This is an optimization exercise on Yosys and OpenROAD, whose aim is small area, not a production implementation.
RTL that was checked went through simulation tests only; none was proved equivalent to the original.
Some runs may be left out. An edit can pass the tests and still lose a function that they never use.
For runs 1 and 12, only the layout was checked, not whether the RTL still works.

`design/flow/design.v`:
```
`timescale 1ns / 1ps
module prbs9(enable, o_bit, rst, clk);
    output  o_bit;
    input   enable;
    input   clk;
    input   rst;
    parameter SEED = 9'b110101010;
    reg [8:0] buffer;
    always @(posedge clk) begin
        if (rst)
            buffer <= SEED;
        else if (enable)
            buffer <= {buffer[0] ^ buffer[4], buffer[8:1]};
    end
    assign o_bit = buffer[0];
endmodule
`timescale 1ns / 1ps
module tx(i_tx, enable, o_tx, clk, rst);
    output [7:0] o_tx;
    input   i_tx;
    input   clk;
    input   rst;
    input   enable;
    reg [23:0] buffer_in;
    reg [1:0]  phase;
    reg        zero;
    always @(posedge clk) begin
        if (rst) begin
            buffer_in <= 24'd0;
            phase     <= 2'd3;
            zero      <= 1'b1;
        end else if (enable) begin
            buffer_in <= {i_tx, buffer_in[23:1]};
            phase     <= phase + 2'd1;
            zero      <= 1'b0;
        end
    end
    wire [7:0] t0 = (buffer_in[3] ? (buffer_in[7] ? (buffer_in[11] ? (buffer_in[15] ? (buffer_in[19] ? 8'h3e : 8'h3a) : (buffer_in[19] ? 8'h4c : 8'h48)) : (buffer_in[15] ? (buffer_in[19] ? 8'hae : 8'haa) : (buffer_in[19] ? 8'hbc : 8'hb8))) : (buffer_in[11] ? (buffer_in[15] ? (buffer_in[19] ? 8'h4c : 8'h48) : (buffer_in[19] ? 8'h5a : 8'h56)) : (buffer_in[15] ? (buffer_in[19] ? 8'hbc : 8'hb8) : (buffer_in[19] ? 8'hca : 8'hc6)))) : (buffer_in[7] ? (buffer_in[11] ? (buffer_in[15] ? (buffer_in[19] ? 8'h3a : 8'h36) : (buffer_in[19] ? 8'h48 : 8'h44)) : (buffer_in[15] ? (buffer_in[19] ? 8'haa : 8'ha6) : (buffer_in[19] ? 8'hb8 : 8'hb4))) : (buffer_in[11] ? (buffer_in[15] ? (buffer_in[19] ? 8'h48 : 8'h44) : (buffer_in[19] ? 8'h56 : 8'h52)) : (buffer_in[15] ? (buffer_in[19] ? 8'hb8 : 8'hb4) : (buffer_in[19] ? 8'hc6 : 8'hc2)))));
    wire [7:0] t1 = (buffer_in[0] ? (buffer_in[8] ? (buffer_in[12] ? (buffer_in[16] ? 8'h3b : 8'h51) : (buffer_in[16] ? 8'hbf : 8'hd5)) : (buffer_in[12] ? (buffer_in[16] ? 8'h27 : 8'h3d) : (buffer_in[16] ? 8'hab : 8'hc1))) : (buffer_in[8] ? (buffer_in[12] ? (buffer_in[16] ? 8'h3f : 8'h55) : (buffer_in[16] ? 8'hc3 : 8'hd9)) : (buffer_in[12] ? (buffer_in[16] ? 8'h2b : 8'h41) : (buffer_in[16] ? 8'haf : 8'hc5))));
    wire [7:0] t2 = (buffer_in[1] ? (buffer_in[5] ? (buffer_in[9] ? (buffer_in[13] ? (buffer_in[17] ? (buffer_in[21] ? 8'h3e : 8'h40) : (buffer_in[21] ? 8'h48 : 8'h4a)) : (buffer_in[17] ? (buffer_in[21] ? 8'hf4 : 8'hf6) : (buffer_in[21] ? 8'hfe : 8'h00))) : (buffer_in[13] ? (buffer_in[17] ? (buffer_in[21] ? 8'hf4 : 8'hf6) : (buffer_in[21] ? 8'hfe : 8'h00)) : (buffer_in[17] ? (buffer_in[21] ? 8'haa : 8'hac) : (buffer_in[21] ? 8'hb4 : 8'hb6)))) : (buffer_in[9] ? (buffer_in[13] ? (buffer_in[17] ? (buffer_in[21] ? 8'h48 : 8'h4a) : (buffer_in[21] ? 8'h52 : 8'h54)) : (buffer_in[17] ? (buffer_in[21] ? 8'hfe : 8'h00) : (buffer_in[21] ? 8'h08 : 8'h0a))) : (buffer_in[13] ? (buffer_in[17] ? (buffer_in[21] ? 8'hfe : 8'h00) : (buffer_in[21] ? 8'h08 : 8'h0a)) : (buffer_in[17] ? (buffer_in[21] ? 8'hb4 : 8'hb6) : (buffer_in[21] ? 8'hbe : 8'hc0))))) : (buffer_in[5] ? (buffer_in[9] ? (buffer_in[13] ? (buffer_in[17] ? (buffer_in[21] ? 8'h40 : 8'h42) : (buffer_in[21] ? 8'h4a : 8'h4c)) : (buffer_in[17] ? (buffer_in[21] ? 8'hf6 : 8'hf8) : (buffer_in[21] ? 8'h00 : 8'h02))) : (buffer_in[13] ? (buffer_in[17] ? (buffer_in[21] ? 8'hf6 : 8'hf8) : (buffer_in[21] ? 8'h00 : 8'h02)) : (buffer_in[17] ? (buffer_in[21] ? 8'hac : 8'hae) : (buffer_in[21] ? 8'hb6 : 8'hb8)))) : (buffer_in[9] ? (buffer_in[13] ? (buffer_in[17] ? (buffer_in[21] ? 8'h4a : 8'h4c) : (buffer_in[21] ? 8'h54 : 8'h56)) : (buffer_in[17] ? (buffer_in[21] ? 8'h00 : 8'h02) : (buffer_in[21] ? 8'h0a : 8'h0c))) : (buffer_in[13] ? (buffer_in[17] ? (buffer_in[21] ? 8'h00 : 8'h02) : (buffer_in[21] ? 8'h0a : 8'h0c)) : (buffer_in[17] ? (buffer_in[21] ? 8'hb6 : 8'hb8) : (buffer_in[21] ? 8'hc0 : 8'hc2))))));
    wire [7:0] t3 = (buffer_in[6] ? (buffer_in[10] ? (buffer_in[14] ? (buffer_in[22] ? 8'h3b : 8'h3f) : (buffer_in[22] ? 8'h27 : 8'h2b)) : (buffer_in[14] ? (buffer_in[22] ? 8'hbf : 8'hc3) : (buffer_in[22] ? 8'hab : 8'haf))) : (buffer_in[10] ? (buffer_in[14] ? (buffer_in[22] ? 8'h51 : 8'h55) : (buffer_in[22] ? 8'h3d : 8'h41)) : (buffer_in[14] ? (buffer_in[22] ? 8'hd5 : 8'hd9) : (buffer_in[22] ? 8'hc1 : 8'hc5))));
    wire [7:0] s = phase[1] ? (phase[0] ? t3 : t2) : (phase[0] ? t1 : t0);
    assign o_tx = zero ? 8'd0 : s;
endmodule
`timescale 1ns / 1ps
module rx(clk, rst, enable, i_rx, i_sw, o_rx);
    input clk;
    input rst;
    input enable;
    input signed [7:0] i_rx;
    input [1:0] i_sw;
    output reg o_rx;
    reg [1:0] down_counter;
    reg sgn;
    reg [7:0] s1;
    reg [7:0] s2;
    reg [7:0] s3;
    reg [7:0] s4;
    reg [7:0] s5;
    reg [7:0] s6;
    reg [7:0] s7;
    reg [7:0] s8;
    reg [7:0] s9;
    reg [7:0] s10;
    reg [7:0] s11;
    reg [7:0] s12;
    reg [7:0] s13;
    reg [7:0] s14;
    reg [7:0] s15;
    reg [7:0] s16;
    reg [7:0] s17;
    reg [7:0] s18;
    reg [7:0] s19;
    reg [7:0] s20;
    reg [7:0] s21;
    reg [7:0] s22;
    reg [7:0] s23;
    wire n1 = s6[0] ^ s18[0];
    wire n2 = s6[0] & s18[0];
    wire n3 = (s6[1] ^ s18[1]) ^ n2;
    wire n4 = (s6[1] & (s18[1] | n2)) | (s18[1] & n2);
    wire n5 = (s6[2] ^ s18[2]) ^ n4;
    wire n6 = (s6[2] & (s18[2] | n4)) | (s18[2] & n4);
    wire n7 = (s6[3] ^ s18[3]) ^ n6;
    wire n8 = (s6[3] & (s18[3] | n6)) | (s18[3] & n6);
    wire n9 = (s6[4] ^ s18[4]) ^ n8;
    wire n10 = (s6[4] & (s18[4] | n8)) | (s18[4] & n8);
    wire n11 = (s6[5] ^ s18[5]) ^ n10;
    wire n12 = (s6[5] & (s18[5] | n10)) | (s18[5] & n10);
    wire n13 = (s6[6] ^ s18[6]) ^ n12;
    wire n14 = (s6[6] & (s18[6] | n12)) | (s18[6] & n12);
    wire n15 = (s6[7] ^ s18[7]) ^ n14;
    wire n16 = (s6[7] & (s18[7] | n14)) | (s18[7] & n14);
    wire n17 = s7[0] ^ s17[0];
    wire n18 = s7[0] & s17[0];
    wire n19 = (s7[1] ^ s17[1]) ^ n18;
    wire n20 = (s7[1] & (s17[1] | n18)) | (s17[1] & n18);
    wire n21 = (s7[2] ^ s17[2]) ^ n20;
    wire n22 = (s7[2] & (s17[2] | n20)) | (s17[2] & n20);
    wire n23 = (s7[3] ^ s17[3]) ^ n22;
    wire n24 = (s7[3] & (s17[3] | n22)) | (s17[3] & n22);
    wire n25 = (s7[4] ^ s17[4]) ^ n24;
    wire n26 = (s7[4] & (s17[4] | n24)) | (s17[4] & n24);
    wire n27 = (s7[5] ^ s17[5]) ^ n26;
    wire n28 = (s7[5] & (s17[5] | n26)) | (s17[5] & n26);
    wire n29 = (s7[6] ^ s17[6]) ^ n28;
    wire n30 = (s7[6] & (s17[6] | n28)) | (s17[6] & n28);
    wire n31 = (s7[7] ^ s17[7]) ^ n30;
    wire n32 = (s7[7] & (s17[7] | n30)) | (s17[7] & n30);
    wire n33 = s8[0] ^ s16[0];
    wire n34 = s8[0] & s16[0];
    wire n35 = (s8[1] ^ s16[1]) ^ n34;
    wire n36 = (s8[1] & (s16[1] | n34)) | (s16[1] & n34);
    wire n37 = (s8[2] ^ s16[2]) ^ n36;
    wire n38 = (s8[2] & (s16[2] | n36)) | (s16[2] & n36);
    wire n39 = (s8[3] ^ s16[3]) ^ n38;
    wire n40 = (s8[3] & (s16[3] | n38)) | (s16[3] & n38);
    wire n41 = (s8[4] ^ s16[4]) ^ n40;
    wire n42 = (s8[4] & (s16[4] | n40)) | (s16[4] & n40);
    wire n43 = (s8[5] ^ s16[5]) ^ n42;
    wire n44 = (s8[5] & (s16[5] | n42)) | (s16[5] & n42);
    wire n45 = (s8[6] ^ s16[6]) ^ n44;
    wire n46 = (s8[6] & (s16[6] | n44)) | (s16[6] & n44);
    wire n47 = (s8[7] ^ s16[7]) ^ n46;
    wire n48 = (s8[7] & (s16[7] | n46)) | (s16[7] & n46);
    wire n49 = s9[0] ^ s15[0];
    wire n50 = s9[0] & s15[0];
    wire n51 = (s9[1] ^ s15[1]) ^ n50;
    wire n52 = (s9[1] & (s15[1] | n50)) | (s15[1] & n50);
    wire n53 = (s9[2] ^ s15[2]) ^ n52;
    wire n54 = (s9[2] & (s15[2] | n52)) | (s15[2] & n52);
    wire n55 = (s9[3] ^ s15[3]) ^ n54;
    wire n56 = (s9[3] & (s15[3] | n54)) | (s15[3] & n54);
    wire n57 = (s9[4] ^ s15[4]) ^ n56;
    wire n58 = (s9[4] & (s15[4] | n56)) | (s15[4] & n56);
    wire n59 = (s9[5] ^ s15[5]) ^ n58;
    wire n60 = (s9[5] & (s15[5] | n58)) | (s15[5] & n58);
    wire n61 = (s9[6] ^ s15[6]) ^ n60;
    wire n62 = (s9[6] & (s15[6] | n60)) | (s15[6] & n60);
    wire n63 = (s9[7] ^ s15[7]) ^ n62;
    wire n64 = (s9[7] & (s15[7] | n62)) | (s15[7] & n62);
    wire n65 = s10[0] ^ s14[0];
    wire n66 = s10[0] & s14[0];
    wire n67 = (s10[1] ^ s14[1]) ^ n66;
    wire n68 = (s10[1] & (s14[1] | n66)) | (s14[1] & n66);
    wire n69 = (s10[2] ^ s14[2]) ^ n68;
    wire n70 = (s10[2] & (s14[2] | n68)) | (s14[2] & n68);
    wire n71 = (s10[3] ^ s14[3]) ^ n70;
    wire n72 = (s10[3] & (s14[3] | n70)) | (s14[3] & n70);
    wire n73 = (s10[4] ^ s14[4]) ^ n72;
    wire n74 = (s10[4] & (s14[4] | n72)) | (s14[4] & n72);
    wire n75 = (s10[5] ^ s14[5]) ^ n74;
    wire n76 = (s10[5] & (s14[5] | n74)) | (s14[5] & n74);
    wire n77 = (s10[6] ^ s14[6]) ^ n76;
    wire n78 = (s10[6] & (s14[6] | n76)) | (s14[6] & n76);
    wire n79 = (s10[7] ^ s14[7]) ^ n78;
    wire n80 = (s10[7] & (s14[7] | n78)) | (s14[7] & n78);
    wire n81 = s11[0] ^ s13[0];
    wire n82 = s11[0] & s13[0];
    wire n83 = (s11[1] ^ s13[1]) ^ n82;
    wire n84 = (s11[1] & (s13[1] | n82)) | (s13[1] & n82);
    wire n85 = (s11[2] ^ s13[2]) ^ n84;
    wire n86 = (s11[2] & (s13[2] | n84)) | (s13[2] & n84);
    wire n87 = (s11[3] ^ s13[3]) ^ n86;
    wire n88 = (s11[3] & (s13[3] | n86)) | (s13[3] & n86);
    wire n89 = (s11[4] ^ s13[4]) ^ n88;
    wire n90 = (s11[4] & (s13[4] | n88)) | (s13[4] & n88);
    wire n91 = (s11[5] ^ s13[5]) ^ n90;
    wire n92 = (s11[5] & (s13[5] | n90)) | (s13[5] & n90);
    wire n93 = (s11[6] ^ s13[6]) ^ n92;
    wire n94 = (s11[6] & (s13[6] | n92)) | (s13[6] & n92);
    wire n95 = (s11[7] ^ s13[7]) ^ n94;
    wire n96 = (s11[7] & (s13[7] | n94)) | (s13[7] & n94);
    wire n97 = s1[3] ^ s23[3];
    wire n98 = s1[3] & s23[3];
    wire n99 = (s1[4] ^ s23[4]) ^ s2[5];
    wire n100 = (s1[4] & (s23[4] | s2[5])) | (s23[4] & s2[5]);
    wire n101 = s22[5] ^ s4[4];
    wire n102 = s22[5] & s4[4];
    wire n103 = (s1[5] ^ s23[5]) ^ s2[6];
    wire n104 = (s1[5] & (s23[5] | s2[6])) | (s23[5] & s2[6]);
    wire n105 = (s22[6] ^ s4[5]) ^ s20[5];
    wire n106 = (s22[6] & (s4[5] | s20[5])) | (s4[5] & s20[5]);
    wire n107 = n13 ^ n9;
    wire n108 = n13 & n9;
    wire n109 = (s1[6] ^ s23[6]) ^ s2[7];
    wire n110 = (s1[6] & (s23[6] | s2[7])) | (s23[6] & s2[7]);
    wire n111 = (s22[7] ^ s4[6]) ^ s20[6];
    wire n112 = (s22[7] & (s4[6] | s20[6])) | (s4[6] & s20[6]);
    wire n113 = (n15 ^ n11) ^ n31;
    wire n114 = (n15 & (n11 | n31)) | (n11 & n31);
    wire n115 = (s1[7] ^ s23[7]) ^ s4[7];
    wire n116 = (s1[7] & (s23[7] | s4[7])) | (s23[7] & s4[7]);
    wire n117 = (s20[7] ^ n16) ^ n13;
    wire n118 = (s20[7] & (n16 | n13)) | (n16 & n13);
    wire n119 = n32 ^ n31;
    wire n120 = n32 & n31;
    wire n121 = s1[0] ^ s23[0];
    wire n122 = s1[0] & s23[0];
    wire n123 = (s1[1] ^ s23[1]) ^ s2[2];
    wire n124 = (s1[1] & (s23[1] | s2[2])) | (s23[1] & s2[2]);
    wire n125 = (s22[2] ^ s4[1]) ^ s20[1];
    wire n126 = (s22[2] & (s4[1] | s20[1])) | (s4[1] & s20[1]);
    wire n127 = (s1[2] ^ s23[2]) ^ s2[3];
    wire n128 = (s1[2] & (s23[2] | s2[3])) | (s23[2] & s2[3]);
    wire n129 = (s22[3] ^ s4[2]) ^ s20[2];
    wire n130 = (s22[3] & (s4[2] | s20[2])) | (s4[2] & s20[2]);
    wire n131 = (n7 ^ n3) ^ n23;
    wire n132 = (n7 & (n3 | n23)) | (n3 & n23);
    wire n133 = (n21 ^ n17) ^ n33;
    wire n134 = (n21 & (n17 | n33)) | (n17 & n33);
    wire n135 = (n97 ^ s2[4]) ^ s22[4];
    wire n136 = (n97 & (s2[4] | s22[4])) | (s2[4] & s22[4]);
    wire n137 = (s4[3] ^ s20[3]) ^ n9;
    wire n138 = (s4[3] & (s20[3] | n9)) | (s20[3] & n9);
    wire n139 = (n5 ^ n25) ^ n23;
    wire n140 = (n5 & (n25 | n23)) | (n25 & n23);
    wire n141 = (n19 ^ n35) ^ n55;
    wire n142 = (n19 & (n35 | n55)) | (n35 & n55);
    wire n143 = (n51 ^ n73) ^ n69;
    wire n144 = (n51 & (n73 | n69)) | (n73 & n69);
    wire n145 = (n98 ^ n99) ^ n101;
    wire n146 = (n98 & (n99 | n101)) | (n99 & n101);
    wire n147 = (s20[4] ^ n11) ^ n7;
    wire n148 = (s20[4] & (n11 | n7)) | (n11 & n7);
    wire n149 = (n27 ^ n25) ^ n21;
    wire n150 = (n27 & (n25 | n21)) | (n25 & n21);
    wire n151 = (n37 ^ n57) ^ n53;
    wire n152 = (n37 & (n57 | n53)) | (n57 & n53);
    wire n153 = (n75 ^ n71) ^ n65;
    wire n154 = (n75 & (n71 | n65)) | (n71 & n65);
    wire n155 = (n100 ^ n102) ^ n103;
    wire n156 = (n100 & (n102 | n103)) | (n102 & n103);
    wire n157 = (n105 ^ n107) ^ n29;
    wire n158 = (n105 & (n107 | n29)) | (n107 & n29);
    wire n159 = (n27 ^ n23) ^ n39;
    wire n160 = (n27 & (n23 | n39)) | (n23 & n39);
    wire n161 = (n59 ^ n55) ^ n77;
    wire n162 = (n59 & (n55 | n77)) | (n55 & n77);
    wire n163 = (n73 ^ n67) ^ n81;
    wire n164 = (n73 & (n67 | n81)) | (n67 & n81);
    wire n165 = ~s12[3];
    wire n166 = (n45 ^ n91) ^ n165;
    wire n167 = (n45 & (n91 | n165)) | (n91 & n165);
    wire n168 = (n104 ^ n106) ^ n108;
    wire n169 = (n104 & (n106 | n108)) | (n106 & n108);
    wire n170 = (n109 ^ n111) ^ n113;
    wire n171 = (n109 & (n111 | n113)) | (n111 & n113);
    wire n172 = (n29 ^ n25) ^ n41;
    wire n173 = (n29 & (n25 | n41)) | (n25 & n41);
    wire n174 = (n61 ^ n57) ^ n79;
    wire n175 = (n61 & (n57 | n79)) | (n57 & n79);
    wire n176 = (n75 ^ n69) ^ n83;
    wire n177 = (n75 & (n69 | n83)) | (n69 & n83);
    wire n178 = ~s12[4];
    wire n179 = (n47 ^ n93) ^ n178;
    wire n180 = (n47 & (n93 | n178)) | (n93 & n178);
    wire n181 = (n110 ^ n112) ^ n114;
    wire n182 = (n110 & (n112 | n114)) | (n112 & n114);
    wire n183 = (n115 ^ n117) ^ n119;
    wire n184 = (n115 & (n117 | n119)) | (n117 & n119);
    wire n185 = (n27 ^ n43) ^ n63;
    wire n186 = (n27 & (n43 | n63)) | (n43 & n63);
    wire n187 = (n59 ^ n80) ^ n77;
    wire n188 = (n59 & (n80 | n77)) | (n80 & n77);
    wire n189 = (n71 ^ n85) ^ s12[5];
    wire n190 = (n71 & (n85 | s12[5])) | (n85 & s12[5]);
    wire n191 = n48 ^ n95;
    wire n192 = ~n48 | ~n95;
    wire n193 = (n116 ^ n118) ^ n120;
    wire n194 = (n116 & (n118 | n120)) | (n118 & n120);
    wire n195 = (n15 ^ n32) ^ n29;
    wire n196 = (n15 & (n32 | n29)) | (n32 & n29);
    wire n197 = (n45 ^ n64) ^ n61;
    wire n198 = (n45 & (n64 | n61)) | (n64 & n61);
    wire n199 = (n79 ^ n73) ^ n87;
    wire n200 = (n79 & (n73 | n87)) | (n73 & n87);
    wire n201 = n16 ^ n31;
    wire n202 = n16 & n31;
    wire n203 = (n121 ^ s2[1]) ^ s22[1];
    wire n204 = (n121 & (s2[1] | s22[1])) | (s2[1] & s22[1]);
    wire n205 = (s4[0] ^ s20[0]) ^ n3;
    wire n206 = (s4[0] & (s20[0] | n3)) | (s20[0] & n3);
    wire n207 = (n122 ^ n123) ^ n125;
    wire n208 = (n122 & (n123 | n125)) | (n123 & n125);
    wire n209 = (n5 ^ n1) ^ n21;
    wire n210 = (n5 & (n1 | n21)) | (n1 & n21);
    wire n211 = (n19 ^ n51) ^ n69;
    wire n212 = (n19 & (n51 | n69)) | (n51 & n69);
    wire n213 = (n124 ^ n126) ^ n127;
    wire n214 = (n124 & (n126 | n127)) | (n126 & n127);
    wire n215 = (n129 ^ n131) ^ n133;
    wire n216 = (n129 & (n131 | n133)) | (n131 & n133);
    wire n217 = (n53 ^ n49) ^ n71;
    wire n218 = (n53 & (n49 | n71)) | (n49 & n71);
    wire n219 = n67 ^ s12[0];
    wire n220 = n67 & s12[0];
    wire n221 = (n128 ^ n130) ^ n132;
    wire n222 = (n128 & (n130 | n132)) | (n130 & n132);
    wire n223 = (n134 ^ n135) ^ n137;
    wire n224 = (n134 & (n135 | n137)) | (n135 & n137);
    wire n225 = (n139 ^ n141) ^ n143;
    wire n226 = (n139 & (n141 | n143)) | (n141 & n143);
    wire n227 = n41 ^ n87;
    wire n228 = ~n41 | ~n87;
    wire n229 = (n136 ^ n138) ^ n140;
    wire n230 = (n136 & (n138 | n140)) | (n138 & n140);
    wire n231 = (n142 ^ n144) ^ n145;
    wire n232 = (n142 & (n144 | n145)) | (n144 & n145);
    wire n233 = (n147 ^ n149) ^ n151;
    wire n234 = (n147 & (n149 | n151)) | (n149 & n151);
    wire n235 = (n153 ^ n43) ^ s12[2];
    wire n236 = (n153 & (n43 | s12[2])) | (n43 & s12[2]);
    wire n237 = (n146 ^ n148) ^ n150;
    wire n238 = (n146 & (n148 | n150)) | (n148 & n150);
    wire n239 = (n152 ^ n154) ^ n155;
    wire n240 = (n152 & (n154 | n155)) | (n154 & n155);
    wire n241 = (n157 ^ n159) ^ n161;
    wire n242 = (n157 & (n159 | n161)) | (n159 & n161);
    wire n243 = ~n163;
    wire n244 = (n43 ^ n166) ^ n243;
    wire n245 = (n43 & (n166 | n243)) | (n166 & n243);
    wire n246 = (n156 ^ n158) ^ n160;
    wire n247 = (n156 & (n158 | n160)) | (n158 & n160);
    wire n248 = (n162 ^ n164) ^ n168;
    wire n249 = (n162 & (n164 | n168)) | (n164 & n168);
    wire n250 = (n170 ^ n172) ^ n174;
    wire n251 = (n170 & (n172 | n174)) | (n172 & n174);
    wire n252 = ~n176;
    wire n253 = (n167 ^ n179) ^ n252;
    wire n254 = (n167 & (n179 | n252)) | (n179 & n252);
    wire n255 = (n169 ^ n171) ^ n173;
    wire n256 = (n169 & (n171 | n173)) | (n171 & n173);
    wire n257 = (n175 ^ n177) ^ n181;
    wire n258 = (n175 & (n177 | n181)) | (n177 & n181);
    wire n259 = (n183 ^ n185) ^ n187;
    wire n260 = (n183 & (n185 | n187)) | (n185 & n187);
    wire n261 = ~n189;
    wire n262 = (n180 ^ n191) ^ n261;
    wire n263 = (n180 & (n191 | n261)) | (n191 & n261);
    wire n264 = (n182 ^ n184) ^ n186;
    wire n265 = (n182 & (n184 | n186)) | (n184 & n186);
    wire n266 = (n188 ^ n190) ^ n192;
    wire n267 = (n188 & (n190 | n192)) | (n190 & n192);
    wire n268 = (n193 ^ n195) ^ n197;
    wire n269 = (n193 & (n195 | n197)) | (n195 & n197);
    wire n270 = (n199 ^ s12[6]) ^ s12[3];
    wire n271 = (n199 & (s12[6] | s12[3])) | (s12[6] & s12[3]);
    wire n272 = (n194 ^ n196) ^ n198;
    wire n273 = (n194 & (n196 | n198)) | (n196 & n198);
    wire n274 = (n200 ^ n201) ^ n47;
    wire n275 = (n200 & (n201 | n47)) | (n201 & n47);
    wire n276 = (n63 ^ n80) ^ n75;
    wire n277 = (n63 & (n80 | n75)) | (n80 & n75);
    wire n278 = (n89 ^ s12[7]) ^ s12[4];
    wire n279 = (n89 & (s12[7] | s12[4])) | (s12[7] & s12[4]);
    wire n280 = (n202 ^ n32) ^ n48;
    wire n281 = (n202 & (n32 | n48)) | (n32 & n48);
    wire n282 = n64 ^ n77;
    wire n283 = n64 & n77;
    wire n284 = s2[0] ^ s22[0];
    wire n285 = s2[0] & s22[0];
    wire n286 = (n203 ^ n205) ^ n19;
    wire n287 = (n203 & (n205 | n19)) | (n205 & n19);
    wire n288 = (n17 ^ n49) ^ n67;
    wire n289 = (n17 & (n49 | n67)) | (n49 & n67);
    wire n290 = (n204 ^ n206) ^ n207;
    wire n291 = (n204 & (n206 | n207)) | (n206 & n207);
    wire n292 = (n209 ^ n211) ^ n65;
    wire n293 = (n209 & (n211 | n65)) | (n211 & n65);
    wire n294 = (n208 ^ n210) ^ n212;
    wire n295 = (n208 & (n210 | n212)) | (n210 & n212);
    wire n296 = (n213 ^ n215) ^ n217;
    wire n297 = (n213 & (n215 | n217)) | (n215 & n217);
    wire n298 = ~n219;
    wire n299 = (n298 ^ n39) ^ n85;
    wire n300 = (n298 & (n39 | n85)) | (n39 & n85);
    wire n301 = (n214 ^ n216) ^ n218;
    wire n302 = (n214 & (n216 | n218)) | (n216 & n218);
    wire n303 = (n220 ^ n221) ^ n223;
    wire n304 = (n220 & (n221 | n223)) | (n221 & n223);
    wire n305 = ~n227;
    wire n306 = (n305 ^ n225) ^ s12[1];
    wire n307 = (n305 & (n225 | s12[1])) | (n225 & s12[1]);
    wire n308 = (n222 ^ n224) ^ n226;
    wire n309 = (n222 & (n224 | n226)) | (n224 & n226);
    wire n310 = (n228 ^ n229) ^ n231;
    wire n311 = (n228 & (n229 | n231)) | (n229 & n231);
    wire n312 = ~n89;
    wire n313 = (n312 ^ n233) ^ n235;
    wire n314 = (n312 & (n233 | n235)) | (n233 & n235);
    wire n315 = (n230 ^ n232) ^ n234;
    wire n316 = (n230 & (n232 | n234)) | (n232 & n234);
    wire n317 = (n236 ^ n237) ^ n239;
    wire n318 = (n236 & (n237 | n239)) | (n237 & n239);
    wire n319 = ~n244;
    wire n320 = (n319 ^ n241) ^ s12[0];
    wire n321 = (n319 & (n241 | s12[0])) | (n241 & s12[0]);
    wire n322 = (n238 ^ n240) ^ n242;
    wire n323 = (n238 & (n240 | n242)) | (n240 & n242);
    wire n324 = (n246 ^ n248) ^ n250;
    wire n325 = (n246 & (n248 | n250)) | (n248 & n250);
    wire n326 = ~s12[1];
    wire n327 = (n326 ^ n245) ^ n253;
    wire n328 = (n326 & (n245 | n253)) | (n245 & n253);
    wire n329 = (n247 ^ n249) ^ n251;
    wire n330 = (n247 & (n249 | n251)) | (n249 & n251);
    wire n331 = (n255 ^ n257) ^ n259;
    wire n332 = (n255 & (n257 | n259)) | (n257 & n259);
    wire n333 = ~s12[2];
    wire n334 = (n333 ^ n254) ^ n262;
    wire n335 = (n333 & (n254 | n262)) | (n254 & n262);
    wire n336 = (n256 ^ n258) ^ n260;
    wire n337 = (n256 & (n258 | n260)) | (n258 & n260);
    wire n338 = (n264 ^ n266) ^ n268;
    wire n339 = (n264 & (n266 | n268)) | (n266 & n268);
    wire n340 = ~n270;
    wire n341 = (n340 ^ n263) ^ n96;
    wire n342 = (n340 & (n263 | n96)) | (n263 & n96);
    wire n343 = (n265 ^ n267) ^ n269;
    wire n344 = (n265 & (n267 | n269)) | (n267 & n269);
    wire n345 = (n271 ^ n272) ^ n274;
    wire n346 = (n271 & (n272 | n274)) | (n272 & n274);
    wire n347 = n276 ^ n278;
    wire n348 = n276 | n278;
    wire n349 = (n273 ^ n275) ^ n277;
    wire n350 = (n273 & (n275 | n277)) | (n275 & n277);
    wire n351 = (n279 ^ n280) ^ n282;
    wire n352 = (n279 & (n280 | n282)) | (n280 & n282);
    wire n353 = n91 ^ s12[5];
    wire n354 = n91 | s12[5];
    wire n355 = (n281 ^ n283) ^ n79;
    wire n356 = (n281 & (n283 | n79)) | (n283 & n79);
    wire n357 = (n284 ^ n1) ^ n17;
    wire n358 = (n284 & (n1 | n17)) | (n1 & n17);
    wire n359 = (n285 ^ n286) ^ n288;
    wire n360 = (n285 & (n286 | n288)) | (n286 & n288);
    wire n361 = (n287 ^ n289) ^ n290;
    wire n362 = (n287 & (n289 | n290)) | (n289 & n290);
    wire n363 = ~n83;
    wire n364 = (n363 ^ n292) ^ n37;
    wire n365 = (n363 & (n292 | n37)) | (n292 & n37);
    wire n366 = (n291 ^ n293) ^ n294;
    wire n367 = (n291 & (n293 | n294)) | (n293 & n294);
    wire n368 = ~n296;
    wire n369 = (n368 ^ n37) ^ n299;
    wire n370 = (n368 & (n37 | n299)) | (n37 & n299);
    wire n371 = (n295 ^ n297) ^ n301;
    wire n372 = (n295 & (n297 | n301)) | (n297 & n301);
    wire n373 = ~n300;
    wire n374 = (n373 ^ n303) ^ n306;
    wire n375 = (n373 & (n303 | n306)) | (n303 & n306);
    wire n376 = (n302 ^ n304) ^ n307;
    wire n377 = (n302 & (n304 | n307)) | (n304 & n307);
    wire n378 = (n308 ^ n310) ^ n313;
    wire n379 = (n308 & (n310 | n313)) | (n310 & n313);
    wire n380 = (n309 ^ n311) ^ n314;
    wire n381 = (n309 & (n311 | n314)) | (n311 & n314);
    wire n382 = (n315 ^ n317) ^ n320;
    wire n383 = (n315 & (n317 | n320)) | (n317 & n320);
    wire n384 = (n316 ^ n318) ^ n321;
    wire n385 = (n316 & (n318 | n321)) | (n318 & n321);
    wire n386 = ~n327;
    wire n387 = (n386 ^ n322) ^ n324;
    wire n388 = (n386 & (n322 | n324)) | (n322 & n324);
    wire n389 = (n323 ^ n325) ^ n329;
    wire n390 = (n323 & (n325 | n329)) | (n325 & n329);
    wire n391 = ~n331;
    wire n392 = (n391 ^ n328) ^ n334;
    wire n393 = (n391 & (n328 | n334)) | (n328 & n334);
    wire n394 = (n330 ^ n332) ^ n336;
    wire n395 = (n330 & (n332 | n336)) | (n332 & n336);
    wire n396 = ~n338;
    wire n397 = (n396 ^ n335) ^ n341;
    wire n398 = (n396 & (n335 | n341)) | (n335 & n341);
    wire n399 = (n337 ^ n339) ^ n343;
    wire n400 = (n337 & (n339 | n343)) | (n339 & n343);
    wire n401 = ~n345;
    wire n402 = (n401 ^ n342) ^ n347;
    wire n403 = (n401 & (n342 | n347)) | (n342 & n347);
    wire n404 = (n344 ^ n346) ^ n348;
    wire n405 = (n344 & (n346 | n348)) | (n346 & n348);
    wire n406 = ~n353;
    wire n407 = (n406 ^ n349) ^ n351;
    wire n408 = (n406 & (n349 | n351)) | (n349 & n351);
    wire n409 = (n350 ^ n352) ^ n354;
    wire n410 = (n350 & (n352 | n354)) | (n352 & n354);
    wire n411 = (n355 ^ n93) ^ s12[6];
    wire n412 = (n355 & (n93 | s12[6])) | (n93 & s12[6]);
    wire n413 = (n356 ^ n80) ^ n95;
    wire n414 = (n356 & (n80 | n95)) | (n80 & n95);
    wire n415 = n357 ^ n65;
    wire n416 = n357 & n65;
    wire n417 = (n358 ^ n359) ^ n35;
    wire n418 = (n358 & (n359 | n35)) | (n359 & n35);
    wire n419 = (n360 ^ n361) ^ n364;
    wire n420 = (n360 & (n361 | n364)) | (n361 & n364);
    wire n421 = (n362 ^ n365) ^ n366;
    wire n422 = (n362 & (n365 | n366)) | (n365 & n366);
    wire n423 = (n367 ^ n371) ^ n374;
    wire n424 = (n367 & (n371 | n374)) | (n371 & n374);
    wire n425 = (n372 ^ n375) ^ n376;
    wire n426 = (n372 & (n375 | n376)) | (n375 & n376);
    wire n427 = (n377 ^ n379) ^ n380;
    wire n428 = (n377 & (n379 | n380)) | (n379 & n380);
    wire n429 = (n381 ^ n383) ^ n384;
    wire n430 = (n381 & (n383 | n384)) | (n383 & n384);
    wire n431 = (n385 ^ n388) ^ n389;
    wire n432 = (n385 & (n388 | n389)) | (n388 & n389);
    wire n433 = ~n390;
    wire n434 = (n393 ^ n397) ^ n433;
    wire n435 = (n393 & (n397 | n433)) | (n397 & n433);
    wire n436 = ~n395;
    wire n437 = (n398 ^ n402) ^ n436;
    wire n438 = (n398 & (n402 | n436)) | (n402 & n436);
    wire n439 = (n400 ^ n404) ^ n407;
    wire n440 = (n400 & (n404 | n407)) | (n404 & n407);
    wire n441 = (n405 ^ n408) ^ n409;
    wire n442 = (n405 & (n408 | n409)) | (n408 & n409);
    wire n443 = (n410 ^ n412) ^ n413;
    wire n444 = (n410 & (n412 | n413)) | (n412 & n413);
    wire n445 = n414 ^ n96;
    wire n446 = n414 & n96;
    wire n447 = ~n81;
    wire n448 = (n447 ^ n416) ^ n417;
    wire n449 = (n447 & (n416 | n417)) | (n416 & n417);
    wire n450 = ~n35;
    wire n451 = (n450 ^ n418) ^ n419;
    wire n452 = (n450 & (n418 | n419)) | (n418 & n419);
    wire n453 = ~n369;
    wire n454 = (n453 ^ n420) ^ n421;
    wire n455 = (n453 & (n420 | n421)) | (n420 & n421);
    wire n456 = ~n370;
    wire n457 = (n456 ^ n422) ^ n423;
    wire n458 = (n456 & (n422 | n423)) | (n422 & n423);
    wire n459 = (n424 ^ n425) ^ n378;
    wire n460 = (n424 & (n425 | n378)) | (n425 & n378);
    wire n461 = (n426 ^ n427) ^ n382;
    wire n462 = (n426 & (n427 | n382)) | (n427 & n382);
    wire n463 = (n428 ^ n429) ^ n387;
    wire n464 = (n428 & (n429 | n387)) | (n429 & n387);
    wire n465 = ~n392;
    wire n466 = (n465 ^ n430) ^ n431;
    wire n467 = (n465 & (n430 | n431)) | (n430 & n431);
    wire n468 = ~n434;
    wire n469 = (n468 ^ n432) ^ n394;
    wire n470 = (n468 & (n432 | n394)) | (n432 & n394);
    wire n471 = ~n399;
    wire n472 = (n471 ^ n435) ^ n437;
    wire n473 = (n471 & (n435 | n437)) | (n435 & n437);
    wire n474 = ~n439;
    wire n475 = (n474 ^ n438) ^ n403;
    wire n476 = (n474 & (n438 | n403)) | (n438 & n403);
    wire n477 = (n440 ^ n441) ^ n411;
    wire n478 = (n440 & (n441 | n411)) | (n441 & n411);
    wire n479 = (n442 ^ n443) ^ s12[7];
    wire n480 = (n442 & (n443 | s12[7])) | (n443 & s12[7]);
    wire n481 = n444 ^ n445;
    wire n482 = n444 | n445;
    wire n483 = n33 ^ n415;
    wire n484 = n33 & n415;
    wire n485 = ~n33;
    wire n486 = (n485 ^ n448) ^ n484;
    wire n487 = (n485 & (n448 | n484)) | (n448 & n484);
    wire n488 = (n449 ^ n451) ^ n487;
    wire n489 = (n449 & (n451 | n487)) | (n451 & n487);
    wire n490 = (n452 ^ n454) ^ n489;
    wire n491 = (n452 & (n454 | n489)) | (n454 & n489);
    wire n492 = (n455 ^ n457) ^ n491;
    wire n493 = (n455 & (n457 | n491)) | (n457 & n491);
    wire n494 = (n458 ^ n459) ^ n493;
    wire n495 = (n458 & (n459 | n493)) | (n459 & n493);
    wire n496 = (n460 ^ n461) ^ n495;
    wire n497 = (n460 & (n461 | n495)) | (n461 & n495);
    wire n498 = (n462 ^ n463) ^ n497;
    wire n499 = (n462 & (n463 | n497)) | (n463 & n497);
    wire n500 = (n464 ^ n466) ^ n499;
    wire n501 = (n464 & (n466 | n499)) | (n466 & n499);
    wire n502 = (n467 ^ n469) ^ n501;
    wire n503 = (n467 & (n469 | n501)) | (n469 & n501);
    wire n504 = ~n472;
    wire n505 = (n470 ^ n504) ^ n503;
    wire n506 = (n470 & (n504 | n503)) | (n504 & n503);
    wire n507 = ~n506;
    wire n508 = (n473 ^ n475) ^ n507;
    wire n509 = (n473 & (n475 | n507)) | (n475 & n507);
    wire n510 = ~n477;
    wire n511 = (n476 ^ n510) ^ n509;
    wire n512 = (n476 & (n510 | n509)) | (n510 & n509);
    wire n513 = ~n512;
    wire n514 = (n478 ^ n479) ^ n513;
    wire n515 = (n478 & (n479 | n513)) | (n479 & n513);
    wire n516 = ~n481;
    wire n517 = (n480 ^ n516) ^ n515;
    wire n518 = (n480 & (n516 | n515)) | (n516 & n515);
    wire neg = n446 ^ n482 ^ n518;
    always @(posedge clk) begin
        if (rst) begin
            s1 <= 8'h7f;
            s2 <= 8'h7f;
            s3 <= 8'h7f;
            s4 <= 8'h80;
            s5 <= 8'h80;
            s6 <= 8'h7f;
            s7 <= 8'h7f;
            s8 <= 8'h7f;
            s9 <= 8'h80;
            s10 <= 8'h80;
            s11 <= 8'h80;
            s12 <= 8'h80;
            s13 <= 8'h80;
            s14 <= 8'h80;
            s15 <= 8'h80;
            s16 <= 8'h7f;
            s17 <= 8'h7f;
            s18 <= 8'h7f;
            s19 <= 8'h7f;
            s20 <= 8'h80;
            s21 <= 8'h80;
            s22 <= 8'h7f;
            s23 <= 8'h7f;
            sgn <= 1'b0;
            o_rx <= 1'b0;
            down_counter <= 2'd0;
        end else if (enable) begin
            s1 <= i_rx ^ 8'h7f;
            s2 <= s1;
            s3 <= s2;
            s4 <= s3 ^ 8'hff;
            s5 <= s4;
            s6 <= s5 ^ 8'hff;
            s7 <= s6;
            s8 <= s7;
            s9 <= s8 ^ 8'hff;
            s10 <= s9;
            s11 <= s10;
            s12 <= s11;
            s13 <= s12;
            s14 <= s13;
            s15 <= s14;
            s16 <= s15 ^ 8'hff;
            s17 <= s16;
            s18 <= s17;
            s19 <= s18;
            s20 <= s19 ^ 8'hff;
            s21 <= s20;
            s22 <= s21 ^ 8'hff;
            s23 <= s22;
            sgn <= neg;
            down_counter <= down_counter + 2'd1;
            if (down_counter == i_sw)
                o_rx <= ~sgn;
        end
    end
endmodule
`timescale 1ns / 1ps
module ber(clk, rst, enable, clk_count, i_prbs, i_rx, o_err);
    input  clk;
    input  rst;
    input  enable;
    input  [1:0] clk_count;
    input  i_prbs;
    input  i_rx;
    output o_err;
    reg [512:0] ring;
    reg [3:0] cap;
    reg       o_error;
    reg [8:0] count;
    reg       full;
    reg       error;
    reg [8:0] ber_shift;
    assign o_err = o_error;
    wire [31:0] taps;
    genvar g;
    generate
        for (g = 0; g < 32; g = g + 1) begin : g_tap
            assign taps[g] = ring[16*g];
        end
    endgenerate
    wire       tap    = taps[ber_shift[6:2]];
    wire [1:0] wslot  = count[1:0] - 2'd1;
    wire [1:0] rslot  = count[1:0] - ber_shift[1:0] - 2'd1;
    wire       now    = (ber_shift[1:0] == 2'd0) & (ber_shift[8:7] == 2'd3);
    wire       hist   = now ? tap : cap[rslot];
    wire       valid  = full | (ber_shift < count);
    wire       miss   = (valid & hist) ^ i_prbs;
    wire       last   = (ber_shift == ~count);
    always @(posedge clk) begin
        ring <= {ring[511:0], enable ? i_rx : ring[512]};
        if (clk_count == {~ber_shift[8], ber_shift[7]})
            cap[wslot] <= tap;
    end
    always @(posedge clk) begin
        if (rst) begin
            o_error   <= 1'b0;
            count     <= 9'd0;
            full      <= 1'b0;
            error     <= 1'b0;
            ber_shift <= 9'd0;
        end else if (enable) begin
            count <= count + 9'd1;
            if (count == 9'd511)
                full <= 1'b1;
            error <= error | miss;
            if (last) begin
                if (!error) begin
                    o_error <= 1'b1;
                    error   <= miss;
                end else begin
                    ber_shift <= ber_shift + 9'd1;
                    error     <= 1'b0;
                    o_error   <= 1'b0;
                end
            end
        end
    end
endmodule
`timescale 1ns / 1ps
module top_level(
                rst,
                CLK100MHZ,
                i_switch,
                o_led,
                o_tx,
                o_rx
                );
    input       rst;
    input       CLK100MHZ;
    input [3:0] i_switch;
    output      o_led;
    output [7:0] o_tx;
    output      o_rx;
    parameter SEED   = 9'b110101010;
    wire        o_prbs;
    wire        reset;
    reg [1:0]   clk_count;
    reg         enable;
    assign reset  = ~rst;
    always @(posedge CLK100MHZ) begin
        if (reset) begin
            clk_count <= 2'd0;
            enable    <= 1'b0;
        end else begin
            clk_count <= clk_count + 2'd1;
            enable    <= (clk_count == 2'd0);
        end
    end
    prbs9 #(.SEED(SEED)) prbs_r(
        .clk   (CLK100MHZ),
        .enable(enable),
        .rst   (reset),
        .o_bit (o_prbs)
    );
    tx tx_r(
        .clk   (CLK100MHZ),
        .rst   (reset),
        .enable(i_switch[0]),
        .i_tx  (o_prbs),
        .o_tx  (o_tx)
    );
    rx rx_r(
        .clk   (CLK100MHZ),
        .rst   (reset),
        .enable(i_switch[1]),
        .i_rx  (o_tx),
        .i_sw  (i_switch[2:1]),
        .o_rx  (o_rx)
    );
    ber ber_r(
        .clk      (CLK100MHZ),
        .rst      (reset),
        .enable   (enable),
        .clk_count(clk_count),
        .i_prbs   (o_prbs),
        .i_rx     (o_rx),
        .o_err    (o_led)
    );
endmodule
```
`design/flow/flow/run.sh`:
```
#!/bin/bash
# Layout flow: the standard flow, except that synthesis skips the quick
# "abc -fast" pass at the end of Yosys's fine stage, so that extract_fa sees
# the full adders of the RTL as written (abc -fast restructures them and
# extract_fa then surrounds the adders it finds with inverters). Everything
# else, including the naming and flattening of synth_recipe.tcl, is unchanged.
set -euo pipefail
W=$PWD
sed 's/synth -top \$::env(DESIGN_NAME) -run fine: {\*}\$synth_full_args/synth -top $::env(DESIGN_NAME) -run fine: -noabc {*}$synth_full_args/' \
    "$FLOW_HOME/scripts/synth.tcl" > "$W/synth_noabc.tcl"
grep -q -- '-run fine: -noabc' "$W/synth_noabc.tcl" || { echo "could not patch synth.tcl" >&2; exit 1; }
sed "s#source \$::env(SCRIPTS_DIR)/synth.tcl#source $W/synth_noabc.tcl#" synth_recipe.tcl > "$W/synth_recipe_noabc.tcl"
grep -q "synth_noabc.tcl" "$W/synth_recipe_noabc.tcl" || { echo "could not patch synth_recipe.tcl" >&2; exit 1; }
bash standard.sh SYNTH_SCRIPT="$W/synth_recipe_noabc.tcl" finish > "$W/flow_make.log" 2>&1
```
`design/flow/standard.sh`:
```
#!/bin/bash
# synth_recipe.tcl (not shown) runs the flow's synth.tcl, then flattens the netlist and writes it again
# the make line also repeats each setting of config.mk as NAME=value (left out here)
make -C /OpenROAD-flow-scripts/flow DESIGN_CONFIG=/design/flow/config.mk WORK_HOME=/design/flow/orfs CLKGATE_MAP_FILE= SYNTH_SCRIPT=/design/flow/synth_recipe.tcl "${@:-finish}"
```
`design/flow/config.mk`:
```
export PLATFORM = sky130hd
export DESIGN_NAME = top_level
export DESIGN_NICKNAME = top_level
export VERILOG_FILES = /design/flow/design.v
export SDC_FILE = /design/flow/constraint.sdc
export NUM_CORES = 4
export LEC_CHECK = 0
export ABC_AREA = 1
export CAP_MARGIN = 20
export CORE_MARGIN = 2
export CORE_UTILIZATION = 75
export CTS_BUF_LIST = sky130_fd_sc_hd__clkbuf_8
export CTS_CLUSTER_DIAMETER = 60
export CTS_CLUSTER_SIZE = 18
export SLEW_MARGIN = 20
```
`design/flow/constraint.sdc`:
```
create_clock -name core_clock -period 10.0 [get_ports {CLK100MHZ}]
set_input_delay 2.0000 -clock core_clock [delete_from_list [all_inputs] [get_ports {CLK100MHZ}]]
set_output_delay 2.0000 -clock core_clock [all_outputs]
set_load 0.01 [all_outputs]
```
==> summary.md, run 1 <==
| Metric | Value |
|---|---|
| Ys async rst share | 0% |
| Largest net degree at the start of global routing | 108 |
| #FFs+latches synth | 765 |
| Number of global-route vias before repair | 14970 |
| Fraction of standard cell area in multi-input logic | 34.04% |
| Dpl ws | 1.335 ns |
| Fraction of cell area in non-clock buffers | 0.7076% |
| Post-synth top cells | dfxtp_1 (761), nand2_1 (250), fa_1 (204) |
| Maximum operating frequency | 115.2 MHz |
| CP Depth | 29 |
| Synth Area in XOR/XNOR | 0.3113% |
| Synth Area per Inst | 11.48 sq um |
| Well Taps | 448 |
| WP data arrival | 9.24 ns |
| Met3 usage in global routing | 4.267% |
| Setup TNS | 0 ns |
| Post-Synth Adder-Cell Area | 18.35% |
| Synth top area cells | dfxtp_1 (60%), fa_1 (16%), nand2_1 (3.7%) |
| Overflow after GRT | 0 |
| Ports | 16 |
| Largest Register | ber_r.ring |
| Synth Cell Area | 25320 sq um |
| Mux cell area share after synthesis | 0% |
| Vias | 14660 |
| Min cycle time layout | 8.680 ns |
| Fill count | 1934 |
| Seq/Total Area, Yosys | 60.64% |
| Critical hold path startpoint | ber_r.ring[409] |
| Commonest non-fill, non-tap cell in the layout | dfxtp_1 |
| Iteration-0 DRC Markers | 1038 |
| Post-Syn Nets | 2461 |
| Seq/total area | 57.89% |
| Area Overhead vs Synth | 4.733% |
| Met1 usage in global routing | 36.10% |
| Core Util, Final | 79.49% |
| Comb_multi_in | 1200 |
| Max-Cap Viols | 0 |
| Worst skew pair latency | 0.66 ns |
| Leading cell type by number of instances after synthesis | dfxtp_1 |
| Final hold vios | 0 |
| Initial antenna violation count | 1 |
| Top sig layer | met4 |
| Antenna Violating Nets Remaining | 0 |
| Setup Buffers After CTS | 0 |
| Crit-path slowest cell | fa_1 |
| CP required | 10.56 ns |
| Largest register FFs | 513 |
| Worst r2r src | rx_r.s7[0] |
| R2r setup slk | 1.32 ns |
| Status | finished clean |
| Post-cts sizing count | 0 |
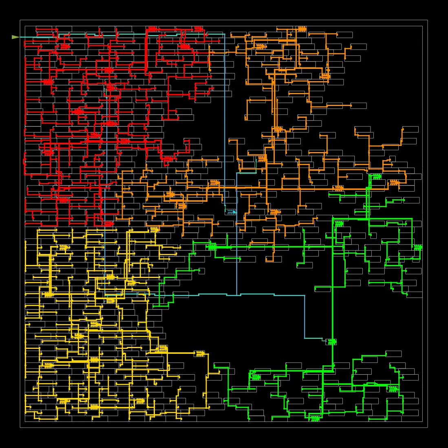
Fig. 1. Clock tree branches (run 1).
Root Buffer: clkbuf_8
seq_cells: 765
CTS buffer count: 50
H-tree depth: 2

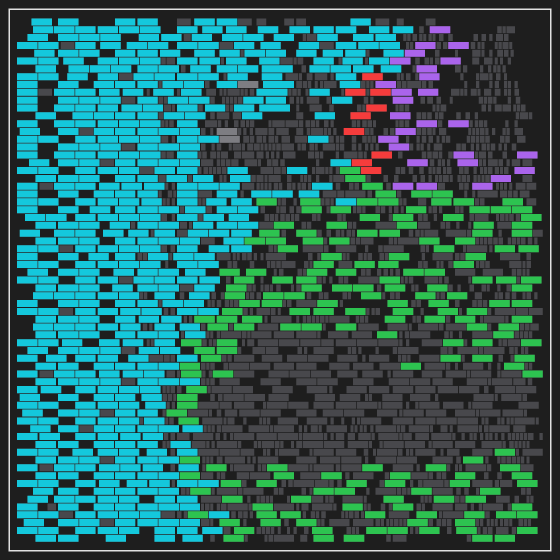
Fig. 2. Sequential cells coloured by instance or generate block (run 1).
scope	colour	flops
rx_r	green	188
prbs_r	red	9
tx_r	purple	27
ber_r	cyan	538
not coloured	3
die area: 35250 sq um
Cell Count, Final, Fillers Out: 2655

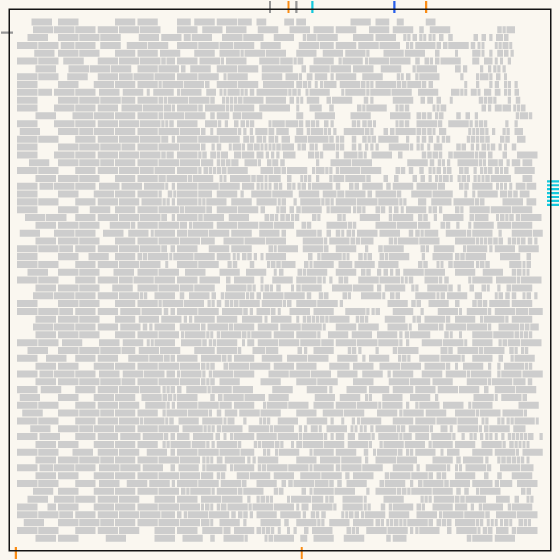
Fig. 3. Pin map (run 1).
Pins as bars across the die edge, other pins in grey.
port	colour	pins	direction	edge
i_switch	orange	4	input	2 top, 2 bottom
rst	blue	1	input	top
o_tx	cyan	8	output	7 right, 1 top
all pins by edge	7 right, 6 top, 2 bottom, 1 left
Die Wd: 187.8 microns
die height: 187.8 microns
Port Buffers: 14

Fig. 4: run 1, signal wires by layer
Only two layers are drawn.
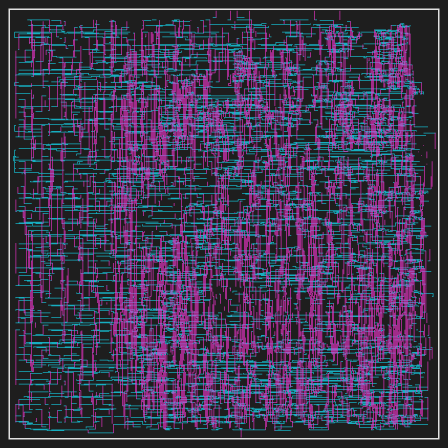

==> inputs of run 2 (changes only) <==
--- a/design/flow/design.v
+++ b/design/flow/design.v
@@ -666,7 +666,7 @@
     reg [3:0] cap;
     reg       o_error;
     reg [8:0] count;
-    reg       full;
+    reg       started;
     reg       error;
     reg [8:0] ber_shift;
     assign o_err = o_error;
@@ -682,7 +682,7 @@
     wire [1:0] rslot  = count[1:0] - ber_shift[1:0] - 2'd1;
     wire       now    = (ber_shift[1:0] == 2'd0) & (ber_shift[8:7] == 2'd3);
     wire       hist   = now ? tap : cap[rslot];
-    wire       valid  = full | (ber_shift < count);
+    wire       valid  = started;
     wire       miss   = (valid & hist) ^ i_prbs;
     wire       last   = (ber_shift == ~count);
     always @(posedge clk) begin
@@ -694,13 +694,12 @@
         if (rst) begin
             o_error   <= 1'b0;
             count     <= 9'd0;
-            full      <= 1'b0;
+            started   <= 1'b0;
             error     <= 1'b0;
             ber_shift <= 9'd0;
         end else if (enable) begin
             count <= count + 9'd1;
-            if (count == 9'd511)
-                full <= 1'b1;
+            started <= 1'b1;
             error <= error | miss;
             if (last) begin
                 if (!error) begin
==> design/flow/flow/run.sh (replaced) <==
#!/bin/bash
# Layout flow: the standard flow with two changes to synthesis:
# - the quick "abc -fast" pass at the end of Yosys's fine stage is skipped, so
#   that extract_fa sees the full adders of the RTL as written (abc -fast
#   restructures them and extract_fa then surrounds the adders it finds with
#   inverters);
# - the final technology mapping uses flow/abc_map.script, an area-oriented
#   ABC script, instead of ORFS's abc_area.script.
# Everything else, including the naming and flattening of synth_recipe.tcl and
# all steps after synthesis, is the standard flow.
set -euo pipefail
W=$PWD
ABC_SCRIPT="$W/flow/abc_map.script"
sed -e 's/synth -top \$::env(DESIGN_NAME) -run fine: {\*}\$synth_full_args/synth -top $::env(DESIGN_NAME) -run fine: -noabc {*}$synth_full_args/' \
    -e "s#^source \$::env(SCRIPTS_DIR)/synth_preamble.tcl\$#&\nset my_i [expr {[lsearch \$abc_args -script] + 1}]\nset abc_args [lreplace \$abc_args \$my_i \$my_i $ABC_SCRIPT]#" \
    "$FLOW_HOME/scripts/synth.tcl" > "$W/synth_custom.tcl"
grep -q -- '-run fine: -noabc' "$W/synth_custom.tcl" || { echo "could not patch synth.tcl (abc -fast)" >&2; exit 1; }
grep -q -- "$ABC_SCRIPT" "$W/synth_custom.tcl" || { echo "could not patch synth.tcl (abc script)" >&2; exit 1; }
sed "s#source \$::env(SCRIPTS_DIR)/synth.tcl#source $W/synth_custom.tcl#" synth_recipe.tcl > "$W/synth_recipe_custom.tcl"
grep -q "synth_custom.tcl" "$W/synth_recipe_custom.tcl" || { echo "could not patch synth_recipe.tcl" >&2; exit 1; }
bash standard.sh SYNTH_SCRIPT="$W/synth_recipe_custom.tcl" finish > "$W/flow_make.log" 2>&1
==> design/flow/flow/abc_map.script (new file) <==
strash
dc2
dch -f
map -a
topo
stime -c
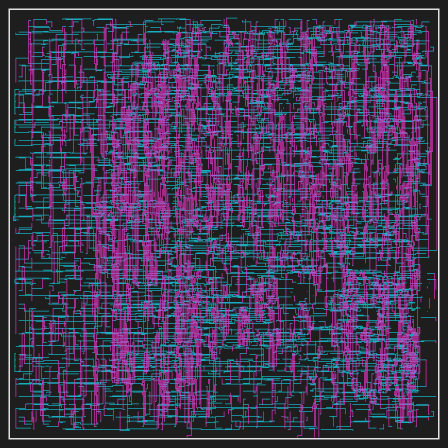
Fig. 5. Signal wires by layer (run 2).
Only two layers are drawn.
layer	colour	wire length
met1	cyan	19800 microns
met2	magenta	24.2 mm
vias: 14630
Detailed Route WL: 48.46 mm
wire per inst: 18.87 microns
Total GRT Usage: 29.89%

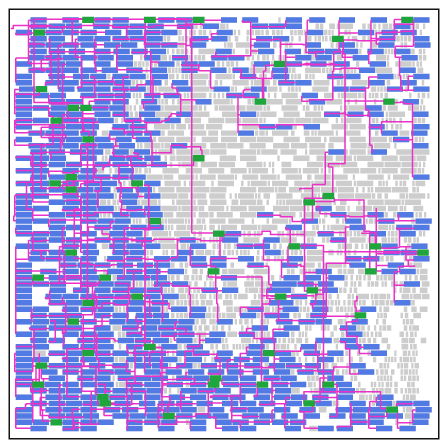
Fig. 6. Clock wires, drivers and flops (run 2).
[clock wires] magenta | length: 7020 microns
[flip-flops] blue | count: 765
[cells driving clock nets] green | count: 52
routed clock nets	53
flops lie	spread over the die

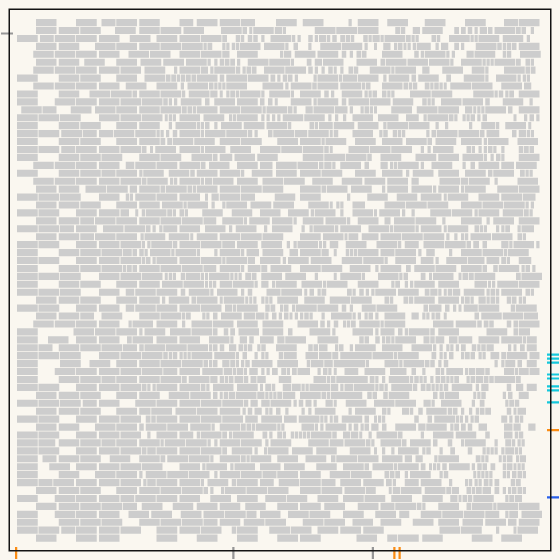
Fig. 7. Pin map (run 2).
Pins as bars across the die edge, other pins in grey.
Die Wd: 185.2 microns
die height: 185.2 microns

==> run 2 against run 1 <==
Compared with the run above:
- synthesized cell count shrank 7.5%
- global-route usage grew 2.9 points
- clock skew shrank 0.0010 ns
- worst setup slack lost 0.41 ns
- synthesized area shrank 2.8%
- maximum frequency shrank 4.5%
- highest routed layer is now met5
==> summary.md, run 2 <==
| Metric | Value |
|---|---|
| Largest Register | ber_r.ring |
| Dpl ws | 0.9487 ns |
| Post-Synth Adder-Cell Area | 18.26% |
| Cell Count, Final, Fillers Out | 2568 |
| Synth top area cells | dfxtp_1 (62%), fa_1 (17%), nand2_1 (5.2%) |
| Well Taps | 442 |
| CTS buffer count | 52 |
| Leading cell type by number of instances after synthesis | dfxtp_1 |
| Synth Area per Inst | 12.07 sq um |
| Status | finished clean |
| Mux cell area share after synthesis | 0% |
| Port Buffers | 14 |
| Comb_multi_in | 1134 |
| Final hold vios | 0 |
| Met3 usage in global routing | 5.230% |
| Largest net degree at the start of global routing | 114 |
| Antenna Violating Nets Remaining | 0 |
| Critical hold path startpoint | ber_r.ring[370] |
| Hold Path Sink | ber_r.ring[371] |
| Commonest non-fill, non-tap cell in the layout | dfxtp_1 |
| CP required | 10.59 ns |
| Iteration-0 DRC Markers | 910 |
| Synth Cell Area | 24620 sq um |
| Seq/Total Area, Yosys | 62.36% |
| Setup crit start | rx_r.s17[0] |
| Worst setup EP type | flip-flop |
| CP Depth | 28 |
| # DRC | 0 |
| Max-Cap Viols | 0 |
| Post-synth top cells | dfxtp_1 (761), nand2_1 (341), fa_1 (204) |
| Ys async rst share | 0% |
| Fill count | 1781 |
| Root Buffer | clkbuf_8 |
| Seq_cells | 765 |
| Area Overhead vs Synth | 6.580% |
| Die area | 34300 sq um |
| Setup TNS | 0 ns |
| Met1 usage in global routing | 37.93% |
| Core Util, Final | 80.87% |
| H-tree depth | 2 |
| Synth Area in XOR/XNOR | 0.3557% |
| First-pass GRT wire length | 78.28 mm |
| #FFs+latches synth | 765 |
| Seq/total area | 58.51% |
| Worst skew pair latency | 0.66 ns |
| Simple-gate share of the synthesized area | 8.745% |
| Worst r2r src | rx_r.s17[0] |
| R2r setup slk | 0.91 ns |
| Overflow after GRT | 0 |
| Share of the clock period used by the worst path | 90.86% |
| WP data arrival | 9.68 ns |
| Largest register FFs | 513 |
| Top sig layer | met5 |
| Setup Buffers After CTS | 0 |
| DP Cell Count | 2502 |
| Post-cts sizing count | 0 |
| Fraction of standard cell area in multi-input logic | 33.30% |
| Fraction of cell area in non-clock buffers | 0.7008% |
| Maximum operating frequency | 110.1 MHz |
| Initial antenna violation count | 2 |
| Crit-path slowest cell | fa_1 |
| Post-Syn Nets | 2283 |
Fig. 8: run 2, clock tree branches
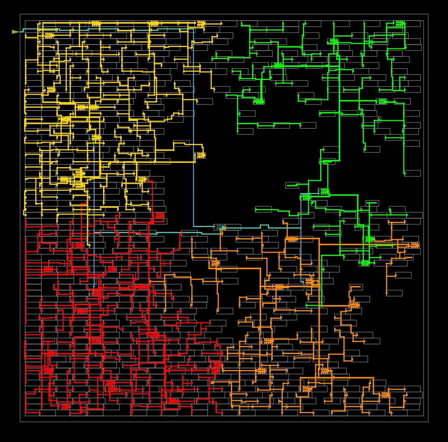

==> inputs of run 3 (changes only) <==
==> design/flow/flow/abc_map.script (replaced) <==
strash
&get -n
&deepsyn -T 30
&put
dch -f
map -a
topo
stime -c
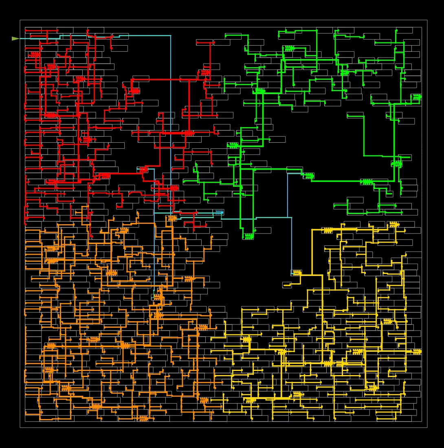
Fig. 9. Clock tree branches (run 3).
clock net sink count: 765
CTS buffer count: 52

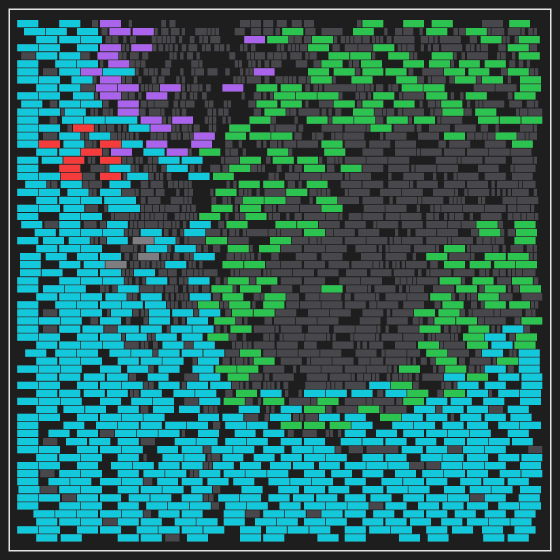
Fig. 10. Sequential cells coloured by instance or generate block (run 3).
scope	colour	flops
rx_r	green	188
ber_r	cyan	538
tx_r	purple	27
prbs_r	red	9
not coloured	3

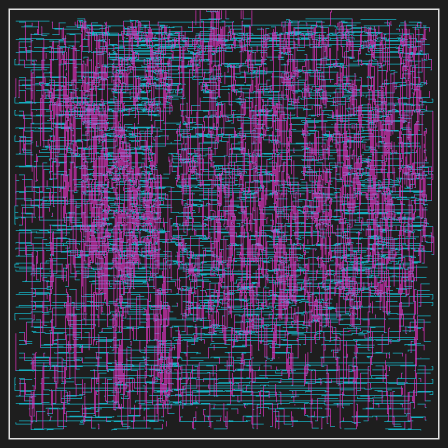
Fig. 11. Signal wires by layer (run 3).
Only two layers are drawn.
Total GRT Usage: 28.36%
wire per inst: 19.36 microns
Detailed Route WL: 45.29 mm

==> run 3 against run 2 <==
Compared with the run above:
- synthesized area decreased by 2.7%
- utilization increased by 0.51 points
- cell count decreased by 8.9%
- die area decreased by 2.6%
- worst hold slack got worse by 0.0014 ns
- still clean
==> summary.md, run 3 <==
| Metric | Value |
|---|---|
| Status | finished clean |
| Number of global-route vias before repair | 14070 |
| Synth top area cells | dfxtp_1 (64%), fa_1 (17%), clkinv_1 (4.4%) |
| Port Buffers | 14 |
| Root Buffer | clkbuf_8 |
| Finished Cell Area | 25610 sq um |
| Vias | 13230 |
| Simple-gate share of the synthesized area | 3.852% |
| Crit-path slowest cell | fa_1 |
| Initial antenna violation count | 1 |
| Antenna Violating Nets Remaining | 0 |
| Synth Cell Area | 23970 sq um |
| Placed instance area | 24660 sq um |
| Overflow after GRT | 0 |
| Mux cell area share after synthesis | 0% |
| Leading cell type by number of instances after synthesis | dfxtp_1 |
| Iteration-0 DRC Markers | 999 |
| Fraction of cell area in non-clock buffers | 0.6644% |
| Fill count | 1689 |
| #FFs+latches synth | 765 |
| Setup TNS | 0 ns |
| First-pass GRT wire length | 73.20 mm |
| Comb_multi_in | 801 |
| Met3 usage in global routing | 3.634% |
| Area Overhead vs Synth | 6.848% |
| Met2 WL post-DR | 22.70 mm |
| H-tree depth | 2 |
| Met1 usage in global routing | 37.18% |
| Largest register FFs | 513 |
| Die height | 182.8 microns |
| Die area | 33410 sq um |
| CP required | 10.55 ns |
| WP data arrival | 9.50 ns |
| Worst setup EP type | flip-flop |
| Length in cells of the worst reg-to-reg path | 26 |
| Well Taps | 402 |
| Seq/Total Area, Yosys | 64.06% |
| Commonest non-fill, non-tap cell in the layout | dfxtp_1 |
| Dpl ws | 1.034 ns |
| # DRC | 0 |
| Critical hold path startpoint | ber_r.ring[403] |
| Hold Path Sink | ber_r.ring[404] |
| Ports | 16 |
| Post-cts sizing count | 0 |
| Setup Buffers After CTS | 0 |
| Synth Area in XOR/XNOR | 0.2192% |
| Post-synth top cells | dfxtp_1 (761), clkinv_1 (284), fa_1 (204) |
| Max-Cap Viols | 0 |
| Maximum operating frequency | 111.8 MHz |
| Fraction of standard cell area in multi-input logic | 29.56% |
| CP Depth | 26 |
| Layout cells sized above 1 | 4.287% |
| Seq/total area | 59.95% |
| Seq_cells | 765 |
| Unique masters post-synth | 37 |
| Commonest non-fill, non-tap cells in the layout | dfxtp_1 (761), clkinv_1 (282), fa_1 (204), nor2_1 (101), o22ai_1 (99) |
| Final hold vios | 0 |
| DP Cell Count | 2270 |
| Layout clock area frac | 3.679% |
| Largest net degree at the start of global routing | 99 |
| R2r setup slk | 1.05 ns |
| Share of the clock period used by the worst path | 89.47% |
| Delay-heaviest family, CP | adder cells |
| Synth Area per Inst | 12.96 sq um |
| Cell Count, Final, Fillers Out | 2340 |
| Synthesized instance count | 1850 |
| Largest Register | ber_r.ring |
| Ys async rst share | 0% |
| Worst r2r src | rx_r.s17[0] |
| Worst-path fanout max | 3 |
| Post-Synth Adder-Cell Area | 18.76% |
| Core Util, Final | 81.38% |
| Top sig layer | met4 |
| Min cycle time layout | 8.947 ns |
| Worst skew pair latency | 0.66 ns |
| CTS tree | built |
| Die Wd | 182.8 microns |
| Setup crit start | rx_r.s17[0] |
| Post-Syn Nets | 2093 |
Fig. 12: run 3, pin map
Pins as bars across the die edge, other pins in grey.
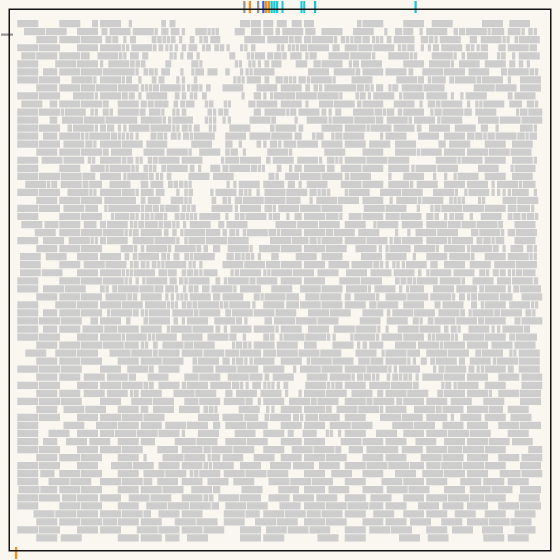

--- run 4 (changed files replaced; the others as in run 3) ---
==> design/flow/design.v <==
`timescale 1ns / 1ps
module prbs9(enable, o_bit, rst, clk);
    output  o_bit;
    input   enable;
    input   clk;
    input   rst;
    parameter SEED = 9'b110101010;
    reg [8:0] buffer;
    always @(posedge clk) begin
        if (rst)
            buffer <= SEED;
        else if (enable)
            buffer <= {buffer[0] ^ buffer[4], buffer[8:1]};
    end
    assign o_bit = buffer[0];
endmodule
`timescale 1ns / 1ps
module tx(i_tx, enable, o_tx, clk, rst);
    output [7:0] o_tx;
    input   i_tx;
    input   clk;
    input   rst;
    input   enable;
    reg [23:0] buffer_in;
    reg [1:0]  phase;
    reg        zero;
    always @(posedge clk) begin
        if (rst) begin
            buffer_in <= 24'd0;
            phase     <= 2'd3;
            zero      <= 1'b1;
        end else if (enable) begin
            buffer_in <= {i_tx, buffer_in[23:1]};
            phase     <= phase + 2'd1;
            zero      <= 1'b0;
        end
    end
    wire [7:0] t0 = (buffer_in[3] ? (buffer_in[7] ? (buffer_in[11] ? (buffer_in[15] ? (buffer_in[19] ? 8'h3e : 8'h3a) : (buffer_in[19] ? 8'h4c : 8'h48)) : (buffer_in[15] ? (buffer_in[19] ? 8'hae : 8'haa) : (buffer_in[19] ? 8'hbc : 8'hb8))) : (buffer_in[11] ? (buffer_in[15] ? (buffer_in[19] ? 8'h4c : 8'h48) : (buffer_in[19] ? 8'h5a : 8'h56)) : (buffer_in[15] ? (buffer_in[19] ? 8'hbc : 8'hb8) : (buffer_in[19] ? 8'hca : 8'hc6)))) : (buffer_in[7] ? (buffer_in[11] ? (buffer_in[15] ? (buffer_in[19] ? 8'h3a : 8'h36) : (buffer_in[19] ? 8'h48 : 8'h44)) : (buffer_in[15] ? (buffer_in[19] ? 8'haa : 8'ha6) : (buffer_in[19] ? 8'hb8 : 8'hb4))) : (buffer_in[11] ? (buffer_in[15] ? (buffer_in[19] ? 8'h48 : 8'h44) : (buffer_in[19] ? 8'h56 : 8'h52)) : (buffer_in[15] ? (buffer_in[19] ? 8'hb8 : 8'hb4) : (buffer_in[19] ? 8'hc6 : 8'hc2)))));
    wire [7:0] t1 = (buffer_in[0] ? (buffer_in[8] ? (buffer_in[12] ? (buffer_in[16] ? 8'h3b : 8'h51) : (buffer_in[16] ? 8'hbf : 8'hd5)) : (buffer_in[12] ? (buffer_in[16] ? 8'h27 : 8'h3d) : (buffer_in[16] ? 8'hab : 8'hc1))) : (buffer_in[8] ? (buffer_in[12] ? (buffer_in[16] ? 8'h3f : 8'h55) : (buffer_in[16] ? 8'hc3 : 8'hd9)) : (buffer_in[12] ? (buffer_in[16] ? 8'h2b : 8'h41) : (buffer_in[16] ? 8'haf : 8'hc5))));
    wire [7:0] t2 = (buffer_in[1] ? (buffer_in[5] ? (buffer_in[9] ? (buffer_in[13] ? (buffer_in[17] ? (buffer_in[21] ? 8'h3e : 8'h40) : (buffer_in[21] ? 8'h48 : 8'h4a)) : (buffer_in[17] ? (buffer_in[21] ? 8'hf4 : 8'hf6) : (buffer_in[21] ? 8'hfe : 8'h00))) : (buffer_in[13] ? (buffer_in[17] ? (buffer_in[21] ? 8'hf4 : 8'hf6) : (buffer_in[21] ? 8'hfe : 8'h00)) : (buffer_in[17] ? (buffer_in[21] ? 8'haa : 8'hac) : (buffer_in[21] ? 8'hb4 : 8'hb6)))) : (buffer_in[9] ? (buffer_in[13] ? (buffer_in[17] ? (buffer_in[21] ? 8'h48 : 8'h4a) : (buffer_in[21] ? 8'h52 : 8'h54)) : (buffer_in[17] ? (buffer_in[21] ? 8'hfe : 8'h00) : (buffer_in[21] ? 8'h08 : 8'h0a))) : (buffer_in[13] ? (buffer_in[17] ? (buffer_in[21] ? 8'hfe : 8'h00) : (buffer_in[21] ? 8'h08 : 8'h0a)) : (buffer_in[17] ? (buffer_in[21] ? 8'hb4 : 8'hb6) : (buffer_in[21] ? 8'hbe : 8'hc0))))) : (buffer_in[5] ? (buffer_in[9] ? (buffer_in[13] ? (buffer_in[17] ? (buffer_in[21] ? 8'h40 : 8'h42) : (buffer_in[21] ? 8'h4a : 8'h4c)) : (buffer_in[17] ? (buffer_in[21] ? 8'hf6 : 8'hf8) : (buffer_in[21] ? 8'h00 : 8'h02))) : (buffer_in[13] ? (buffer_in[17] ? (buffer_in[21] ? 8'hf6 : 8'hf8) : (buffer_in[21] ? 8'h00 : 8'h02)) : (buffer_in[17] ? (buffer_in[21] ? 8'hac : 8'hae) : (buffer_in[21] ? 8'hb6 : 8'hb8)))) : (buffer_in[9] ? (buffer_in[13] ? (buffer_in[17] ? (buffer_in[21] ? 8'h4a : 8'h4c) : (buffer_in[21] ? 8'h54 : 8'h56)) : (buffer_in[17] ? (buffer_in[21] ? 8'h00 : 8'h02) : (buffer_in[21] ? 8'h0a : 8'h0c))) : (buffer_in[13] ? (buffer_in[17] ? (buffer_in[21] ? 8'h00 : 8'h02) : (buffer_in[21] ? 8'h0a : 8'h0c)) : (buffer_in[17] ? (buffer_in[21] ? 8'hb6 : 8'hb8) : (buffer_in[21] ? 8'hc0 : 8'hc2))))));
    wire [7:0] t3 = (buffer_in[6] ? (buffer_in[10] ? (buffer_in[14] ? (buffer_in[22] ? 8'h3b : 8'h3f) : (buffer_in[22] ? 8'h27 : 8'h2b)) : (buffer_in[14] ? (buffer_in[22] ? 8'hbf : 8'hc3) : (buffer_in[22] ? 8'hab : 8'haf))) : (buffer_in[10] ? (buffer_in[14] ? (buffer_in[22] ? 8'h51 : 8'h55) : (buffer_in[22] ? 8'h3d : 8'h41)) : (buffer_in[14] ? (buffer_in[22] ? 8'hd5 : 8'hd9) : (buffer_in[22] ? 8'hc1 : 8'hc5))));
    wire [7:0] s = phase[1] ? (phase[0] ? t3 : t2) : (phase[0] ? t1 : t0);
    assign o_tx = zero ? 8'd0 : s;
endmodule
`timescale 1ns / 1ps
module rx(clk, rst, enable, i_rx, i_sw, o_rx);
    input clk;
    input rst;
    input enable;
    input signed [7:0] i_rx;
    input [1:0] i_sw;
    output reg o_rx;
    reg [1:0] down_counter;
    reg sgn;
    reg [7:0] s1;
    reg [7:0] s2;
    reg [7:0] s3;
    reg [7:0] s4;
    reg [7:0] s5;
    reg [7:0] s6;
    reg [7:0] s7;
    reg [7:0] s8;
    reg [7:0] s9;
    reg [7:0] s10;
    reg [7:0] s11;
    reg [7:0] s12;
    reg [7:0] s13;
    reg [7:0] s14;
    reg [7:0] s15;
    reg [7:0] s16;
    reg [7:0] s17;
    reg [7:0] s18;
    reg [7:0] s19;
    reg [7:0] s20;
    reg [7:0] s21;
    reg [7:0] s22;
    reg [7:0] s23;
    wire n1 = s6[0] ^ s18[0];
    wire n2 = s6[0] & s18[0];
    wire n3 = (s6[1] ^ s18[1]) ^ n2;
    wire n4 = (s6[1] & (s18[1] | n2)) | (s18[1] & n2);
    wire n5 = (s6[2] ^ s18[2]) ^ n4;
    wire n6 = (s6[2] & (s18[2] | n4)) | (s18[2] & n4);
    wire n7 = (s6[3] ^ s18[3]) ^ n6;
    wire n8 = (s6[3] & (s18[3] | n6)) | (s18[3] & n6);
    wire n9 = (s6[4] ^ s18[4]) ^ n8;
    wire n10 = (s6[4] & (s18[4] | n8)) | (s18[4] & n8);
    wire n11 = (s6[5] ^ s18[5]) ^ n10;
    wire n12 = (s6[5] & (s18[5] | n10)) | (s18[5] & n10);
    wire n13 = (s6[6] ^ s18[6]) ^ n12;
    wire n14 = (s6[6] & (s18[6] | n12)) | (s18[6] & n12);
    wire n15 = (s6[7] ^ s18[7]) ^ n14;
    wire n16 = (s6[7] & (s18[7] | n14)) | (s18[7] & n14);
    wire n17 = s7[0] ^ s17[0];
    wire n18 = s7[0] & s17[0];
    wire n19 = (s7[1] ^ s17[1]) ^ n18;
    wire n20 = (s7[1] & (s17[1] | n18)) | (s17[1] & n18);
    wire n21 = (s7[2] ^ s17[2]) ^ n20;
    wire n22 = (s7[2] & (s17[2] | n20)) | (s17[2] & n20);
    wire n23 = (s7[3] ^ s17[3]) ^ n22;
    wire n24 = (s7[3] & (s17[3] | n22)) | (s17[3] & n22);
    wire n25 = (s7[4] ^ s17[4]) ^ n24;
    wire n26 = (s7[4] & (s17[4] | n24)) | (s17[4] & n24);
    wire n27 = (s7[5] ^ s17[5]) ^ n26;
    wire n28 = (s7[5] & (s17[5] | n26)) | (s17[5] & n26);
    wire n29 = (s7[6] ^ s17[6]) ^ n28;
    wire n30 = (s7[6] & (s17[6] | n28)) | (s17[6] & n28);
    wire n31 = (s7[7] ^ s17[7]) ^ n30;
    wire n32 = (s7[7] & (s17[7] | n30)) | (s17[7] & n30);
    wire n33 = s8[0] ^ s16[0];
    wire n34 = s8[0] & s16[0];
    wire n35 = (s8[1] ^ s16[1]) ^ n34;
    wire n36 = (s8[1] & (s16[1] | n34)) | (s16[1] & n34);
    wire n37 = (s8[2] ^ s16[2]) ^ n36;
    wire n38 = (s8[2] & (s16[2] | n36)) | (s16[2] & n36);
    wire n39 = (s8[3] ^ s16[3]) ^ n38;
    wire n40 = (s8[3] & (s16[3] | n38)) | (s16[3] & n38);
    wire n41 = (s8[4] ^ s16[4]) ^ n40;
    wire n42 = (s8[4] & (s16[4] | n40)) | (s16[4] & n40);
    wire n43 = (s8[5] ^ s16[5]) ^ n42;
    wire n44 = (s8[5] & (s16[5] | n42)) | (s16[5] & n42);
    wire n45 = (s8[6] ^ s16[6]) ^ n44;
    wire n46 = (s8[6] & (s16[6] | n44)) | (s16[6] & n44);
    wire n47 = (s8[7] ^ s16[7]) ^ n46;
    wire n48 = (s8[7] & (s16[7] | n46)) | (s16[7] & n46);
    wire n49 = s9[0] ^ s15[0];
    wire n50 = s9[0] & s15[0];
    wire n51 = (s9[1] ^ s15[1]) ^ n50;
    wire n52 = (s9[1] & (s15[1] | n50)) | (s15[1] & n50);
    wire n53 = (s9[2] ^ s15[2]) ^ n52;
    wire n54 = (s9[2] & (s15[2] | n52)) | (s15[2] & n52);
    wire n55 = (s9[3] ^ s15[3]) ^ n54;
    wire n56 = (s9[3] & (s15[3] | n54)) | (s15[3] & n54);
    wire n57 = (s9[4] ^ s15[4]) ^ n56;
    wire n58 = (s9[4] & (s15[4] | n56)) | (s15[4] & n56);
    wire n59 = (s9[5] ^ s15[5]) ^ n58;
    wire n60 = (s9[5] & (s15[5] | n58)) | (s15[5] & n58);
    wire n61 = (s9[6] ^ s15[6]) ^ n60;
    wire n62 = (s9[6] & (s15[6] | n60)) | (s15[6] & n60);
    wire n63 = (s9[7] ^ s15[7]) ^ n62;
    wire n64 = (s9[7] & (s15[7] | n62)) | (s15[7] & n62);
    wire n65 = s10[0] ^ s14[0];
    wire n66 = s10[0] & s14[0];
    wire n67 = (s10[1] ^ s14[1]) ^ n66;
    wire n68 = (s10[1] & (s14[1] | n66)) | (s14[1] & n66);
    wire n69 = (s10[2] ^ s14[2]) ^ n68;
    wire n70 = (s10[2] & (s14[2] | n68)) | (s14[2] & n68);
    wire n71 = (s10[3] ^ s14[3]) ^ n70;
    wire n72 = (s10[3] & (s14[3] | n70)) | (s14[3] & n70);
    wire n73 = (s10[4] ^ s14[4]) ^ n72;
    wire n74 = (s10[4] & (s14[4] | n72)) | (s14[4] & n72);
    wire n75 = (s10[5] ^ s14[5]) ^ n74;
    wire n76 = (s10[5] & (s14[5] | n74)) | (s14[5] & n74);
    wire n77 = (s10[6] ^ s14[6]) ^ n76;
    wire n78 = (s10[6] & (s14[6] | n76)) | (s14[6] & n76);
    wire n79 = (s10[7] ^ s14[7]) ^ n78;
    wire n80 = (s10[7] & (s14[7] | n78)) | (s14[7] & n78);
    wire n81 = s11[0] ^ s13[0];
    wire n82 = s11[0] & s13[0];
    wire n83 = (s11[1] ^ s13[1]) ^ n82;
    wire n84 = (s11[1] & (s13[1] | n82)) | (s13[1] & n82);
    wire n85 = (s11[2] ^ s13[2]) ^ n84;
    wire n86 = (s11[2] & (s13[2] | n84)) | (s13[2] & n84);
    wire n87 = (s11[3] ^ s13[3]) ^ n86;
    wire n88 = (s11[3] & (s13[3] | n86)) | (s13[3] & n86);
    wire n89 = (s11[4] ^ s13[4]) ^ n88;
    wire n90 = (s11[4] & (s13[4] | n88)) | (s13[4] & n88);
    wire n91 = (s11[5] ^ s13[5]) ^ n90;
    wire n92 = (s11[5] & (s13[5] | n90)) | (s13[5] & n90);
    wire n93 = (s11[6] ^ s13[6]) ^ n92;
    wire n94 = (s11[6] & (s13[6] | n92)) | (s13[6] & n92);
    wire n95 = (s11[7] ^ s13[7]) ^ n94;
    wire n96 = (s11[7] & (s13[7] | n94)) | (s13[7] & n94);
    wire n97 = s1[3] ^ s23[3];
    wire n98 = s1[3] & s23[3];
    wire n99 = (s1[4] ^ s23[4]) ^ s2[5];
    wire n100 = (s1[4] & (s23[4] | s2[5])) | (s23[4] & s2[5]);
    wire n101 = s22[5] ^ s4[4];
    wire n102 = s22[5] & s4[4];
    wire n103 = (s1[5] ^ s23[5]) ^ s2[6];
    wire n104 = (s1[5] & (s23[5] | s2[6])) | (s23[5] & s2[6]);
    wire n105 = (s22[6] ^ s4[5]) ^ s20[5];
    wire n106 = (s22[6] & (s4[5] | s20[5])) | (s4[5] & s20[5]);
    wire n107 = n13 ^ n9;
    wire n108 = n13 & n9;
    wire n109 = (s1[6] ^ s23[6]) ^ s2[7];
    wire n110 = (s1[6] & (s23[6] | s2[7])) | (s23[6] & s2[7]);
    wire n111 = (s22[7] ^ s4[6]) ^ s20[6];
    wire n112 = (s22[7] & (s4[6] | s20[6])) | (s4[6] & s20[6]);
    wire n113 = (n15 ^ n11) ^ n31;
    wire n114 = (n15 & (n11 | n31)) | (n11 & n31);
    wire n115 = (s1[7] ^ s23[7]) ^ s4[7];
    wire n116 = (s1[7] & (s23[7] | s4[7])) | (s23[7] & s4[7]);
    wire n117 = (s20[7] ^ n16) ^ n13;
    wire n118 = (s20[7] & (n16 | n13)) | (n16 & n13);
    wire n119 = n32 ^ n31;
    wire n120 = n32 & n31;
    wire n121 = s1[0] ^ s23[0];
    wire n122 = s1[0] & s23[0];
    wire n123 = (s1[1] ^ s23[1]) ^ s2[2];
    wire n124 = (s1[1] & (s23[1] | s2[2])) | (s23[1] & s2[2]);
    wire n125 = (s22[2] ^ s4[1]) ^ s20[1];
    wire n126 = (s22[2] & (s4[1] | s20[1])) | (s4[1] & s20[1]);
    wire n127 = (s1[2] ^ s23[2]) ^ s2[3];
    wire n128 = (s1[2] & (s23[2] | s2[3])) | (s23[2] & s2[3]);
    wire n129 = (s22[3] ^ s4[2]) ^ s20[2];
    wire n130 = (s22[3] & (s4[2] | s20[2])) | (s4[2] & s20[2]);
    wire n131 = (n7 ^ n3) ^ n23;
    wire n132 = (n7 & (n3 | n23)) | (n3 & n23);
    wire n133 = (n21 ^ n17) ^ n33;
    wire n134 = (n21 & (n17 | n33)) | (n17 & n33);
    wire n135 = (n97 ^ s2[4]) ^ s22[4];
    wire n136 = (n97 & (s2[4] | s22[4])) | (s2[4] & s22[4]);
    wire n137 = (s4[3] ^ s20[3]) ^ n9;
    wire n138 = (s4[3] & (s20[3] | n9)) | (s20[3] & n9);
    wire n139 = (n5 ^ n25) ^ n23;
    wire n140 = (n5 & (n25 | n23)) | (n25 & n23);
    wire n141 = (n19 ^ n35) ^ n55;
    wire n142 = (n19 & (n35 | n55)) | (n35 & n55);
    wire n143 = (n51 ^ n73) ^ n69;
    wire n144 = (n51 & (n73 | n69)) | (n73 & n69);
    wire n145 = (n98 ^ n99) ^ n101;
    wire n146 = (n98 & (n99 | n101)) | (n99 & n101);
    wire n147 = (s20[4] ^ n11) ^ n7;
    wire n148 = (s20[4] & (n11 | n7)) | (n11 & n7);
    wire n149 = (n27 ^ n25) ^ n21;
    wire n150 = (n27 & (n25 | n21)) | (n25 & n21);
    wire n151 = (n37 ^ n57) ^ n53;
    wire n152 = (n37 & (n57 | n53)) | (n57 & n53);
    wire n153 = (n75 ^ n71) ^ n65;
    wire n154 = (n75 & (n71 | n65)) | (n71 & n65);
    wire n155 = (n100 ^ n102) ^ n103;
    wire n156 = (n100 & (n102 | n103)) | (n102 & n103);
    wire n157 = (n105 ^ n107) ^ n29;
    wire n158 = (n105 & (n107 | n29)) | (n107 & n29);
    wire n159 = (n27 ^ n23) ^ n39;
    wire n160 = (n27 & (n23 | n39)) | (n23 & n39);
    wire n161 = (n59 ^ n55) ^ n77;
    wire n162 = (n59 & (n55 | n77)) | (n55 & n77);
    wire n163 = (n73 ^ n67) ^ n81;
    wire n164 = (n73 & (n67 | n81)) | (n67 & n81);
    wire n165 = ~s12[3];
    wire n166 = (n45 ^ n91) ^ n165;
    wire n167 = (n45 & (n91 | n165)) | (n91 & n165);
    wire n168 = (n104 ^ n106) ^ n108;
    wire n169 = (n104 & (n106 | n108)) | (n106 & n108);
    wire n170 = (n109 ^ n111) ^ n113;
    wire n171 = (n109 & (n111 | n113)) | (n111 & n113);
    wire n172 = (n29 ^ n25) ^ n41;
    wire n173 = (n29 & (n25 | n41)) | (n25 & n41);
    wire n174 = (n61 ^ n57) ^ n79;
    wire n175 = (n61 & (n57 | n79)) | (n57 & n79);
    wire n176 = (n75 ^ n69) ^ n83;
    wire n177 = (n75 & (n69 | n83)) | (n69 & n83);
    wire n178 = ~s12[4];
    wire n179 = (n47 ^ n93) ^ n178;
    wire n180 = (n47 & (n93 | n178)) | (n93 & n178);
    wire n181 = (n110 ^ n112) ^ n114;
    wire n182 = (n110 & (n112 | n114)) | (n112 & n114);
    wire n183 = (n115 ^ n117) ^ n119;
    wire n184 = (n115 & (n117 | n119)) | (n117 & n119);
    wire n185 = (n27 ^ n43) ^ n63;
    wire n186 = (n27 & (n43 | n63)) | (n43 & n63);
    wire n187 = (n59 ^ n80) ^ n77;
    wire n188 = (n59 & (n80 | n77)) | (n80 & n77);
    wire n189 = (n71 ^ n85) ^ s12[5];
    wire n190 = (n71 & (n85 | s12[5])) | (n85 & s12[5]);
    wire n191 = n48 ^ n95;
    wire n192 = ~n48 | ~n95;
    wire n193 = (n116 ^ n118) ^ n120;
    wire n194 = (n116 & (n118 | n120)) | (n118 & n120);
    wire n195 = (n15 ^ n32) ^ n29;
    wire n196 = (n15 & (n32 | n29)) | (n32 & n29);
    wire n197 = (n45 ^ n64) ^ n61;
    wire n198 = (n45 & (n64 | n61)) | (n64 & n61);
    wire n199 = (n79 ^ n73) ^ n87;
    wire n200 = (n79 & (n73 | n87)) | (n73 & n87);
    wire n201 = n16 ^ n31;
    wire n202 = n16 & n31;
    wire n203 = (n121 ^ s2[1]) ^ s22[1];
    wire n204 = (n121 & (s2[1] | s22[1])) | (s2[1] & s22[1]);
    wire n205 = (s4[0] ^ s20[0]) ^ n3;
    wire n206 = (s4[0] & (s20[0] | n3)) | (s20[0] & n3);
    wire n207 = (n122 ^ n123) ^ n125;
    wire n208 = (n122 & (n123 | n125)) | (n123 & n125);
    wire n209 = (n5 ^ n1) ^ n21;
    wire n210 = (n5 & (n1 | n21)) | (n1 & n21);
    wire n211 = (n19 ^ n51) ^ n69;
    wire n212 = (n19 & (n51 | n69)) | (n51 & n69);
    wire n213 = (n124 ^ n126) ^ n127;
    wire n214 = (n124 & (n126 | n127)) | (n126 & n127);
    wire n215 = (n129 ^ n131) ^ n133;
    wire n216 = (n129 & (n131 | n133)) | (n131 & n133);
    wire n217 = (n53 ^ n49) ^ n71;
    wire n218 = (n53 & (n49 | n71)) | (n49 & n71);
    wire n219 = n67 ^ s12[0];
    wire n220 = n67 & s12[0];
    wire n221 = (n128 ^ n130) ^ n132;
    wire n222 = (n128 & (n130 | n132)) | (n130 & n132);
    wire n223 = (n134 ^ n135) ^ n137;
    wire n224 = (n134 & (n135 | n137)) | (n135 & n137);
    wire n225 = (n139 ^ n141) ^ n143;
    wire n226 = (n139 & (n141 | n143)) | (n141 & n143);
    wire n227 = n41 ^ n87;
    wire n228 = ~n41 | ~n87;
    wire n229 = (n136 ^ n138) ^ n140;
    wire n230 = (n136 & (n138 | n140)) | (n138 & n140);
    wire n231 = (n142 ^ n144) ^ n145;
    wire n232 = (n142 & (n144 | n145)) | (n144 & n145);
    wire n233 = (n147 ^ n149) ^ n151;
    wire n234 = (n147 & (n149 | n151)) | (n149 & n151);
    wire n235 = (s12[2] ^ n43) ^ n89;
    wire n236 = (s12[2] & (n43 | n89)) | (n43 & n89);
    wire n237 = (n146 ^ n148) ^ n150;
    wire n238 = (n146 & (n148 | n150)) | (n148 & n150);
    wire n239 = (n152 ^ n154) ^ s12[2];
    wire n240 = (n152 & (n154 | s12[2])) | (n154 & s12[2]);
    wire n241 = (n155 ^ n157) ^ n159;
    wire n242 = (n155 & (n157 | n159)) | (n157 & n159);
    wire n243 = (n161 ^ n163) ^ s12[0];
    wire n244 = (n161 & (n163 | s12[0])) | (n163 & s12[0]);
    wire n245 = (n156 ^ n158) ^ n160;
    wire n246 = (n156 & (n158 | n160)) | (n158 & n160);
    wire n247 = (n162 ^ n164) ^ n168;
    wire n248 = (n162 & (n164 | n168)) | (n164 & n168);
    wire n249 = (n170 ^ n172) ^ n174;
    wire n250 = (n170 & (n172 | n174)) | (n172 & n174);
    wire n251 = ~n176;
    wire n252 = (n167 ^ n179) ^ n251;
    wire n253 = (n167 & (n179 | n251)) | (n179 & n251);
    wire n254 = (n169 ^ n171) ^ n173;
    wire n255 = (n169 & (n171 | n173)) | (n171 & n173);
    wire n256 = (n175 ^ n177) ^ n181;
    wire n257 = (n175 & (n177 | n181)) | (n177 & n181);
    wire n258 = (n183 ^ n185) ^ n187;
    wire n259 = (n183 & (n185 | n187)) | (n185 & n187);
    wire n260 = ~n189;
    wire n261 = (n180 ^ n191) ^ n260;
    wire n262 = (n180 & (n191 | n260)) | (n191 & n260);
    wire n263 = (n182 ^ n184) ^ n186;
    wire n264 = (n182 & (n184 | n186)) | (n184 & n186);
    wire n265 = (n188 ^ n190) ^ n192;
    wire n266 = (n188 & (n190 | n192)) | (n190 & n192);
    wire n267 = (n193 ^ n195) ^ n197;
    wire n268 = (n193 & (n195 | n197)) | (n195 & n197);
    wire n269 = (n199 ^ s12[6]) ^ s12[3];
    wire n270 = (n199 & (s12[6] | s12[3])) | (s12[6] & s12[3]);
    wire n271 = (n194 ^ n196) ^ n198;
    wire n272 = (n194 & (n196 | n198)) | (n196 & n198);
    wire n273 = (n200 ^ n201) ^ n47;
    wire n274 = (n200 & (n201 | n47)) | (n201 & n47);
    wire n275 = (n63 ^ n80) ^ n75;
    wire n276 = (n63 & (n80 | n75)) | (n80 & n75);
    wire n277 = (n89 ^ s12[7]) ^ s12[4];
    wire n278 = (n89 & (s12[7] | s12[4])) | (s12[7] & s12[4]);
    wire n279 = (n202 ^ n32) ^ n48;
    wire n280 = (n202 & (n32 | n48)) | (n32 & n48);
    wire n281 = n64 ^ n77;
    wire n282 = n64 & n77;
    wire n283 = s2[0] ^ s22[0];
    wire n284 = s2[0] & s22[0];
    wire n285 = (n203 ^ n205) ^ n19;
    wire n286 = (n203 & (n205 | n19)) | (n205 & n19);
    wire n287 = (n17 ^ n49) ^ n67;
    wire n288 = (n17 & (n49 | n67)) | (n49 & n67);
    wire n289 = (n204 ^ n206) ^ n207;
    wire n290 = (n204 & (n206 | n207)) | (n206 & n207);
    wire n291 = (n209 ^ n211) ^ n65;
    wire n292 = (n209 & (n211 | n65)) | (n211 & n65);
    wire n293 = n37 ^ n83;
    wire n294 = n37 | n83;
    wire n295 = (n208 ^ n210) ^ n212;
    wire n296 = (n208 & (n210 | n212)) | (n210 & n212);
    wire n297 = (n213 ^ n215) ^ n217;
    wire n298 = (n213 & (n215 | n217)) | (n215 & n217);
    wire n299 = ~n219;
    wire n300 = (n299 ^ n39) ^ n85;
    wire n301 = (n299 & (n39 | n85)) | (n39 & n85);
    wire n302 = (n214 ^ n216) ^ n218;
    wire n303 = (n214 & (n216 | n218)) | (n216 & n218);
    wire n304 = (n220 ^ n221) ^ n223;
    wire n305 = (n220 & (n221 | n223)) | (n221 & n223);
    wire n306 = ~n227;
    wire n307 = (n306 ^ n225) ^ s12[1];
    wire n308 = (n306 & (n225 | s12[1])) | (n225 & s12[1]);
    wire n309 = (n222 ^ n224) ^ n226;
    wire n310 = (n222 & (n224 | n226)) | (n224 & n226);
    wire n311 = (n228 ^ n229) ^ n231;
    wire n312 = (n228 & (n229 | n231)) | (n229 & n231);
    wire n313 = ~n235;
    wire n314 = (n313 ^ n233) ^ n153;
    wire n315 = (n313 & (n233 | n153)) | (n233 & n153);
    wire n316 = (n230 ^ n232) ^ n234;
    wire n317 = (n230 & (n232 | n234)) | (n232 & n234);
    wire n318 = (n237 ^ n239) ^ n241;
    wire n319 = (n237 & (n239 | n241)) | (n239 & n241);
    wire n320 = ~n243;
    wire n321 = (n320 ^ n236) ^ n166;
    wire n322 = (n320 & (n236 | n166)) | (n236 & n166);
    wire n323 = (n238 ^ n240) ^ n242;
    wire n324 = (n238 & (n240 | n242)) | (n240 & n242);
    wire n325 = (n244 ^ n245) ^ n247;
    wire n326 = (n244 & (n245 | n247)) | (n245 & n247);
    wire n327 = ~n252;
    wire n328 = (n327 ^ n249) ^ s12[1];
    wire n329 = (n327 & (n249 | s12[1])) | (n249 & s12[1]);
    wire n330 = (n246 ^ n248) ^ n250;
    wire n331 = (n246 & (n248 | n250)) | (n248 & n250);
    wire n332 = (n254 ^ n256) ^ n258;
    wire n333 = (n254 & (n256 | n258)) | (n256 & n258);
    wire n334 = ~s12[2];
    wire n335 = (n334 ^ n253) ^ n261;
    wire n336 = (n334 & (n253 | n261)) | (n253 & n261);
    wire n337 = (n255 ^ n257) ^ n259;
    wire n338 = (n255 & (n257 | n259)) | (n257 & n259);
    wire n339 = (n263 ^ n265) ^ n267;
    wire n340 = (n263 & (n265 | n267)) | (n265 & n267);
    wire n341 = ~n269;
    wire n342 = (n341 ^ n262) ^ n96;
    wire n343 = (n341 & (n262 | n96)) | (n262 & n96);
    wire n344 = (n264 ^ n266) ^ n268;
    wire n345 = (n264 & (n266 | n268)) | (n266 & n268);
    wire n346 = (n270 ^ n271) ^ n273;
    wire n347 = (n270 & (n271 | n273)) | (n271 & n273);
    wire n348 = n275 ^ n277;
    wire n349 = n275 | n277;
    wire n350 = (n272 ^ n274) ^ n276;
    wire n351 = (n272 & (n274 | n276)) | (n274 & n276);
    wire n352 = (n278 ^ n279) ^ n281;
    wire n353 = (n278 & (n279 | n281)) | (n279 & n281);
    wire n354 = n91 ^ s12[5];
    wire n355 = n91 | s12[5];
    wire n356 = (n280 ^ n282) ^ n79;
    wire n357 = (n280 & (n282 | n79)) | (n282 & n79);
    wire n358 = (n283 ^ n1) ^ n17;
    wire n359 = (n283 & (n1 | n17)) | (n1 & n17);
    wire n360 = (n284 ^ n285) ^ n287;
    wire n361 = (n284 & (n285 | n287)) | (n285 & n287);
    wire n362 = n35 ^ n81;
    wire n363 = n35 | n81;
    wire n364 = (n286 ^ n288) ^ n289;
    wire n365 = (n286 & (n288 | n289)) | (n288 & n289);
    wire n366 = n291 ^ n293;
    wire n367 = n291 | n293;
    wire n368 = (n290 ^ n292) ^ n295;
    wire n369 = (n290 & (n292 | n295)) | (n292 & n295);
    wire n370 = ~n297;
    wire n371 = (n370 ^ n294) ^ n300;
    wire n372 = (n370 & (n294 | n300)) | (n294 & n300);
    wire n373 = (n296 ^ n298) ^ n302;
    wire n374 = (n296 & (n298 | n302)) | (n298 & n302);
    wire n375 = ~n301;
    wire n376 = (n375 ^ n304) ^ n307;
    wire n377 = (n375 & (n304 | n307)) | (n304 & n307);
    wire n378 = (n303 ^ n305) ^ n308;
    wire n379 = (n303 & (n305 | n308)) | (n305 & n308);
    wire n380 = (n309 ^ n311) ^ n314;
    wire n381 = (n309 & (n311 | n314)) | (n311 & n314);
    wire n382 = (n310 ^ n312) ^ n315;
    wire n383 = (n310 & (n312 | n315)) | (n312 & n315);
    wire n384 = ~n321;
    wire n385 = (n384 ^ n316) ^ n318;
    wire n386 = (n384 & (n316 | n318)) | (n316 & n318);
    wire n387 = (n317 ^ n319) ^ n323;
    wire n388 = (n317 & (n319 | n323)) | (n319 & n323);
    wire n389 = ~n322;
    wire n390 = (n389 ^ n325) ^ n328;
    wire n391 = (n389 & (n325 | n328)) | (n325 & n328);
    wire n392 = (n324 ^ n326) ^ n329;
    wire n393 = (n324 & (n326 | n329)) | (n326 & n329);
    wire n394 = ~n335;
    wire n395 = (n394 ^ n330) ^ n332;
    wire n396 = (n394 & (n330 | n332)) | (n330 & n332);
    wire n397 = (n331 ^ n333) ^ n337;
    wire n398 = (n331 & (n333 | n337)) | (n333 & n337);
    wire n399 = ~n339;
    wire n400 = (n399 ^ n336) ^ n342;
    wire n401 = (n399 & (n336 | n342)) | (n336 & n342);
    wire n402 = (n338 ^ n340) ^ n344;
    wire n403 = (n338 & (n340 | n344)) | (n340 & n344);
    wire n404 = ~n346;
    wire n405 = (n404 ^ n343) ^ n348;
    wire n406 = (n404 & (n343 | n348)) | (n343 & n348);
    wire n407 = (n345 ^ n347) ^ n349;
    wire n408 = (n345 & (n347 | n349)) | (n347 & n349);
    wire n409 = ~n354;
    wire n410 = (n409 ^ n350) ^ n352;
    wire n411 = (n409 & (n350 | n352)) | (n350 & n352);
    wire n412 = (n351 ^ n353) ^ n355;
    wire n413 = (n351 & (n353 | n355)) | (n353 & n355);
    wire n414 = (n356 ^ n93) ^ s12[6];
    wire n415 = (n356 & (n93 | s12[6])) | (n93 & s12[6]);
    wire n416 = (n357 ^ n80) ^ n95;
    wire n417 = (n357 & (n80 | n95)) | (n80 & n95);
    wire n418 = n358 ^ n65;
    wire n419 = n358 & n65;
    wire n420 = (n359 ^ n360) ^ n362;
    wire n421 = (n359 & (n360 | n362)) | (n360 & n362);
    wire n422 = ~n361;
    wire n423 = (n363 ^ n366) ^ n422;
    wire n424 = (n363 & (n366 | n422)) | (n366 & n422);
    wire n425 = (n365 ^ n367) ^ n368;
    wire n426 = (n365 & (n367 | n368)) | (n367 & n368);
    wire n427 = (n369 ^ n373) ^ n376;
    wire n428 = (n369 & (n373 | n376)) | (n373 & n376);
    wire n429 = (n374 ^ n377) ^ n378;
    wire n430 = (n374 & (n377 | n378)) | (n377 & n378);
    wire n431 = (n379 ^ n381) ^ n382;
    wire n432 = (n379 & (n381 | n382)) | (n381 & n382);
    wire n433 = (n383 ^ n386) ^ n387;
    wire n434 = (n383 & (n386 | n387)) | (n386 & n387);
    wire n435 = (n388 ^ n391) ^ n392;
    wire n436 = (n388 & (n391 | n392)) | (n391 & n392);
    wire n437 = (n393 ^ n396) ^ n397;
    wire n438 = (n393 & (n396 | n397)) | (n396 & n397);
    wire n439 = ~n398;
    wire n440 = (n401 ^ n405) ^ n439;
    wire n441 = (n401 & (n405 | n439)) | (n405 & n439);
    wire n442 = (n403 ^ n407) ^ n410;
    wire n443 = (n403 & (n407 | n410)) | (n407 & n410);
    wire n444 = (n408 ^ n411) ^ n412;
    wire n445 = (n408 & (n411 | n412)) | (n411 & n412);
    wire n446 = (n413 ^ n415) ^ n416;
    wire n447 = (n413 & (n415 | n416)) | (n415 & n416);
    wire n448 = n417 ^ n96;
    wire n449 = n417 & n96;
    wire n450 = n419 ^ n420;
    wire n451 = n419 | n420;
    wire n452 = ~n423;
    wire n453 = (n452 ^ n421) ^ n364;
    wire n454 = (n452 & (n421 | n364)) | (n421 & n364);
    wire n455 = ~n425;
    wire n456 = (n455 ^ n424) ^ n371;
    wire n457 = (n455 & (n424 | n371)) | (n424 & n371);
    wire n458 = ~n372;
    wire n459 = (n458 ^ n426) ^ n427;
    wire n460 = (n458 & (n426 | n427)) | (n426 & n427);
    wire n461 = (n428 ^ n429) ^ n380;
    wire n462 = (n428 & (n429 | n380)) | (n429 & n380);
    wire n463 = (n430 ^ n431) ^ n385;
    wire n464 = (n430 & (n431 | n385)) | (n431 & n385);
    wire n465 = (n432 ^ n433) ^ n390;
    wire n466 = (n432 & (n433 | n390)) | (n433 & n390);
    wire n467 = (n434 ^ n435) ^ n395;
    wire n468 = (n434 & (n435 | n395)) | (n435 & n395);
    wire n469 = ~n400;
    wire n470 = (n469 ^ n436) ^ n437;
    wire n471 = (n469 & (n436 | n437)) | (n436 & n437);
    wire n472 = ~n440;
    wire n473 = (n472 ^ n438) ^ n402;
    wire n474 = (n472 & (n438 | n402)) | (n438 & n402);
    wire n475 = ~n442;
    wire n476 = (n475 ^ n441) ^ n406;
    wire n477 = (n475 & (n441 | n406)) | (n441 & n406);
    wire n478 = (n443 ^ n444) ^ n414;
    wire n479 = (n443 & (n444 | n414)) | (n444 & n414);
    wire n480 = (n445 ^ n446) ^ s12[7];
    wire n481 = (n445 & (n446 | s12[7])) | (n446 & s12[7]);
    wire n482 = n447 ^ n448;
    wire n483 = n447 | n448;
    wire n484 = n418 ^ n33;
    wire n485 = n418 | n33;
    wire n486 = ~n418;
    wire n487 = (n486 ^ n450) ^ n485;
    wire n488 = (n486 & (n450 | n485)) | (n450 & n485);
    wire n489 = ~n488;
    wire n490 = (n451 ^ n453) ^ n489;
    wire n491 = (n451 & (n453 | n489)) | (n453 & n489);
    wire n492 = ~n456;
    wire n493 = (n454 ^ n492) ^ n491;
    wire n494 = (n454 & (n492 | n491)) | (n492 & n491);
    wire n495 = ~n457;
    wire n496 = (n495 ^ n459) ^ n494;
    wire n497 = (n495 & (n459 | n494)) | (n459 & n494);
    wire n498 = (n460 ^ n461) ^ n497;
    wire n499 = (n460 & (n461 | n497)) | (n461 & n497);
    wire n500 = (n462 ^ n463) ^ n499;
    wire n501 = (n462 & (n463 | n499)) | (n463 & n499);
    wire n502 = (n464 ^ n465) ^ n501;
    wire n503 = (n464 & (n465 | n501)) | (n465 & n501);
    wire n504 = (n466 ^ n467) ^ n503;
    wire n505 = (n466 & (n467 | n503)) | (n467 & n503);
    wire n506 = (n468 ^ n470) ^ n505;
    wire n507 = (n468 & (n470 | n505)) | (n470 & n505);
    wire n508 = (n471 ^ n473) ^ n507;
    wire n509 = (n471 & (n473 | n507)) | (n473 & n507);
    wire n510 = ~n476;
    wire n511 = (n474 ^ n510) ^ n509;
    wire n512 = (n474 & (n510 | n509)) | (n510 & n509);
    wire n513 = ~n477;
    wire n514 = (n513 ^ n478) ^ n512;
    wire n515 = (n513 & (n478 | n512)) | (n478 & n512);
    wire n516 = (n479 ^ n480) ^ n515;
    wire n517 = (n479 & (n480 | n515)) | (n480 & n515);
    wire n518 = ~n482;
    wire n519 = (n481 ^ n518) ^ n517;
    wire n520 = (n481 & (n518 | n517)) | (n518 & n517);
    wire neg = n449 ^ n483 ^ n520;
    always @(posedge clk) begin
        if (rst) begin
            s1 <= 8'h7f;
            s2 <= 8'h7f;
            s3 <= 8'h7f;
            s4 <= 8'h80;
            s5 <= 8'h80;
            s6 <= 8'h7f;
            s7 <= 8'h7f;
            s8 <= 8'h7f;
            s9 <= 8'h80;
            s10 <= 8'h80;
            s11 <= 8'h80;
            s12 <= 8'h80;
            s13 <= 8'h80;
            s14 <= 8'h80;
            s15 <= 8'h80;
            s16 <= 8'h7f;
            s17 <= 8'h7f;
            s18 <= 8'h7f;
            s19 <= 8'h7f;
            s20 <= 8'h80;
            s21 <= 8'h80;
            s22 <= 8'h7f;
            s23 <= 8'h7f;
            sgn <= 1'b0;
            o_rx <= 1'b0;
            down_counter <= 2'd0;
        end else if (enable) begin
            s1 <= i_rx ^ 8'h7f;
            s2 <= s1;
            s3 <= s2;
            s4 <= s3 ^ 8'hff;
            s5 <= s4;
            s6 <= s5 ^ 8'hff;
            s7 <= s6;
            s8 <= s7;
            s9 <= s8 ^ 8'hff;
            s10 <= s9;
            s11 <= s10;
            s12 <= s11;
            s13 <= s12;
            s14 <= s13;
            s15 <= s14;
            s16 <= s15 ^ 8'hff;
            s17 <= s16;
            s18 <= s17;
            s19 <= s18;
            s20 <= s19 ^ 8'hff;
            s21 <= s20;
            s22 <= s21 ^ 8'hff;
            s23 <= s22;
            sgn <= neg;
            down_counter <= down_counter + 2'd1;
            if (down_counter == i_sw)
                o_rx <= ~sgn;
        end
    end
endmodule
`timescale 1ns / 1ps
module ber(clk, rst, enable, clk_count, i_prbs, i_rx, o_err);
    input  clk;
    input  rst;
    input  enable;
    input  [1:0] clk_count;
    input  i_prbs;
    input  i_rx;
    output o_err;
    reg [512:0] ring;
    reg [3:0] cap;
    reg       o_error;
    reg [8:0] count;
    reg       started;
    reg       error;
    reg [8:0] ber_shift;
    assign o_err = o_error;
    wire [31:0] taps;
    genvar g;
    generate
        for (g = 0; g < 32; g = g + 1) begin : g_tap
            assign taps[g] = ring[16*g];
        end
    endgenerate
    wire       tap    = taps[ber_shift[6:2]];
    wire [1:0] wslot  = count[1:0] - 2'd1;
    wire [1:0] rslot  = count[1:0] - ber_shift[1:0] - 2'd1;
    wire       now    = (ber_shift[1:0] == 2'd0) & (ber_shift[8:7] == 2'd3);
    wire       hist   = now ? tap : cap[rslot];
    wire       valid  = started;
    wire       miss   = (valid & hist) ^ i_prbs;
    wire       last   = (ber_shift == ~count);
    always @(posedge clk) begin
        ring <= {ring[511:0], enable ? i_rx : ring[512]};
        if (clk_count == {~ber_shift[8], ber_shift[7]})
            cap[wslot] <= tap;
    end
    always @(posedge clk) begin
        if (rst) begin
            o_error   <= 1'b0;
            count     <= 9'd0;
            started   <= 1'b0;
            error     <= 1'b0;
            ber_shift <= 9'd0;
        end else if (enable) begin
            count <= count + 9'd1;
            started <= 1'b1;
            error <= error | miss;
            if (last) begin
                if (!error) begin
                    o_error <= 1'b1;
                    error   <= miss;
                end else begin
                    ber_shift <= ber_shift + 9'd1;
                    error     <= 1'b0;
                    o_error   <= 1'b0;
                end
            end
        end
    end
endmodule
`timescale 1ns / 1ps
module top_level(
                rst,
                CLK100MHZ,
                i_switch,
                o_led,
                o_tx,
                o_rx
                );
    input       rst;
    input       CLK100MHZ;
    input [3:0] i_switch;
    output      o_led;
    output [7:0] o_tx;
    output      o_rx;
    parameter SEED   = 9'b110101010;
    wire        o_prbs;
    wire        reset;
    reg [1:0]   clk_count;
    reg         enable;
    assign reset  = ~rst;
    always @(posedge CLK100MHZ) begin
        if (reset) begin
            clk_count <= 2'd0;
            enable    <= 1'b0;
        end else begin
            clk_count <= clk_count + 2'd1;
            enable    <= (clk_count == 2'd0);
        end
    end
    prbs9 #(.SEED(SEED)) prbs_r(
        .clk   (CLK100MHZ),
        .enable(enable),
        .rst   (reset),
        .o_bit (o_prbs)
    );
    tx tx_r(
        .clk   (CLK100MHZ),
        .rst   (reset),
        .enable(i_switch[0]),
        .i_tx  (o_prbs),
        .o_tx  (o_tx)
    );
    rx rx_r(
        .clk   (CLK100MHZ),
        .rst   (reset),
        .enable(i_switch[1]),
        .i_rx  (o_tx),
        .i_sw  (i_switch[2:1]),
        .o_rx  (o_rx)
    );
    ber ber_r(
        .clk      (CLK100MHZ),
        .rst      (reset),
        .enable   (enable),
        .clk_count(clk_count),
        .i_prbs   (o_prbs),
        .i_rx     (o_rx),
        .o_err    (o_led)
    );
endmodule
==> design/flow/flow/abc_map.script <==
strash
&get -n
&deepsyn -T 30
&nf -R 1000 -p -F 10 -C 32
&put
topo
stime -c
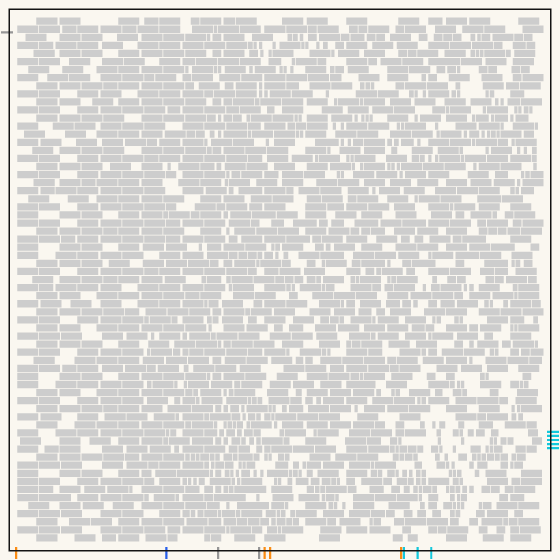
Fig. 13. Pin map (run 4).
Pins as bars across the die edge, other pins in grey.
port	colour	pins	direction	edge
i_switch	orange	4	input	bottom
o_tx	cyan	8	output	5 right, 3 bottom
rst	blue	1	input	bottom

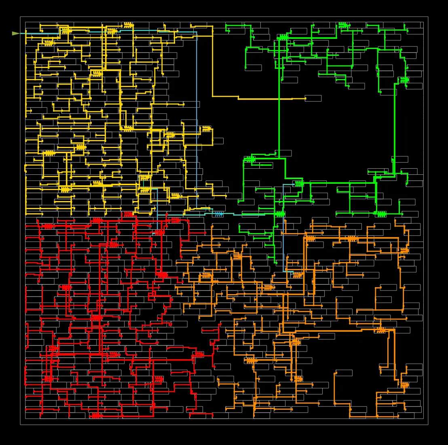
Fig. 14. Clock tree branches (run 4).
CTS buffer count: 50

==> run 4 against run 3 <==
Compared with the run above:
- via count decreased by 7.0%
- die area fell by 0.93%
- register-to-register slack got worse by 0.66 ns
- worst hold slack lost 0.0078 ns
- synthesized cell count fell by 11%
- synthesized area down 0.95%
- cell count decreased by 8.3%
- highest routed layer unchanged
==> summary.md, run 4 <==
| Metric | Value |
|---|---|
| Largest net degree at the start of global routing | 99 |
| Wire per inst | 19.88 microns |
| CTS Hold Bufs | 0 |
| Dpl ws | -0.1429 ns |
| Share of the clock period used by the worst path | 96.06% |
| First-pass iteration count of the detailed router | 8 |
| Critical hold path startpoint | ber_r.ring[113] |
| Post-synth top area share | 64.17% |
| ANT cells | 1 |
| Commonest non-fill, non-tap cell in the layout | dfxtp_1 |
| Vias per cell | 5.733 |
| Finished Cell Area | 25410 sq um |
| Met3 usage in global routing | 3.570% |
| Unique masters post-synth | 47 |
| # clk buffers | 52 |
| Hold Path Sink | ber_r.ring[114] |
| Setup Buffers After CTS | 1 |
| Fin nets | 1975 |
| Top sig layer | met4 |
| Area leader, netlist | dfxtp_1 |
| Mux cell area share after synthesis | 0.2740% |
| Worst slew pin tran | 1.013 ns |
| Layout clock area frac | 3.368% |
| Hold/Removal Path Class | reg -> reg |
| Ports | 16 |
| Max clock buf depth | 3 |
| Pins Over Slew Limit | 0 |
| Cell Count, Final, Fillers Out | 2145 |
| Synth Cell Area | 23740 sq um |
| First-pass GRT wire length | 69.71 mm |
| CP Capture Point | rx_r.sgn |
| Combinational family with the most area after synthesis | adder cells |
| Well Taps | 402 |
| Yosys warns | 5 |
| Top Registers | ber_r.ring x513, tx_r.buffer_in x24 |
| Seq_cells | 765 |
| H-tree depth | 2 |
| Setup TNS | 0 ns |
| Length in cells of the worst reg-to-reg path | 31 |
| Worst Path Buf+Inv | 2 |
| Simple-gate share of the synthesized area | 3.763% |
| Placed instance area | 24450 sq um |
| Worst r2r src | rx_r.s17[0] |
| Worst r2r dst | rx_r.sgn |
| Post-synth top cells | dfxtp_1 (761), fa_1 (202), clkinv_1 (100) |
| Seq/Total Area, Yosys | 64.67% |
| Met2 WL post-DR | 21.22 mm |
| CTS tree | built |
| Maximum operating frequency | 104.1 MHz |
| Port Buffers | 14 |
| Setup crit start | rx_r.s17[0] |
| Met2 Use GR | 46.45% |
| Area Overhead vs Synth | 7.014% |
| Seq/total area | 60.43% |
| Initial antenna violation count | 1 |
| Overflow after GRT | 0 |
| Busiest grt layer | met2 |
| CP Launch Type | flip-flop |
| DP Cell Count | 2076 |
| Post-synth EDFFs | 4 |
| Min cycle time layout | 9.606 ns |
| Inverters | 100 |
| #FFs+latches synth | 765 |
| Final HPWL DP | 30.13 mm |
| Total GRT Usage | 27.28% |
| # DRC | 0 |
| Die height | 181.9 microns |
| RSZ-0062 raised after global routing | no |
| Non-clock buffers | 24 |
| Largest class | flip-flops and latches |
| Crit-path slowest cell | fa_2 |
| Synth Area in XOR/XNOR | 0.7009% |
| Worst slew margin relative to its limit | 32.47% |
| Ys async rst share | 0% |
| Iteration-0 DRC Markers | 770 |
| Critical Path Max Stage Delay | 0.63 ns |
| Antenna Violating Nets Remaining | 0 |
| Register area | 15350 sq um |
| Core Util, Final | 80.94% |
| Fraction of cell area in non-clock buffers | 0.9258% |
| Status | finished clean |
| Largest register FFs | 513 |
| Post-cts sizing count | 8 |
| CP Depth | 31 |
| Worst setup EP type | flip-flop |
| Fraction of standard cell area in multi-input logic | 31.81% |
| Post-Synth Adder-Cell Area | 19.28% |
| Vias | 12300 |
| Final hold vios | 0 |
| Setup ws final | 0.3939 ns |
| Synthesized instance count | 1654 |
| Die area | 33100 sq um |
| Synth top area cells | dfxtp_1 (64%), fa_1 (17%), a22o_1 (3.2%) |
| Largest Register | ber_r.ring |
| R2r setup slk | 0.39 ns |
| Multi-input logic area | 8082 sq um |
| Number of global-route vias before repair | 13160 |
| CP required | 10.57 ns |
| Synth Area per Inst | 14.35 sq um |
| Core area | 31390 sq um |
| Wire length on met1 | 17.97 mm |
| Global placer's final weighted congestion | 0.8618 |
| Layout cells sized above 1 | 5.511% |
| Detailed Route WL | 42.64 mm |
| Synth Area in Compound Gates | 9.733% |
| Initial Util | 75.63% |
| Clock net sink count | 765 |
| Die Wd | 181.9 microns |
| Post-Syn Nets | 1899 |
| Leading cell type by number of instances after synthesis | dfxtp_1 |
| Max-Cap Viols | 0 |
| Hold WS | 0.3139 ns |
| Row cnt | 65 |
| Final setup viols | 0 |
| Main synth FF type | dfxtp_1 |
| Comb_multi_in | 789 |
| Root Buffer | clkbuf_8 |
| Worst-path fanout max | 3 |
| Fill count | 1645 |
| Commonest non-fill, non-tap cells in the layout | dfxtp_1 (761), fa_1 (186), clkinv_1 (100), a22o_1 (88), nor2_1 (72) |
| Clk slew on worst S/H paths | 0.12 ns |
| Hold path depth | 0 |
| Critical path type | reg -> reg |
| Delay-heaviest family, CP | adder cells |
| WP data arrival | 10.18 ns |
| DR WL met3 | 1.781 mm |
| Met1 usage in global routing | 36.58% |
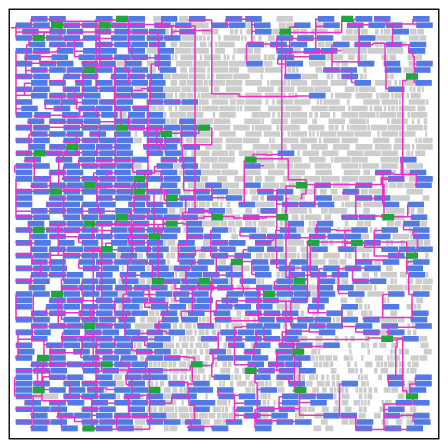
Fig. 15. Clock wires, drivers and flops (run 4).
worst skew pair latency: 0.63 ns
Setup Skew: 0.03427 ns

Fig. 16: run 4, sequential cells coloured by instance or generate block
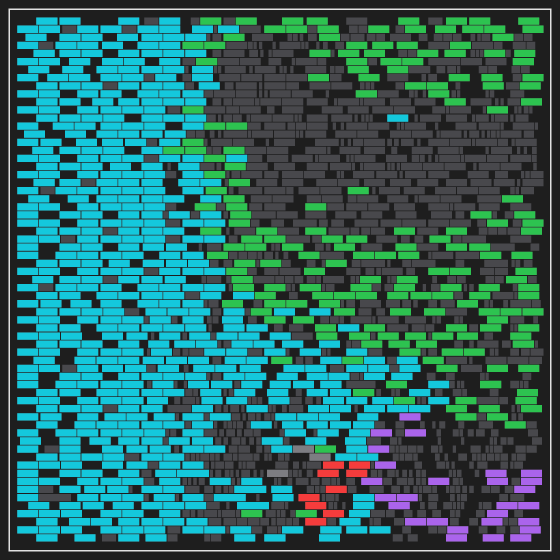

==> inputs of run 5 (changes only) <==
--- a/design/flow/config.mk
+++ b/design/flow/config.mk
@@ -9,7 +9,7 @@
 export CAP_MARGIN = 20
 export CORE_MARGIN = 2
 export CORE_UTILIZATION = 75
-export CTS_BUF_LIST = sky130_fd_sc_hd__clkbuf_8
+export CTS_BUF_LIST = sky130_fd_sc_hd__clkbuf_4 sky130_fd_sc_hd__clkbuf_8
 export CTS_CLUSTER_DIAMETER = 60
 export CTS_CLUSTER_SIZE = 18
 export SLEW_MARGIN = 20
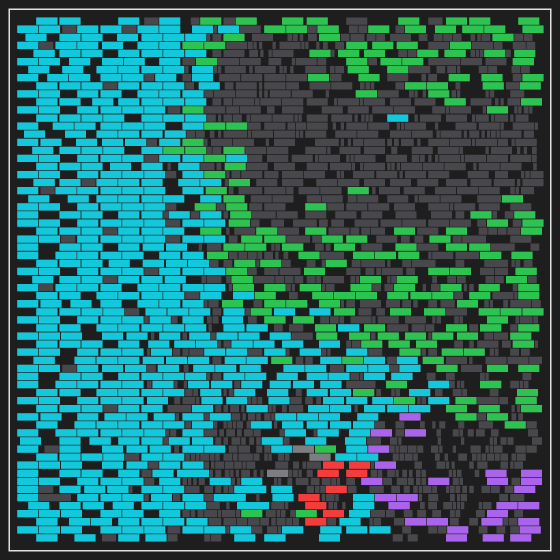
Fig. 17. Sequential cells coloured by instance or generate block (run 5).
scope	colour	flops
rx_r	green	188
ber_r	cyan	538
prbs_r	red	9
tx_r	purple	27
not coloured	3
Core Util, Final: 80.97%
die area: 33100 sq um

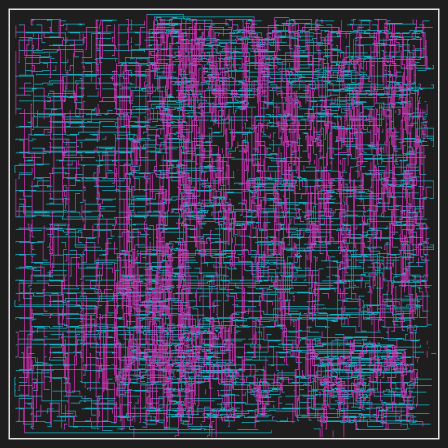
Fig. 18. Signal wires by layer (run 5).
Only two layers are drawn.
layer	colour	wire length
met2	magenta	21.2 mm
met1	cyan	18000 microns
vias: 12300
Total GRT Usage: 27.25%

==> run 5 against run 4 <==
Compared with the run above:
- die area did not move
- maximum frequency is essentially flat
- register-to-register slack is essentially flat
- cell count unchanged
- via count hardly changed
- worst setup slack improved by 0.0024 ns
- first-iteration DRC count increased by 2.2%
- non-clock buffer count did not move
- utilization barely moved
- critical path type unchanged
- clock-buffer cell count grew 3
==> summary.md, run 5 <==
| Metric | Value |
|---|---|
| Number of global-route vias before repair | 13160 |
| Length in cells of the worst reg-to-reg path | 31 |
| Commonest non-fill, non-tap cell in the layout | dfxtp_1 |
| Post-cts sizing count | 8 |
| Overflow after GRT | 0 |
| H-tree depth | 2 |
| Critical hold path startpoint | ber_r.ring[113] |
| CTS Hold Bufs | 0 |
| Main synth FF type | dfxtp_1 |
| Hold path depth | 0 |
| Max-Cap Viols | 0 |
| Fill count | 1639 |
| Maximum operating frequency | 104.1 MHz |
| Root Buffer | clkbuf_8 |
| Iteration-0 DRC Markers | 787 |
| Min cycle time layout | 9.604 ns |
| Synth Cell Area | 23740 sq um |
| Ys async rst share | 0% |
| Setup ws final | 0.3963 ns |
| Critical Path Max Stage Delay | 0.63 ns |
| CP Launch Type | flip-flop |
| Wire per inst | 19.88 microns |
| Detailed Route WL | 42.65 mm |
| Delay-heaviest family, CP | adder cells |
| Hold WS | 0.3155 ns |
| #FFs+latches synth | 765 |
| Hold/Removal Path Class | reg -> reg |
| Placed instance area | 24450 sq um |
| CP required | 10.57 ns |
| RSZ-0062 raised after global routing | no |
| Fraction of cell area in non-clock buffers | 0.9254% |
| Dpl ws | -0.1429 ns |
| Worst slew pin tran | 1.006 ns |
| Setup Buffers After CTS | 1 |
| Busiest grt layer | met2 |
| First-pass iteration count of the detailed router | 7 |
| Synth top area cells | dfxtp_1 (64%), fa_1 (17%), a22o_1 (3.2%) |
| Worst Path Buf+Inv | 2 |
| Multi-input logic area | 8082 sq um |
| Synth Area in XOR/XNOR | 0.7009% |
| Worst r2r dst | rx_r.sgn |
| Met1 usage in global routing | 36.54% |
| First-pass GRT wire length | 69.70 mm |
| Port Buffers | 14 |
| Status | finished clean |
| CP Capture Point | rx_r.sgn |
| # DRC | 0 |
| Met3 usage in global routing | 3.550% |
| Fin nets | 1975 |
| Unique masters post-synth | 47 |
| Final setup viols | 0 |
| ANT cells | 1 |
| Setup Skew | 0.03452 ns |
| Finished Cell Area | 25420 sq um |
| DR WL met3 | 1.805 mm |
| Layout cells sized above 1 | 5.683% |
| Core area | 31390 sq um |
| Mux cell area share after synthesis | 0.2740% |
| Clock net sink count | 765 |
| Met2 WL post-DR | 21.18 mm |
| Synth Area per Inst | 14.35 sq um |
| Worst skew pair latency | 0.63 ns |
| Setup TNS | 0 ns |
| Top sig layer | met4 |
| CP Depth | 31 |
| Cell Count, Final, Fillers Out | 2145 |
| Worst slew margin relative to its limit | 32.94% |
| Ports | 16 |
| Global placer's final weighted congestion | 0.8618 |
| Post-Synth Adder-Cell Area | 19.28% |
| Seq/Total Area, Yosys | 64.67% |
| Row cnt | 65 |
| Inverters | 100 |
| Fraction of standard cell area in multi-input logic | 31.79% |
| Synth Area in Compound Gates | 9.733% |
| Leading cell type by number of instances after synthesis | dfxtp_1 |
| Synthesized instance count | 1654 |
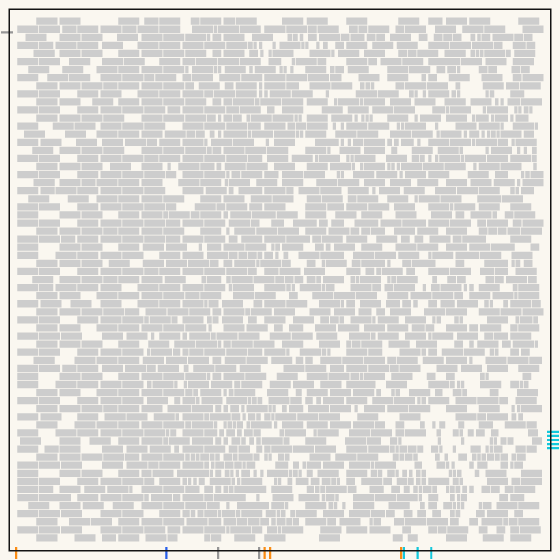
Fig. 19. Pin map (run 5).
Pins as bars across the die edge, other pins in grey.
port	colour	pins	direction	edge
o_tx	cyan	8	output	5 right, 3 bottom
rst	blue	1	input	bottom
i_switch	orange	4	input	bottom

Fig. 20: run 5, clock tree branches
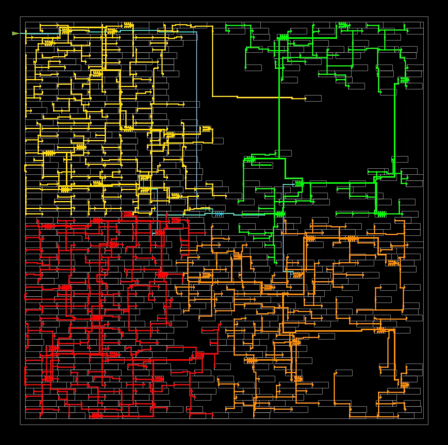

==> inputs of run 6 (changes only) <==
--- a/design/flow/config.mk
+++ b/design/flow/config.mk
@@ -9,7 +9,7 @@
 export CAP_MARGIN = 20
 export CORE_MARGIN = 2
 export CORE_UTILIZATION = 75
-export CTS_BUF_LIST = sky130_fd_sc_hd__clkbuf_4 sky130_fd_sc_hd__clkbuf_8
-export CTS_CLUSTER_DIAMETER = 60
-export CTS_CLUSTER_SIZE = 18
+export CTS_BUF_LIST = sky130_fd_sc_hd__clkbuf_8
+export CTS_CLUSTER_DIAMETER = 80
+export CTS_CLUSTER_SIZE = 16
 export SLEW_MARGIN = 20
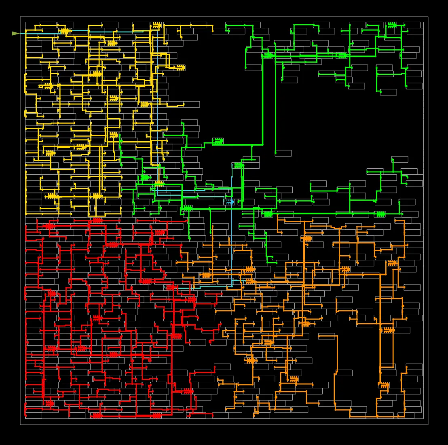
Fig. 21. Clock tree branches (run 6).
CTS buffer count: 53

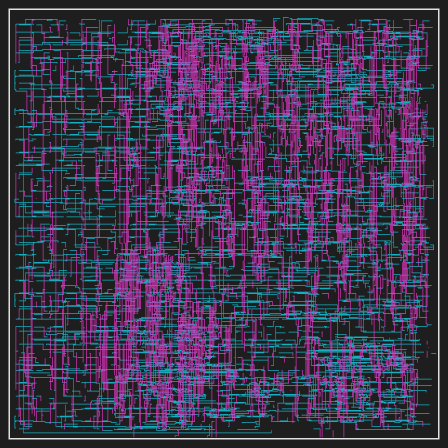
Fig. 22. Signal wires by layer (run 6).
Only two layers are drawn.
Total GRT Usage: 27.14%
wire per inst: 19.86 microns
Detailed Route WL: 42.49 mm
vias: 12280

==> run 6 against run 5 <==
Compared with the run above:
- synthesized area unchanged
- highest routed layer unchanged
- maximum frequency decreased by 0.15%
- largest cell class unchanged
- final area decreased by 0.32%
- die area unchanged
- global-route usage decreased by 0.11 points
- worst setup slack got worse by 0.015 ns
==> summary.md, run 6 <==
| Metric | Value |
|---|---|
| Worst Path Buf+Inv | 2 |
| Simple-gate share of the synthesized area | 3.763% |
| Largest net degree at the start of global routing | 99 |
| Core Util, Final | 80.71% |
| DR WL met3 | 1.705 mm |
| First-pass iteration count of the detailed router | 7 |
| Final HPWL DP | 30.13 mm |
| Busiest grt layer | met2 |
| Worst-path fanout max | 3 |
| Min cycle time layout | 9.618 ns |
| RSZ-0062 raised after global routing | no |
| Met3 usage in global routing | 3.891% |
| Vias per cell | 5.742 |
| R2r setup slk | 0.38 ns |
| Delay-heaviest family, CP | adder cells |
| Multi-input logic area | 8083 sq um |
| Clock net sink count | 765 |
| Worst skew pair latency | 0.64 ns |
| #FFs+latches synth | 765 |
| Post-cts sizing count | 11 |
| Overflow after GRT | 0 |
| Global placer's final weighted congestion | 0.8618 |
| Hold path depth | 0 |
| Fraction of cell area in non-clock buffers | 0.9283% |
| Seq/Total Area, Yosys | 64.67% |
| CTS tree | built |
| Worst slew margin relative to its limit | 29.30% |
| Combinational family with the most area after synthesis | adder cells |
| Post-Syn Nets | 1899 |
| CP Depth | 30 |
| Antenna Violating Nets Remaining | 0 |
| Die area | 33100 sq um |
| Port Buffers | 14 |
| Synth Area in XOR/XNOR | 0.7009% |
| Layout cells sized above 1 | 5.354% |
| Hold WS | 0.3024 ns |
| Area leader, netlist | dfxtp_1 |
| Ports | 16 |
| Worst r2r src | rx_r.s14[0] |
| Yosys warns | 5 |
| Area Overhead vs Synth | 6.719% |
| Placed instance area | 24450 sq um |
| Setup TNS | 0 ns |
| Die Wd | 181.9 microns |
| Largest register FFs | 513 |
| Root Buffer | clkbuf_8 |
| Synth Area per Inst | 14.35 sq um |
| Comb_multi_in | 789 |
| Register area | 15350 sq um |
| Initial antenna violation count | 1 |
| CP Capture Point | rx_r.sgn |
| Seq/total area | 60.60% |
| Synth Area in Compound Gates | 9.733% |
| Top sig layer | met4 |
| Fraction of standard cell area in multi-input logic | 31.90% |
| Setup Skew | 0.03698 ns |
| Critical hold path startpoint | ber_r.ring[306] |
| Worst setup EP type | flip-flop |
| Top Registers | ber_r.ring x513, tx_r.buffer_in x24 |
| Commonest non-fill, non-tap cell in the layout | dfxtp_1 |
| Crit-path slowest cell | fa_2 |
| First-pass GRT wire length | 69.44 mm |
| CP required | 10.57 ns |
| Share of the clock period used by the worst path | 96.18% |
| Hold/Removal Path Class | reg -> reg |
| Initial Util | 75.63% |
| Mux cell area share after synthesis | 0.2740% |
| Status | finished clean |
| Wire length on met1 | 17.85 mm |
| Post-Synth Adder-Cell Area | 19.28% |
| H-tree depth | 2 |
| Dpl ws | -0.1429 ns |
| Synthesized instance count | 1654 |
| Well Taps | 402 |
| Critical Path Max Stage Delay | 0.63 ns |
| Cell Count, Final, Fillers Out | 2139 |
| Max clock buf depth | 3 |
| ANT cells | 0 |
| Number of global-route vias before repair | 13200 |
| Die height | 181.9 microns |
| Largest Register | ber_r.ring |
| CP Launch Type | flip-flop |
| Max-Cap Viols | 0 |
| Synth top area cells | dfxtp_1 (64%), fa_1 (17%), a22o_1 (3.2%) |
| # clk buffers | 53 |
| Hold Path Sink | ber_r.ring[307] |
| Maximum operating frequency | 104.0 MHz |
| CTS Hold Bufs | 0 |
| Worst slew pin tran | 1.051 ns |
| Leading cell type by number of instances after synthesis | dfxtp_1 |
| Synth Cell Area | 23740 sq um |
| Largest class | flip-flops and latches |
| DP Cell Count | 2076 |
| Inverters | 100 |
| Met2 WL post-DR | 21.23 mm |
| Setup ws final | 0.3817 ns |
| Critical path type | reg -> reg |
| Post-synth top cells | dfxtp_1 (761), fa_1 (202), clkinv_1 (100) |
| Length in cells of the worst reg-to-reg path | 30 |
| Ys async rst share | 0% |
| Final hold vios | 0 |
| Fill count | 1639 |
| Commonest non-fill, non-tap cells in the layout | dfxtp_1 (761), fa_1 (185), clkinv_1 (100), a22o_1 (88), nor2_1 (71) |
| # DRC | 0 |
| Post-synth top area share | 64.17% |
| Layout clock area frac | 3.106% |
| Final setup viols | 0 |
| Iteration-0 DRC Markers | 754 |
| Met1 usage in global routing | 35.88% |
| Setup Buffers After CTS | 2 |
| Pins Over Slew Limit | 0 |
| Non-clock buffers | 24 |
| Clk slew on worst S/H paths | 0.10 ns |
| Met2 Use GR | 46.25% |
| Setup crit start | rx_r.s14[0] |
| Main synth FF type | dfxtp_1 |
| Row cnt | 65 |
| Unique masters post-synth | 47 |
| Finished Cell Area | 25340 sq um |
| Fin nets | 1978 |
| Seq_cells | 765 |
| WP data arrival | 10.19 ns |
| Core area | 31390 sq um |
| Worst r2r dst | rx_r.sgn |
| Post-synth EDFFs | 4 |
| Worst path most repeated cell | fa_1 |
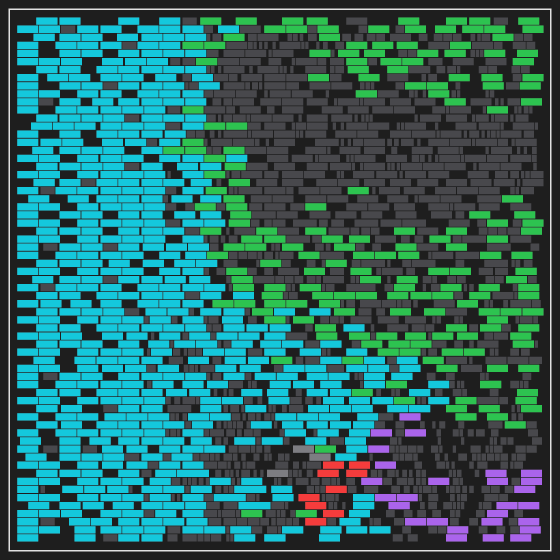
Fig. 23. Sequential cells coloured by instance or generate block (run 6).
scope	colour	flops
ber_r	cyan	538
tx_r	purple	27
prbs_r	red	9
rx_r	green	188
not coloured	3

Fig. 24: run 6, pin map
Pins as bars across the die edge, other pins in grey.
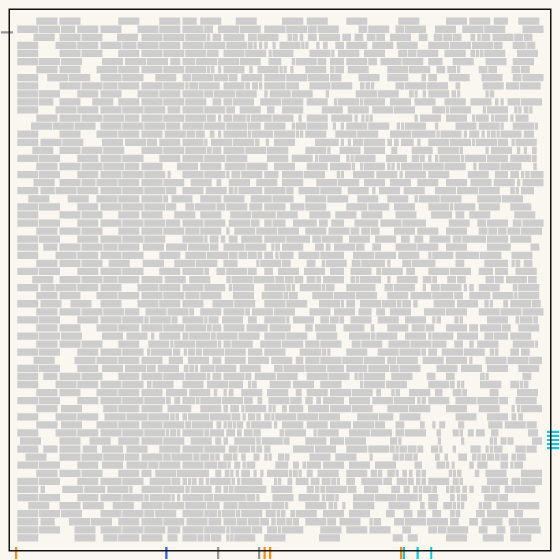

==> inputs of run 7 (changes only) <==
==> design/flow/flow/run.sh (replaced) <==
#!/bin/bash
# Layout flow: the standard flow with these changes:
# - synthesis skips the quick "abc -fast" pass at the end of Yosys's fine
#   stage, so that extract_fa sees the full adders of the RTL as written
#   (abc -fast restructures them and extract_fa then surrounds the adders it
#   finds with inverters);
# - the final technology mapping uses flow/abc_map.script, an area-oriented
#   ABC script, instead of ORFS's abc_area.script;
# - after synthesis, flow/bubble.py moves inverters across full-adder cells
#   (a full adder is self-dual), which removes some inverters; registers and
#   all other cells are untouched;
# - ports are buffered with sky130_fd_sc_hd__buf_1 instead of the delay
#   buffer buffer_ports picks by default.
# Everything else, including the naming and flattening of synth_recipe.tcl and
# all steps after synthesis, is the standard flow.
set -euo pipefail
W=$PWD
ABC_SCRIPT="$W/flow/abc_map.script"
R="$W/orfs/results/$FLOW_PLATFORM/top_level/base"
sed -e 's/synth -top \$::env(DESIGN_NAME) -run fine: {\*}\$synth_full_args/synth -top $::env(DESIGN_NAME) -run fine: -noabc {*}$synth_full_args/' \
    -e "s#^source \$::env(SCRIPTS_DIR)/synth_preamble.tcl\$#&\nset my_i [expr {[lsearch \$abc_args -script] + 1}]\nset abc_args [lreplace \$abc_args \$my_i \$my_i $ABC_SCRIPT]#" \
    "$FLOW_HOME/scripts/synth.tcl" > "$W/synth_custom.tcl"
grep -q -- '-run fine: -noabc' "$W/synth_custom.tcl" || { echo "could not patch synth.tcl (abc -fast)" >&2; exit 1; }
grep -q -- "$ABC_SCRIPT" "$W/synth_custom.tcl" || { echo "could not patch synth.tcl (abc script)" >&2; exit 1; }
sed "s#source \$::env(SCRIPTS_DIR)/synth.tcl#source $W/synth_custom.tcl#" synth_recipe.tcl > "$W/synth_recipe_custom.tcl"
grep -q "synth_custom.tcl" "$W/synth_recipe_custom.tcl" || { echo "could not patch synth_recipe.tcl" >&2; exit 1; }
MAKEVARS=(SYNTH_SCRIPT="$W/synth_recipe_custom.tcl" BUFFER_PORTS_ARGS="-buffer_cell sky130_fd_sc_hd__buf_1")
bash standard.sh "${MAKEVARS[@]}" "$R/1_2_yosys.v" > "$W/flow_synth.log" 2>&1
cp "$R/1_2_yosys.v" "$W/1_2_yosys_before_bubble.v"
python3 "$W/flow/bubble.py" "$W/1_2_yosys_before_bubble.v" "$R/1_2_yosys.v" > "$W/bubble.log" 2>&1
bash standard.sh "${MAKEVARS[@]}" finish > "$W/flow_make.log" 2>&1
==> design/flow/flow/bubble.py (new file) <==
#!/usr/bin/env python3
"""Push inverters through full-adder cells of a mapped netlist.

A full adder is self-dual: FA(~a,~b,~c) = (~s, ~co). Flipping an adder
cell (complementing all its inputs and outputs) can remove inverters between
adders. The netlist keeps the same function; only inverter cells and the
connections of adder pins change. Every other cell keeps its connections.
usage: bubble.py in.v out.v"""
import re, sys, collections

src = open(sys.argv[1]).read()
FA = re.compile(r'sky130_fd_sc_hd__fa_\d+$')
INV = re.compile(r'sky130_fd_sc_hd__(clk)?inv_\d+$')

m = re.search(r'\bmodule\s+(\S+)\s*\((.*?)\);', src, re.S)
body_start = m.end()
end = src.rindex('endmodule')
body = src[body_start:end]

# split body into statements
stmts = [s.strip() for s in body.split(';')]
cells = []      # (type, name, [(pin, net)], raw)
others = []
for s in stmts:
    if not s:
        continue
    cm = re.match(r'(sky130_fd_sc_hd__\w+)\s+(\S+)\s*\((.*)\)\s*$', s, re.S)
    if cm:
        pins = re.findall(r'\.(\w+)\(\s*([^()]*?)\s*\)', cm.group(3))
        cells.append([cm.group(1), cm.group(2), pins])
    else:
        others.append(s)

OUTP = {'X', 'Y', 'Q', 'Q_N', 'SUM', 'COUT'}
drv = {}
for i, (t, n, pins) in enumerate(cells):
    for p, net in pins:
        if p in OUTP:
            drv[net] = (i, p)

def root(net):
    """follow inverters back: returns (root net, polarity)"""
    pol = 0
    seen = 0
    while net in drv and INV.match(cells[drv[net][0]][0]):
        i = drv[net][0]
        net = dict(cells[i][2])['A']
        pol ^= 1
        seen += 1
        if seen > 50:
            break
    return net, pol

fa_idx = [i for i, c in enumerate(cells) if FA.match(c[0])]
flip = {i: 0 for i in fa_idx}
# loads: list of (cell index, pin, root, required polarity wrt root before flips)
loads = []
for i, (t, n, pins) in enumerate(cells):
    if INV.match(t):
        continue
    for p, net in pins:
        if p in OUTP:
            continue
        r, pol = root(net)
        loads.append((i, p, r, pol))
# port / assign loads: nets used in 'assign' statements or module outputs
port_nets = set()
for s in others:
    if s.startswith('assign'):
        for tok in re.findall(r'[\\]?[\w\[\]\.$]+', s.split('=', 1)[1]):
            port_nets.add(tok)
hdr_outputs = set()
for s in others:
    om = re.match(r'output\s+(\[[^\]]*\]\s*)?(\S+)', s)
    if om:
        hdr_outputs.add(om.group(2))
fixed_need = collections.defaultdict(set)   # root -> set of polarities needed by fixed loads
for net in list(port_nets) + list(hdr_outputs):
    if net in drv:
        r, pol = root(net)
        fixed_need[r].add(pol)

by_root = collections.defaultdict(list)
for k, (i, p, r, pol) in enumerate(loads):
    by_root[r].append(k)
fa_out_root = {}
for i in fa_idx:
    for p, net in cells[i][2]:
        if p in ('SUM', 'COUT'):
            fa_out_root[net] = i

def phys(r):
    i = fa_out_root.get(r)
    return flip[i] if i is not None else 0

def need(k):
    i, p, r, pol = loads[k]
    if i in flip:
        return pol ^ flip[i]
    return pol

def root_cost(r):
    ph = phys(r)
    pols = {need(k) for k in by_root[r]} | fixed_need.get(r, set())
    return 1 if any(q != ph for q in pols) else 0

def fa_roots(i):
    rs = set()
    for p, net in cells[i][2]:
        if p in OUTP:
            rs.add(net)
        else:
            rs.add(root(net)[0])
    return rs

roots_of = {i: fa_roots(i) for i in fa_idx}
before = sum(root_cost(r) for r in set(by_root) | set(fixed_need))
improved = True
passes = 0
while improved and passes < 50:
    improved = False
    passes += 1
    for i in fa_idx:
        rs = roots_of[i]
        c0 = sum(root_cost(r) for r in rs)
        flip[i] ^= 1
        c1 = sum(root_cost(r) for r in rs)
        if c1 < c0:
            improved = True
        else:
            flip[i] ^= 1
after = sum(root_cost(r) for r in set(by_root) | set(fixed_need))
sys.stderr.write('inverter roots needed: %d -> %d, flipped %d of %d adders\n'
                 % (before, after, sum(flip.values()), len(fa_idx)))

# rebuild: remove all inverters whose outputs are only used via roots; create
# one inverter per root that needs one. Inverters driving fixed loads
# (ports/assigns) are rebuilt too.
new_cells = []
inv_net = {}
cnt = [0]
def inv_of(r):
    if r not in inv_net:
        cnt[0] += 1
        n = '_bp_n%d_' % cnt[0]
        inv_net[r] = n
        new_cells.append(['sky130_fd_sc_hd__inv_1', '_bp_inv%d_' % cnt[0], [('A', r), ('Y', n)]])
    return inv_net[r]

kept = []
for i, (t, n, pins) in enumerate(cells):
    if INV.match(t):
        continue
    newpins = []
    for p, net in pins:
        if p in OUTP:
            newpins.append((p, net))
            continue
        r, pol = root(net)
        q = pol ^ (flip[i] if i in flip else 0)
        newpins.append((p, r if q == phys(r) else inv_of(r)))
    kept.append([t, n, newpins])
# fixed loads on nets: those nets were driven by inverters; re-drive them.
extra = []
for s in others:
    pass
decl_wires = []
fixed_nets = {}
for net in list(port_nets) + list(hdr_outputs):
    if net in drv and INV.match(cells[drv[net][0]][0]):
        r, pol = root(net)
        src_net = r if pol == phys(r) else None
        if src_net is None:
            cnt[0] += 1
            extra.append(['sky130_fd_sc_hd__inv_1', '_bp_inv%d_' % cnt[0], [('A', r), ('Y', net)]])
        else:
            cnt[0] += 1
            extra.append(['sky130_fd_sc_hd__buf_1', '_bp_buf%d_' % cnt[0], [('A', r), ('X', net)]])
# nets that were driven by old inverters and still referenced only by
# non-cell statements are handled above. Wires for new nets:
for r, n in inv_net.items():
    decl_wires.append('wire %s' % n)

out = [src[:body_start]]
for s in others:
    out.append('  %s ;\n' % s)
for w in decl_wires:
    out.append('  %s ;\n' % w)
for t, n, pins in kept + new_cells + extra:
    out.append('  %s %s (%s);\n' % (t, n, ', '.join('.%s(%s )' % pp for pp in pins)))
out.append('endmodule\n')
open(sys.argv[2], 'w').write(''.join(out))
--- a/design/flow/config.mk
+++ b/design/flow/config.mk
@@ -11,5 +11,5 @@
 export CORE_UTILIZATION = 75
 export CTS_BUF_LIST = sky130_fd_sc_hd__clkbuf_8
 export CTS_CLUSTER_DIAMETER = 80
-export CTS_CLUSTER_SIZE = 16
+export CTS_CLUSTER_SIZE = 14
 export SLEW_MARGIN = 20
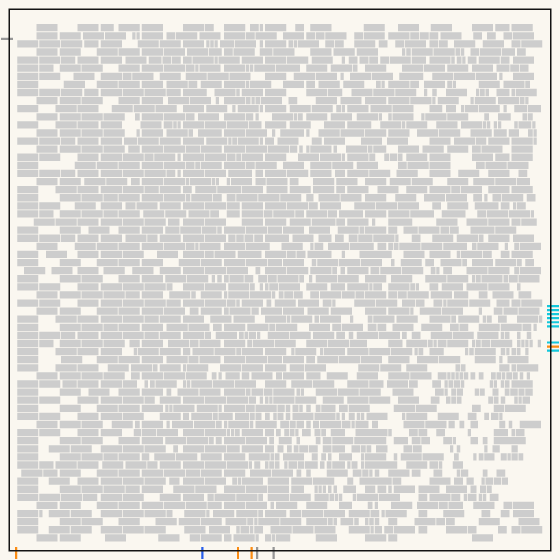
Fig. 25. Pin map (run 7).
Pins as bars across the die edge, other pins in grey.
port	colour	pins	direction	edge
o_tx	cyan	8	output	right
i_switch	orange	4	input	3 bottom, 1 right
rst	blue	1	input	bottom
die height: 181.4 microns
Die Wd: 181.4 microns

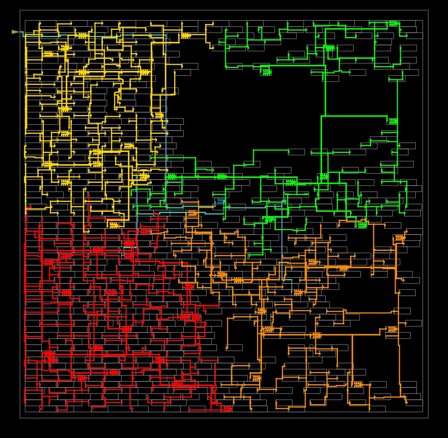
Fig. 26. Clock tree branches (run 7).
CTS buffer count: 60

==> run 7 against run 6 <==
Compared with the run above:
- still clean on timing, DRC and antenna
- critical path depth decreased by 1
- register-to-register slack lost 0.07 ns
- die area down 0.59%
- final area decreased by 0.28%
- worst hold slack improved by 0.0087 ns
- non-clock buffer count grew 3
- global-route usage rose by 2.1 points
- clock-buffer cell count is 7 higher
- synthesized cell count fell by 2.3%
- first-iteration DRC count increased by 25%
- highest routed layer unchanged
==> summary.md, run 7 <==
| Metric | Value |
|---|---|
| Status | finished clean |
| Largest Register | ber_r.ring |
| Commonest non-fill, non-tap cell in the layout | dfxtp_1 |
| Min cycle time layout | 9.686 ns |
| Met2 WL post-DR | 23.54 mm |
| DR WL met3 | 2.279 mm |
| Critical path type | reg -> reg |
| WP data arrival | 10.28 ns |
| Cell Count, Final, Fillers Out | 2107 |
| Busiest grt layer | met2 |
| Final HPWL DP | 30.29 mm |
| Clock net sink count | 765 |
| CTS tree | built |
| Total GRT Usage | 29.29% |
| Post-cts sizing count | 12 |
| Non-clock buffers | 27 |
| Length in cells of the worst reg-to-reg path | 29 |
| # clk buffers | 60 |
| Synth Area per Inst | 14.60 sq um |
| Seq/total area | 60.77% |
| Die area | 32900 sq um |
| Top sig layer | met4 |
| Placed instance area | 24210 sq um |
| Max-Cap Viols | 0 |
| Setup crit start | rx_r.s17[0] |
| Crit-path slowest cell | fa_2 |
| Post-Syn Nets | 1861 |
| Detailed Route WL | 46.43 mm |
| Initial Util | 76.75% |
| Vias per cell | 5.930 |
| Fill count | 1479 |
| Final hold vios | 0 |
| First-pass GRT wire length | 74.23 mm |
| Largest net degree at the start of global routing | 99 |
| Layout clock area frac | 3.659% |
| Commonest non-fill, non-tap cells in the layout | dfxtp_1 (761), fa_1 (181), a22o_1 (88), nor2_1 (72), a21oi_1 (68) |
| Inverters | 62 |
| Overflow after GRT | 0 |
| Core area | 30750 sq um |
| CP Launch Type | flip-flop |
| Setup Buffers After CTS | 2 |
| First-pass iteration count of the detailed router | 5 |
| Setup ws final | 0.3144 ns |
| Multi-input logic area | 8095 sq um |
| CTS Hold Bufs | 0 |
| Worst-path fanout max | 3 |
| Critical Path Max Stage Delay | 0.59 ns |
| Largest register FFs | 513 |
| Setup TNS | 0 ns |
| CP required | 10.59 ns |
| Dpl ws | -0.2013 ns |
| H-tree depth | 2 |
| # DRC | 0 |
| Wire length on met1 | 18.74 mm |
| Antenna Violating Nets Remaining | 0 |
| Worst setup EP type | flip-flop |
| Share of the clock period used by the worst path | 96.86% |
| Comb_multi_in | 789 |
| Hold Path Sink | ber_r.ring[11] |
| Global placer's final weighted congestion | 0.8963 |
| Largest class | flip-flops and latches |
| Fraction of cell area in non-clock buffers | 0.6437% |
| Ports | 16 |
| Clk slew on worst S/H paths | 0.09 ns |
| Worst r2r src | rx_r.s17[0] |
| Critical hold path startpoint | ber_r.ring[10] |
| CP Depth | 29 |
| Delay-heaviest family, CP | adder cells |
| Worst r2r dst | rx_r.sgn |
| Met2 Use GR | 50.36% |
| Synth Cell Area | 23600 sq um |
| CP Capture Point | rx_r.sgn |
| ANT cells | 1 |
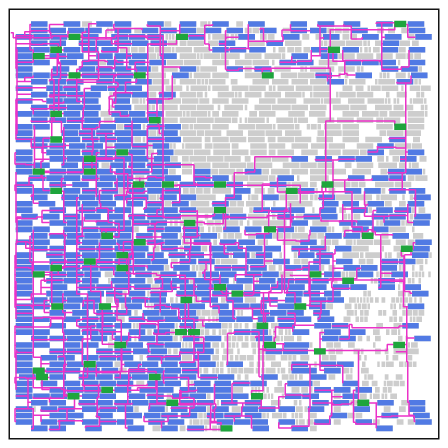
Fig. 27. Clock wires, drivers and flops (run 7).
[cells driving clock nets] green | count: 60
[clock wires] magenta | length: 7020 microns
[flip-flops] blue | count: 765
routed clock nets	61
flops lie	spread over the die
Setup Skew: 0.03097 ns
worst skew pair latency: 0.66 ns

Fig. 28: run 7, sequential cells coloured by instance or generate block
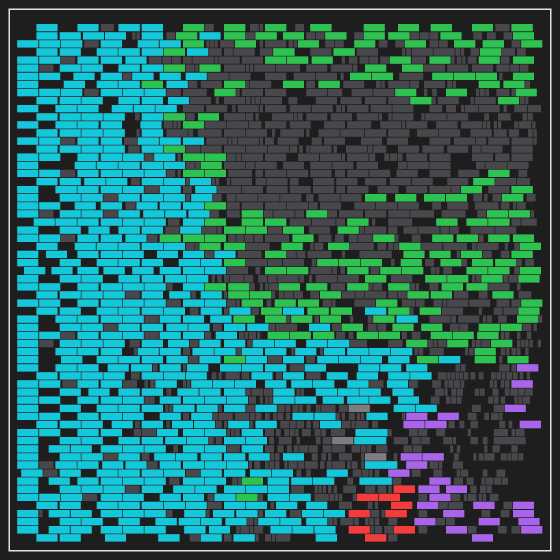

==> inputs of run 8 (changes only) <==
--- a/design/flow/config.mk
+++ b/design/flow/config.mk
@@ -10,6 +10,6 @@
 export CORE_MARGIN = 2
 export CORE_UTILIZATION = 75
 export CTS_BUF_LIST = sky130_fd_sc_hd__clkbuf_8
-export CTS_CLUSTER_DIAMETER = 80
-export CTS_CLUSTER_SIZE = 14
+export CTS_CLUSTER_DIAMETER = 60
+export CTS_CLUSTER_SIZE = 18
 export SLEW_MARGIN = 20
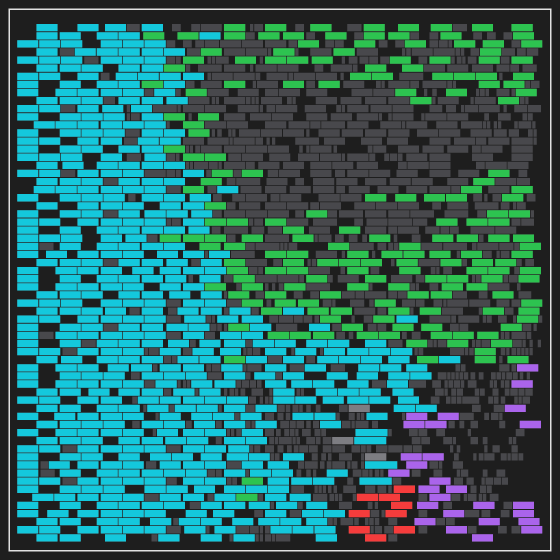
Fig. 29. Sequential cells coloured by instance or generate block (run 8).
die area: 32900 sq um
Core Util, Final: 81.65%
Cell Count, Final, Fillers Out: 2097

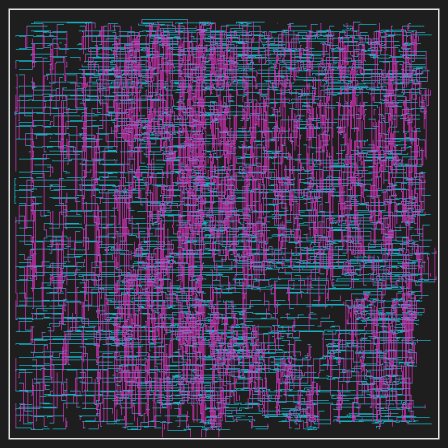
Fig. 30. Signal wires by layer (run 8).
Only two layers are drawn.
vias: 12490
wire per inst: 22.19 microns
Detailed Route WL: 46.53 mm
Total GRT Usage: 29.54%

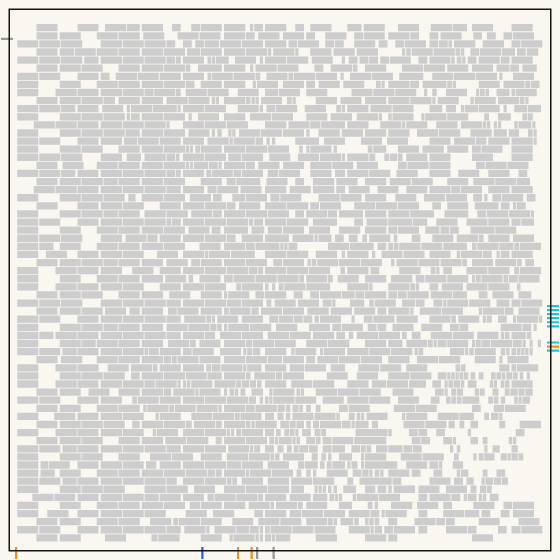
Fig. 31. Pin map (run 8).
Pins as bars across the die edge, other pins in grey.
port	colour	pins	direction	edge
rst	blue	1	input	bottom
i_switch	orange	4	input	3 bottom, 1 right
o_tx	cyan	8	output	right
all pins by edge	9 right, 6 bottom, 1 left

==> run 8 against run 7 <==
Compared with the run above:
- still clean on timing, DRC and antenna
- non-clock buffer count fell by 4
- flip-flop and latch count stayed put
- synthesized cell count unchanged
- maximum frequency rose by 0.26%
- critical endpoint unchanged
- critical path type unchanged
- worst setup slack gained 0.025 ns
- wire length grew 0.22%
- largest cell class unchanged
- worst hold slack improved by 0.015 ns
==> summary.md, run 8 <==
| Metric | Value |
|---|---|
| Max clock buf depth | 3 |
| H-tree depth | 2 |
| ANT cells | 0 |
| Synth Cell Area | 23600 sq um |
| Area Overhead vs Synth | 6.388% |
| Hold path depth | 0 |
| # clk buffers | 51 |
| Initial antenna violation count | 2 |
| Top Registers | ber_r.ring x513, tx_r.buffer_in x24 |
| Iteration-0 DRC Markers | 1035 |
| Seq_cells | 765 |
| CTS tree | built |
| Global placer's final weighted congestion | 0.8963 |
| Largest net degree at the start of global routing | 99 |
| WP data arrival | 10.26 ns |
| Synth Area per Inst | 14.60 sq um |
| Min cycle time layout | 9.660 ns |
| Worst r2r dst | rx_r.sgn |
| First-pass iteration count of the detailed router | 5 |
| Met3 usage in global routing | 5.094% |
| CP Launch Type | flip-flop |
| Worst slew margin relative to its limit | 30.70% |
| Commonest non-fill, non-tap cell in the layout | dfxtp_1 |
| Crit-path slowest cell | fa_2 |
| Port Buffers | 14 |
| Worst-path fanout max | 3 |
| Share of the clock period used by the worst path | 96.60% |
| Hold Path Sink | ber_r.ring[415] |
| Finished Cell Area | 25110 sq um |
| Non-clock buffers | 23 |
| Fin nets | 1936 |
| Worst setup EP type | flip-flop |
| Worst Path Buf+Inv | 0 |
| Final setup viols | 0 |
| Critical hold path startpoint | ber_r.ring[414] |
| Final hold vios | 0 |
| Status | finished clean |
| Post-Syn Nets | 1861 |
| CP Capture Point | rx_r.sgn |
| Synthesized instance count | 1616 |
| Root Buffer | clkbuf_8 |
| Clk slew on worst S/H paths | 0.11 ns |
| Busiest grt layer | met2 |
| Delay-heaviest family, CP | adder cells |
| CP required | 10.60 ns |
| Number of global-route vias before repair | 13510 |
| Clock net sink count | 765 |
| Pins Over Slew Limit | 0 |
| Placed instance area | 24210 sq um |
| Die height | 181.4 microns |
| Seq/total area | 61.16% |
| Layout cells sized above 1 | 5.526% |
| Worst slew pin tran | 1.030 ns |
| Wire length on met1 | 19.00 mm |
| Setup Buffers After CTS | 1 |
| Dpl ws | -0.2013 ns |
| Multi-input logic area | 8083 sq um |
| Comb_multi_in | 789 |
| Maximum operating frequency | 103.5 MHz |
| Setup Skew | 0.02626 ns |
| Worst skew pair latency | 0.64 ns |
| Hold WS | 0.3260 ns |
| DR WL met3 | 2.167 mm |
| Largest class | flip-flops and latches |
| CP Depth | 28 |
| Met2 WL post-DR | 23.49 mm |
| Initial Util | 76.75% |
| Core area | 30750 sq um |
| Met2 Use GR | 50.48% |
| Met1 usage in global routing | 38.11% |
| Yosys warns | 5 |
| Largest register FFs | 513 |
| Ports | 16 |
| RSZ-0062 raised after global routing | no |
| Inverters | 62 |
| First-pass GRT wire length | 74.62 mm |
| DP Cell Count | 2032 |
| Well Taps | 396 |
| Antenna Violating Nets Remaining | 0 |
| Worst r2r src | rx_r.s14[0] |
| Setup ws final | 0.3397 ns |
| Fraction of standard cell area in multi-input logic | 32.19% |
| Post-cts sizing count | 13 |
| Die Wd | 181.4 microns |
| CTS Hold Bufs | 0 |
| CTS buffer count | 50 |
| Largest Register | ber_r.ring |
| Overflow after GRT | 0 |
| Row cnt | 64 |
| Commonest non-fill, non-tap cells in the layout | dfxtp_1 (761), fa_1 (182), a22o_1 (88), nor2_1 (72), a21oi_1 (69) |
| Length in cells of the worst reg-to-reg path | 28 |
| Max-Cap Viols | 0 |
| Critical path type | reg -> reg |
| Layout clock area frac | 3.224% |
| Worst path most repeated cell | fa_1 |
| Vias per cell | 5.955 |
| Fill count | 1499 |
| Register area | 15350 sq um |
| Top sig layer | met5 |
| Fraction of cell area in non-clock buffers | 0.5282% |
| Hold/Removal Path Class | reg -> reg |
| Final HPWL DP | 30.29 mm |
| Critical Path Max Stage Delay | 0.66 ns |
| R2r setup slk | 0.34 ns |
==> inputs of run 9 (changes only) <==
--- a/design/flow/config.mk
+++ b/design/flow/config.mk
@@ -8,7 +8,7 @@
 export ABC_AREA = 1
 export CAP_MARGIN = 20
 export CORE_MARGIN = 2
-export CORE_UTILIZATION = 75
+export CORE_UTILIZATION = 85
 export CTS_BUF_LIST = sky130_fd_sc_hd__clkbuf_8
 export CTS_CLUSTER_DIAMETER = 60
 export CTS_CLUSTER_SIZE = 18
==> run 9 against run 8 <==
Compared with the run above:
- the flow now stops in clock tree synthesis
- synthesized area is the same
- synthesized cell count unchanged
==> summary.md, run 9 <==
| Metric | Value |
|---|---|
| Row cnt | 60 |
| CTS buffer count | 50 |
| Die Wd | 170.6 microns |
| Err | [ERROR DPL-0033] detailed placement checks failed during check placement. |
| Synth Area per Inst | 14.60 sq um |
| DP Cell Count | 2008 |
| Setup Buffers After CTS | 4 |
| Clock net sink count | 765 |
| Die height | 170.6 microns |
| Fail Step | clock tree synthesis |
| Status | did not finish |
| Root Buffer | clkbuf_8 |
| Max clock buf depth | 3 |
| Post-Syn Nets | 1861 |
| Synthesized instance count | 1616 |
| Ports | 16 |
| Global placer's final weighted congestion | 0.8710 |
| H-tree depth | 2 |
| CTS Hold Bufs | 0 |
| Dpl ws | -0.4414 ns |
| Post-cts sizing count | 19 |
| Placed instance area | 24180 sq um |
| Final HPWL DP | 38.97 mm |
| Initial Util | 87.08% |
| Synth Cell Area | 23600 sq um |
| Port Buffers | 14 |
| Yosys warns | 5 |
==> inputs of run 10 (changes only) <==
--- a/design/flow/config.mk
+++ b/design/flow/config.mk
@@ -8,8 +8,8 @@
 export ABC_AREA = 1
 export CAP_MARGIN = 20
 export CORE_MARGIN = 2
-export CORE_UTILIZATION = 85
-export CTS_BUF_LIST = sky130_fd_sc_hd__clkbuf_8
+export CORE_UTILIZATION = 75
+export CTS_BUF_LIST = sky130_fd_sc_hd__clkbuf_16
 export CTS_CLUSTER_DIAMETER = 60
-export CTS_CLUSTER_SIZE = 18
+export CTS_CLUSTER_SIZE = 28
 export SLEW_MARGIN = 20
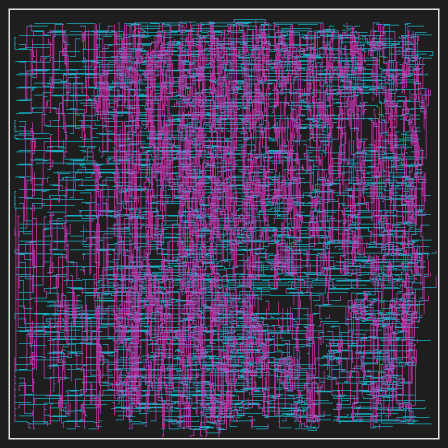
Fig. 32. Signal wires by layer (run 10).
Only two layers are drawn.
Detailed Route WL: 52.18 mm
wire per inst: 24.90 microns

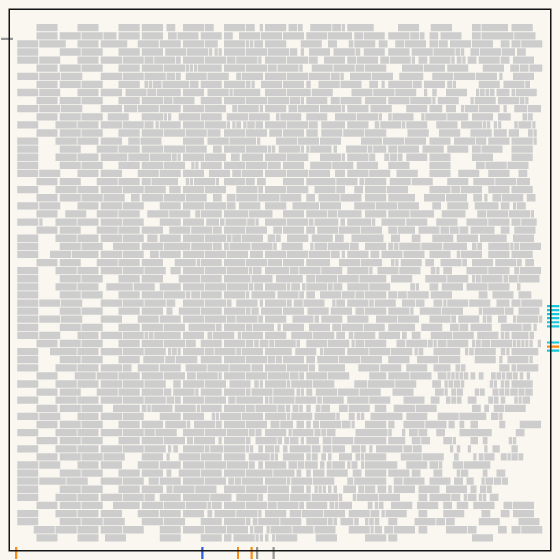
Fig. 33. Pin map (run 10).
Pins as bars across the die edge, other pins in grey.
port	colour	pins	direction	edge
i_switch	orange	4	input	3 bottom, 1 right
o_tx	cyan	8	output	right
rst	blue	1	input	bottom
all pins by edge	9 right, 6 bottom, 1 left

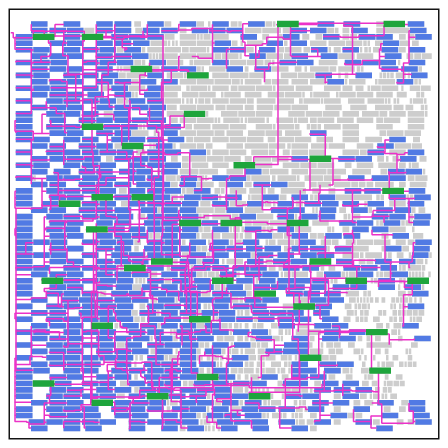
Fig. 34. Clock wires, drivers and flops (run 10).
[clock wires] magenta | length: 6960 microns
[flip-flops] blue | count: 765
[cells driving clock nets] green | count: 38
flops lie	spread over the die

==> run 10 against run 9 <==
Compared with the run above:
- now clean on timing, DRC and antenna
- synthesized cell count is the same
- synthesized area unchanged
==> summary.md, run 10 <==
| Metric | Value |
|---|---|
| Status | finished clean |
| Largest class | flip-flops and latches |
| DR WL met3 | 3.529 mm |
| Largest Register | ber_r.ring |
| Initial antenna violation count | 4 |
| Worst Path Buf+Inv | 0 |
| Critical path type | reg -> reg |
| Fraction of cell area in non-clock buffers | 0.6355% |
| Critical Path Max Stage Delay | 0.62 ns |
| Number of global-route vias before repair | 13720 |
| Multi-input logic area | 8097 sq um |
| Initial Util | 76.75% |
| Min cycle time layout | 9.605 ns |
| Worst slew margin relative to its limit | 26.92% |
| CP Depth | 29 |
| Well Taps | 396 |
| Setup ws final | 0.3947 ns |
| Row cnt | 64 |
| Seq_cells | 765 |
| CP Launch Type | flip-flop |
| Register area | 15350 sq um |
| Share of the clock period used by the worst path | 96.05% |
| Layout cells sized above 1 | 5.654% |
| Wire length on met1 | 20.11 mm |
| Placed instance area | 24210 sq um |
| WP data arrival | 10.13 ns |
| CP Capture Point | rx_r.sgn |
| Root Buffer | clkbuf_16 |
| Met3 usage in global routing | 5.756% |
| Total GRT Usage | 31.73% |
| Post-cts sizing count | 11 |
| Top Registers | ber_r.ring x513, tx_r.buffer_in x24 |
| Busiest grt layer | met2 |
| Largest net degree at the start of global routing | 99 |
| CP required | 10.52 ns |
| RSZ-0062 raised after global routing | no |
| Length in cells of the worst reg-to-reg path | 29 |
| Fill count | 1327 |
| Largest register FFs | 513 |
| Vias per cell | 6.201 |
| Ports | 16 |
| Die Wd | 181.4 microns |
| Comb_multi_in | 789 |
| Area Overhead vs Synth | 8.456% |
| Dpl ws | -0.2013 ns |
| Cell Count, Final, Fillers Out | 2095 |
| Met2 Use GR | 53.44% |
| ANT cells | 1 |
| DP Cell Count | 2032 |
| Clk slew on worst S/H paths | 0.12 ns |
| # clk buffers | 38 |
| Delay-heaviest family, CP | adder cells |
| Seq/total area | 59.99% |
| Iteration-0 DRC Markers | 1291 |
| Synth Area per Inst | 14.60 sq um |
| Layout clock area frac | 4.888% |
| Post-Syn Nets | 1861 |
| R2r setup slk | 0.39 ns |
| Final setup viols | 0 |
| Vias | 12990 |
| Core Util, Final | 83.24% |
| Worst skew pair latency | 0.59 ns |
| CTS Hold Bufs | 0 |
| Port Buffers | 14 |
| Core area | 30750 sq um |
| Hold Path Sink | ber_r.ring[59] |
| Max clock buf depth | 3 |
| Inverters | 62 |
| Met1 usage in global routing | 40.46% |
| Crit-path slowest cell | fa_2 |
| Worst path most repeated cell | fa_2 |
| Hold path depth | 0 |
| Worst slew pin tran | 1.096 ns |
| Die area | 32900 sq um |
| Pins Over Slew Limit | 0 |
| Worst-path fanout max | 3 |
| Worst r2r dst | rx_r.sgn |
| Top sig layer | met5 |
| First-pass iteration count of the detailed router | 5 |
| Worst r2r src | rx_r.s18[0] |
| Yosys warns | 5 |
| Clock net sink count | 765 |
| Global placer's final weighted congestion | 0.8963 |
| Setup TNS | 0 ns |
| Maximum operating frequency | 104.1 MHz |
| Commonest non-fill, non-tap cell in the layout | dfxtp_1 |
| Final HPWL DP | 30.29 mm |
| Final hold vios | 0 |
| Synth Cell Area | 23600 sq um |
| # DRC | 0 |
| Hold WS | 0.3060 ns |
| Overflow after GRT | 0 |
| CTS tree | built |
| Finished Cell Area | 25600 sq um |
| First-pass GRT wire length | 78.92 mm |
| Worst setup EP type | flip-flop |
| Hold/Removal Path Class | reg -> reg |
| H-tree depth | 2 |
| CTS buffer count | 38 |
| Max-Cap Viols | 0 |
| Critical hold path startpoint | ber_r.ring[58] |
| Antenna Violating Nets Remaining | 0 |
| Setup Skew | 0.04233 ns |
| Met2 WL post-DR | 25.61 mm |
| Setup crit start | rx_r.s18[0] |
| Fin nets | 1927 |
| Synthesized instance count | 1616 |
| Commonest non-fill, non-tap cells in the layout | dfxtp_1 (761), fa_1 (182), a22o_1 (88), nor2_1 (72), a21oi_1 (68) |
| Fraction of standard cell area in multi-input logic | 31.63% |
| Die height | 181.4 microns |
| Setup Buffers After CTS | 0 |
| Non-clock buffers | 26 |
Fig. 35: run 10, clock tree branches
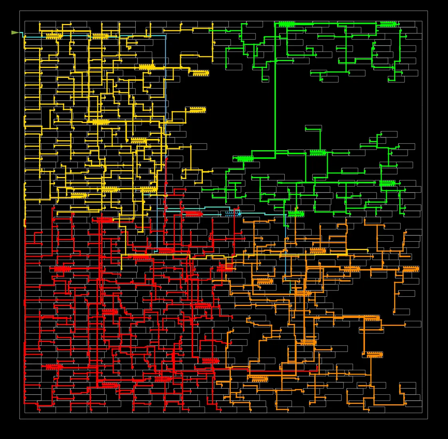

==> inputs of run 11 (changes only) <==
--- a/design/flow/config.mk
+++ b/design/flow/config.mk
@@ -9,7 +9,7 @@
 export CAP_MARGIN = 20
 export CORE_MARGIN = 2
 export CORE_UTILIZATION = 75
-export CTS_BUF_LIST = sky130_fd_sc_hd__clkbuf_16
-export CTS_CLUSTER_DIAMETER = 60
-export CTS_CLUSTER_SIZE = 28
+export CTS_BUF_LIST = sky130_fd_sc_hd__clkbuf_8
+export CTS_CLUSTER_DIAMETER = 70
+export CTS_CLUSTER_SIZE = 20
 export SLEW_MARGIN = 20
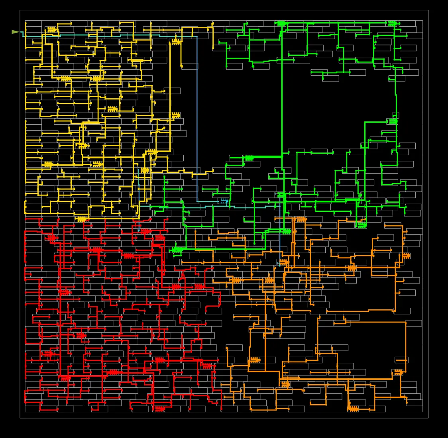
Fig. 36. Clock tree branches (run 11).
CTS buffer count: 46

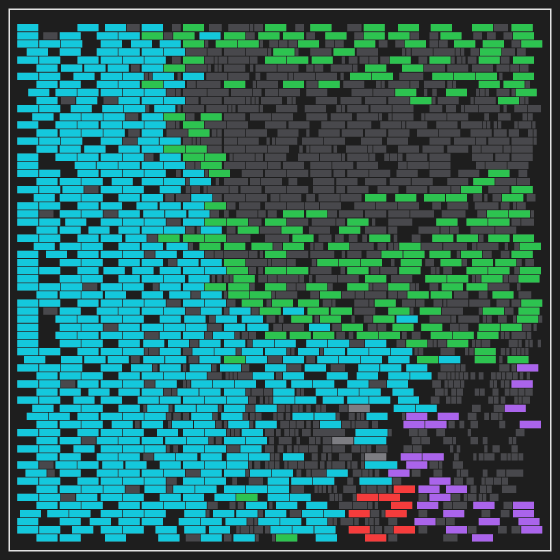
Fig. 37. Sequential cells coloured by instance or generate block (run 11).
Core Util, Final: 81.73%

==> run 11 against run 10 <==
Compared with the run above:
- maximum frequency shrank 0.39%
- worst hold slack gained 0.021 ns
- critical path type unchanged
- global-route usage shrank 4.3 points
- largest cell class unchanged
- clock skew shrank 0.022 ns
- worst setup slack lost 0.038 ns
- critical path depth is the same
- wire length shrank 16%
- clock-buffer cell count grew 11
- cell count is essentially flat
- critical endpoint unchanged
==> summary.md, run 11 <==
| Metric | Value |
|---|---|
| Worst r2r dst | rx_r.sgn |
| Hold Path Sink | ber_r.ring[55] |
| Hold WS | 0.3272 ns |
| Wire per inst | 20.88 microns |
| Die area | 32900 sq um |
| Final HPWL DP | 30.29 mm |
| Critical hold path startpoint | ber_r.ring[54] |
| Critical Path Max Stage Delay | 0.62 ns |
| Worst slew pin tran | 1.041 ns |
| Met2 WL post-DR | 21.74 mm |
| Met3 usage in global routing | 4.332% |
| Inverters | 62 |
| Status | finished clean |
| ANT cells | 0 |
| Register area | 15350 sq um |
| Setup TNS | 0 ns |
| Worst path most repeated cell | fa_2 |
| CP required | 10.56 ns |
| Post-Syn Nets | 1861 |
| Iteration-0 DRC Markers | 964 |
| Comb_multi_in | 789 |
| Max clock buf depth | 3 |
| Largest Register | ber_r.ring |
| Synth Area per Inst | 14.60 sq um |
| Worst-path fanout max | 3 |
| Met2 Use GR | 46.74% |
| Initial Util | 76.75% |
| Dpl ws | -0.2013 ns |
| Vias per cell | 5.865 |
| Worst r2r src | rx_r.s17[0] |
| CP Capture Point | rx_r.sgn |
| Length in cells of the worst reg-to-reg path | 29 |
| Max-Cap Viols | 0 |
| Post-cts sizing count | 14 |
| Total GRT Usage | 27.42% |
| CP Launch Type | flip-flop |
| Top Registers | ber_r.ring x513, tx_r.buffer_in x24 |
| Final setup viols | 0 |
| Root Buffer | clkbuf_8 |
| # DRC | 0 |
| Setup crit start | rx_r.s17[0] |
| Largest net degree at the start of global routing | 99 |
| Multi-input logic area | 8088 sq um |
| Top sig layer | met4 |
| Seq_cells | 765 |
| Finished Cell Area | 25130 sq um |
| First-pass GRT wire length | 69.93 mm |
| RSZ-0062 raised after global routing | no |
| WP data arrival | 10.20 ns |
| Die height | 181.4 microns |
| DP Cell Count | 2032 |
| Crit-path slowest cell | fa_2 |
| Delay-heaviest family, CP | adder cells |
| Detailed Route WL | 43.78 mm |
| Seq/total area | 61.09% |
| Synthesized instance count | 1616 |
| Maximum operating frequency | 103.7 MHz |
| Non-clock buffers | 26 |
| Fin nets | 1935 |
| Core area | 30750 sq um |
| Fill count | 1521 |
| Hold path depth | 0 |
| Worst slew margin relative to its limit | 30.58% |
| Hold/Removal Path Class | reg -> reg |
| Setup Buffers After CTS | 1 |
| # clk buffers | 49 |
| Area Overhead vs Synth | 6.495% |
| Worst Path Buf+Inv | 0 |
| Ports | 16 |
| Layout clock area frac | 3.211% |
| Worst setup EP type | flip-flop |
| First-pass iteration count of the detailed router | 6 |
| Busiest grt layer | met2 |
| Met1 usage in global routing | 36.40% |
| Clk slew on worst S/H paths | 0.12 ns |
| Wire length on met1 | 18.35 mm |
| Commonest non-fill, non-tap cell in the layout | dfxtp_1 |
| Setup Skew | 0.02004 ns |
| Cell Count, Final, Fillers Out | 2097 |
| Commonest non-fill, non-tap cells in the layout | dfxtp_1 (761), fa_1 (184), a22o_1 (88), nor2_1 (72), a21oi_1 (68) |
| Port Buffers | 14 |
| Layout cells sized above 1 | 5.820% |
| Final hold vios | 0 |
| Die Wd | 181.4 microns |
| Well Taps | 396 |
| Synth Cell Area | 23600 sq um |
| CTS tree | built |
| Largest register FFs | 513 |
| Initial antenna violation count | 0 |
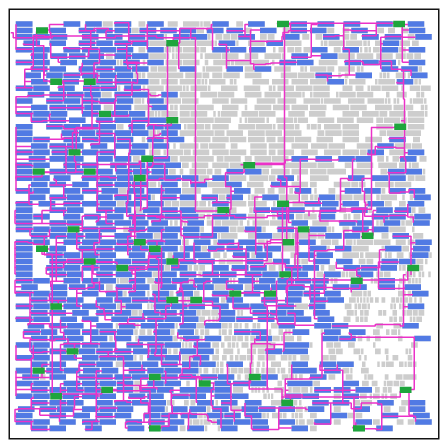
Fig. 38. Clock wires, drivers and flops (run 11).
[cells driving clock nets] green | count: 46
[clock wires] magenta | length: 6360 microns
[flip-flops] blue | count: 765
routed clock nets	47
flops lie	spread over the die
worst skew pair latency: 0.62 ns

Fig. 39: run 11, pin map
Pins as bars across the die edge, other pins in grey.
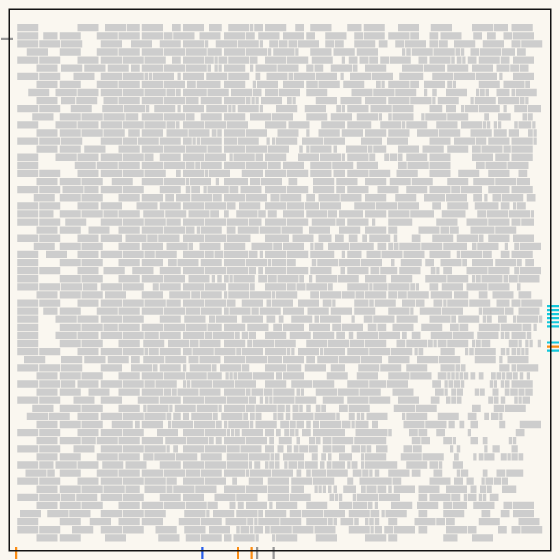

==> run 12: a larger rewrite; changed files in full <==
==> design/flow/design.v <==
`timescale 1ns / 1ps
module prbs9(enable, o_bit, rst, clk);
    output  o_bit;
    input   enable;
    input   clk;
    input   rst;
    parameter SEED = 9'b110101010;
    reg [8:0] buffer;
    always @(posedge clk) begin
        if (rst)
            buffer <= SEED;
        else if (enable)
            buffer <= {buffer[0] ^ buffer[4], buffer[8:1]};
    end
    assign o_bit = buffer[0];
endmodule
`timescale 1ns / 1ps
module tx(i_tx, enable, o_tx, clk, rst);
    output [7:0] o_tx;
    input   i_tx;
    input   clk;
    input   rst;
    input   enable;
    reg [23:0] buffer_in;
    reg [1:0]  phase;
    reg        zero;
    always @(posedge clk) begin
        if (rst) begin
            buffer_in <= 24'd0;
            phase     <= 2'd3;
            zero      <= 1'b1;
        end else if (enable) begin
            buffer_in <= {i_tx, buffer_in[23:1]};
            phase     <= phase + 2'd1;
            zero      <= 1'b0;
        end
    end
    wire [7:0] t0 = (buffer_in[3] ? (buffer_in[7] ? (buffer_in[11] ? (buffer_in[15] ? (buffer_in[19] ? 8'h3e : 8'h3a) : (buffer_in[19] ? 8'h4c : 8'h48)) : (buffer_in[15] ? (buffer_in[19] ? 8'hae : 8'haa) : (buffer_in[19] ? 8'hbc : 8'hb8))) : (buffer_in[11] ? (buffer_in[15] ? (buffer_in[19] ? 8'h4c : 8'h48) : (buffer_in[19] ? 8'h5a : 8'h56)) : (buffer_in[15] ? (buffer_in[19] ? 8'hbc : 8'hb8) : (buffer_in[19] ? 8'hca : 8'hc6)))) : (buffer_in[7] ? (buffer_in[11] ? (buffer_in[15] ? (buffer_in[19] ? 8'h3a : 8'h36) : (buffer_in[19] ? 8'h48 : 8'h44)) : (buffer_in[15] ? (buffer_in[19] ? 8'haa : 8'ha6) : (buffer_in[19] ? 8'hb8 : 8'hb4))) : (buffer_in[11] ? (buffer_in[15] ? (buffer_in[19] ? 8'h48 : 8'h44) : (buffer_in[19] ? 8'h56 : 8'h52)) : (buffer_in[15] ? (buffer_in[19] ? 8'hb8 : 8'hb4) : (buffer_in[19] ? 8'hc6 : 8'hc2)))));
    wire [7:0] t1 = (buffer_in[0] ? (buffer_in[8] ? (buffer_in[12] ? (buffer_in[16] ? 8'h3b : 8'h51) : (buffer_in[16] ? 8'hbf : 8'hd5)) : (buffer_in[12] ? (buffer_in[16] ? 8'h27 : 8'h3d) : (buffer_in[16] ? 8'hab : 8'hc1))) : (buffer_in[8] ? (buffer_in[12] ? (buffer_in[16] ? 8'h3f : 8'h55) : (buffer_in[16] ? 8'hc3 : 8'hd9)) : (buffer_in[12] ? (buffer_in[16] ? 8'h2b : 8'h41) : (buffer_in[16] ? 8'haf : 8'hc5))));
    wire [7:0] t2 = (buffer_in[1] ? (buffer_in[5] ? (buffer_in[9] ? (buffer_in[13] ? (buffer_in[17] ? (buffer_in[21] ? 8'h3e : 8'h40) : (buffer_in[21] ? 8'h48 : 8'h4a)) : (buffer_in[17] ? (buffer_in[21] ? 8'hf4 : 8'hf6) : (buffer_in[21] ? 8'hfe : 8'h00))) : (buffer_in[13] ? (buffer_in[17] ? (buffer_in[21] ? 8'hf4 : 8'hf6) : (buffer_in[21] ? 8'hfe : 8'h00)) : (buffer_in[17] ? (buffer_in[21] ? 8'haa : 8'hac) : (buffer_in[21] ? 8'hb4 : 8'hb6)))) : (buffer_in[9] ? (buffer_in[13] ? (buffer_in[17] ? (buffer_in[21] ? 8'h48 : 8'h4a) : (buffer_in[21] ? 8'h52 : 8'h54)) : (buffer_in[17] ? (buffer_in[21] ? 8'hfe : 8'h00) : (buffer_in[21] ? 8'h08 : 8'h0a))) : (buffer_in[13] ? (buffer_in[17] ? (buffer_in[21] ? 8'hfe : 8'h00) : (buffer_in[21] ? 8'h08 : 8'h0a)) : (buffer_in[17] ? (buffer_in[21] ? 8'hb4 : 8'hb6) : (buffer_in[21] ? 8'hbe : 8'hc0))))) : (buffer_in[5] ? (buffer_in[9] ? (buffer_in[13] ? (buffer_in[17] ? (buffer_in[21] ? 8'h40 : 8'h42) : (buffer_in[21] ? 8'h4a : 8'h4c)) : (buffer_in[17] ? (buffer_in[21] ? 8'hf6 : 8'hf8) : (buffer_in[21] ? 8'h00 : 8'h02))) : (buffer_in[13] ? (buffer_in[17] ? (buffer_in[21] ? 8'hf6 : 8'hf8) : (buffer_in[21] ? 8'h00 : 8'h02)) : (buffer_in[17] ? (buffer_in[21] ? 8'hac : 8'hae) : (buffer_in[21] ? 8'hb6 : 8'hb8)))) : (buffer_in[9] ? (buffer_in[13] ? (buffer_in[17] ? (buffer_in[21] ? 8'h4a : 8'h4c) : (buffer_in[21] ? 8'h54 : 8'h56)) : (buffer_in[17] ? (buffer_in[21] ? 8'h00 : 8'h02) : (buffer_in[21] ? 8'h0a : 8'h0c))) : (buffer_in[13] ? (buffer_in[17] ? (buffer_in[21] ? 8'h00 : 8'h02) : (buffer_in[21] ? 8'h0a : 8'h0c)) : (buffer_in[17] ? (buffer_in[21] ? 8'hb6 : 8'hb8) : (buffer_in[21] ? 8'hc0 : 8'hc2))))));
    wire [7:0] t3 = (buffer_in[6] ? (buffer_in[10] ? (buffer_in[14] ? (buffer_in[22] ? 8'h3b : 8'h3f) : (buffer_in[22] ? 8'h27 : 8'h2b)) : (buffer_in[14] ? (buffer_in[22] ? 8'hbf : 8'hc3) : (buffer_in[22] ? 8'hab : 8'haf))) : (buffer_in[10] ? (buffer_in[14] ? (buffer_in[22] ? 8'h51 : 8'h55) : (buffer_in[22] ? 8'h3d : 8'h41)) : (buffer_in[14] ? (buffer_in[22] ? 8'hd5 : 8'hd9) : (buffer_in[22] ? 8'hc1 : 8'hc5))));
    wire [7:0] s = phase[1] ? (phase[0] ? t3 : t2) : (phase[0] ? t1 : t0);
    assign o_tx = zero ? 8'd0 : s;
endmodule
`timescale 1ns / 1ps
module rx(clk, rst, enable, i_rx, i_sw, o_rx);
    input clk;
    input rst;
    input enable;
    input signed [7:0] i_rx;
    input [1:0] i_sw;
    output reg o_rx;
    reg [1:0] down_counter;
    reg sgn;
    reg [7:0] s1;
    reg [7:0] s2;
    reg [7:0] s3;
    reg [7:0] s4;
    reg [7:0] s5;
    reg [7:0] s6;
    reg [7:0] s7;
    reg [7:0] s8;
    reg [7:0] s9;
    reg [7:0] s10;
    reg [7:0] s11;
    reg [7:0] s12;
    reg [7:0] s13;
    reg [7:0] s14;
    reg [7:0] s15;
    reg [7:0] s16;
    reg [7:0] s17;
    reg [7:0] s18;
    reg [7:0] s19;
    reg [7:0] s20;
    reg [7:0] s21;
    reg [7:0] s22;
    reg [7:0] s23;
    wire n1 = s6[0] ^ s18[0];
    wire n2 = s6[0] & s18[0];
    wire n3 = (s6[1] ^ s18[1]) ^ n2;
    wire n4 = (s6[1] & (s18[1] | n2)) | (s18[1] & n2);
    wire n5 = (s6[2] ^ s18[2]) ^ n4;
    wire n6 = (s6[2] & (s18[2] | n4)) | (s18[2] & n4);
    wire n7 = (s6[3] ^ s18[3]) ^ n6;
    wire n8 = (s6[3] & (s18[3] | n6)) | (s18[3] & n6);
    wire n9 = (s6[4] ^ s18[4]) ^ n8;
    wire n10 = (s6[4] & (s18[4] | n8)) | (s18[4] & n8);
    wire n11 = (s6[5] ^ s18[5]) ^ n10;
    wire n12 = (s6[5] & (s18[5] | n10)) | (s18[5] & n10);
    wire n13 = (s6[6] ^ s18[6]) ^ n12;
    wire n14 = (s6[6] & (s18[6] | n12)) | (s18[6] & n12);
    wire n15 = (s6[7] ^ s18[7]) ^ n14;
    wire n16 = (s6[7] & (s18[7] | n14)) | (s18[7] & n14);
    wire n17 = s7[0] ^ s17[0];
    wire n18 = s7[0] & s17[0];
    wire n19 = (s7[1] ^ s17[1]) ^ n18;
    wire n20 = (s7[1] & (s17[1] | n18)) | (s17[1] & n18);
    wire n21 = (s7[2] ^ s17[2]) ^ n20;
    wire n22 = (s7[2] & (s17[2] | n20)) | (s17[2] & n20);
    wire n23 = (s7[3] ^ s17[3]) ^ n22;
    wire n24 = (s7[3] & (s17[3] | n22)) | (s17[3] & n22);
    wire n25 = (s7[4] ^ s17[4]) ^ n24;
    wire n26 = (s7[4] & (s17[4] | n24)) | (s17[4] & n24);
    wire n27 = (s7[5] ^ s17[5]) ^ n26;
    wire n28 = (s7[5] & (s17[5] | n26)) | (s17[5] & n26);
    wire n29 = (s7[6] ^ s17[6]) ^ n28;
    wire n30 = (s7[6] & (s17[6] | n28)) | (s17[6] & n28);
    wire n31 = (s7[7] ^ s17[7]) ^ n30;
    wire n32 = (s7[7] & (s17[7] | n30)) | (s17[7] & n30);
    wire n33 = s8[0] ^ s16[0];
    wire n34 = s8[0] & s16[0];
    wire n35 = (s8[1] ^ s16[1]) ^ n34;
    wire n36 = (s8[1] & (s16[1] | n34)) | (s16[1] & n34);
    wire n37 = (s8[2] ^ s16[2]) ^ n36;
    wire n38 = (s8[2] & (s16[2] | n36)) | (s16[2] & n36);
    wire n39 = (s8[3] ^ s16[3]) ^ n38;
    wire n40 = (s8[3] & (s16[3] | n38)) | (s16[3] & n38);
    wire n41 = (s8[4] ^ s16[4]) ^ n40;
    wire n42 = (s8[4] & (s16[4] | n40)) | (s16[4] & n40);
    wire n43 = (s8[5] ^ s16[5]) ^ n42;
    wire n44 = (s8[5] & (s16[5] | n42)) | (s16[5] & n42);
    wire n45 = (s8[6] ^ s16[6]) ^ n44;
    wire n46 = (s8[6] & (s16[6] | n44)) | (s16[6] & n44);
    wire n47 = (s8[7] ^ s16[7]) ^ n46;
    wire n48 = (s8[7] & (s16[7] | n46)) | (s16[7] & n46);
    wire n49 = s9[0] ^ s15[0];
    wire n50 = s9[0] & s15[0];
    wire n51 = (s9[1] ^ s15[1]) ^ n50;
    wire n52 = (s9[1] & (s15[1] | n50)) | (s15[1] & n50);
    wire n53 = (s9[2] ^ s15[2]) ^ n52;
    wire n54 = (s9[2] & (s15[2] | n52)) | (s15[2] & n52);
    wire n55 = (s9[3] ^ s15[3]) ^ n54;
    wire n56 = (s9[3] & (s15[3] | n54)) | (s15[3] & n54);
    wire n57 = (s9[4] ^ s15[4]) ^ n56;
    wire n58 = (s9[4] & (s15[4] | n56)) | (s15[4] & n56);
    wire n59 = (s9[5] ^ s15[5]) ^ n58;
    wire n60 = (s9[5] & (s15[5] | n58)) | (s15[5] & n58);
    wire n61 = (s9[6] ^ s15[6]) ^ n60;
    wire n62 = (s9[6] & (s15[6] | n60)) | (s15[6] & n60);
    wire n63 = (s9[7] ^ s15[7]) ^ n62;
    wire n64 = (s9[7] & (s15[7] | n62)) | (s15[7] & n62);
    wire n65 = s10[0] ^ s14[0];
    wire n66 = s10[0] & s14[0];
    wire n67 = (s10[1] ^ s14[1]) ^ n66;
    wire n68 = (s10[1] & (s14[1] | n66)) | (s14[1] & n66);
    wire n69 = (s10[2] ^ s14[2]) ^ n68;
    wire n70 = (s10[2] & (s14[2] | n68)) | (s14[2] & n68);
    wire n71 = (s10[3] ^ s14[3]) ^ n70;
    wire n72 = (s10[3] & (s14[3] | n70)) | (s14[3] & n70);
    wire n73 = (s10[4] ^ s14[4]) ^ n72;
    wire n74 = (s10[4] & (s14[4] | n72)) | (s14[4] & n72);
    wire n75 = (s10[5] ^ s14[5]) ^ n74;
    wire n76 = (s10[5] & (s14[5] | n74)) | (s14[5] & n74);
    wire n77 = (s10[6] ^ s14[6]) ^ n76;
    wire n78 = (s10[6] & (s14[6] | n76)) | (s14[6] & n76);
    wire n79 = (s10[7] ^ s14[7]) ^ n78;
    wire n80 = (s10[7] & (s14[7] | n78)) | (s14[7] & n78);
    wire n81 = s11[0] ^ s13[0];
    wire n82 = s11[0] & s13[0];
    wire n83 = (s11[1] ^ s13[1]) ^ n82;
    wire n84 = (s11[1] & (s13[1] | n82)) | (s13[1] & n82);
    wire n85 = (s11[2] ^ s13[2]) ^ n84;
    wire n86 = (s11[2] & (s13[2] | n84)) | (s13[2] & n84);
    wire n87 = (s11[3] ^ s13[3]) ^ n86;
    wire n88 = (s11[3] & (s13[3] | n86)) | (s13[3] & n86);
    wire n89 = (s11[4] ^ s13[4]) ^ n88;
    wire n90 = (s11[4] & (s13[4] | n88)) | (s13[4] & n88);
    wire n91 = (s11[5] ^ s13[5]) ^ n90;
    wire n92 = (s11[5] & (s13[5] | n90)) | (s13[5] & n90);
    wire n93 = (s11[6] ^ s13[6]) ^ n92;
    wire n94 = (s11[6] & (s13[6] | n92)) | (s13[6] & n92);
    wire n95 = (s11[7] ^ s13[7]) ^ n94;
    wire n96 = (s11[7] & (s13[7] | n94)) | (s13[7] & n94);
    wire n97 = s1[3] ^ s23[3];
    wire n98 = s1[3] & s23[3];
    wire n99 = (s1[4] ^ s23[4]) ^ s2[5];
    wire n100 = (s1[4] & (s23[4] | s2[5])) | (s23[4] & s2[5]);
    wire n101 = s22[5] ^ s4[4];
    wire n102 = s22[5] & s4[4];
    wire n103 = (s1[5] ^ s23[5]) ^ s2[6];
    wire n104 = (s1[5] & (s23[5] | s2[6])) | (s23[5] & s2[6]);
    wire n105 = (s22[6] ^ s4[5]) ^ s20[5];
    wire n106 = (s22[6] & (s4[5] | s20[5])) | (s4[5] & s20[5]);
    wire n107 = n13 ^ n9;
    wire n108 = n13 & n9;
    wire n109 = (s1[6] ^ s23[6]) ^ s2[7];
    wire n110 = (s1[6] & (s23[6] | s2[7])) | (s23[6] & s2[7]);
    wire n111 = (s22[7] ^ s4[6]) ^ s20[6];
    wire n112 = (s22[7] & (s4[6] | s20[6])) | (s4[6] & s20[6]);
    wire n113 = (n15 ^ n11) ^ n31;
    wire n114 = (n15 & (n11 | n31)) | (n11 & n31);
    wire n115 = (s1[7] ^ s23[7]) ^ s4[7];
    wire n116 = (s1[7] & (s23[7] | s4[7])) | (s23[7] & s4[7]);
    wire n117 = (s20[7] ^ n16) ^ n13;
    wire n118 = (s20[7] & (n16 | n13)) | (n16 & n13);
    wire n119 = n32 ^ n31;
    wire n120 = n32 & n31;
    wire n121 = s1[0] ^ s23[0];
    wire n122 = s1[0] & s23[0];
    wire n123 = (s1[1] ^ s23[1]) ^ s2[2];
    wire n124 = (s1[1] & (s23[1] | s2[2])) | (s23[1] & s2[2]);
    wire n125 = (s22[2] ^ s4[1]) ^ s20[1];
    wire n126 = (s22[2] & (s4[1] | s20[1])) | (s4[1] & s20[1]);
    wire n127 = (s1[2] ^ s23[2]) ^ s2[3];
    wire n128 = (s1[2] & (s23[2] | s2[3])) | (s23[2] & s2[3]);
    wire n129 = (s22[3] ^ s4[2]) ^ s20[2];
    wire n130 = (s22[3] & (s4[2] | s20[2])) | (s4[2] & s20[2]);
    wire n131 = (n7 ^ n3) ^ n23;
    wire n132 = (n7 & (n3 | n23)) | (n3 & n23);
    wire n133 = (n21 ^ n17) ^ n33;
    wire n134 = (n21 & (n17 | n33)) | (n17 & n33);
    wire n135 = (n97 ^ s2[4]) ^ s22[4];
    wire n136 = (n97 & (s2[4] | s22[4])) | (s2[4] & s22[4]);
    wire n137 = (s4[3] ^ s20[3]) ^ n9;
    wire n138 = (s4[3] & (s20[3] | n9)) | (s20[3] & n9);
    wire n139 = (n5 ^ n25) ^ n23;
    wire n140 = (n5 & (n25 | n23)) | (n25 & n23);
    wire n141 = (n19 ^ n35) ^ n55;
    wire n142 = (n19 & (n35 | n55)) | (n35 & n55);
    wire n143 = (n51 ^ n73) ^ n69;
    wire n144 = (n51 & (n73 | n69)) | (n73 & n69);
    wire n145 = (n99 ^ n101) ^ s20[4];
    wire n146 = (n99 & (n101 | s20[4])) | (n101 & s20[4]);
    wire n147 = (n11 ^ n7) ^ n27;
    wire n148 = (n11 & (n7 | n27)) | (n7 & n27);
    wire n149 = (n25 ^ n21) ^ n37;
    wire n150 = (n25 & (n21 | n37)) | (n21 & n37);
    wire n151 = (n57 ^ n53) ^ n75;
    wire n152 = (n57 & (n53 | n75)) | (n53 & n75);
    wire n153 = (n71 ^ n65) ^ s12[2];
    wire n154 = (n71 & (n65 | s12[2])) | (n65 & s12[2]);
    wire n155 = n98 ^ n136;
    wire n156 = n98 & n136;
    wire n157 = (n103 ^ n105) ^ n107;
    wire n158 = (n103 & (n105 | n107)) | (n105 & n107);
    wire n159 = (n29 ^ n27) ^ n23;
    wire n160 = (n29 & (n27 | n23)) | (n27 & n23);
    wire n161 = (n39 ^ n59) ^ n55;
    wire n162 = (n39 & (n59 | n55)) | (n59 & n55);
    wire n163 = (n77 ^ n73) ^ n67;
    wire n164 = (n77 & (n73 | n67)) | (n73 & n67);
    wire n165 = (n81 ^ s12[3]) ^ s12[0];
    wire n166 = (n81 & (s12[3] | s12[0])) | (s12[3] & s12[0]);
    wire n167 = (n100 ^ n102) ^ n146;
    wire n168 = (n100 & (n102 | n146)) | (n102 & n146);
    wire n169 = (n109 ^ n111) ^ n113;
    wire n170 = (n109 & (n111 | n113)) | (n111 & n113);
    wire n171 = (n29 ^ n25) ^ n41;
    wire n172 = (n29 & (n25 | n41)) | (n25 & n41);
    wire n173 = (n61 ^ n57) ^ n79;
    wire n174 = (n61 & (n57 | n79)) | (n57 & n79);
    wire n175 = (n75 ^ n69) ^ n83;
    wire n176 = (n75 & (n69 | n83)) | (n69 & n83);
    wire n177 = (s12[4] ^ s12[1]) ^ n104;
    wire n178 = (s12[4] & (s12[1] | n104)) | (s12[1] & n104);
    wire n179 = (n106 ^ n108) ^ n158;
    wire n180 = (n106 & (n108 | n158)) | (n108 & n158);
    wire n181 = (n115 ^ n117) ^ n119;
    wire n182 = (n115 & (n117 | n119)) | (n117 & n119);
    wire n183 = (n27 ^ n43) ^ n63;
    wire n184 = (n27 & (n43 | n63)) | (n43 & n63);
    wire n185 = (n59 ^ n80) ^ n77;
    wire n186 = (n59 & (n80 | n77)) | (n80 & n77);
    wire n187 = (n71 ^ n85) ^ s12[5];
    wire n188 = (n71 & (n85 | s12[5])) | (n85 & s12[5]);
    wire n189 = (s12[2] ^ n110) ^ n112;
    wire n190 = (s12[2] & (n110 | n112)) | (n110 & n112);
    wire n191 = (n114 ^ n170) ^ n172;
    wire n192 = (n114 & (n170 | n172)) | (n170 & n172);
    wire n193 = (n15 ^ n32) ^ n29;
    wire n194 = (n15 & (n32 | n29)) | (n32 & n29);
    wire n195 = (n45 ^ n64) ^ n61;
    wire n196 = (n45 & (n64 | n61)) | (n64 & n61);
    wire n197 = (n79 ^ n73) ^ n87;
    wire n198 = (n79 & (n73 | n87)) | (n73 & n87);
    wire n199 = (s12[6] ^ s12[3]) ^ n116;
    wire n200 = (s12[6] & (s12[3] | n116)) | (s12[3] & n116);
    wire n201 = n16 ^ n31;
    wire n202 = n16 & n31;
    wire n203 = (n121 ^ s2[1]) ^ s22[1];
    wire n204 = (n121 & (s2[1] | s22[1])) | (s2[1] & s22[1]);
    wire n205 = (s4[0] ^ s20[0]) ^ n3;
    wire n206 = (s4[0] & (s20[0] | n3)) | (s20[0] & n3);
    wire n207 = (n123 ^ n125) ^ n5;
    wire n208 = (n123 & (n125 | n5)) | (n125 & n5);
    wire n209 = (n1 ^ n21) ^ n19;
    wire n210 = (n1 & (n21 | n19)) | (n21 & n19);
    wire n211 = (n51 ^ n69) ^ n65;
    wire n212 = (n51 & (n69 | n65)) | (n69 & n65);
    wire n213 = (n127 ^ n129) ^ n131;
    wire n214 = (n127 & (n129 | n131)) | (n129 & n131);
    wire n215 = (n133 ^ n53) ^ n49;
    wire n216 = (n133 & (n53 | n49)) | (n53 & n49);
    wire n217 = (n71 ^ n67) ^ s12[0];
    wire n218 = (n71 & (n67 | s12[0])) | (n67 & s12[0]);
    wire n219 = n124 ^ n126;
    wire n220 = n124 & n126;
    wire n221 = (n135 ^ n137) ^ n139;
    wire n222 = (n135 & (n137 | n139)) | (n137 & n139);
    wire n223 = (n141 ^ n143) ^ s12[1];
    wire n224 = (n141 & (n143 | s12[1])) | (n143 & s12[1]);
    wire n225 = (n128 ^ n130) ^ n132;
    wire n226 = (n128 & (n130 | n132)) | (n130 & n132);
    wire n227 = (n134 ^ n214) ^ n216;
    wire n228 = (n134 & (n214 | n216)) | (n214 & n216);
    wire n229 = (n145 ^ n147) ^ n149;
    wire n230 = (n145 & (n147 | n149)) | (n147 & n149);
    wire n231 = (n151 ^ n153) ^ n155;
    wire n232 = (n151 & (n153 | n155)) | (n153 & n155);
    wire n233 = (n138 ^ n140) ^ n142;
    wire n234 = (n138 & (n140 | n142)) | (n140 & n142);
    wire n235 = (n144 ^ n222) ^ n224;
    wire n236 = (n144 & (n222 | n224)) | (n222 & n224);
    wire n237 = (n157 ^ n159) ^ n161;
    wire n238 = (n157 & (n159 | n161)) | (n159 & n161);
    wire n239 = (n163 ^ n165) ^ n167;
    wire n240 = (n163 & (n165 | n167)) | (n165 & n167);
    wire n241 = (n148 ^ n150) ^ n152;
    wire n242 = (n148 & (n150 | n152)) | (n150 & n152);
    wire n243 = (n154 ^ n156) ^ n230;
    wire n244 = (n154 & (n156 | n230)) | (n156 & n230);
    wire n245 = (n169 ^ n171) ^ n173;
    wire n246 = (n169 & (n171 | n173)) | (n171 & n173);
    wire n247 = (n175 ^ n177) ^ n179;
    wire n248 = (n175 & (n177 | n179)) | (n177 & n179);
    wire n249 = (n160 ^ n162) ^ n164;
    wire n250 = (n160 & (n162 | n164)) | (n162 & n164);
    wire n251 = (n166 ^ n168) ^ n238;
    wire n252 = (n166 & (n168 | n238)) | (n168 & n238);
    wire n253 = (n181 ^ n183) ^ n185;
    wire n254 = (n181 & (n183 | n185)) | (n183 & n185);
    wire n255 = (n187 ^ n189) ^ n191;
    wire n256 = (n187 & (n189 | n191)) | (n189 & n191);
    wire n257 = (n174 ^ n176) ^ n178;
    wire n258 = (n174 & (n176 | n178)) | (n176 & n178);
    wire n259 = (n180 ^ n246) ^ n248;
    wire n260 = (n180 & (n246 | n248)) | (n246 & n248);
    wire n261 = (n193 ^ n195) ^ n197;
    wire n262 = (n193 & (n195 | n197)) | (n195 & n197);
    wire n263 = (n199 ^ n118) ^ n120;
    wire n264 = (n199 & (n118 | n120)) | (n118 & n120);
    wire n265 = (n182 ^ n184) ^ n186;
    wire n266 = (n182 & (n184 | n186)) | (n184 & n186);
    wire n267 = (n188 ^ n190) ^ n192;
    wire n268 = (n188 & (n190 | n192)) | (n190 & n192);
    wire n269 = (n201 ^ n47) ^ n63;
    wire n270 = (n201 & (n47 | n63)) | (n47 & n63);
    wire n271 = (n80 ^ n75) ^ n89;
    wire n272 = (n80 & (n75 | n89)) | (n75 & n89);
    wire n273 = (s12[7] ^ s12[4]) ^ n194;
    wire n274 = (s12[7] & (s12[4] | n194)) | (s12[4] & n194);
    wire n275 = (n196 ^ n198) ^ n200;
    wire n276 = (n196 & (n198 | n200)) | (n198 & n200);
    wire n277 = (n32 ^ n48) ^ n64;
    wire n278 = (n32 & (n48 | n64)) | (n48 & n64);
    wire n279 = n77 ^ n91;
    wire n280 = n77 & n91;
    wire n281 = s2[0] ^ s22[0];
    wire n282 = s2[0] & s22[0];
    wire n283 = (n203 ^ n205) ^ n19;
    wire n284 = (n203 & (n205 | n19)) | (n205 & n19);
    wire n285 = (n17 ^ n49) ^ n67;
    wire n286 = (n17 & (n49 | n67)) | (n49 & n67);
    wire n287 = (n207 ^ n209) ^ n211;
    wire n288 = (n207 & (n209 | n211)) | (n209 & n211);
    wire n289 = (n122 ^ n204) ^ n206;
    wire n290 = (n122 & (n204 | n206)) | (n204 & n206);
    wire n291 = n284 ^ n286;
    wire n292 = n284 & n286;
    wire n293 = (n213 ^ n215) ^ n217;
    wire n294 = (n213 & (n215 | n217)) | (n215 & n217);
    wire n295 = (n219 ^ n208) ^ n210;
    wire n296 = (n219 & (n208 | n210)) | (n208 & n210);
    wire n297 = (n212 ^ n288) ^ n290;
    wire n298 = (n212 & (n288 | n290)) | (n288 & n290);
    wire n299 = (n221 ^ n223) ^ n225;
    wire n300 = (n221 & (n223 | n225)) | (n223 & n225);
    wire n301 = (n227 ^ n218) ^ n220;
    wire n302 = (n227 & (n218 | n220)) | (n218 & n220);
    wire n303 = (n294 ^ n296) ^ n298;
    wire n304 = (n294 & (n296 | n298)) | (n296 & n298);
    wire n305 = (n229 ^ n231) ^ n233;
    wire n306 = (n229 & (n231 | n233)) | (n231 & n233);
    wire n307 = (n235 ^ n226) ^ n228;
    wire n308 = (n235 & (n226 | n228)) | (n226 & n228);
    wire n309 = (n300 ^ n302) ^ n304;
    wire n310 = (n300 & (n302 | n304)) | (n302 & n304);
    wire n311 = (n237 ^ n239) ^ n241;
    wire n312 = (n237 & (n239 | n241)) | (n239 & n241);
    wire n313 = (n243 ^ n232) ^ n234;
    wire n314 = (n243 & (n232 | n234)) | (n232 & n234);
    wire n315 = (n236 ^ n306) ^ n308;
    wire n316 = (n236 & (n306 | n308)) | (n306 & n308);
    wire n317 = (n245 ^ n247) ^ n249;
    wire n318 = (n245 & (n247 | n249)) | (n247 & n249);
    wire n319 = (n251 ^ n240) ^ n242;
    wire n320 = (n251 & (n240 | n242)) | (n240 & n242);
    wire n321 = (n244 ^ n312) ^ n314;
    wire n322 = (n244 & (n312 | n314)) | (n312 & n314);
    wire n323 = (n253 ^ n255) ^ n257;
    wire n324 = (n253 & (n255 | n257)) | (n255 & n257);
    wire n325 = (n259 ^ n250) ^ n252;
    wire n326 = (n259 & (n250 | n252)) | (n250 & n252);
    wire n327 = (n318 ^ n320) ^ n322;
    wire n328 = (n318 & (n320 | n322)) | (n320 & n322);
    wire n329 = (n261 ^ n263) ^ n265;
    wire n330 = (n261 & (n263 | n265)) | (n263 & n265);
    wire n331 = (n267 ^ n254) ^ n256;
    wire n332 = (n267 & (n254 | n256)) | (n254 & n256);
    wire n333 = (n258 ^ n260) ^ n324;
    wire n334 = (n258 & (n260 | n324)) | (n260 & n324);
    wire n335 = (n269 ^ n271) ^ n273;
    wire n336 = (n269 & (n271 | n273)) | (n271 & n273);
    wire n337 = (n275 ^ n262) ^ n264;
    wire n338 = (n275 & (n262 | n264)) | (n262 & n264);
    wire n339 = (n266 ^ n268) ^ n330;
    wire n340 = (n266 & (n268 | n330)) | (n268 & n330);
    wire n341 = (n277 ^ n279) ^ s12[5];
    wire n342 = (n277 & (n279 | s12[5])) | (n279 & s12[5]);
    wire n343 = (n202 ^ n270) ^ n272;
    wire n344 = (n202 & (n270 | n272)) | (n270 & n272);
    wire n345 = (n274 ^ n276) ^ n336;
    wire n346 = (n274 & (n276 | n336)) | (n276 & n336);
    wire n347 = (n79 ^ n93) ^ s12[6];
    wire n348 = (n79 & (n93 | s12[6])) | (n93 & s12[6]);
    wire n349 = (n281 ^ n1) ^ n17;
    wire n350 = (n281 & (n1 | n17)) | (n1 & n17);
    wire n351 = (n283 ^ n285) ^ n282;
    wire n352 = (n283 & (n285 | n282)) | (n285 & n282);
    wire n353 = (n287 ^ n289) ^ n291;
    wire n354 = (n287 & (n289 | n291)) | (n289 & n291);
    wire n355 = n352 ^ n350;
    wire n356 = n352 & n350;
    wire n357 = (n293 ^ n295) ^ n297;
    wire n358 = (n293 & (n295 | n297)) | (n295 & n297);
    wire n359 = (n292 ^ n354) ^ n356;
    wire n360 = (n292 & (n354 | n356)) | (n354 & n356);
    wire n361 = (n299 ^ n301) ^ n303;
    wire n362 = (n299 & (n301 | n303)) | (n301 & n303);
    wire n363 = n358 ^ n360;
    wire n364 = n358 & n360;
    wire n365 = (n305 ^ n307) ^ n309;
    wire n366 = (n305 & (n307 | n309)) | (n307 & n309);
    wire n367 = n362 ^ n364;
    wire n368 = n362 & n364;
    wire n369 = (n311 ^ n313) ^ n315;
    wire n370 = (n311 & (n313 | n315)) | (n313 & n315);
    wire n371 = (n310 ^ n366) ^ n368;
    wire n372 = (n310 & (n366 | n368)) | (n366 & n368);
    wire n373 = (n317 ^ n319) ^ n321;
    wire n374 = (n317 & (n319 | n321)) | (n319 & n321);
    wire n375 = (n316 ^ n370) ^ n372;
    wire n376 = (n316 & (n370 | n372)) | (n370 & n372);
    wire n377 = (n323 ^ n325) ^ n327;
    wire n378 = (n323 & (n325 | n327)) | (n325 & n327);
    wire n379 = n374 ^ n376;
    wire n380 = n374 & n376;
    wire n381 = (n329 ^ n331) ^ n333;
    wire n382 = (n329 & (n331 | n333)) | (n331 & n333);
    wire n383 = (n326 ^ n328) ^ n378;
    wire n384 = (n326 & (n328 | n378)) | (n328 & n378);
    wire n385 = (n335 ^ n337) ^ n339;
    wire n386 = (n335 & (n337 | n339)) | (n337 & n339);
    wire n387 = (n332 ^ n334) ^ n382;
    wire n388 = (n332 & (n334 | n382)) | (n334 & n382);
    wire n389 = (n341 ^ n343) ^ n345;
    wire n390 = (n341 & (n343 | n345)) | (n343 & n345);
    wire n391 = (n338 ^ n340) ^ n386;
    wire n392 = (n338 & (n340 | n386)) | (n340 & n386);
    wire n393 = (n347 ^ n278) ^ n280;
    wire n394 = (n347 & (n278 | n280)) | (n278 & n280);
    wire n395 = (n342 ^ n344) ^ n346;
    wire n396 = (n342 & (n344 | n346)) | (n344 & n346);
    wire n397 = (n80 ^ n95) ^ s12[7];
    wire n398 = (n80 & (n95 | s12[7])) | (n95 & s12[7]);
    wire n399 = n349 ^ n65;
    wire n400 = n349 & n65;
    wire n401 = (n350 ^ n35) ^ n81;
    wire n402 = (n350 & (n35 | n81)) | (n35 & n81);
    wire n403 = (n37 ^ n83) ^ n402;
    wire n404 = (n37 & (n83 | n402)) | (n83 & n402);
    wire n405 = n353 ^ n355;
    wire n406 = n353 & n355;
    wire n407 = (n357 ^ n359) ^ n406;
    wire n408 = (n357 & (n359 | n406)) | (n359 & n406);
    wire n409 = n39 ^ n85;
    wire n410 = n39 | n85;
    wire n411 = (n361 ^ n363) ^ n408;
    wire n412 = (n361 & (n363 | n408)) | (n363 & n408);
    wire n413 = (n41 ^ n87) ^ n410;
    wire n414 = (n41 & (n87 | n410)) | (n87 & n410);
    wire n415 = (n365 ^ n367) ^ n412;
    wire n416 = (n365 & (n367 | n412)) | (n367 & n412);
    wire n417 = (n43 ^ n89) ^ n414;
    wire n418 = (n43 & (n89 | n414)) | (n89 & n414);
    wire n419 = (n369 ^ n371) ^ n416;
    wire n420 = (n369 & (n371 | n416)) | (n371 & n416);
    wire n421 = n45 ^ n91;
    wire n422 = n45 | n91;
    wire n423 = (n373 ^ n375) ^ n420;
    wire n424 = (n373 & (n375 | n420)) | (n375 & n420);
    wire n425 = n47 ^ n93;
    wire n426 = n47 | n93;
    wire n427 = (n377 ^ n379) ^ n424;
    wire n428 = (n377 & (n379 | n424)) | (n379 & n424);
    wire n429 = (n48 ^ n95) ^ n426;
    wire n430 = (n48 & (n95 | n426)) | (n95 & n426);
    wire n431 = (n381 ^ n383) ^ n380;
    wire n432 = (n381 & (n383 | n380)) | (n383 & n380);
    wire n433 = n96 ^ n430;
    wire n434 = n96 | n430;
    wire n435 = (n385 ^ n387) ^ n384;
    wire n436 = (n385 & (n387 | n384)) | (n387 & n384);
    wire n437 = (n389 ^ n391) ^ n388;
    wire n438 = (n389 & (n391 | n388)) | (n391 & n388);
    wire n439 = n436 ^ n432;
    wire n440 = n436 & n432;
    wire n441 = (n393 ^ n395) ^ n390;
    wire n442 = (n393 & (n395 | n390)) | (n395 & n390);
    wire n443 = n392 ^ n438;
    wire n444 = n392 & n438;
    wire n445 = (n397 ^ n348) ^ n394;
    wire n446 = (n397 & (n348 | n394)) | (n348 & n394);
    wire n447 = n396 ^ n442;
    wire n448 = n396 & n442;
    wire n449 = (n96 ^ n398) ^ n446;
    wire n450 = (n96 & (n398 | n446)) | (n398 & n446);
    wire n451 = (n351 ^ n400) ^ n399;
    wire n452 = (n351 & (n400 | n399)) | (n400 & n399);
    wire n453 = n405 ^ n452;
    wire n454 = n405 | n452;
    wire n455 = (n407 ^ n409) ^ n454;
    wire n456 = (n407 & (n409 | n454)) | (n409 & n454);
    wire n457 = n411 ^ n456;
    wire n458 = n411 | n456;
    wire n459 = n415 ^ n458;
    wire n460 = n415 | n458;
    wire n461 = (n419 ^ n421) ^ n460;
    wire n462 = (n419 & (n421 | n460)) | (n421 & n460);
    wire n463 = (n423 ^ n425) ^ n462;
    wire n464 = (n423 & (n425 | n462)) | (n425 & n462);
    wire n465 = n427 ^ n464;
    wire n466 = n427 | n464;
    wire n467 = (n431 ^ n433) ^ n428;
    wire n468 = (n431 & (n433 | n428)) | (n433 & n428);
    wire n469 = ~n435;
    wire n470 = (n432 ^ n434) ^ n469;
    wire n471 = (n432 & (n434 | n469)) | (n434 & n469);
    wire n472 = n437 ^ n439;
    wire n473 = n437 | n439;
    wire n474 = (n441 ^ n443) ^ n440;
    wire n475 = (n441 & (n443 | n440)) | (n443 & n440);
    wire n476 = (n445 ^ n447) ^ n444;
    wire n477 = (n445 & (n447 | n444)) | (n447 & n444);
    wire n478 = (n449 ^ n448) ^ n477;
    wire n479 = (n449 & (n448 | n477)) | (n448 & n477);
    wire n480 = n399 ^ n33;
    wire n481 = n399 | n33;
    wire n482 = ~n451;
    wire n483 = (n482 ^ n401) ^ n481;
    wire n484 = (n482 & (n401 | n481)) | (n401 & n481);
    wire n485 = (n453 ^ n403) ^ n484;
    wire n486 = (n453 & (n403 | n484)) | (n403 & n484);
    wire n487 = ~n455;
    wire n488 = (n487 ^ n404) ^ n486;
    wire n489 = (n487 & (n404 | n486)) | (n404 & n486);
    wire n490 = (n457 ^ n413) ^ n489;
    wire n491 = (n457 & (n413 | n489)) | (n413 & n489);
    wire n492 = (n459 ^ n417) ^ n491;
    wire n493 = (n459 & (n417 | n491)) | (n417 & n491);
    wire n494 = ~n461;
    wire n495 = (n494 ^ n418) ^ n493;
    wire n496 = (n494 & (n418 | n493)) | (n418 & n493);
    wire n497 = ~n463;
    wire n498 = (n497 ^ n422) ^ n496;
    wire n499 = (n497 & (n422 | n496)) | (n422 & n496);
    wire n500 = (n465 ^ n429) ^ n499;
    wire n501 = (n465 & (n429 | n499)) | (n429 & n499);
    wire n502 = ~n501;
    wire n503 = (n467 ^ n466) ^ n502;
    wire n504 = (n467 & (n466 | n502)) | (n466 & n502);
    wire n505 = ~n470;
    wire n506 = (n505 ^ n468) ^ n504;
    wire n507 = (n505 & (n468 | n504)) | (n468 & n504);
    wire n508 = ~n507;
    wire n509 = (n472 ^ n471) ^ n508;
    wire n510 = (n472 & (n471 | n508)) | (n471 & n508);
    wire n511 = ~n510;
    wire n512 = (n474 ^ n473) ^ n511;
    wire n513 = (n474 & (n473 | n511)) | (n473 & n511);
    wire n514 = (n476 ^ n475) ^ n513;
    wire n515 = (n476 & (n475 | n513)) | (n475 & n513);
    wire n516 = n478 ^ n515;
    wire n517 = n478 | n515;
    wire neg = n450 ^ n479 ^ n517;
    always @(posedge clk) begin
        if (rst) begin
            s1 <= 8'h7f;
            s2 <= 8'h7f;
            s3 <= 8'h7f;
            s4 <= 8'h80;
            s5 <= 8'h80;
            s6 <= 8'h7f;
            s7 <= 8'h7f;
            s8 <= 8'h7f;
            s9 <= 8'h80;
            s10 <= 8'h80;
            s11 <= 8'h80;
            s12 <= 8'h80;
            s13 <= 8'h80;
            s14 <= 8'h80;
            s15 <= 8'h80;
            s16 <= 8'h7f;
            s17 <= 8'h7f;
            s18 <= 8'h7f;
            s19 <= 8'h7f;
            s20 <= 8'h80;
            s21 <= 8'h80;
            s22 <= 8'h7f;
            s23 <= 8'h7f;
            sgn <= 1'b0;
            o_rx <= 1'b0;
            down_counter <= 2'd0;
        end else if (enable) begin
            s1 <= i_rx ^ 8'h7f;
            s2 <= s1;
            s3 <= s2;
            s4 <= s3 ^ 8'hff;
            s5 <= s4;
            s6 <= s5 ^ 8'hff;
            s7 <= s6;
            s8 <= s7;
            s9 <= s8 ^ 8'hff;
            s10 <= s9;
            s11 <= s10;
            s12 <= s11;
            s13 <= s12;
            s14 <= s13;
            s15 <= s14;
            s16 <= s15 ^ 8'hff;
            s17 <= s16;
            s18 <= s17;
            s19 <= s18;
            s20 <= s19 ^ 8'hff;
            s21 <= s20;
            s22 <= s21 ^ 8'hff;
            s23 <= s22;
            sgn <= neg;
            down_counter <= down_counter + 2'd1;
            if (down_counter == i_sw)
                o_rx <= ~sgn;
        end
    end
endmodule
`timescale 1ns / 1ps
module ber(clk, rst, enable, clk_count, i_prbs, i_rx, o_err);
    input  clk;
    input  rst;
    input  enable;
    input  [1:0] clk_count;
    input  i_prbs;
    input  i_rx;
    output o_err;
    reg [512:0] ring;
    reg [3:0] cap;
    reg       o_error;
    reg [8:0] count;
    reg       started;
    reg       error;
    reg [8:0] ber_shift;
    assign o_err = o_error;
    wire [31:0] taps;
    genvar g;
    generate
        for (g = 0; g < 32; g = g + 1) begin : g_tap
            assign taps[g] = ring[16*g];
        end
    endgenerate
    wire       tap    = taps[ber_shift[6:2]];
    wire [1:0] wslot  = count[1:0] - 2'd1;
    wire [1:0] rslot  = count[1:0] - ber_shift[1:0] - 2'd1;
    wire       now    = (ber_shift[1:0] == 2'd0) & (ber_shift[8:7] == 2'd3);
    wire       hist   = now ? tap : cap[rslot];
    wire       valid  = started;
    wire       miss   = (valid & hist) ^ i_prbs;
    wire       last   = (ber_shift == ~count);
    always @(posedge clk) begin
        ring <= {ring[511:0], enable ? i_rx : ring[512]};
        if (clk_count == {~ber_shift[8], ber_shift[7]})
            cap[wslot] <= tap;
    end
    always @(posedge clk) begin
        if (rst) begin
            o_error   <= 1'b0;
            count     <= 9'd0;
            started   <= 1'b0;
            error     <= 1'b0;
            ber_shift <= 9'd0;
        end else if (enable) begin
            count <= count + 9'd1;
            started <= 1'b1;
            error <= error | miss;
            if (last) begin
                if (!error) begin
                    o_error <= 1'b1;
                    error   <= miss;
                end else begin
                    ber_shift <= ber_shift + 9'd1;
                    error     <= 1'b0;
                    o_error   <= 1'b0;
                end
            end
        end
    end
endmodule
`timescale 1ns / 1ps
module top_level(
                rst,
                CLK100MHZ,
                i_switch,
                o_led,
                o_tx,
                o_rx
                );
    input       rst;
    input       CLK100MHZ;
    input [3:0] i_switch;
    output      o_led;
    output [7:0] o_tx;
    output      o_rx;
    parameter SEED   = 9'b110101010;
    wire        o_prbs;
    wire        reset;
    reg [1:0]   clk_count;
    reg         enable;
    assign reset  = ~rst;
    always @(posedge CLK100MHZ) begin
        if (reset) begin
            clk_count <= 2'd0;
            enable    <= 1'b0;
        end else begin
            clk_count <= clk_count + 2'd1;
            enable    <= (clk_count == 2'd0);
        end
    end
    prbs9 #(.SEED(SEED)) prbs_r(
        .clk   (CLK100MHZ),
        .enable(enable),
        .rst   (reset),
        .o_bit (o_prbs)
    );
    tx tx_r(
        .clk   (CLK100MHZ),
        .rst   (reset),
        .enable(i_switch[0]),
        .i_tx  (o_prbs),
        .o_tx  (o_tx)
    );
    rx rx_r(
        .clk   (CLK100MHZ),
        .rst   (reset),
        .enable(i_switch[1]),
        .i_rx  (o_tx),
        .i_sw  (i_switch[2:1]),
        .o_rx  (o_rx)
    );
    ber ber_r(
        .clk      (CLK100MHZ),
        .rst      (reset),
        .enable   (enable),
        .clk_count(clk_count),
        .i_prbs   (o_prbs),
        .i_rx     (o_rx),
        .o_err    (o_led)
    );
endmodule
==> design/flow/config.mk <==
export PLATFORM = sky130hd
export DESIGN_NAME = top_level
export DESIGN_NICKNAME = top_level
export VERILOG_FILES = /design/flow/design.v
export SDC_FILE = /design/flow/constraint.sdc
export NUM_CORES = 4
export LEC_CHECK = 0
export ABC_AREA = 1
export CAP_MARGIN = 20
export CORE_MARGIN = 2
export CORE_UTILIZATION = 75
export CTS_BUF_LIST = sky130_fd_sc_hd__clkbuf_8
export CTS_CLUSTER_DIAMETER = 60
export CTS_CLUSTER_SIZE = 18
export SLEW_MARGIN = 20
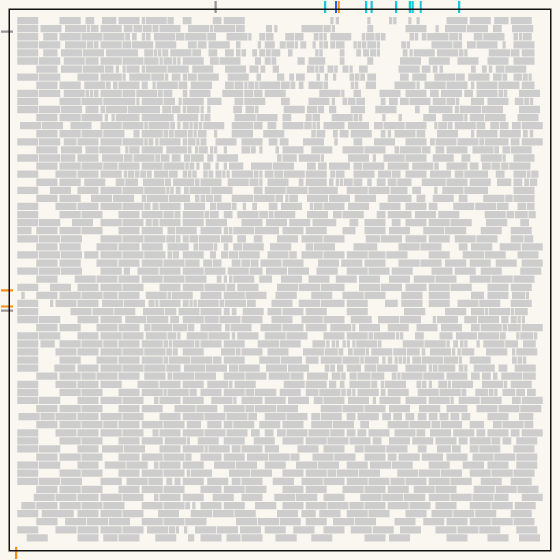
Fig. 40. Pin map (run 12).
Pins as bars across the die edge, other pins in grey.
port	colour	pins	direction	edge
rst	blue	1	input	top
o_tx	cyan	8	output	top
i_switch	orange	4	input	2 left, 1 top, 1 bottom
all pins by edge	11 top, 4 left, 1 bottom

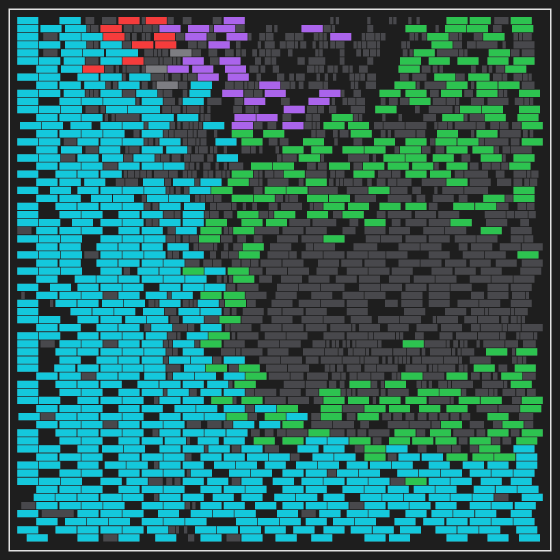
Fig. 41. Sequential cells coloured by instance or generate block (run 12).
scope	colour	flops
prbs_r	red	9
tx_r	purple	27
rx_r	green	188
ber_r	cyan	538
not coloured	3

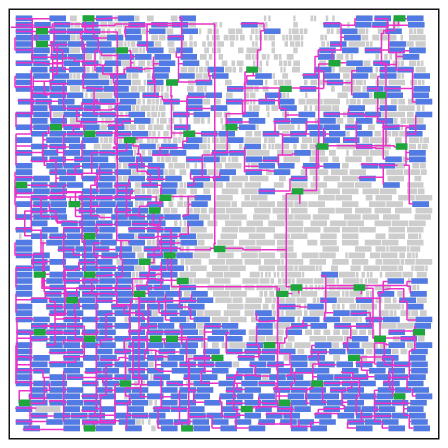
Fig. 42. Clock wires, drivers and flops (run 12).
[clock wires] magenta | length: 6740 microns
[flip-flops] blue | count: 765
[cells driving clock nets] green | count: 51
routed clock nets	52
flops lie	spread over the die
Setup Skew: 0.04129 ns
worst skew pair latency: 0.64 ns

==> run 12 against run 11 <==
Compared with the run above:
- sequential share of layout area shrank 0.45 points
- via count up 1.8%
- worst hold slack got worse by 0.0020 ns
==> summary.md, run 12 <==
| Metric | Value |
|---|---|
| Finished Cell Area | 25320 sq um |
| Die height | 181.7 microns |
| Wire length on met1 | 18.73 mm |
| CP Capture Point | rx_r.sgn |
| Comb_multi_in | 807 |
| # clk buffers | 51 |
| Placed instance area | 24380 sq um |
| Total GRT Usage | 28.66% |
| Clock net sink count | 765 |
| Critical Path Max Stage Delay | 0.59 ns |
| Hold WS | 0.3253 ns |
| Wire per inst | 21.31 microns |
| Antenna Violating Nets Remaining | 0 |
| CTS buffer count | 51 |
| # DRC | 0 |
| Crit-path slowest cell | fa_1 |
| ANT cells | 2 |
| Worst slew margin relative to its limit | 22.97% |
| Met3 usage in global routing | 4.613% |
| Cell Count, Final, Fillers Out | 2113 |
| Vias | 12520 |
| Top Registers | ber_r.ring x513, tx_r.buffer_in x24 |
| Fin nets | 1958 |
| Die Wd | 181.7 microns |
| Setup Buffers After CTS | 1 |
| Area Overhead vs Synth | 6.877% |
| Worst-path fanout max | 2 |
| Clk slew on worst S/H paths | 0.11 ns |
| WP data arrival | 10.17 ns |
| DP Cell Count | 2046 |
| Met2 Use GR | 48.26% |
| First-pass GRT wire length | 72.81 mm |
| Final HPWL DP | 30.21 mm |
| Synthesized instance count | 1614 |
| Worst setup EP type | flip-flop |
| Number of global-route vias before repair | 13450 |
| Worst r2r src | rx_r.s17[0] |
| Largest register FFs | 513 |
| Maximum operating frequency | 103.5 MHz |
| Setup crit start | rx_r.s17[0] |
| Fraction of cell area in non-clock buffers | 0.8797% |
| Commonest non-fill, non-tap cell in the layout | dfxtp_1 |
| Yosys warns | 5 |
| Worst r2r dst | rx_r.sgn |
| Post-cts sizing count | 7 |
| Critical hold path startpoint | ber_r.ring[510] |
| Iteration-0 DRC Markers | 820 |
| Largest class | flip-flops and latches |
| Largest net degree at the start of global routing | 99 |
| Inverters | 42 |
| CP Launch Type | flip-flop |
| Length in cells of the worst reg-to-reg path | 27 |
| DR WL met3 | 2.090 mm |
| Met2 WL post-DR | 22.22 mm |
| Layout clock area frac | 3.351% |
| Synth Area per Inst | 14.68 sq um |
| Layout cells sized above 1 | 5.676% |
| Initial Util | 75.66% |
| Die area | 33020 sq um |
| Port Buffers | 14 |
| Root Buffer | clkbuf_8 |
| Busiest grt layer | met2 |
| Min cycle time layout | 9.665 ns |
| Post-Syn Nets | 1871 |
| Detailed Route WL | 45.03 mm |
| First-pass iteration count of the detailed router | 5 |
| Final hold vios | 0 |
| Largest Register | ber_r.ring |
| Critical path type | reg -> reg |
| Core Util, Final | 80.86% |
| Vias per cell | 5.925 |
| Setup TNS | 0 ns |
| Worst path most repeated cell | fa_1 |
| Global placer's final weighted congestion | 0.8777 |
| Initial antenna violation count | 1 |
| CTS tree | built |
| Ports | 16 |
| Overflow after GRT | 0 |
| CP Depth | 27 |
| CP required | 10.51 ns |
| Dpl ws | -0.2377 ns |
| R2r setup slk | 0.34 ns |
| Register area | 15350 sq um |
| Status | finished clean |
| H-tree depth | 2 |
| Max-Cap Viols | 0 |
| Final setup viols | 0 |
| CTS Hold Bufs | 0 |
| Worst slew pin tran | 1.143 ns |
| Fraction of standard cell area in multi-input logic | 32.49% |
| Setup ws final | 0.3355 ns |
| Pins Over Slew Limit | 0 |
| Non-clock buffers | 34 |
| Top sig layer | met4 |
| Multi-input logic area | 8227 sq um |
| Delay-heaviest family, CP | adder cells |
| Core area | 31310 sq um |
| Share of the clock period used by the worst path | 96.65% |
| Hold Path Sink | ber_r.ring[511] |
| Commonest non-fill, non-tap cells in the layout | dfxtp_1 (761), fa_1 (192), a22o_1 (92), nor2_1 (82), o22a_1 (67) |
| Hold/Removal Path Class | reg -> reg |
| Seq/total area | 60.65% |
| RSZ-0062 raised after global routing | no |
| Met1 usage in global routing | 37.40% |
| Row cnt | 65 |
| Synth Cell Area | 23690 sq um |
| Max clock buf depth | 3 |
| Fill count | 1609 |
| Worst Path Buf+Inv | 1 |
| Well Taps | 402 |
| Seq_cells | 765 |
| Hold path depth | 0 |

re-timing with driven ports:
The flow's constraints put no driver on any port. The routed layouts listed below were extracted and timed again, unchanged, in two steps.
Step 1, drivers: a clkbuf_16 drives CLK100MHZ and a buf_2 each remaining input, both assumed.
Step 2 times the ports against the registers' clock, not the clock port: input delays grow and output delays shrink by t, the midpoint of the rising clock arrivals with the driver on.
Slacks: no drivers / after step 1 / after step 2; pairs: no drivers / after step 1.
| run | t (ns) | setup WS [ns] | slew at the worst register clock pin (ns) |
|---|---|---|---|
| run 1 | 0.700 | 1.320 / 1.320 / 1.320 | 0.11 / 0.11 |
| run 2 | 0.700 | 0.914 / 0.914 / 0.914 | 0.12 / 0.12 |
| run 3 | 0.696 | 1.053 / 1.053 / 1.053 | 0.12 / 0.12 |
| run 4 | 0.659 | 0.394 / 0.394 / 0.394 | 0.12 / 0.12 |
| run 5 | 0.659 | 0.396 / 0.396 / 0.396 | 0.12 / 0.12 |
| run 6 | 0.667 | 0.382 / 0.382 / 0.382 | 0.11 / 0.11 |
| run 7 | 0.697 | 0.314 / 0.314 / 0.314 | 0.09 / 0.09 |
| run 8 | 0.682 | 0.340 / 0.340 / 0.340 | 0.11 / 0.11 |
| run 10 | 0.619 | 0.395 / 0.395 / 0.395 | 0.12 / 0.12 |
| run 11 | 0.660 | 0.357 / 0.357 / 0.357 | 0.12 / 0.12 |
| run 12 | 0.668 | 0.335 / 0.335 / 0.335 | 0.12 / 0.12 |
After both steps setup and hold are still met in every run listed.
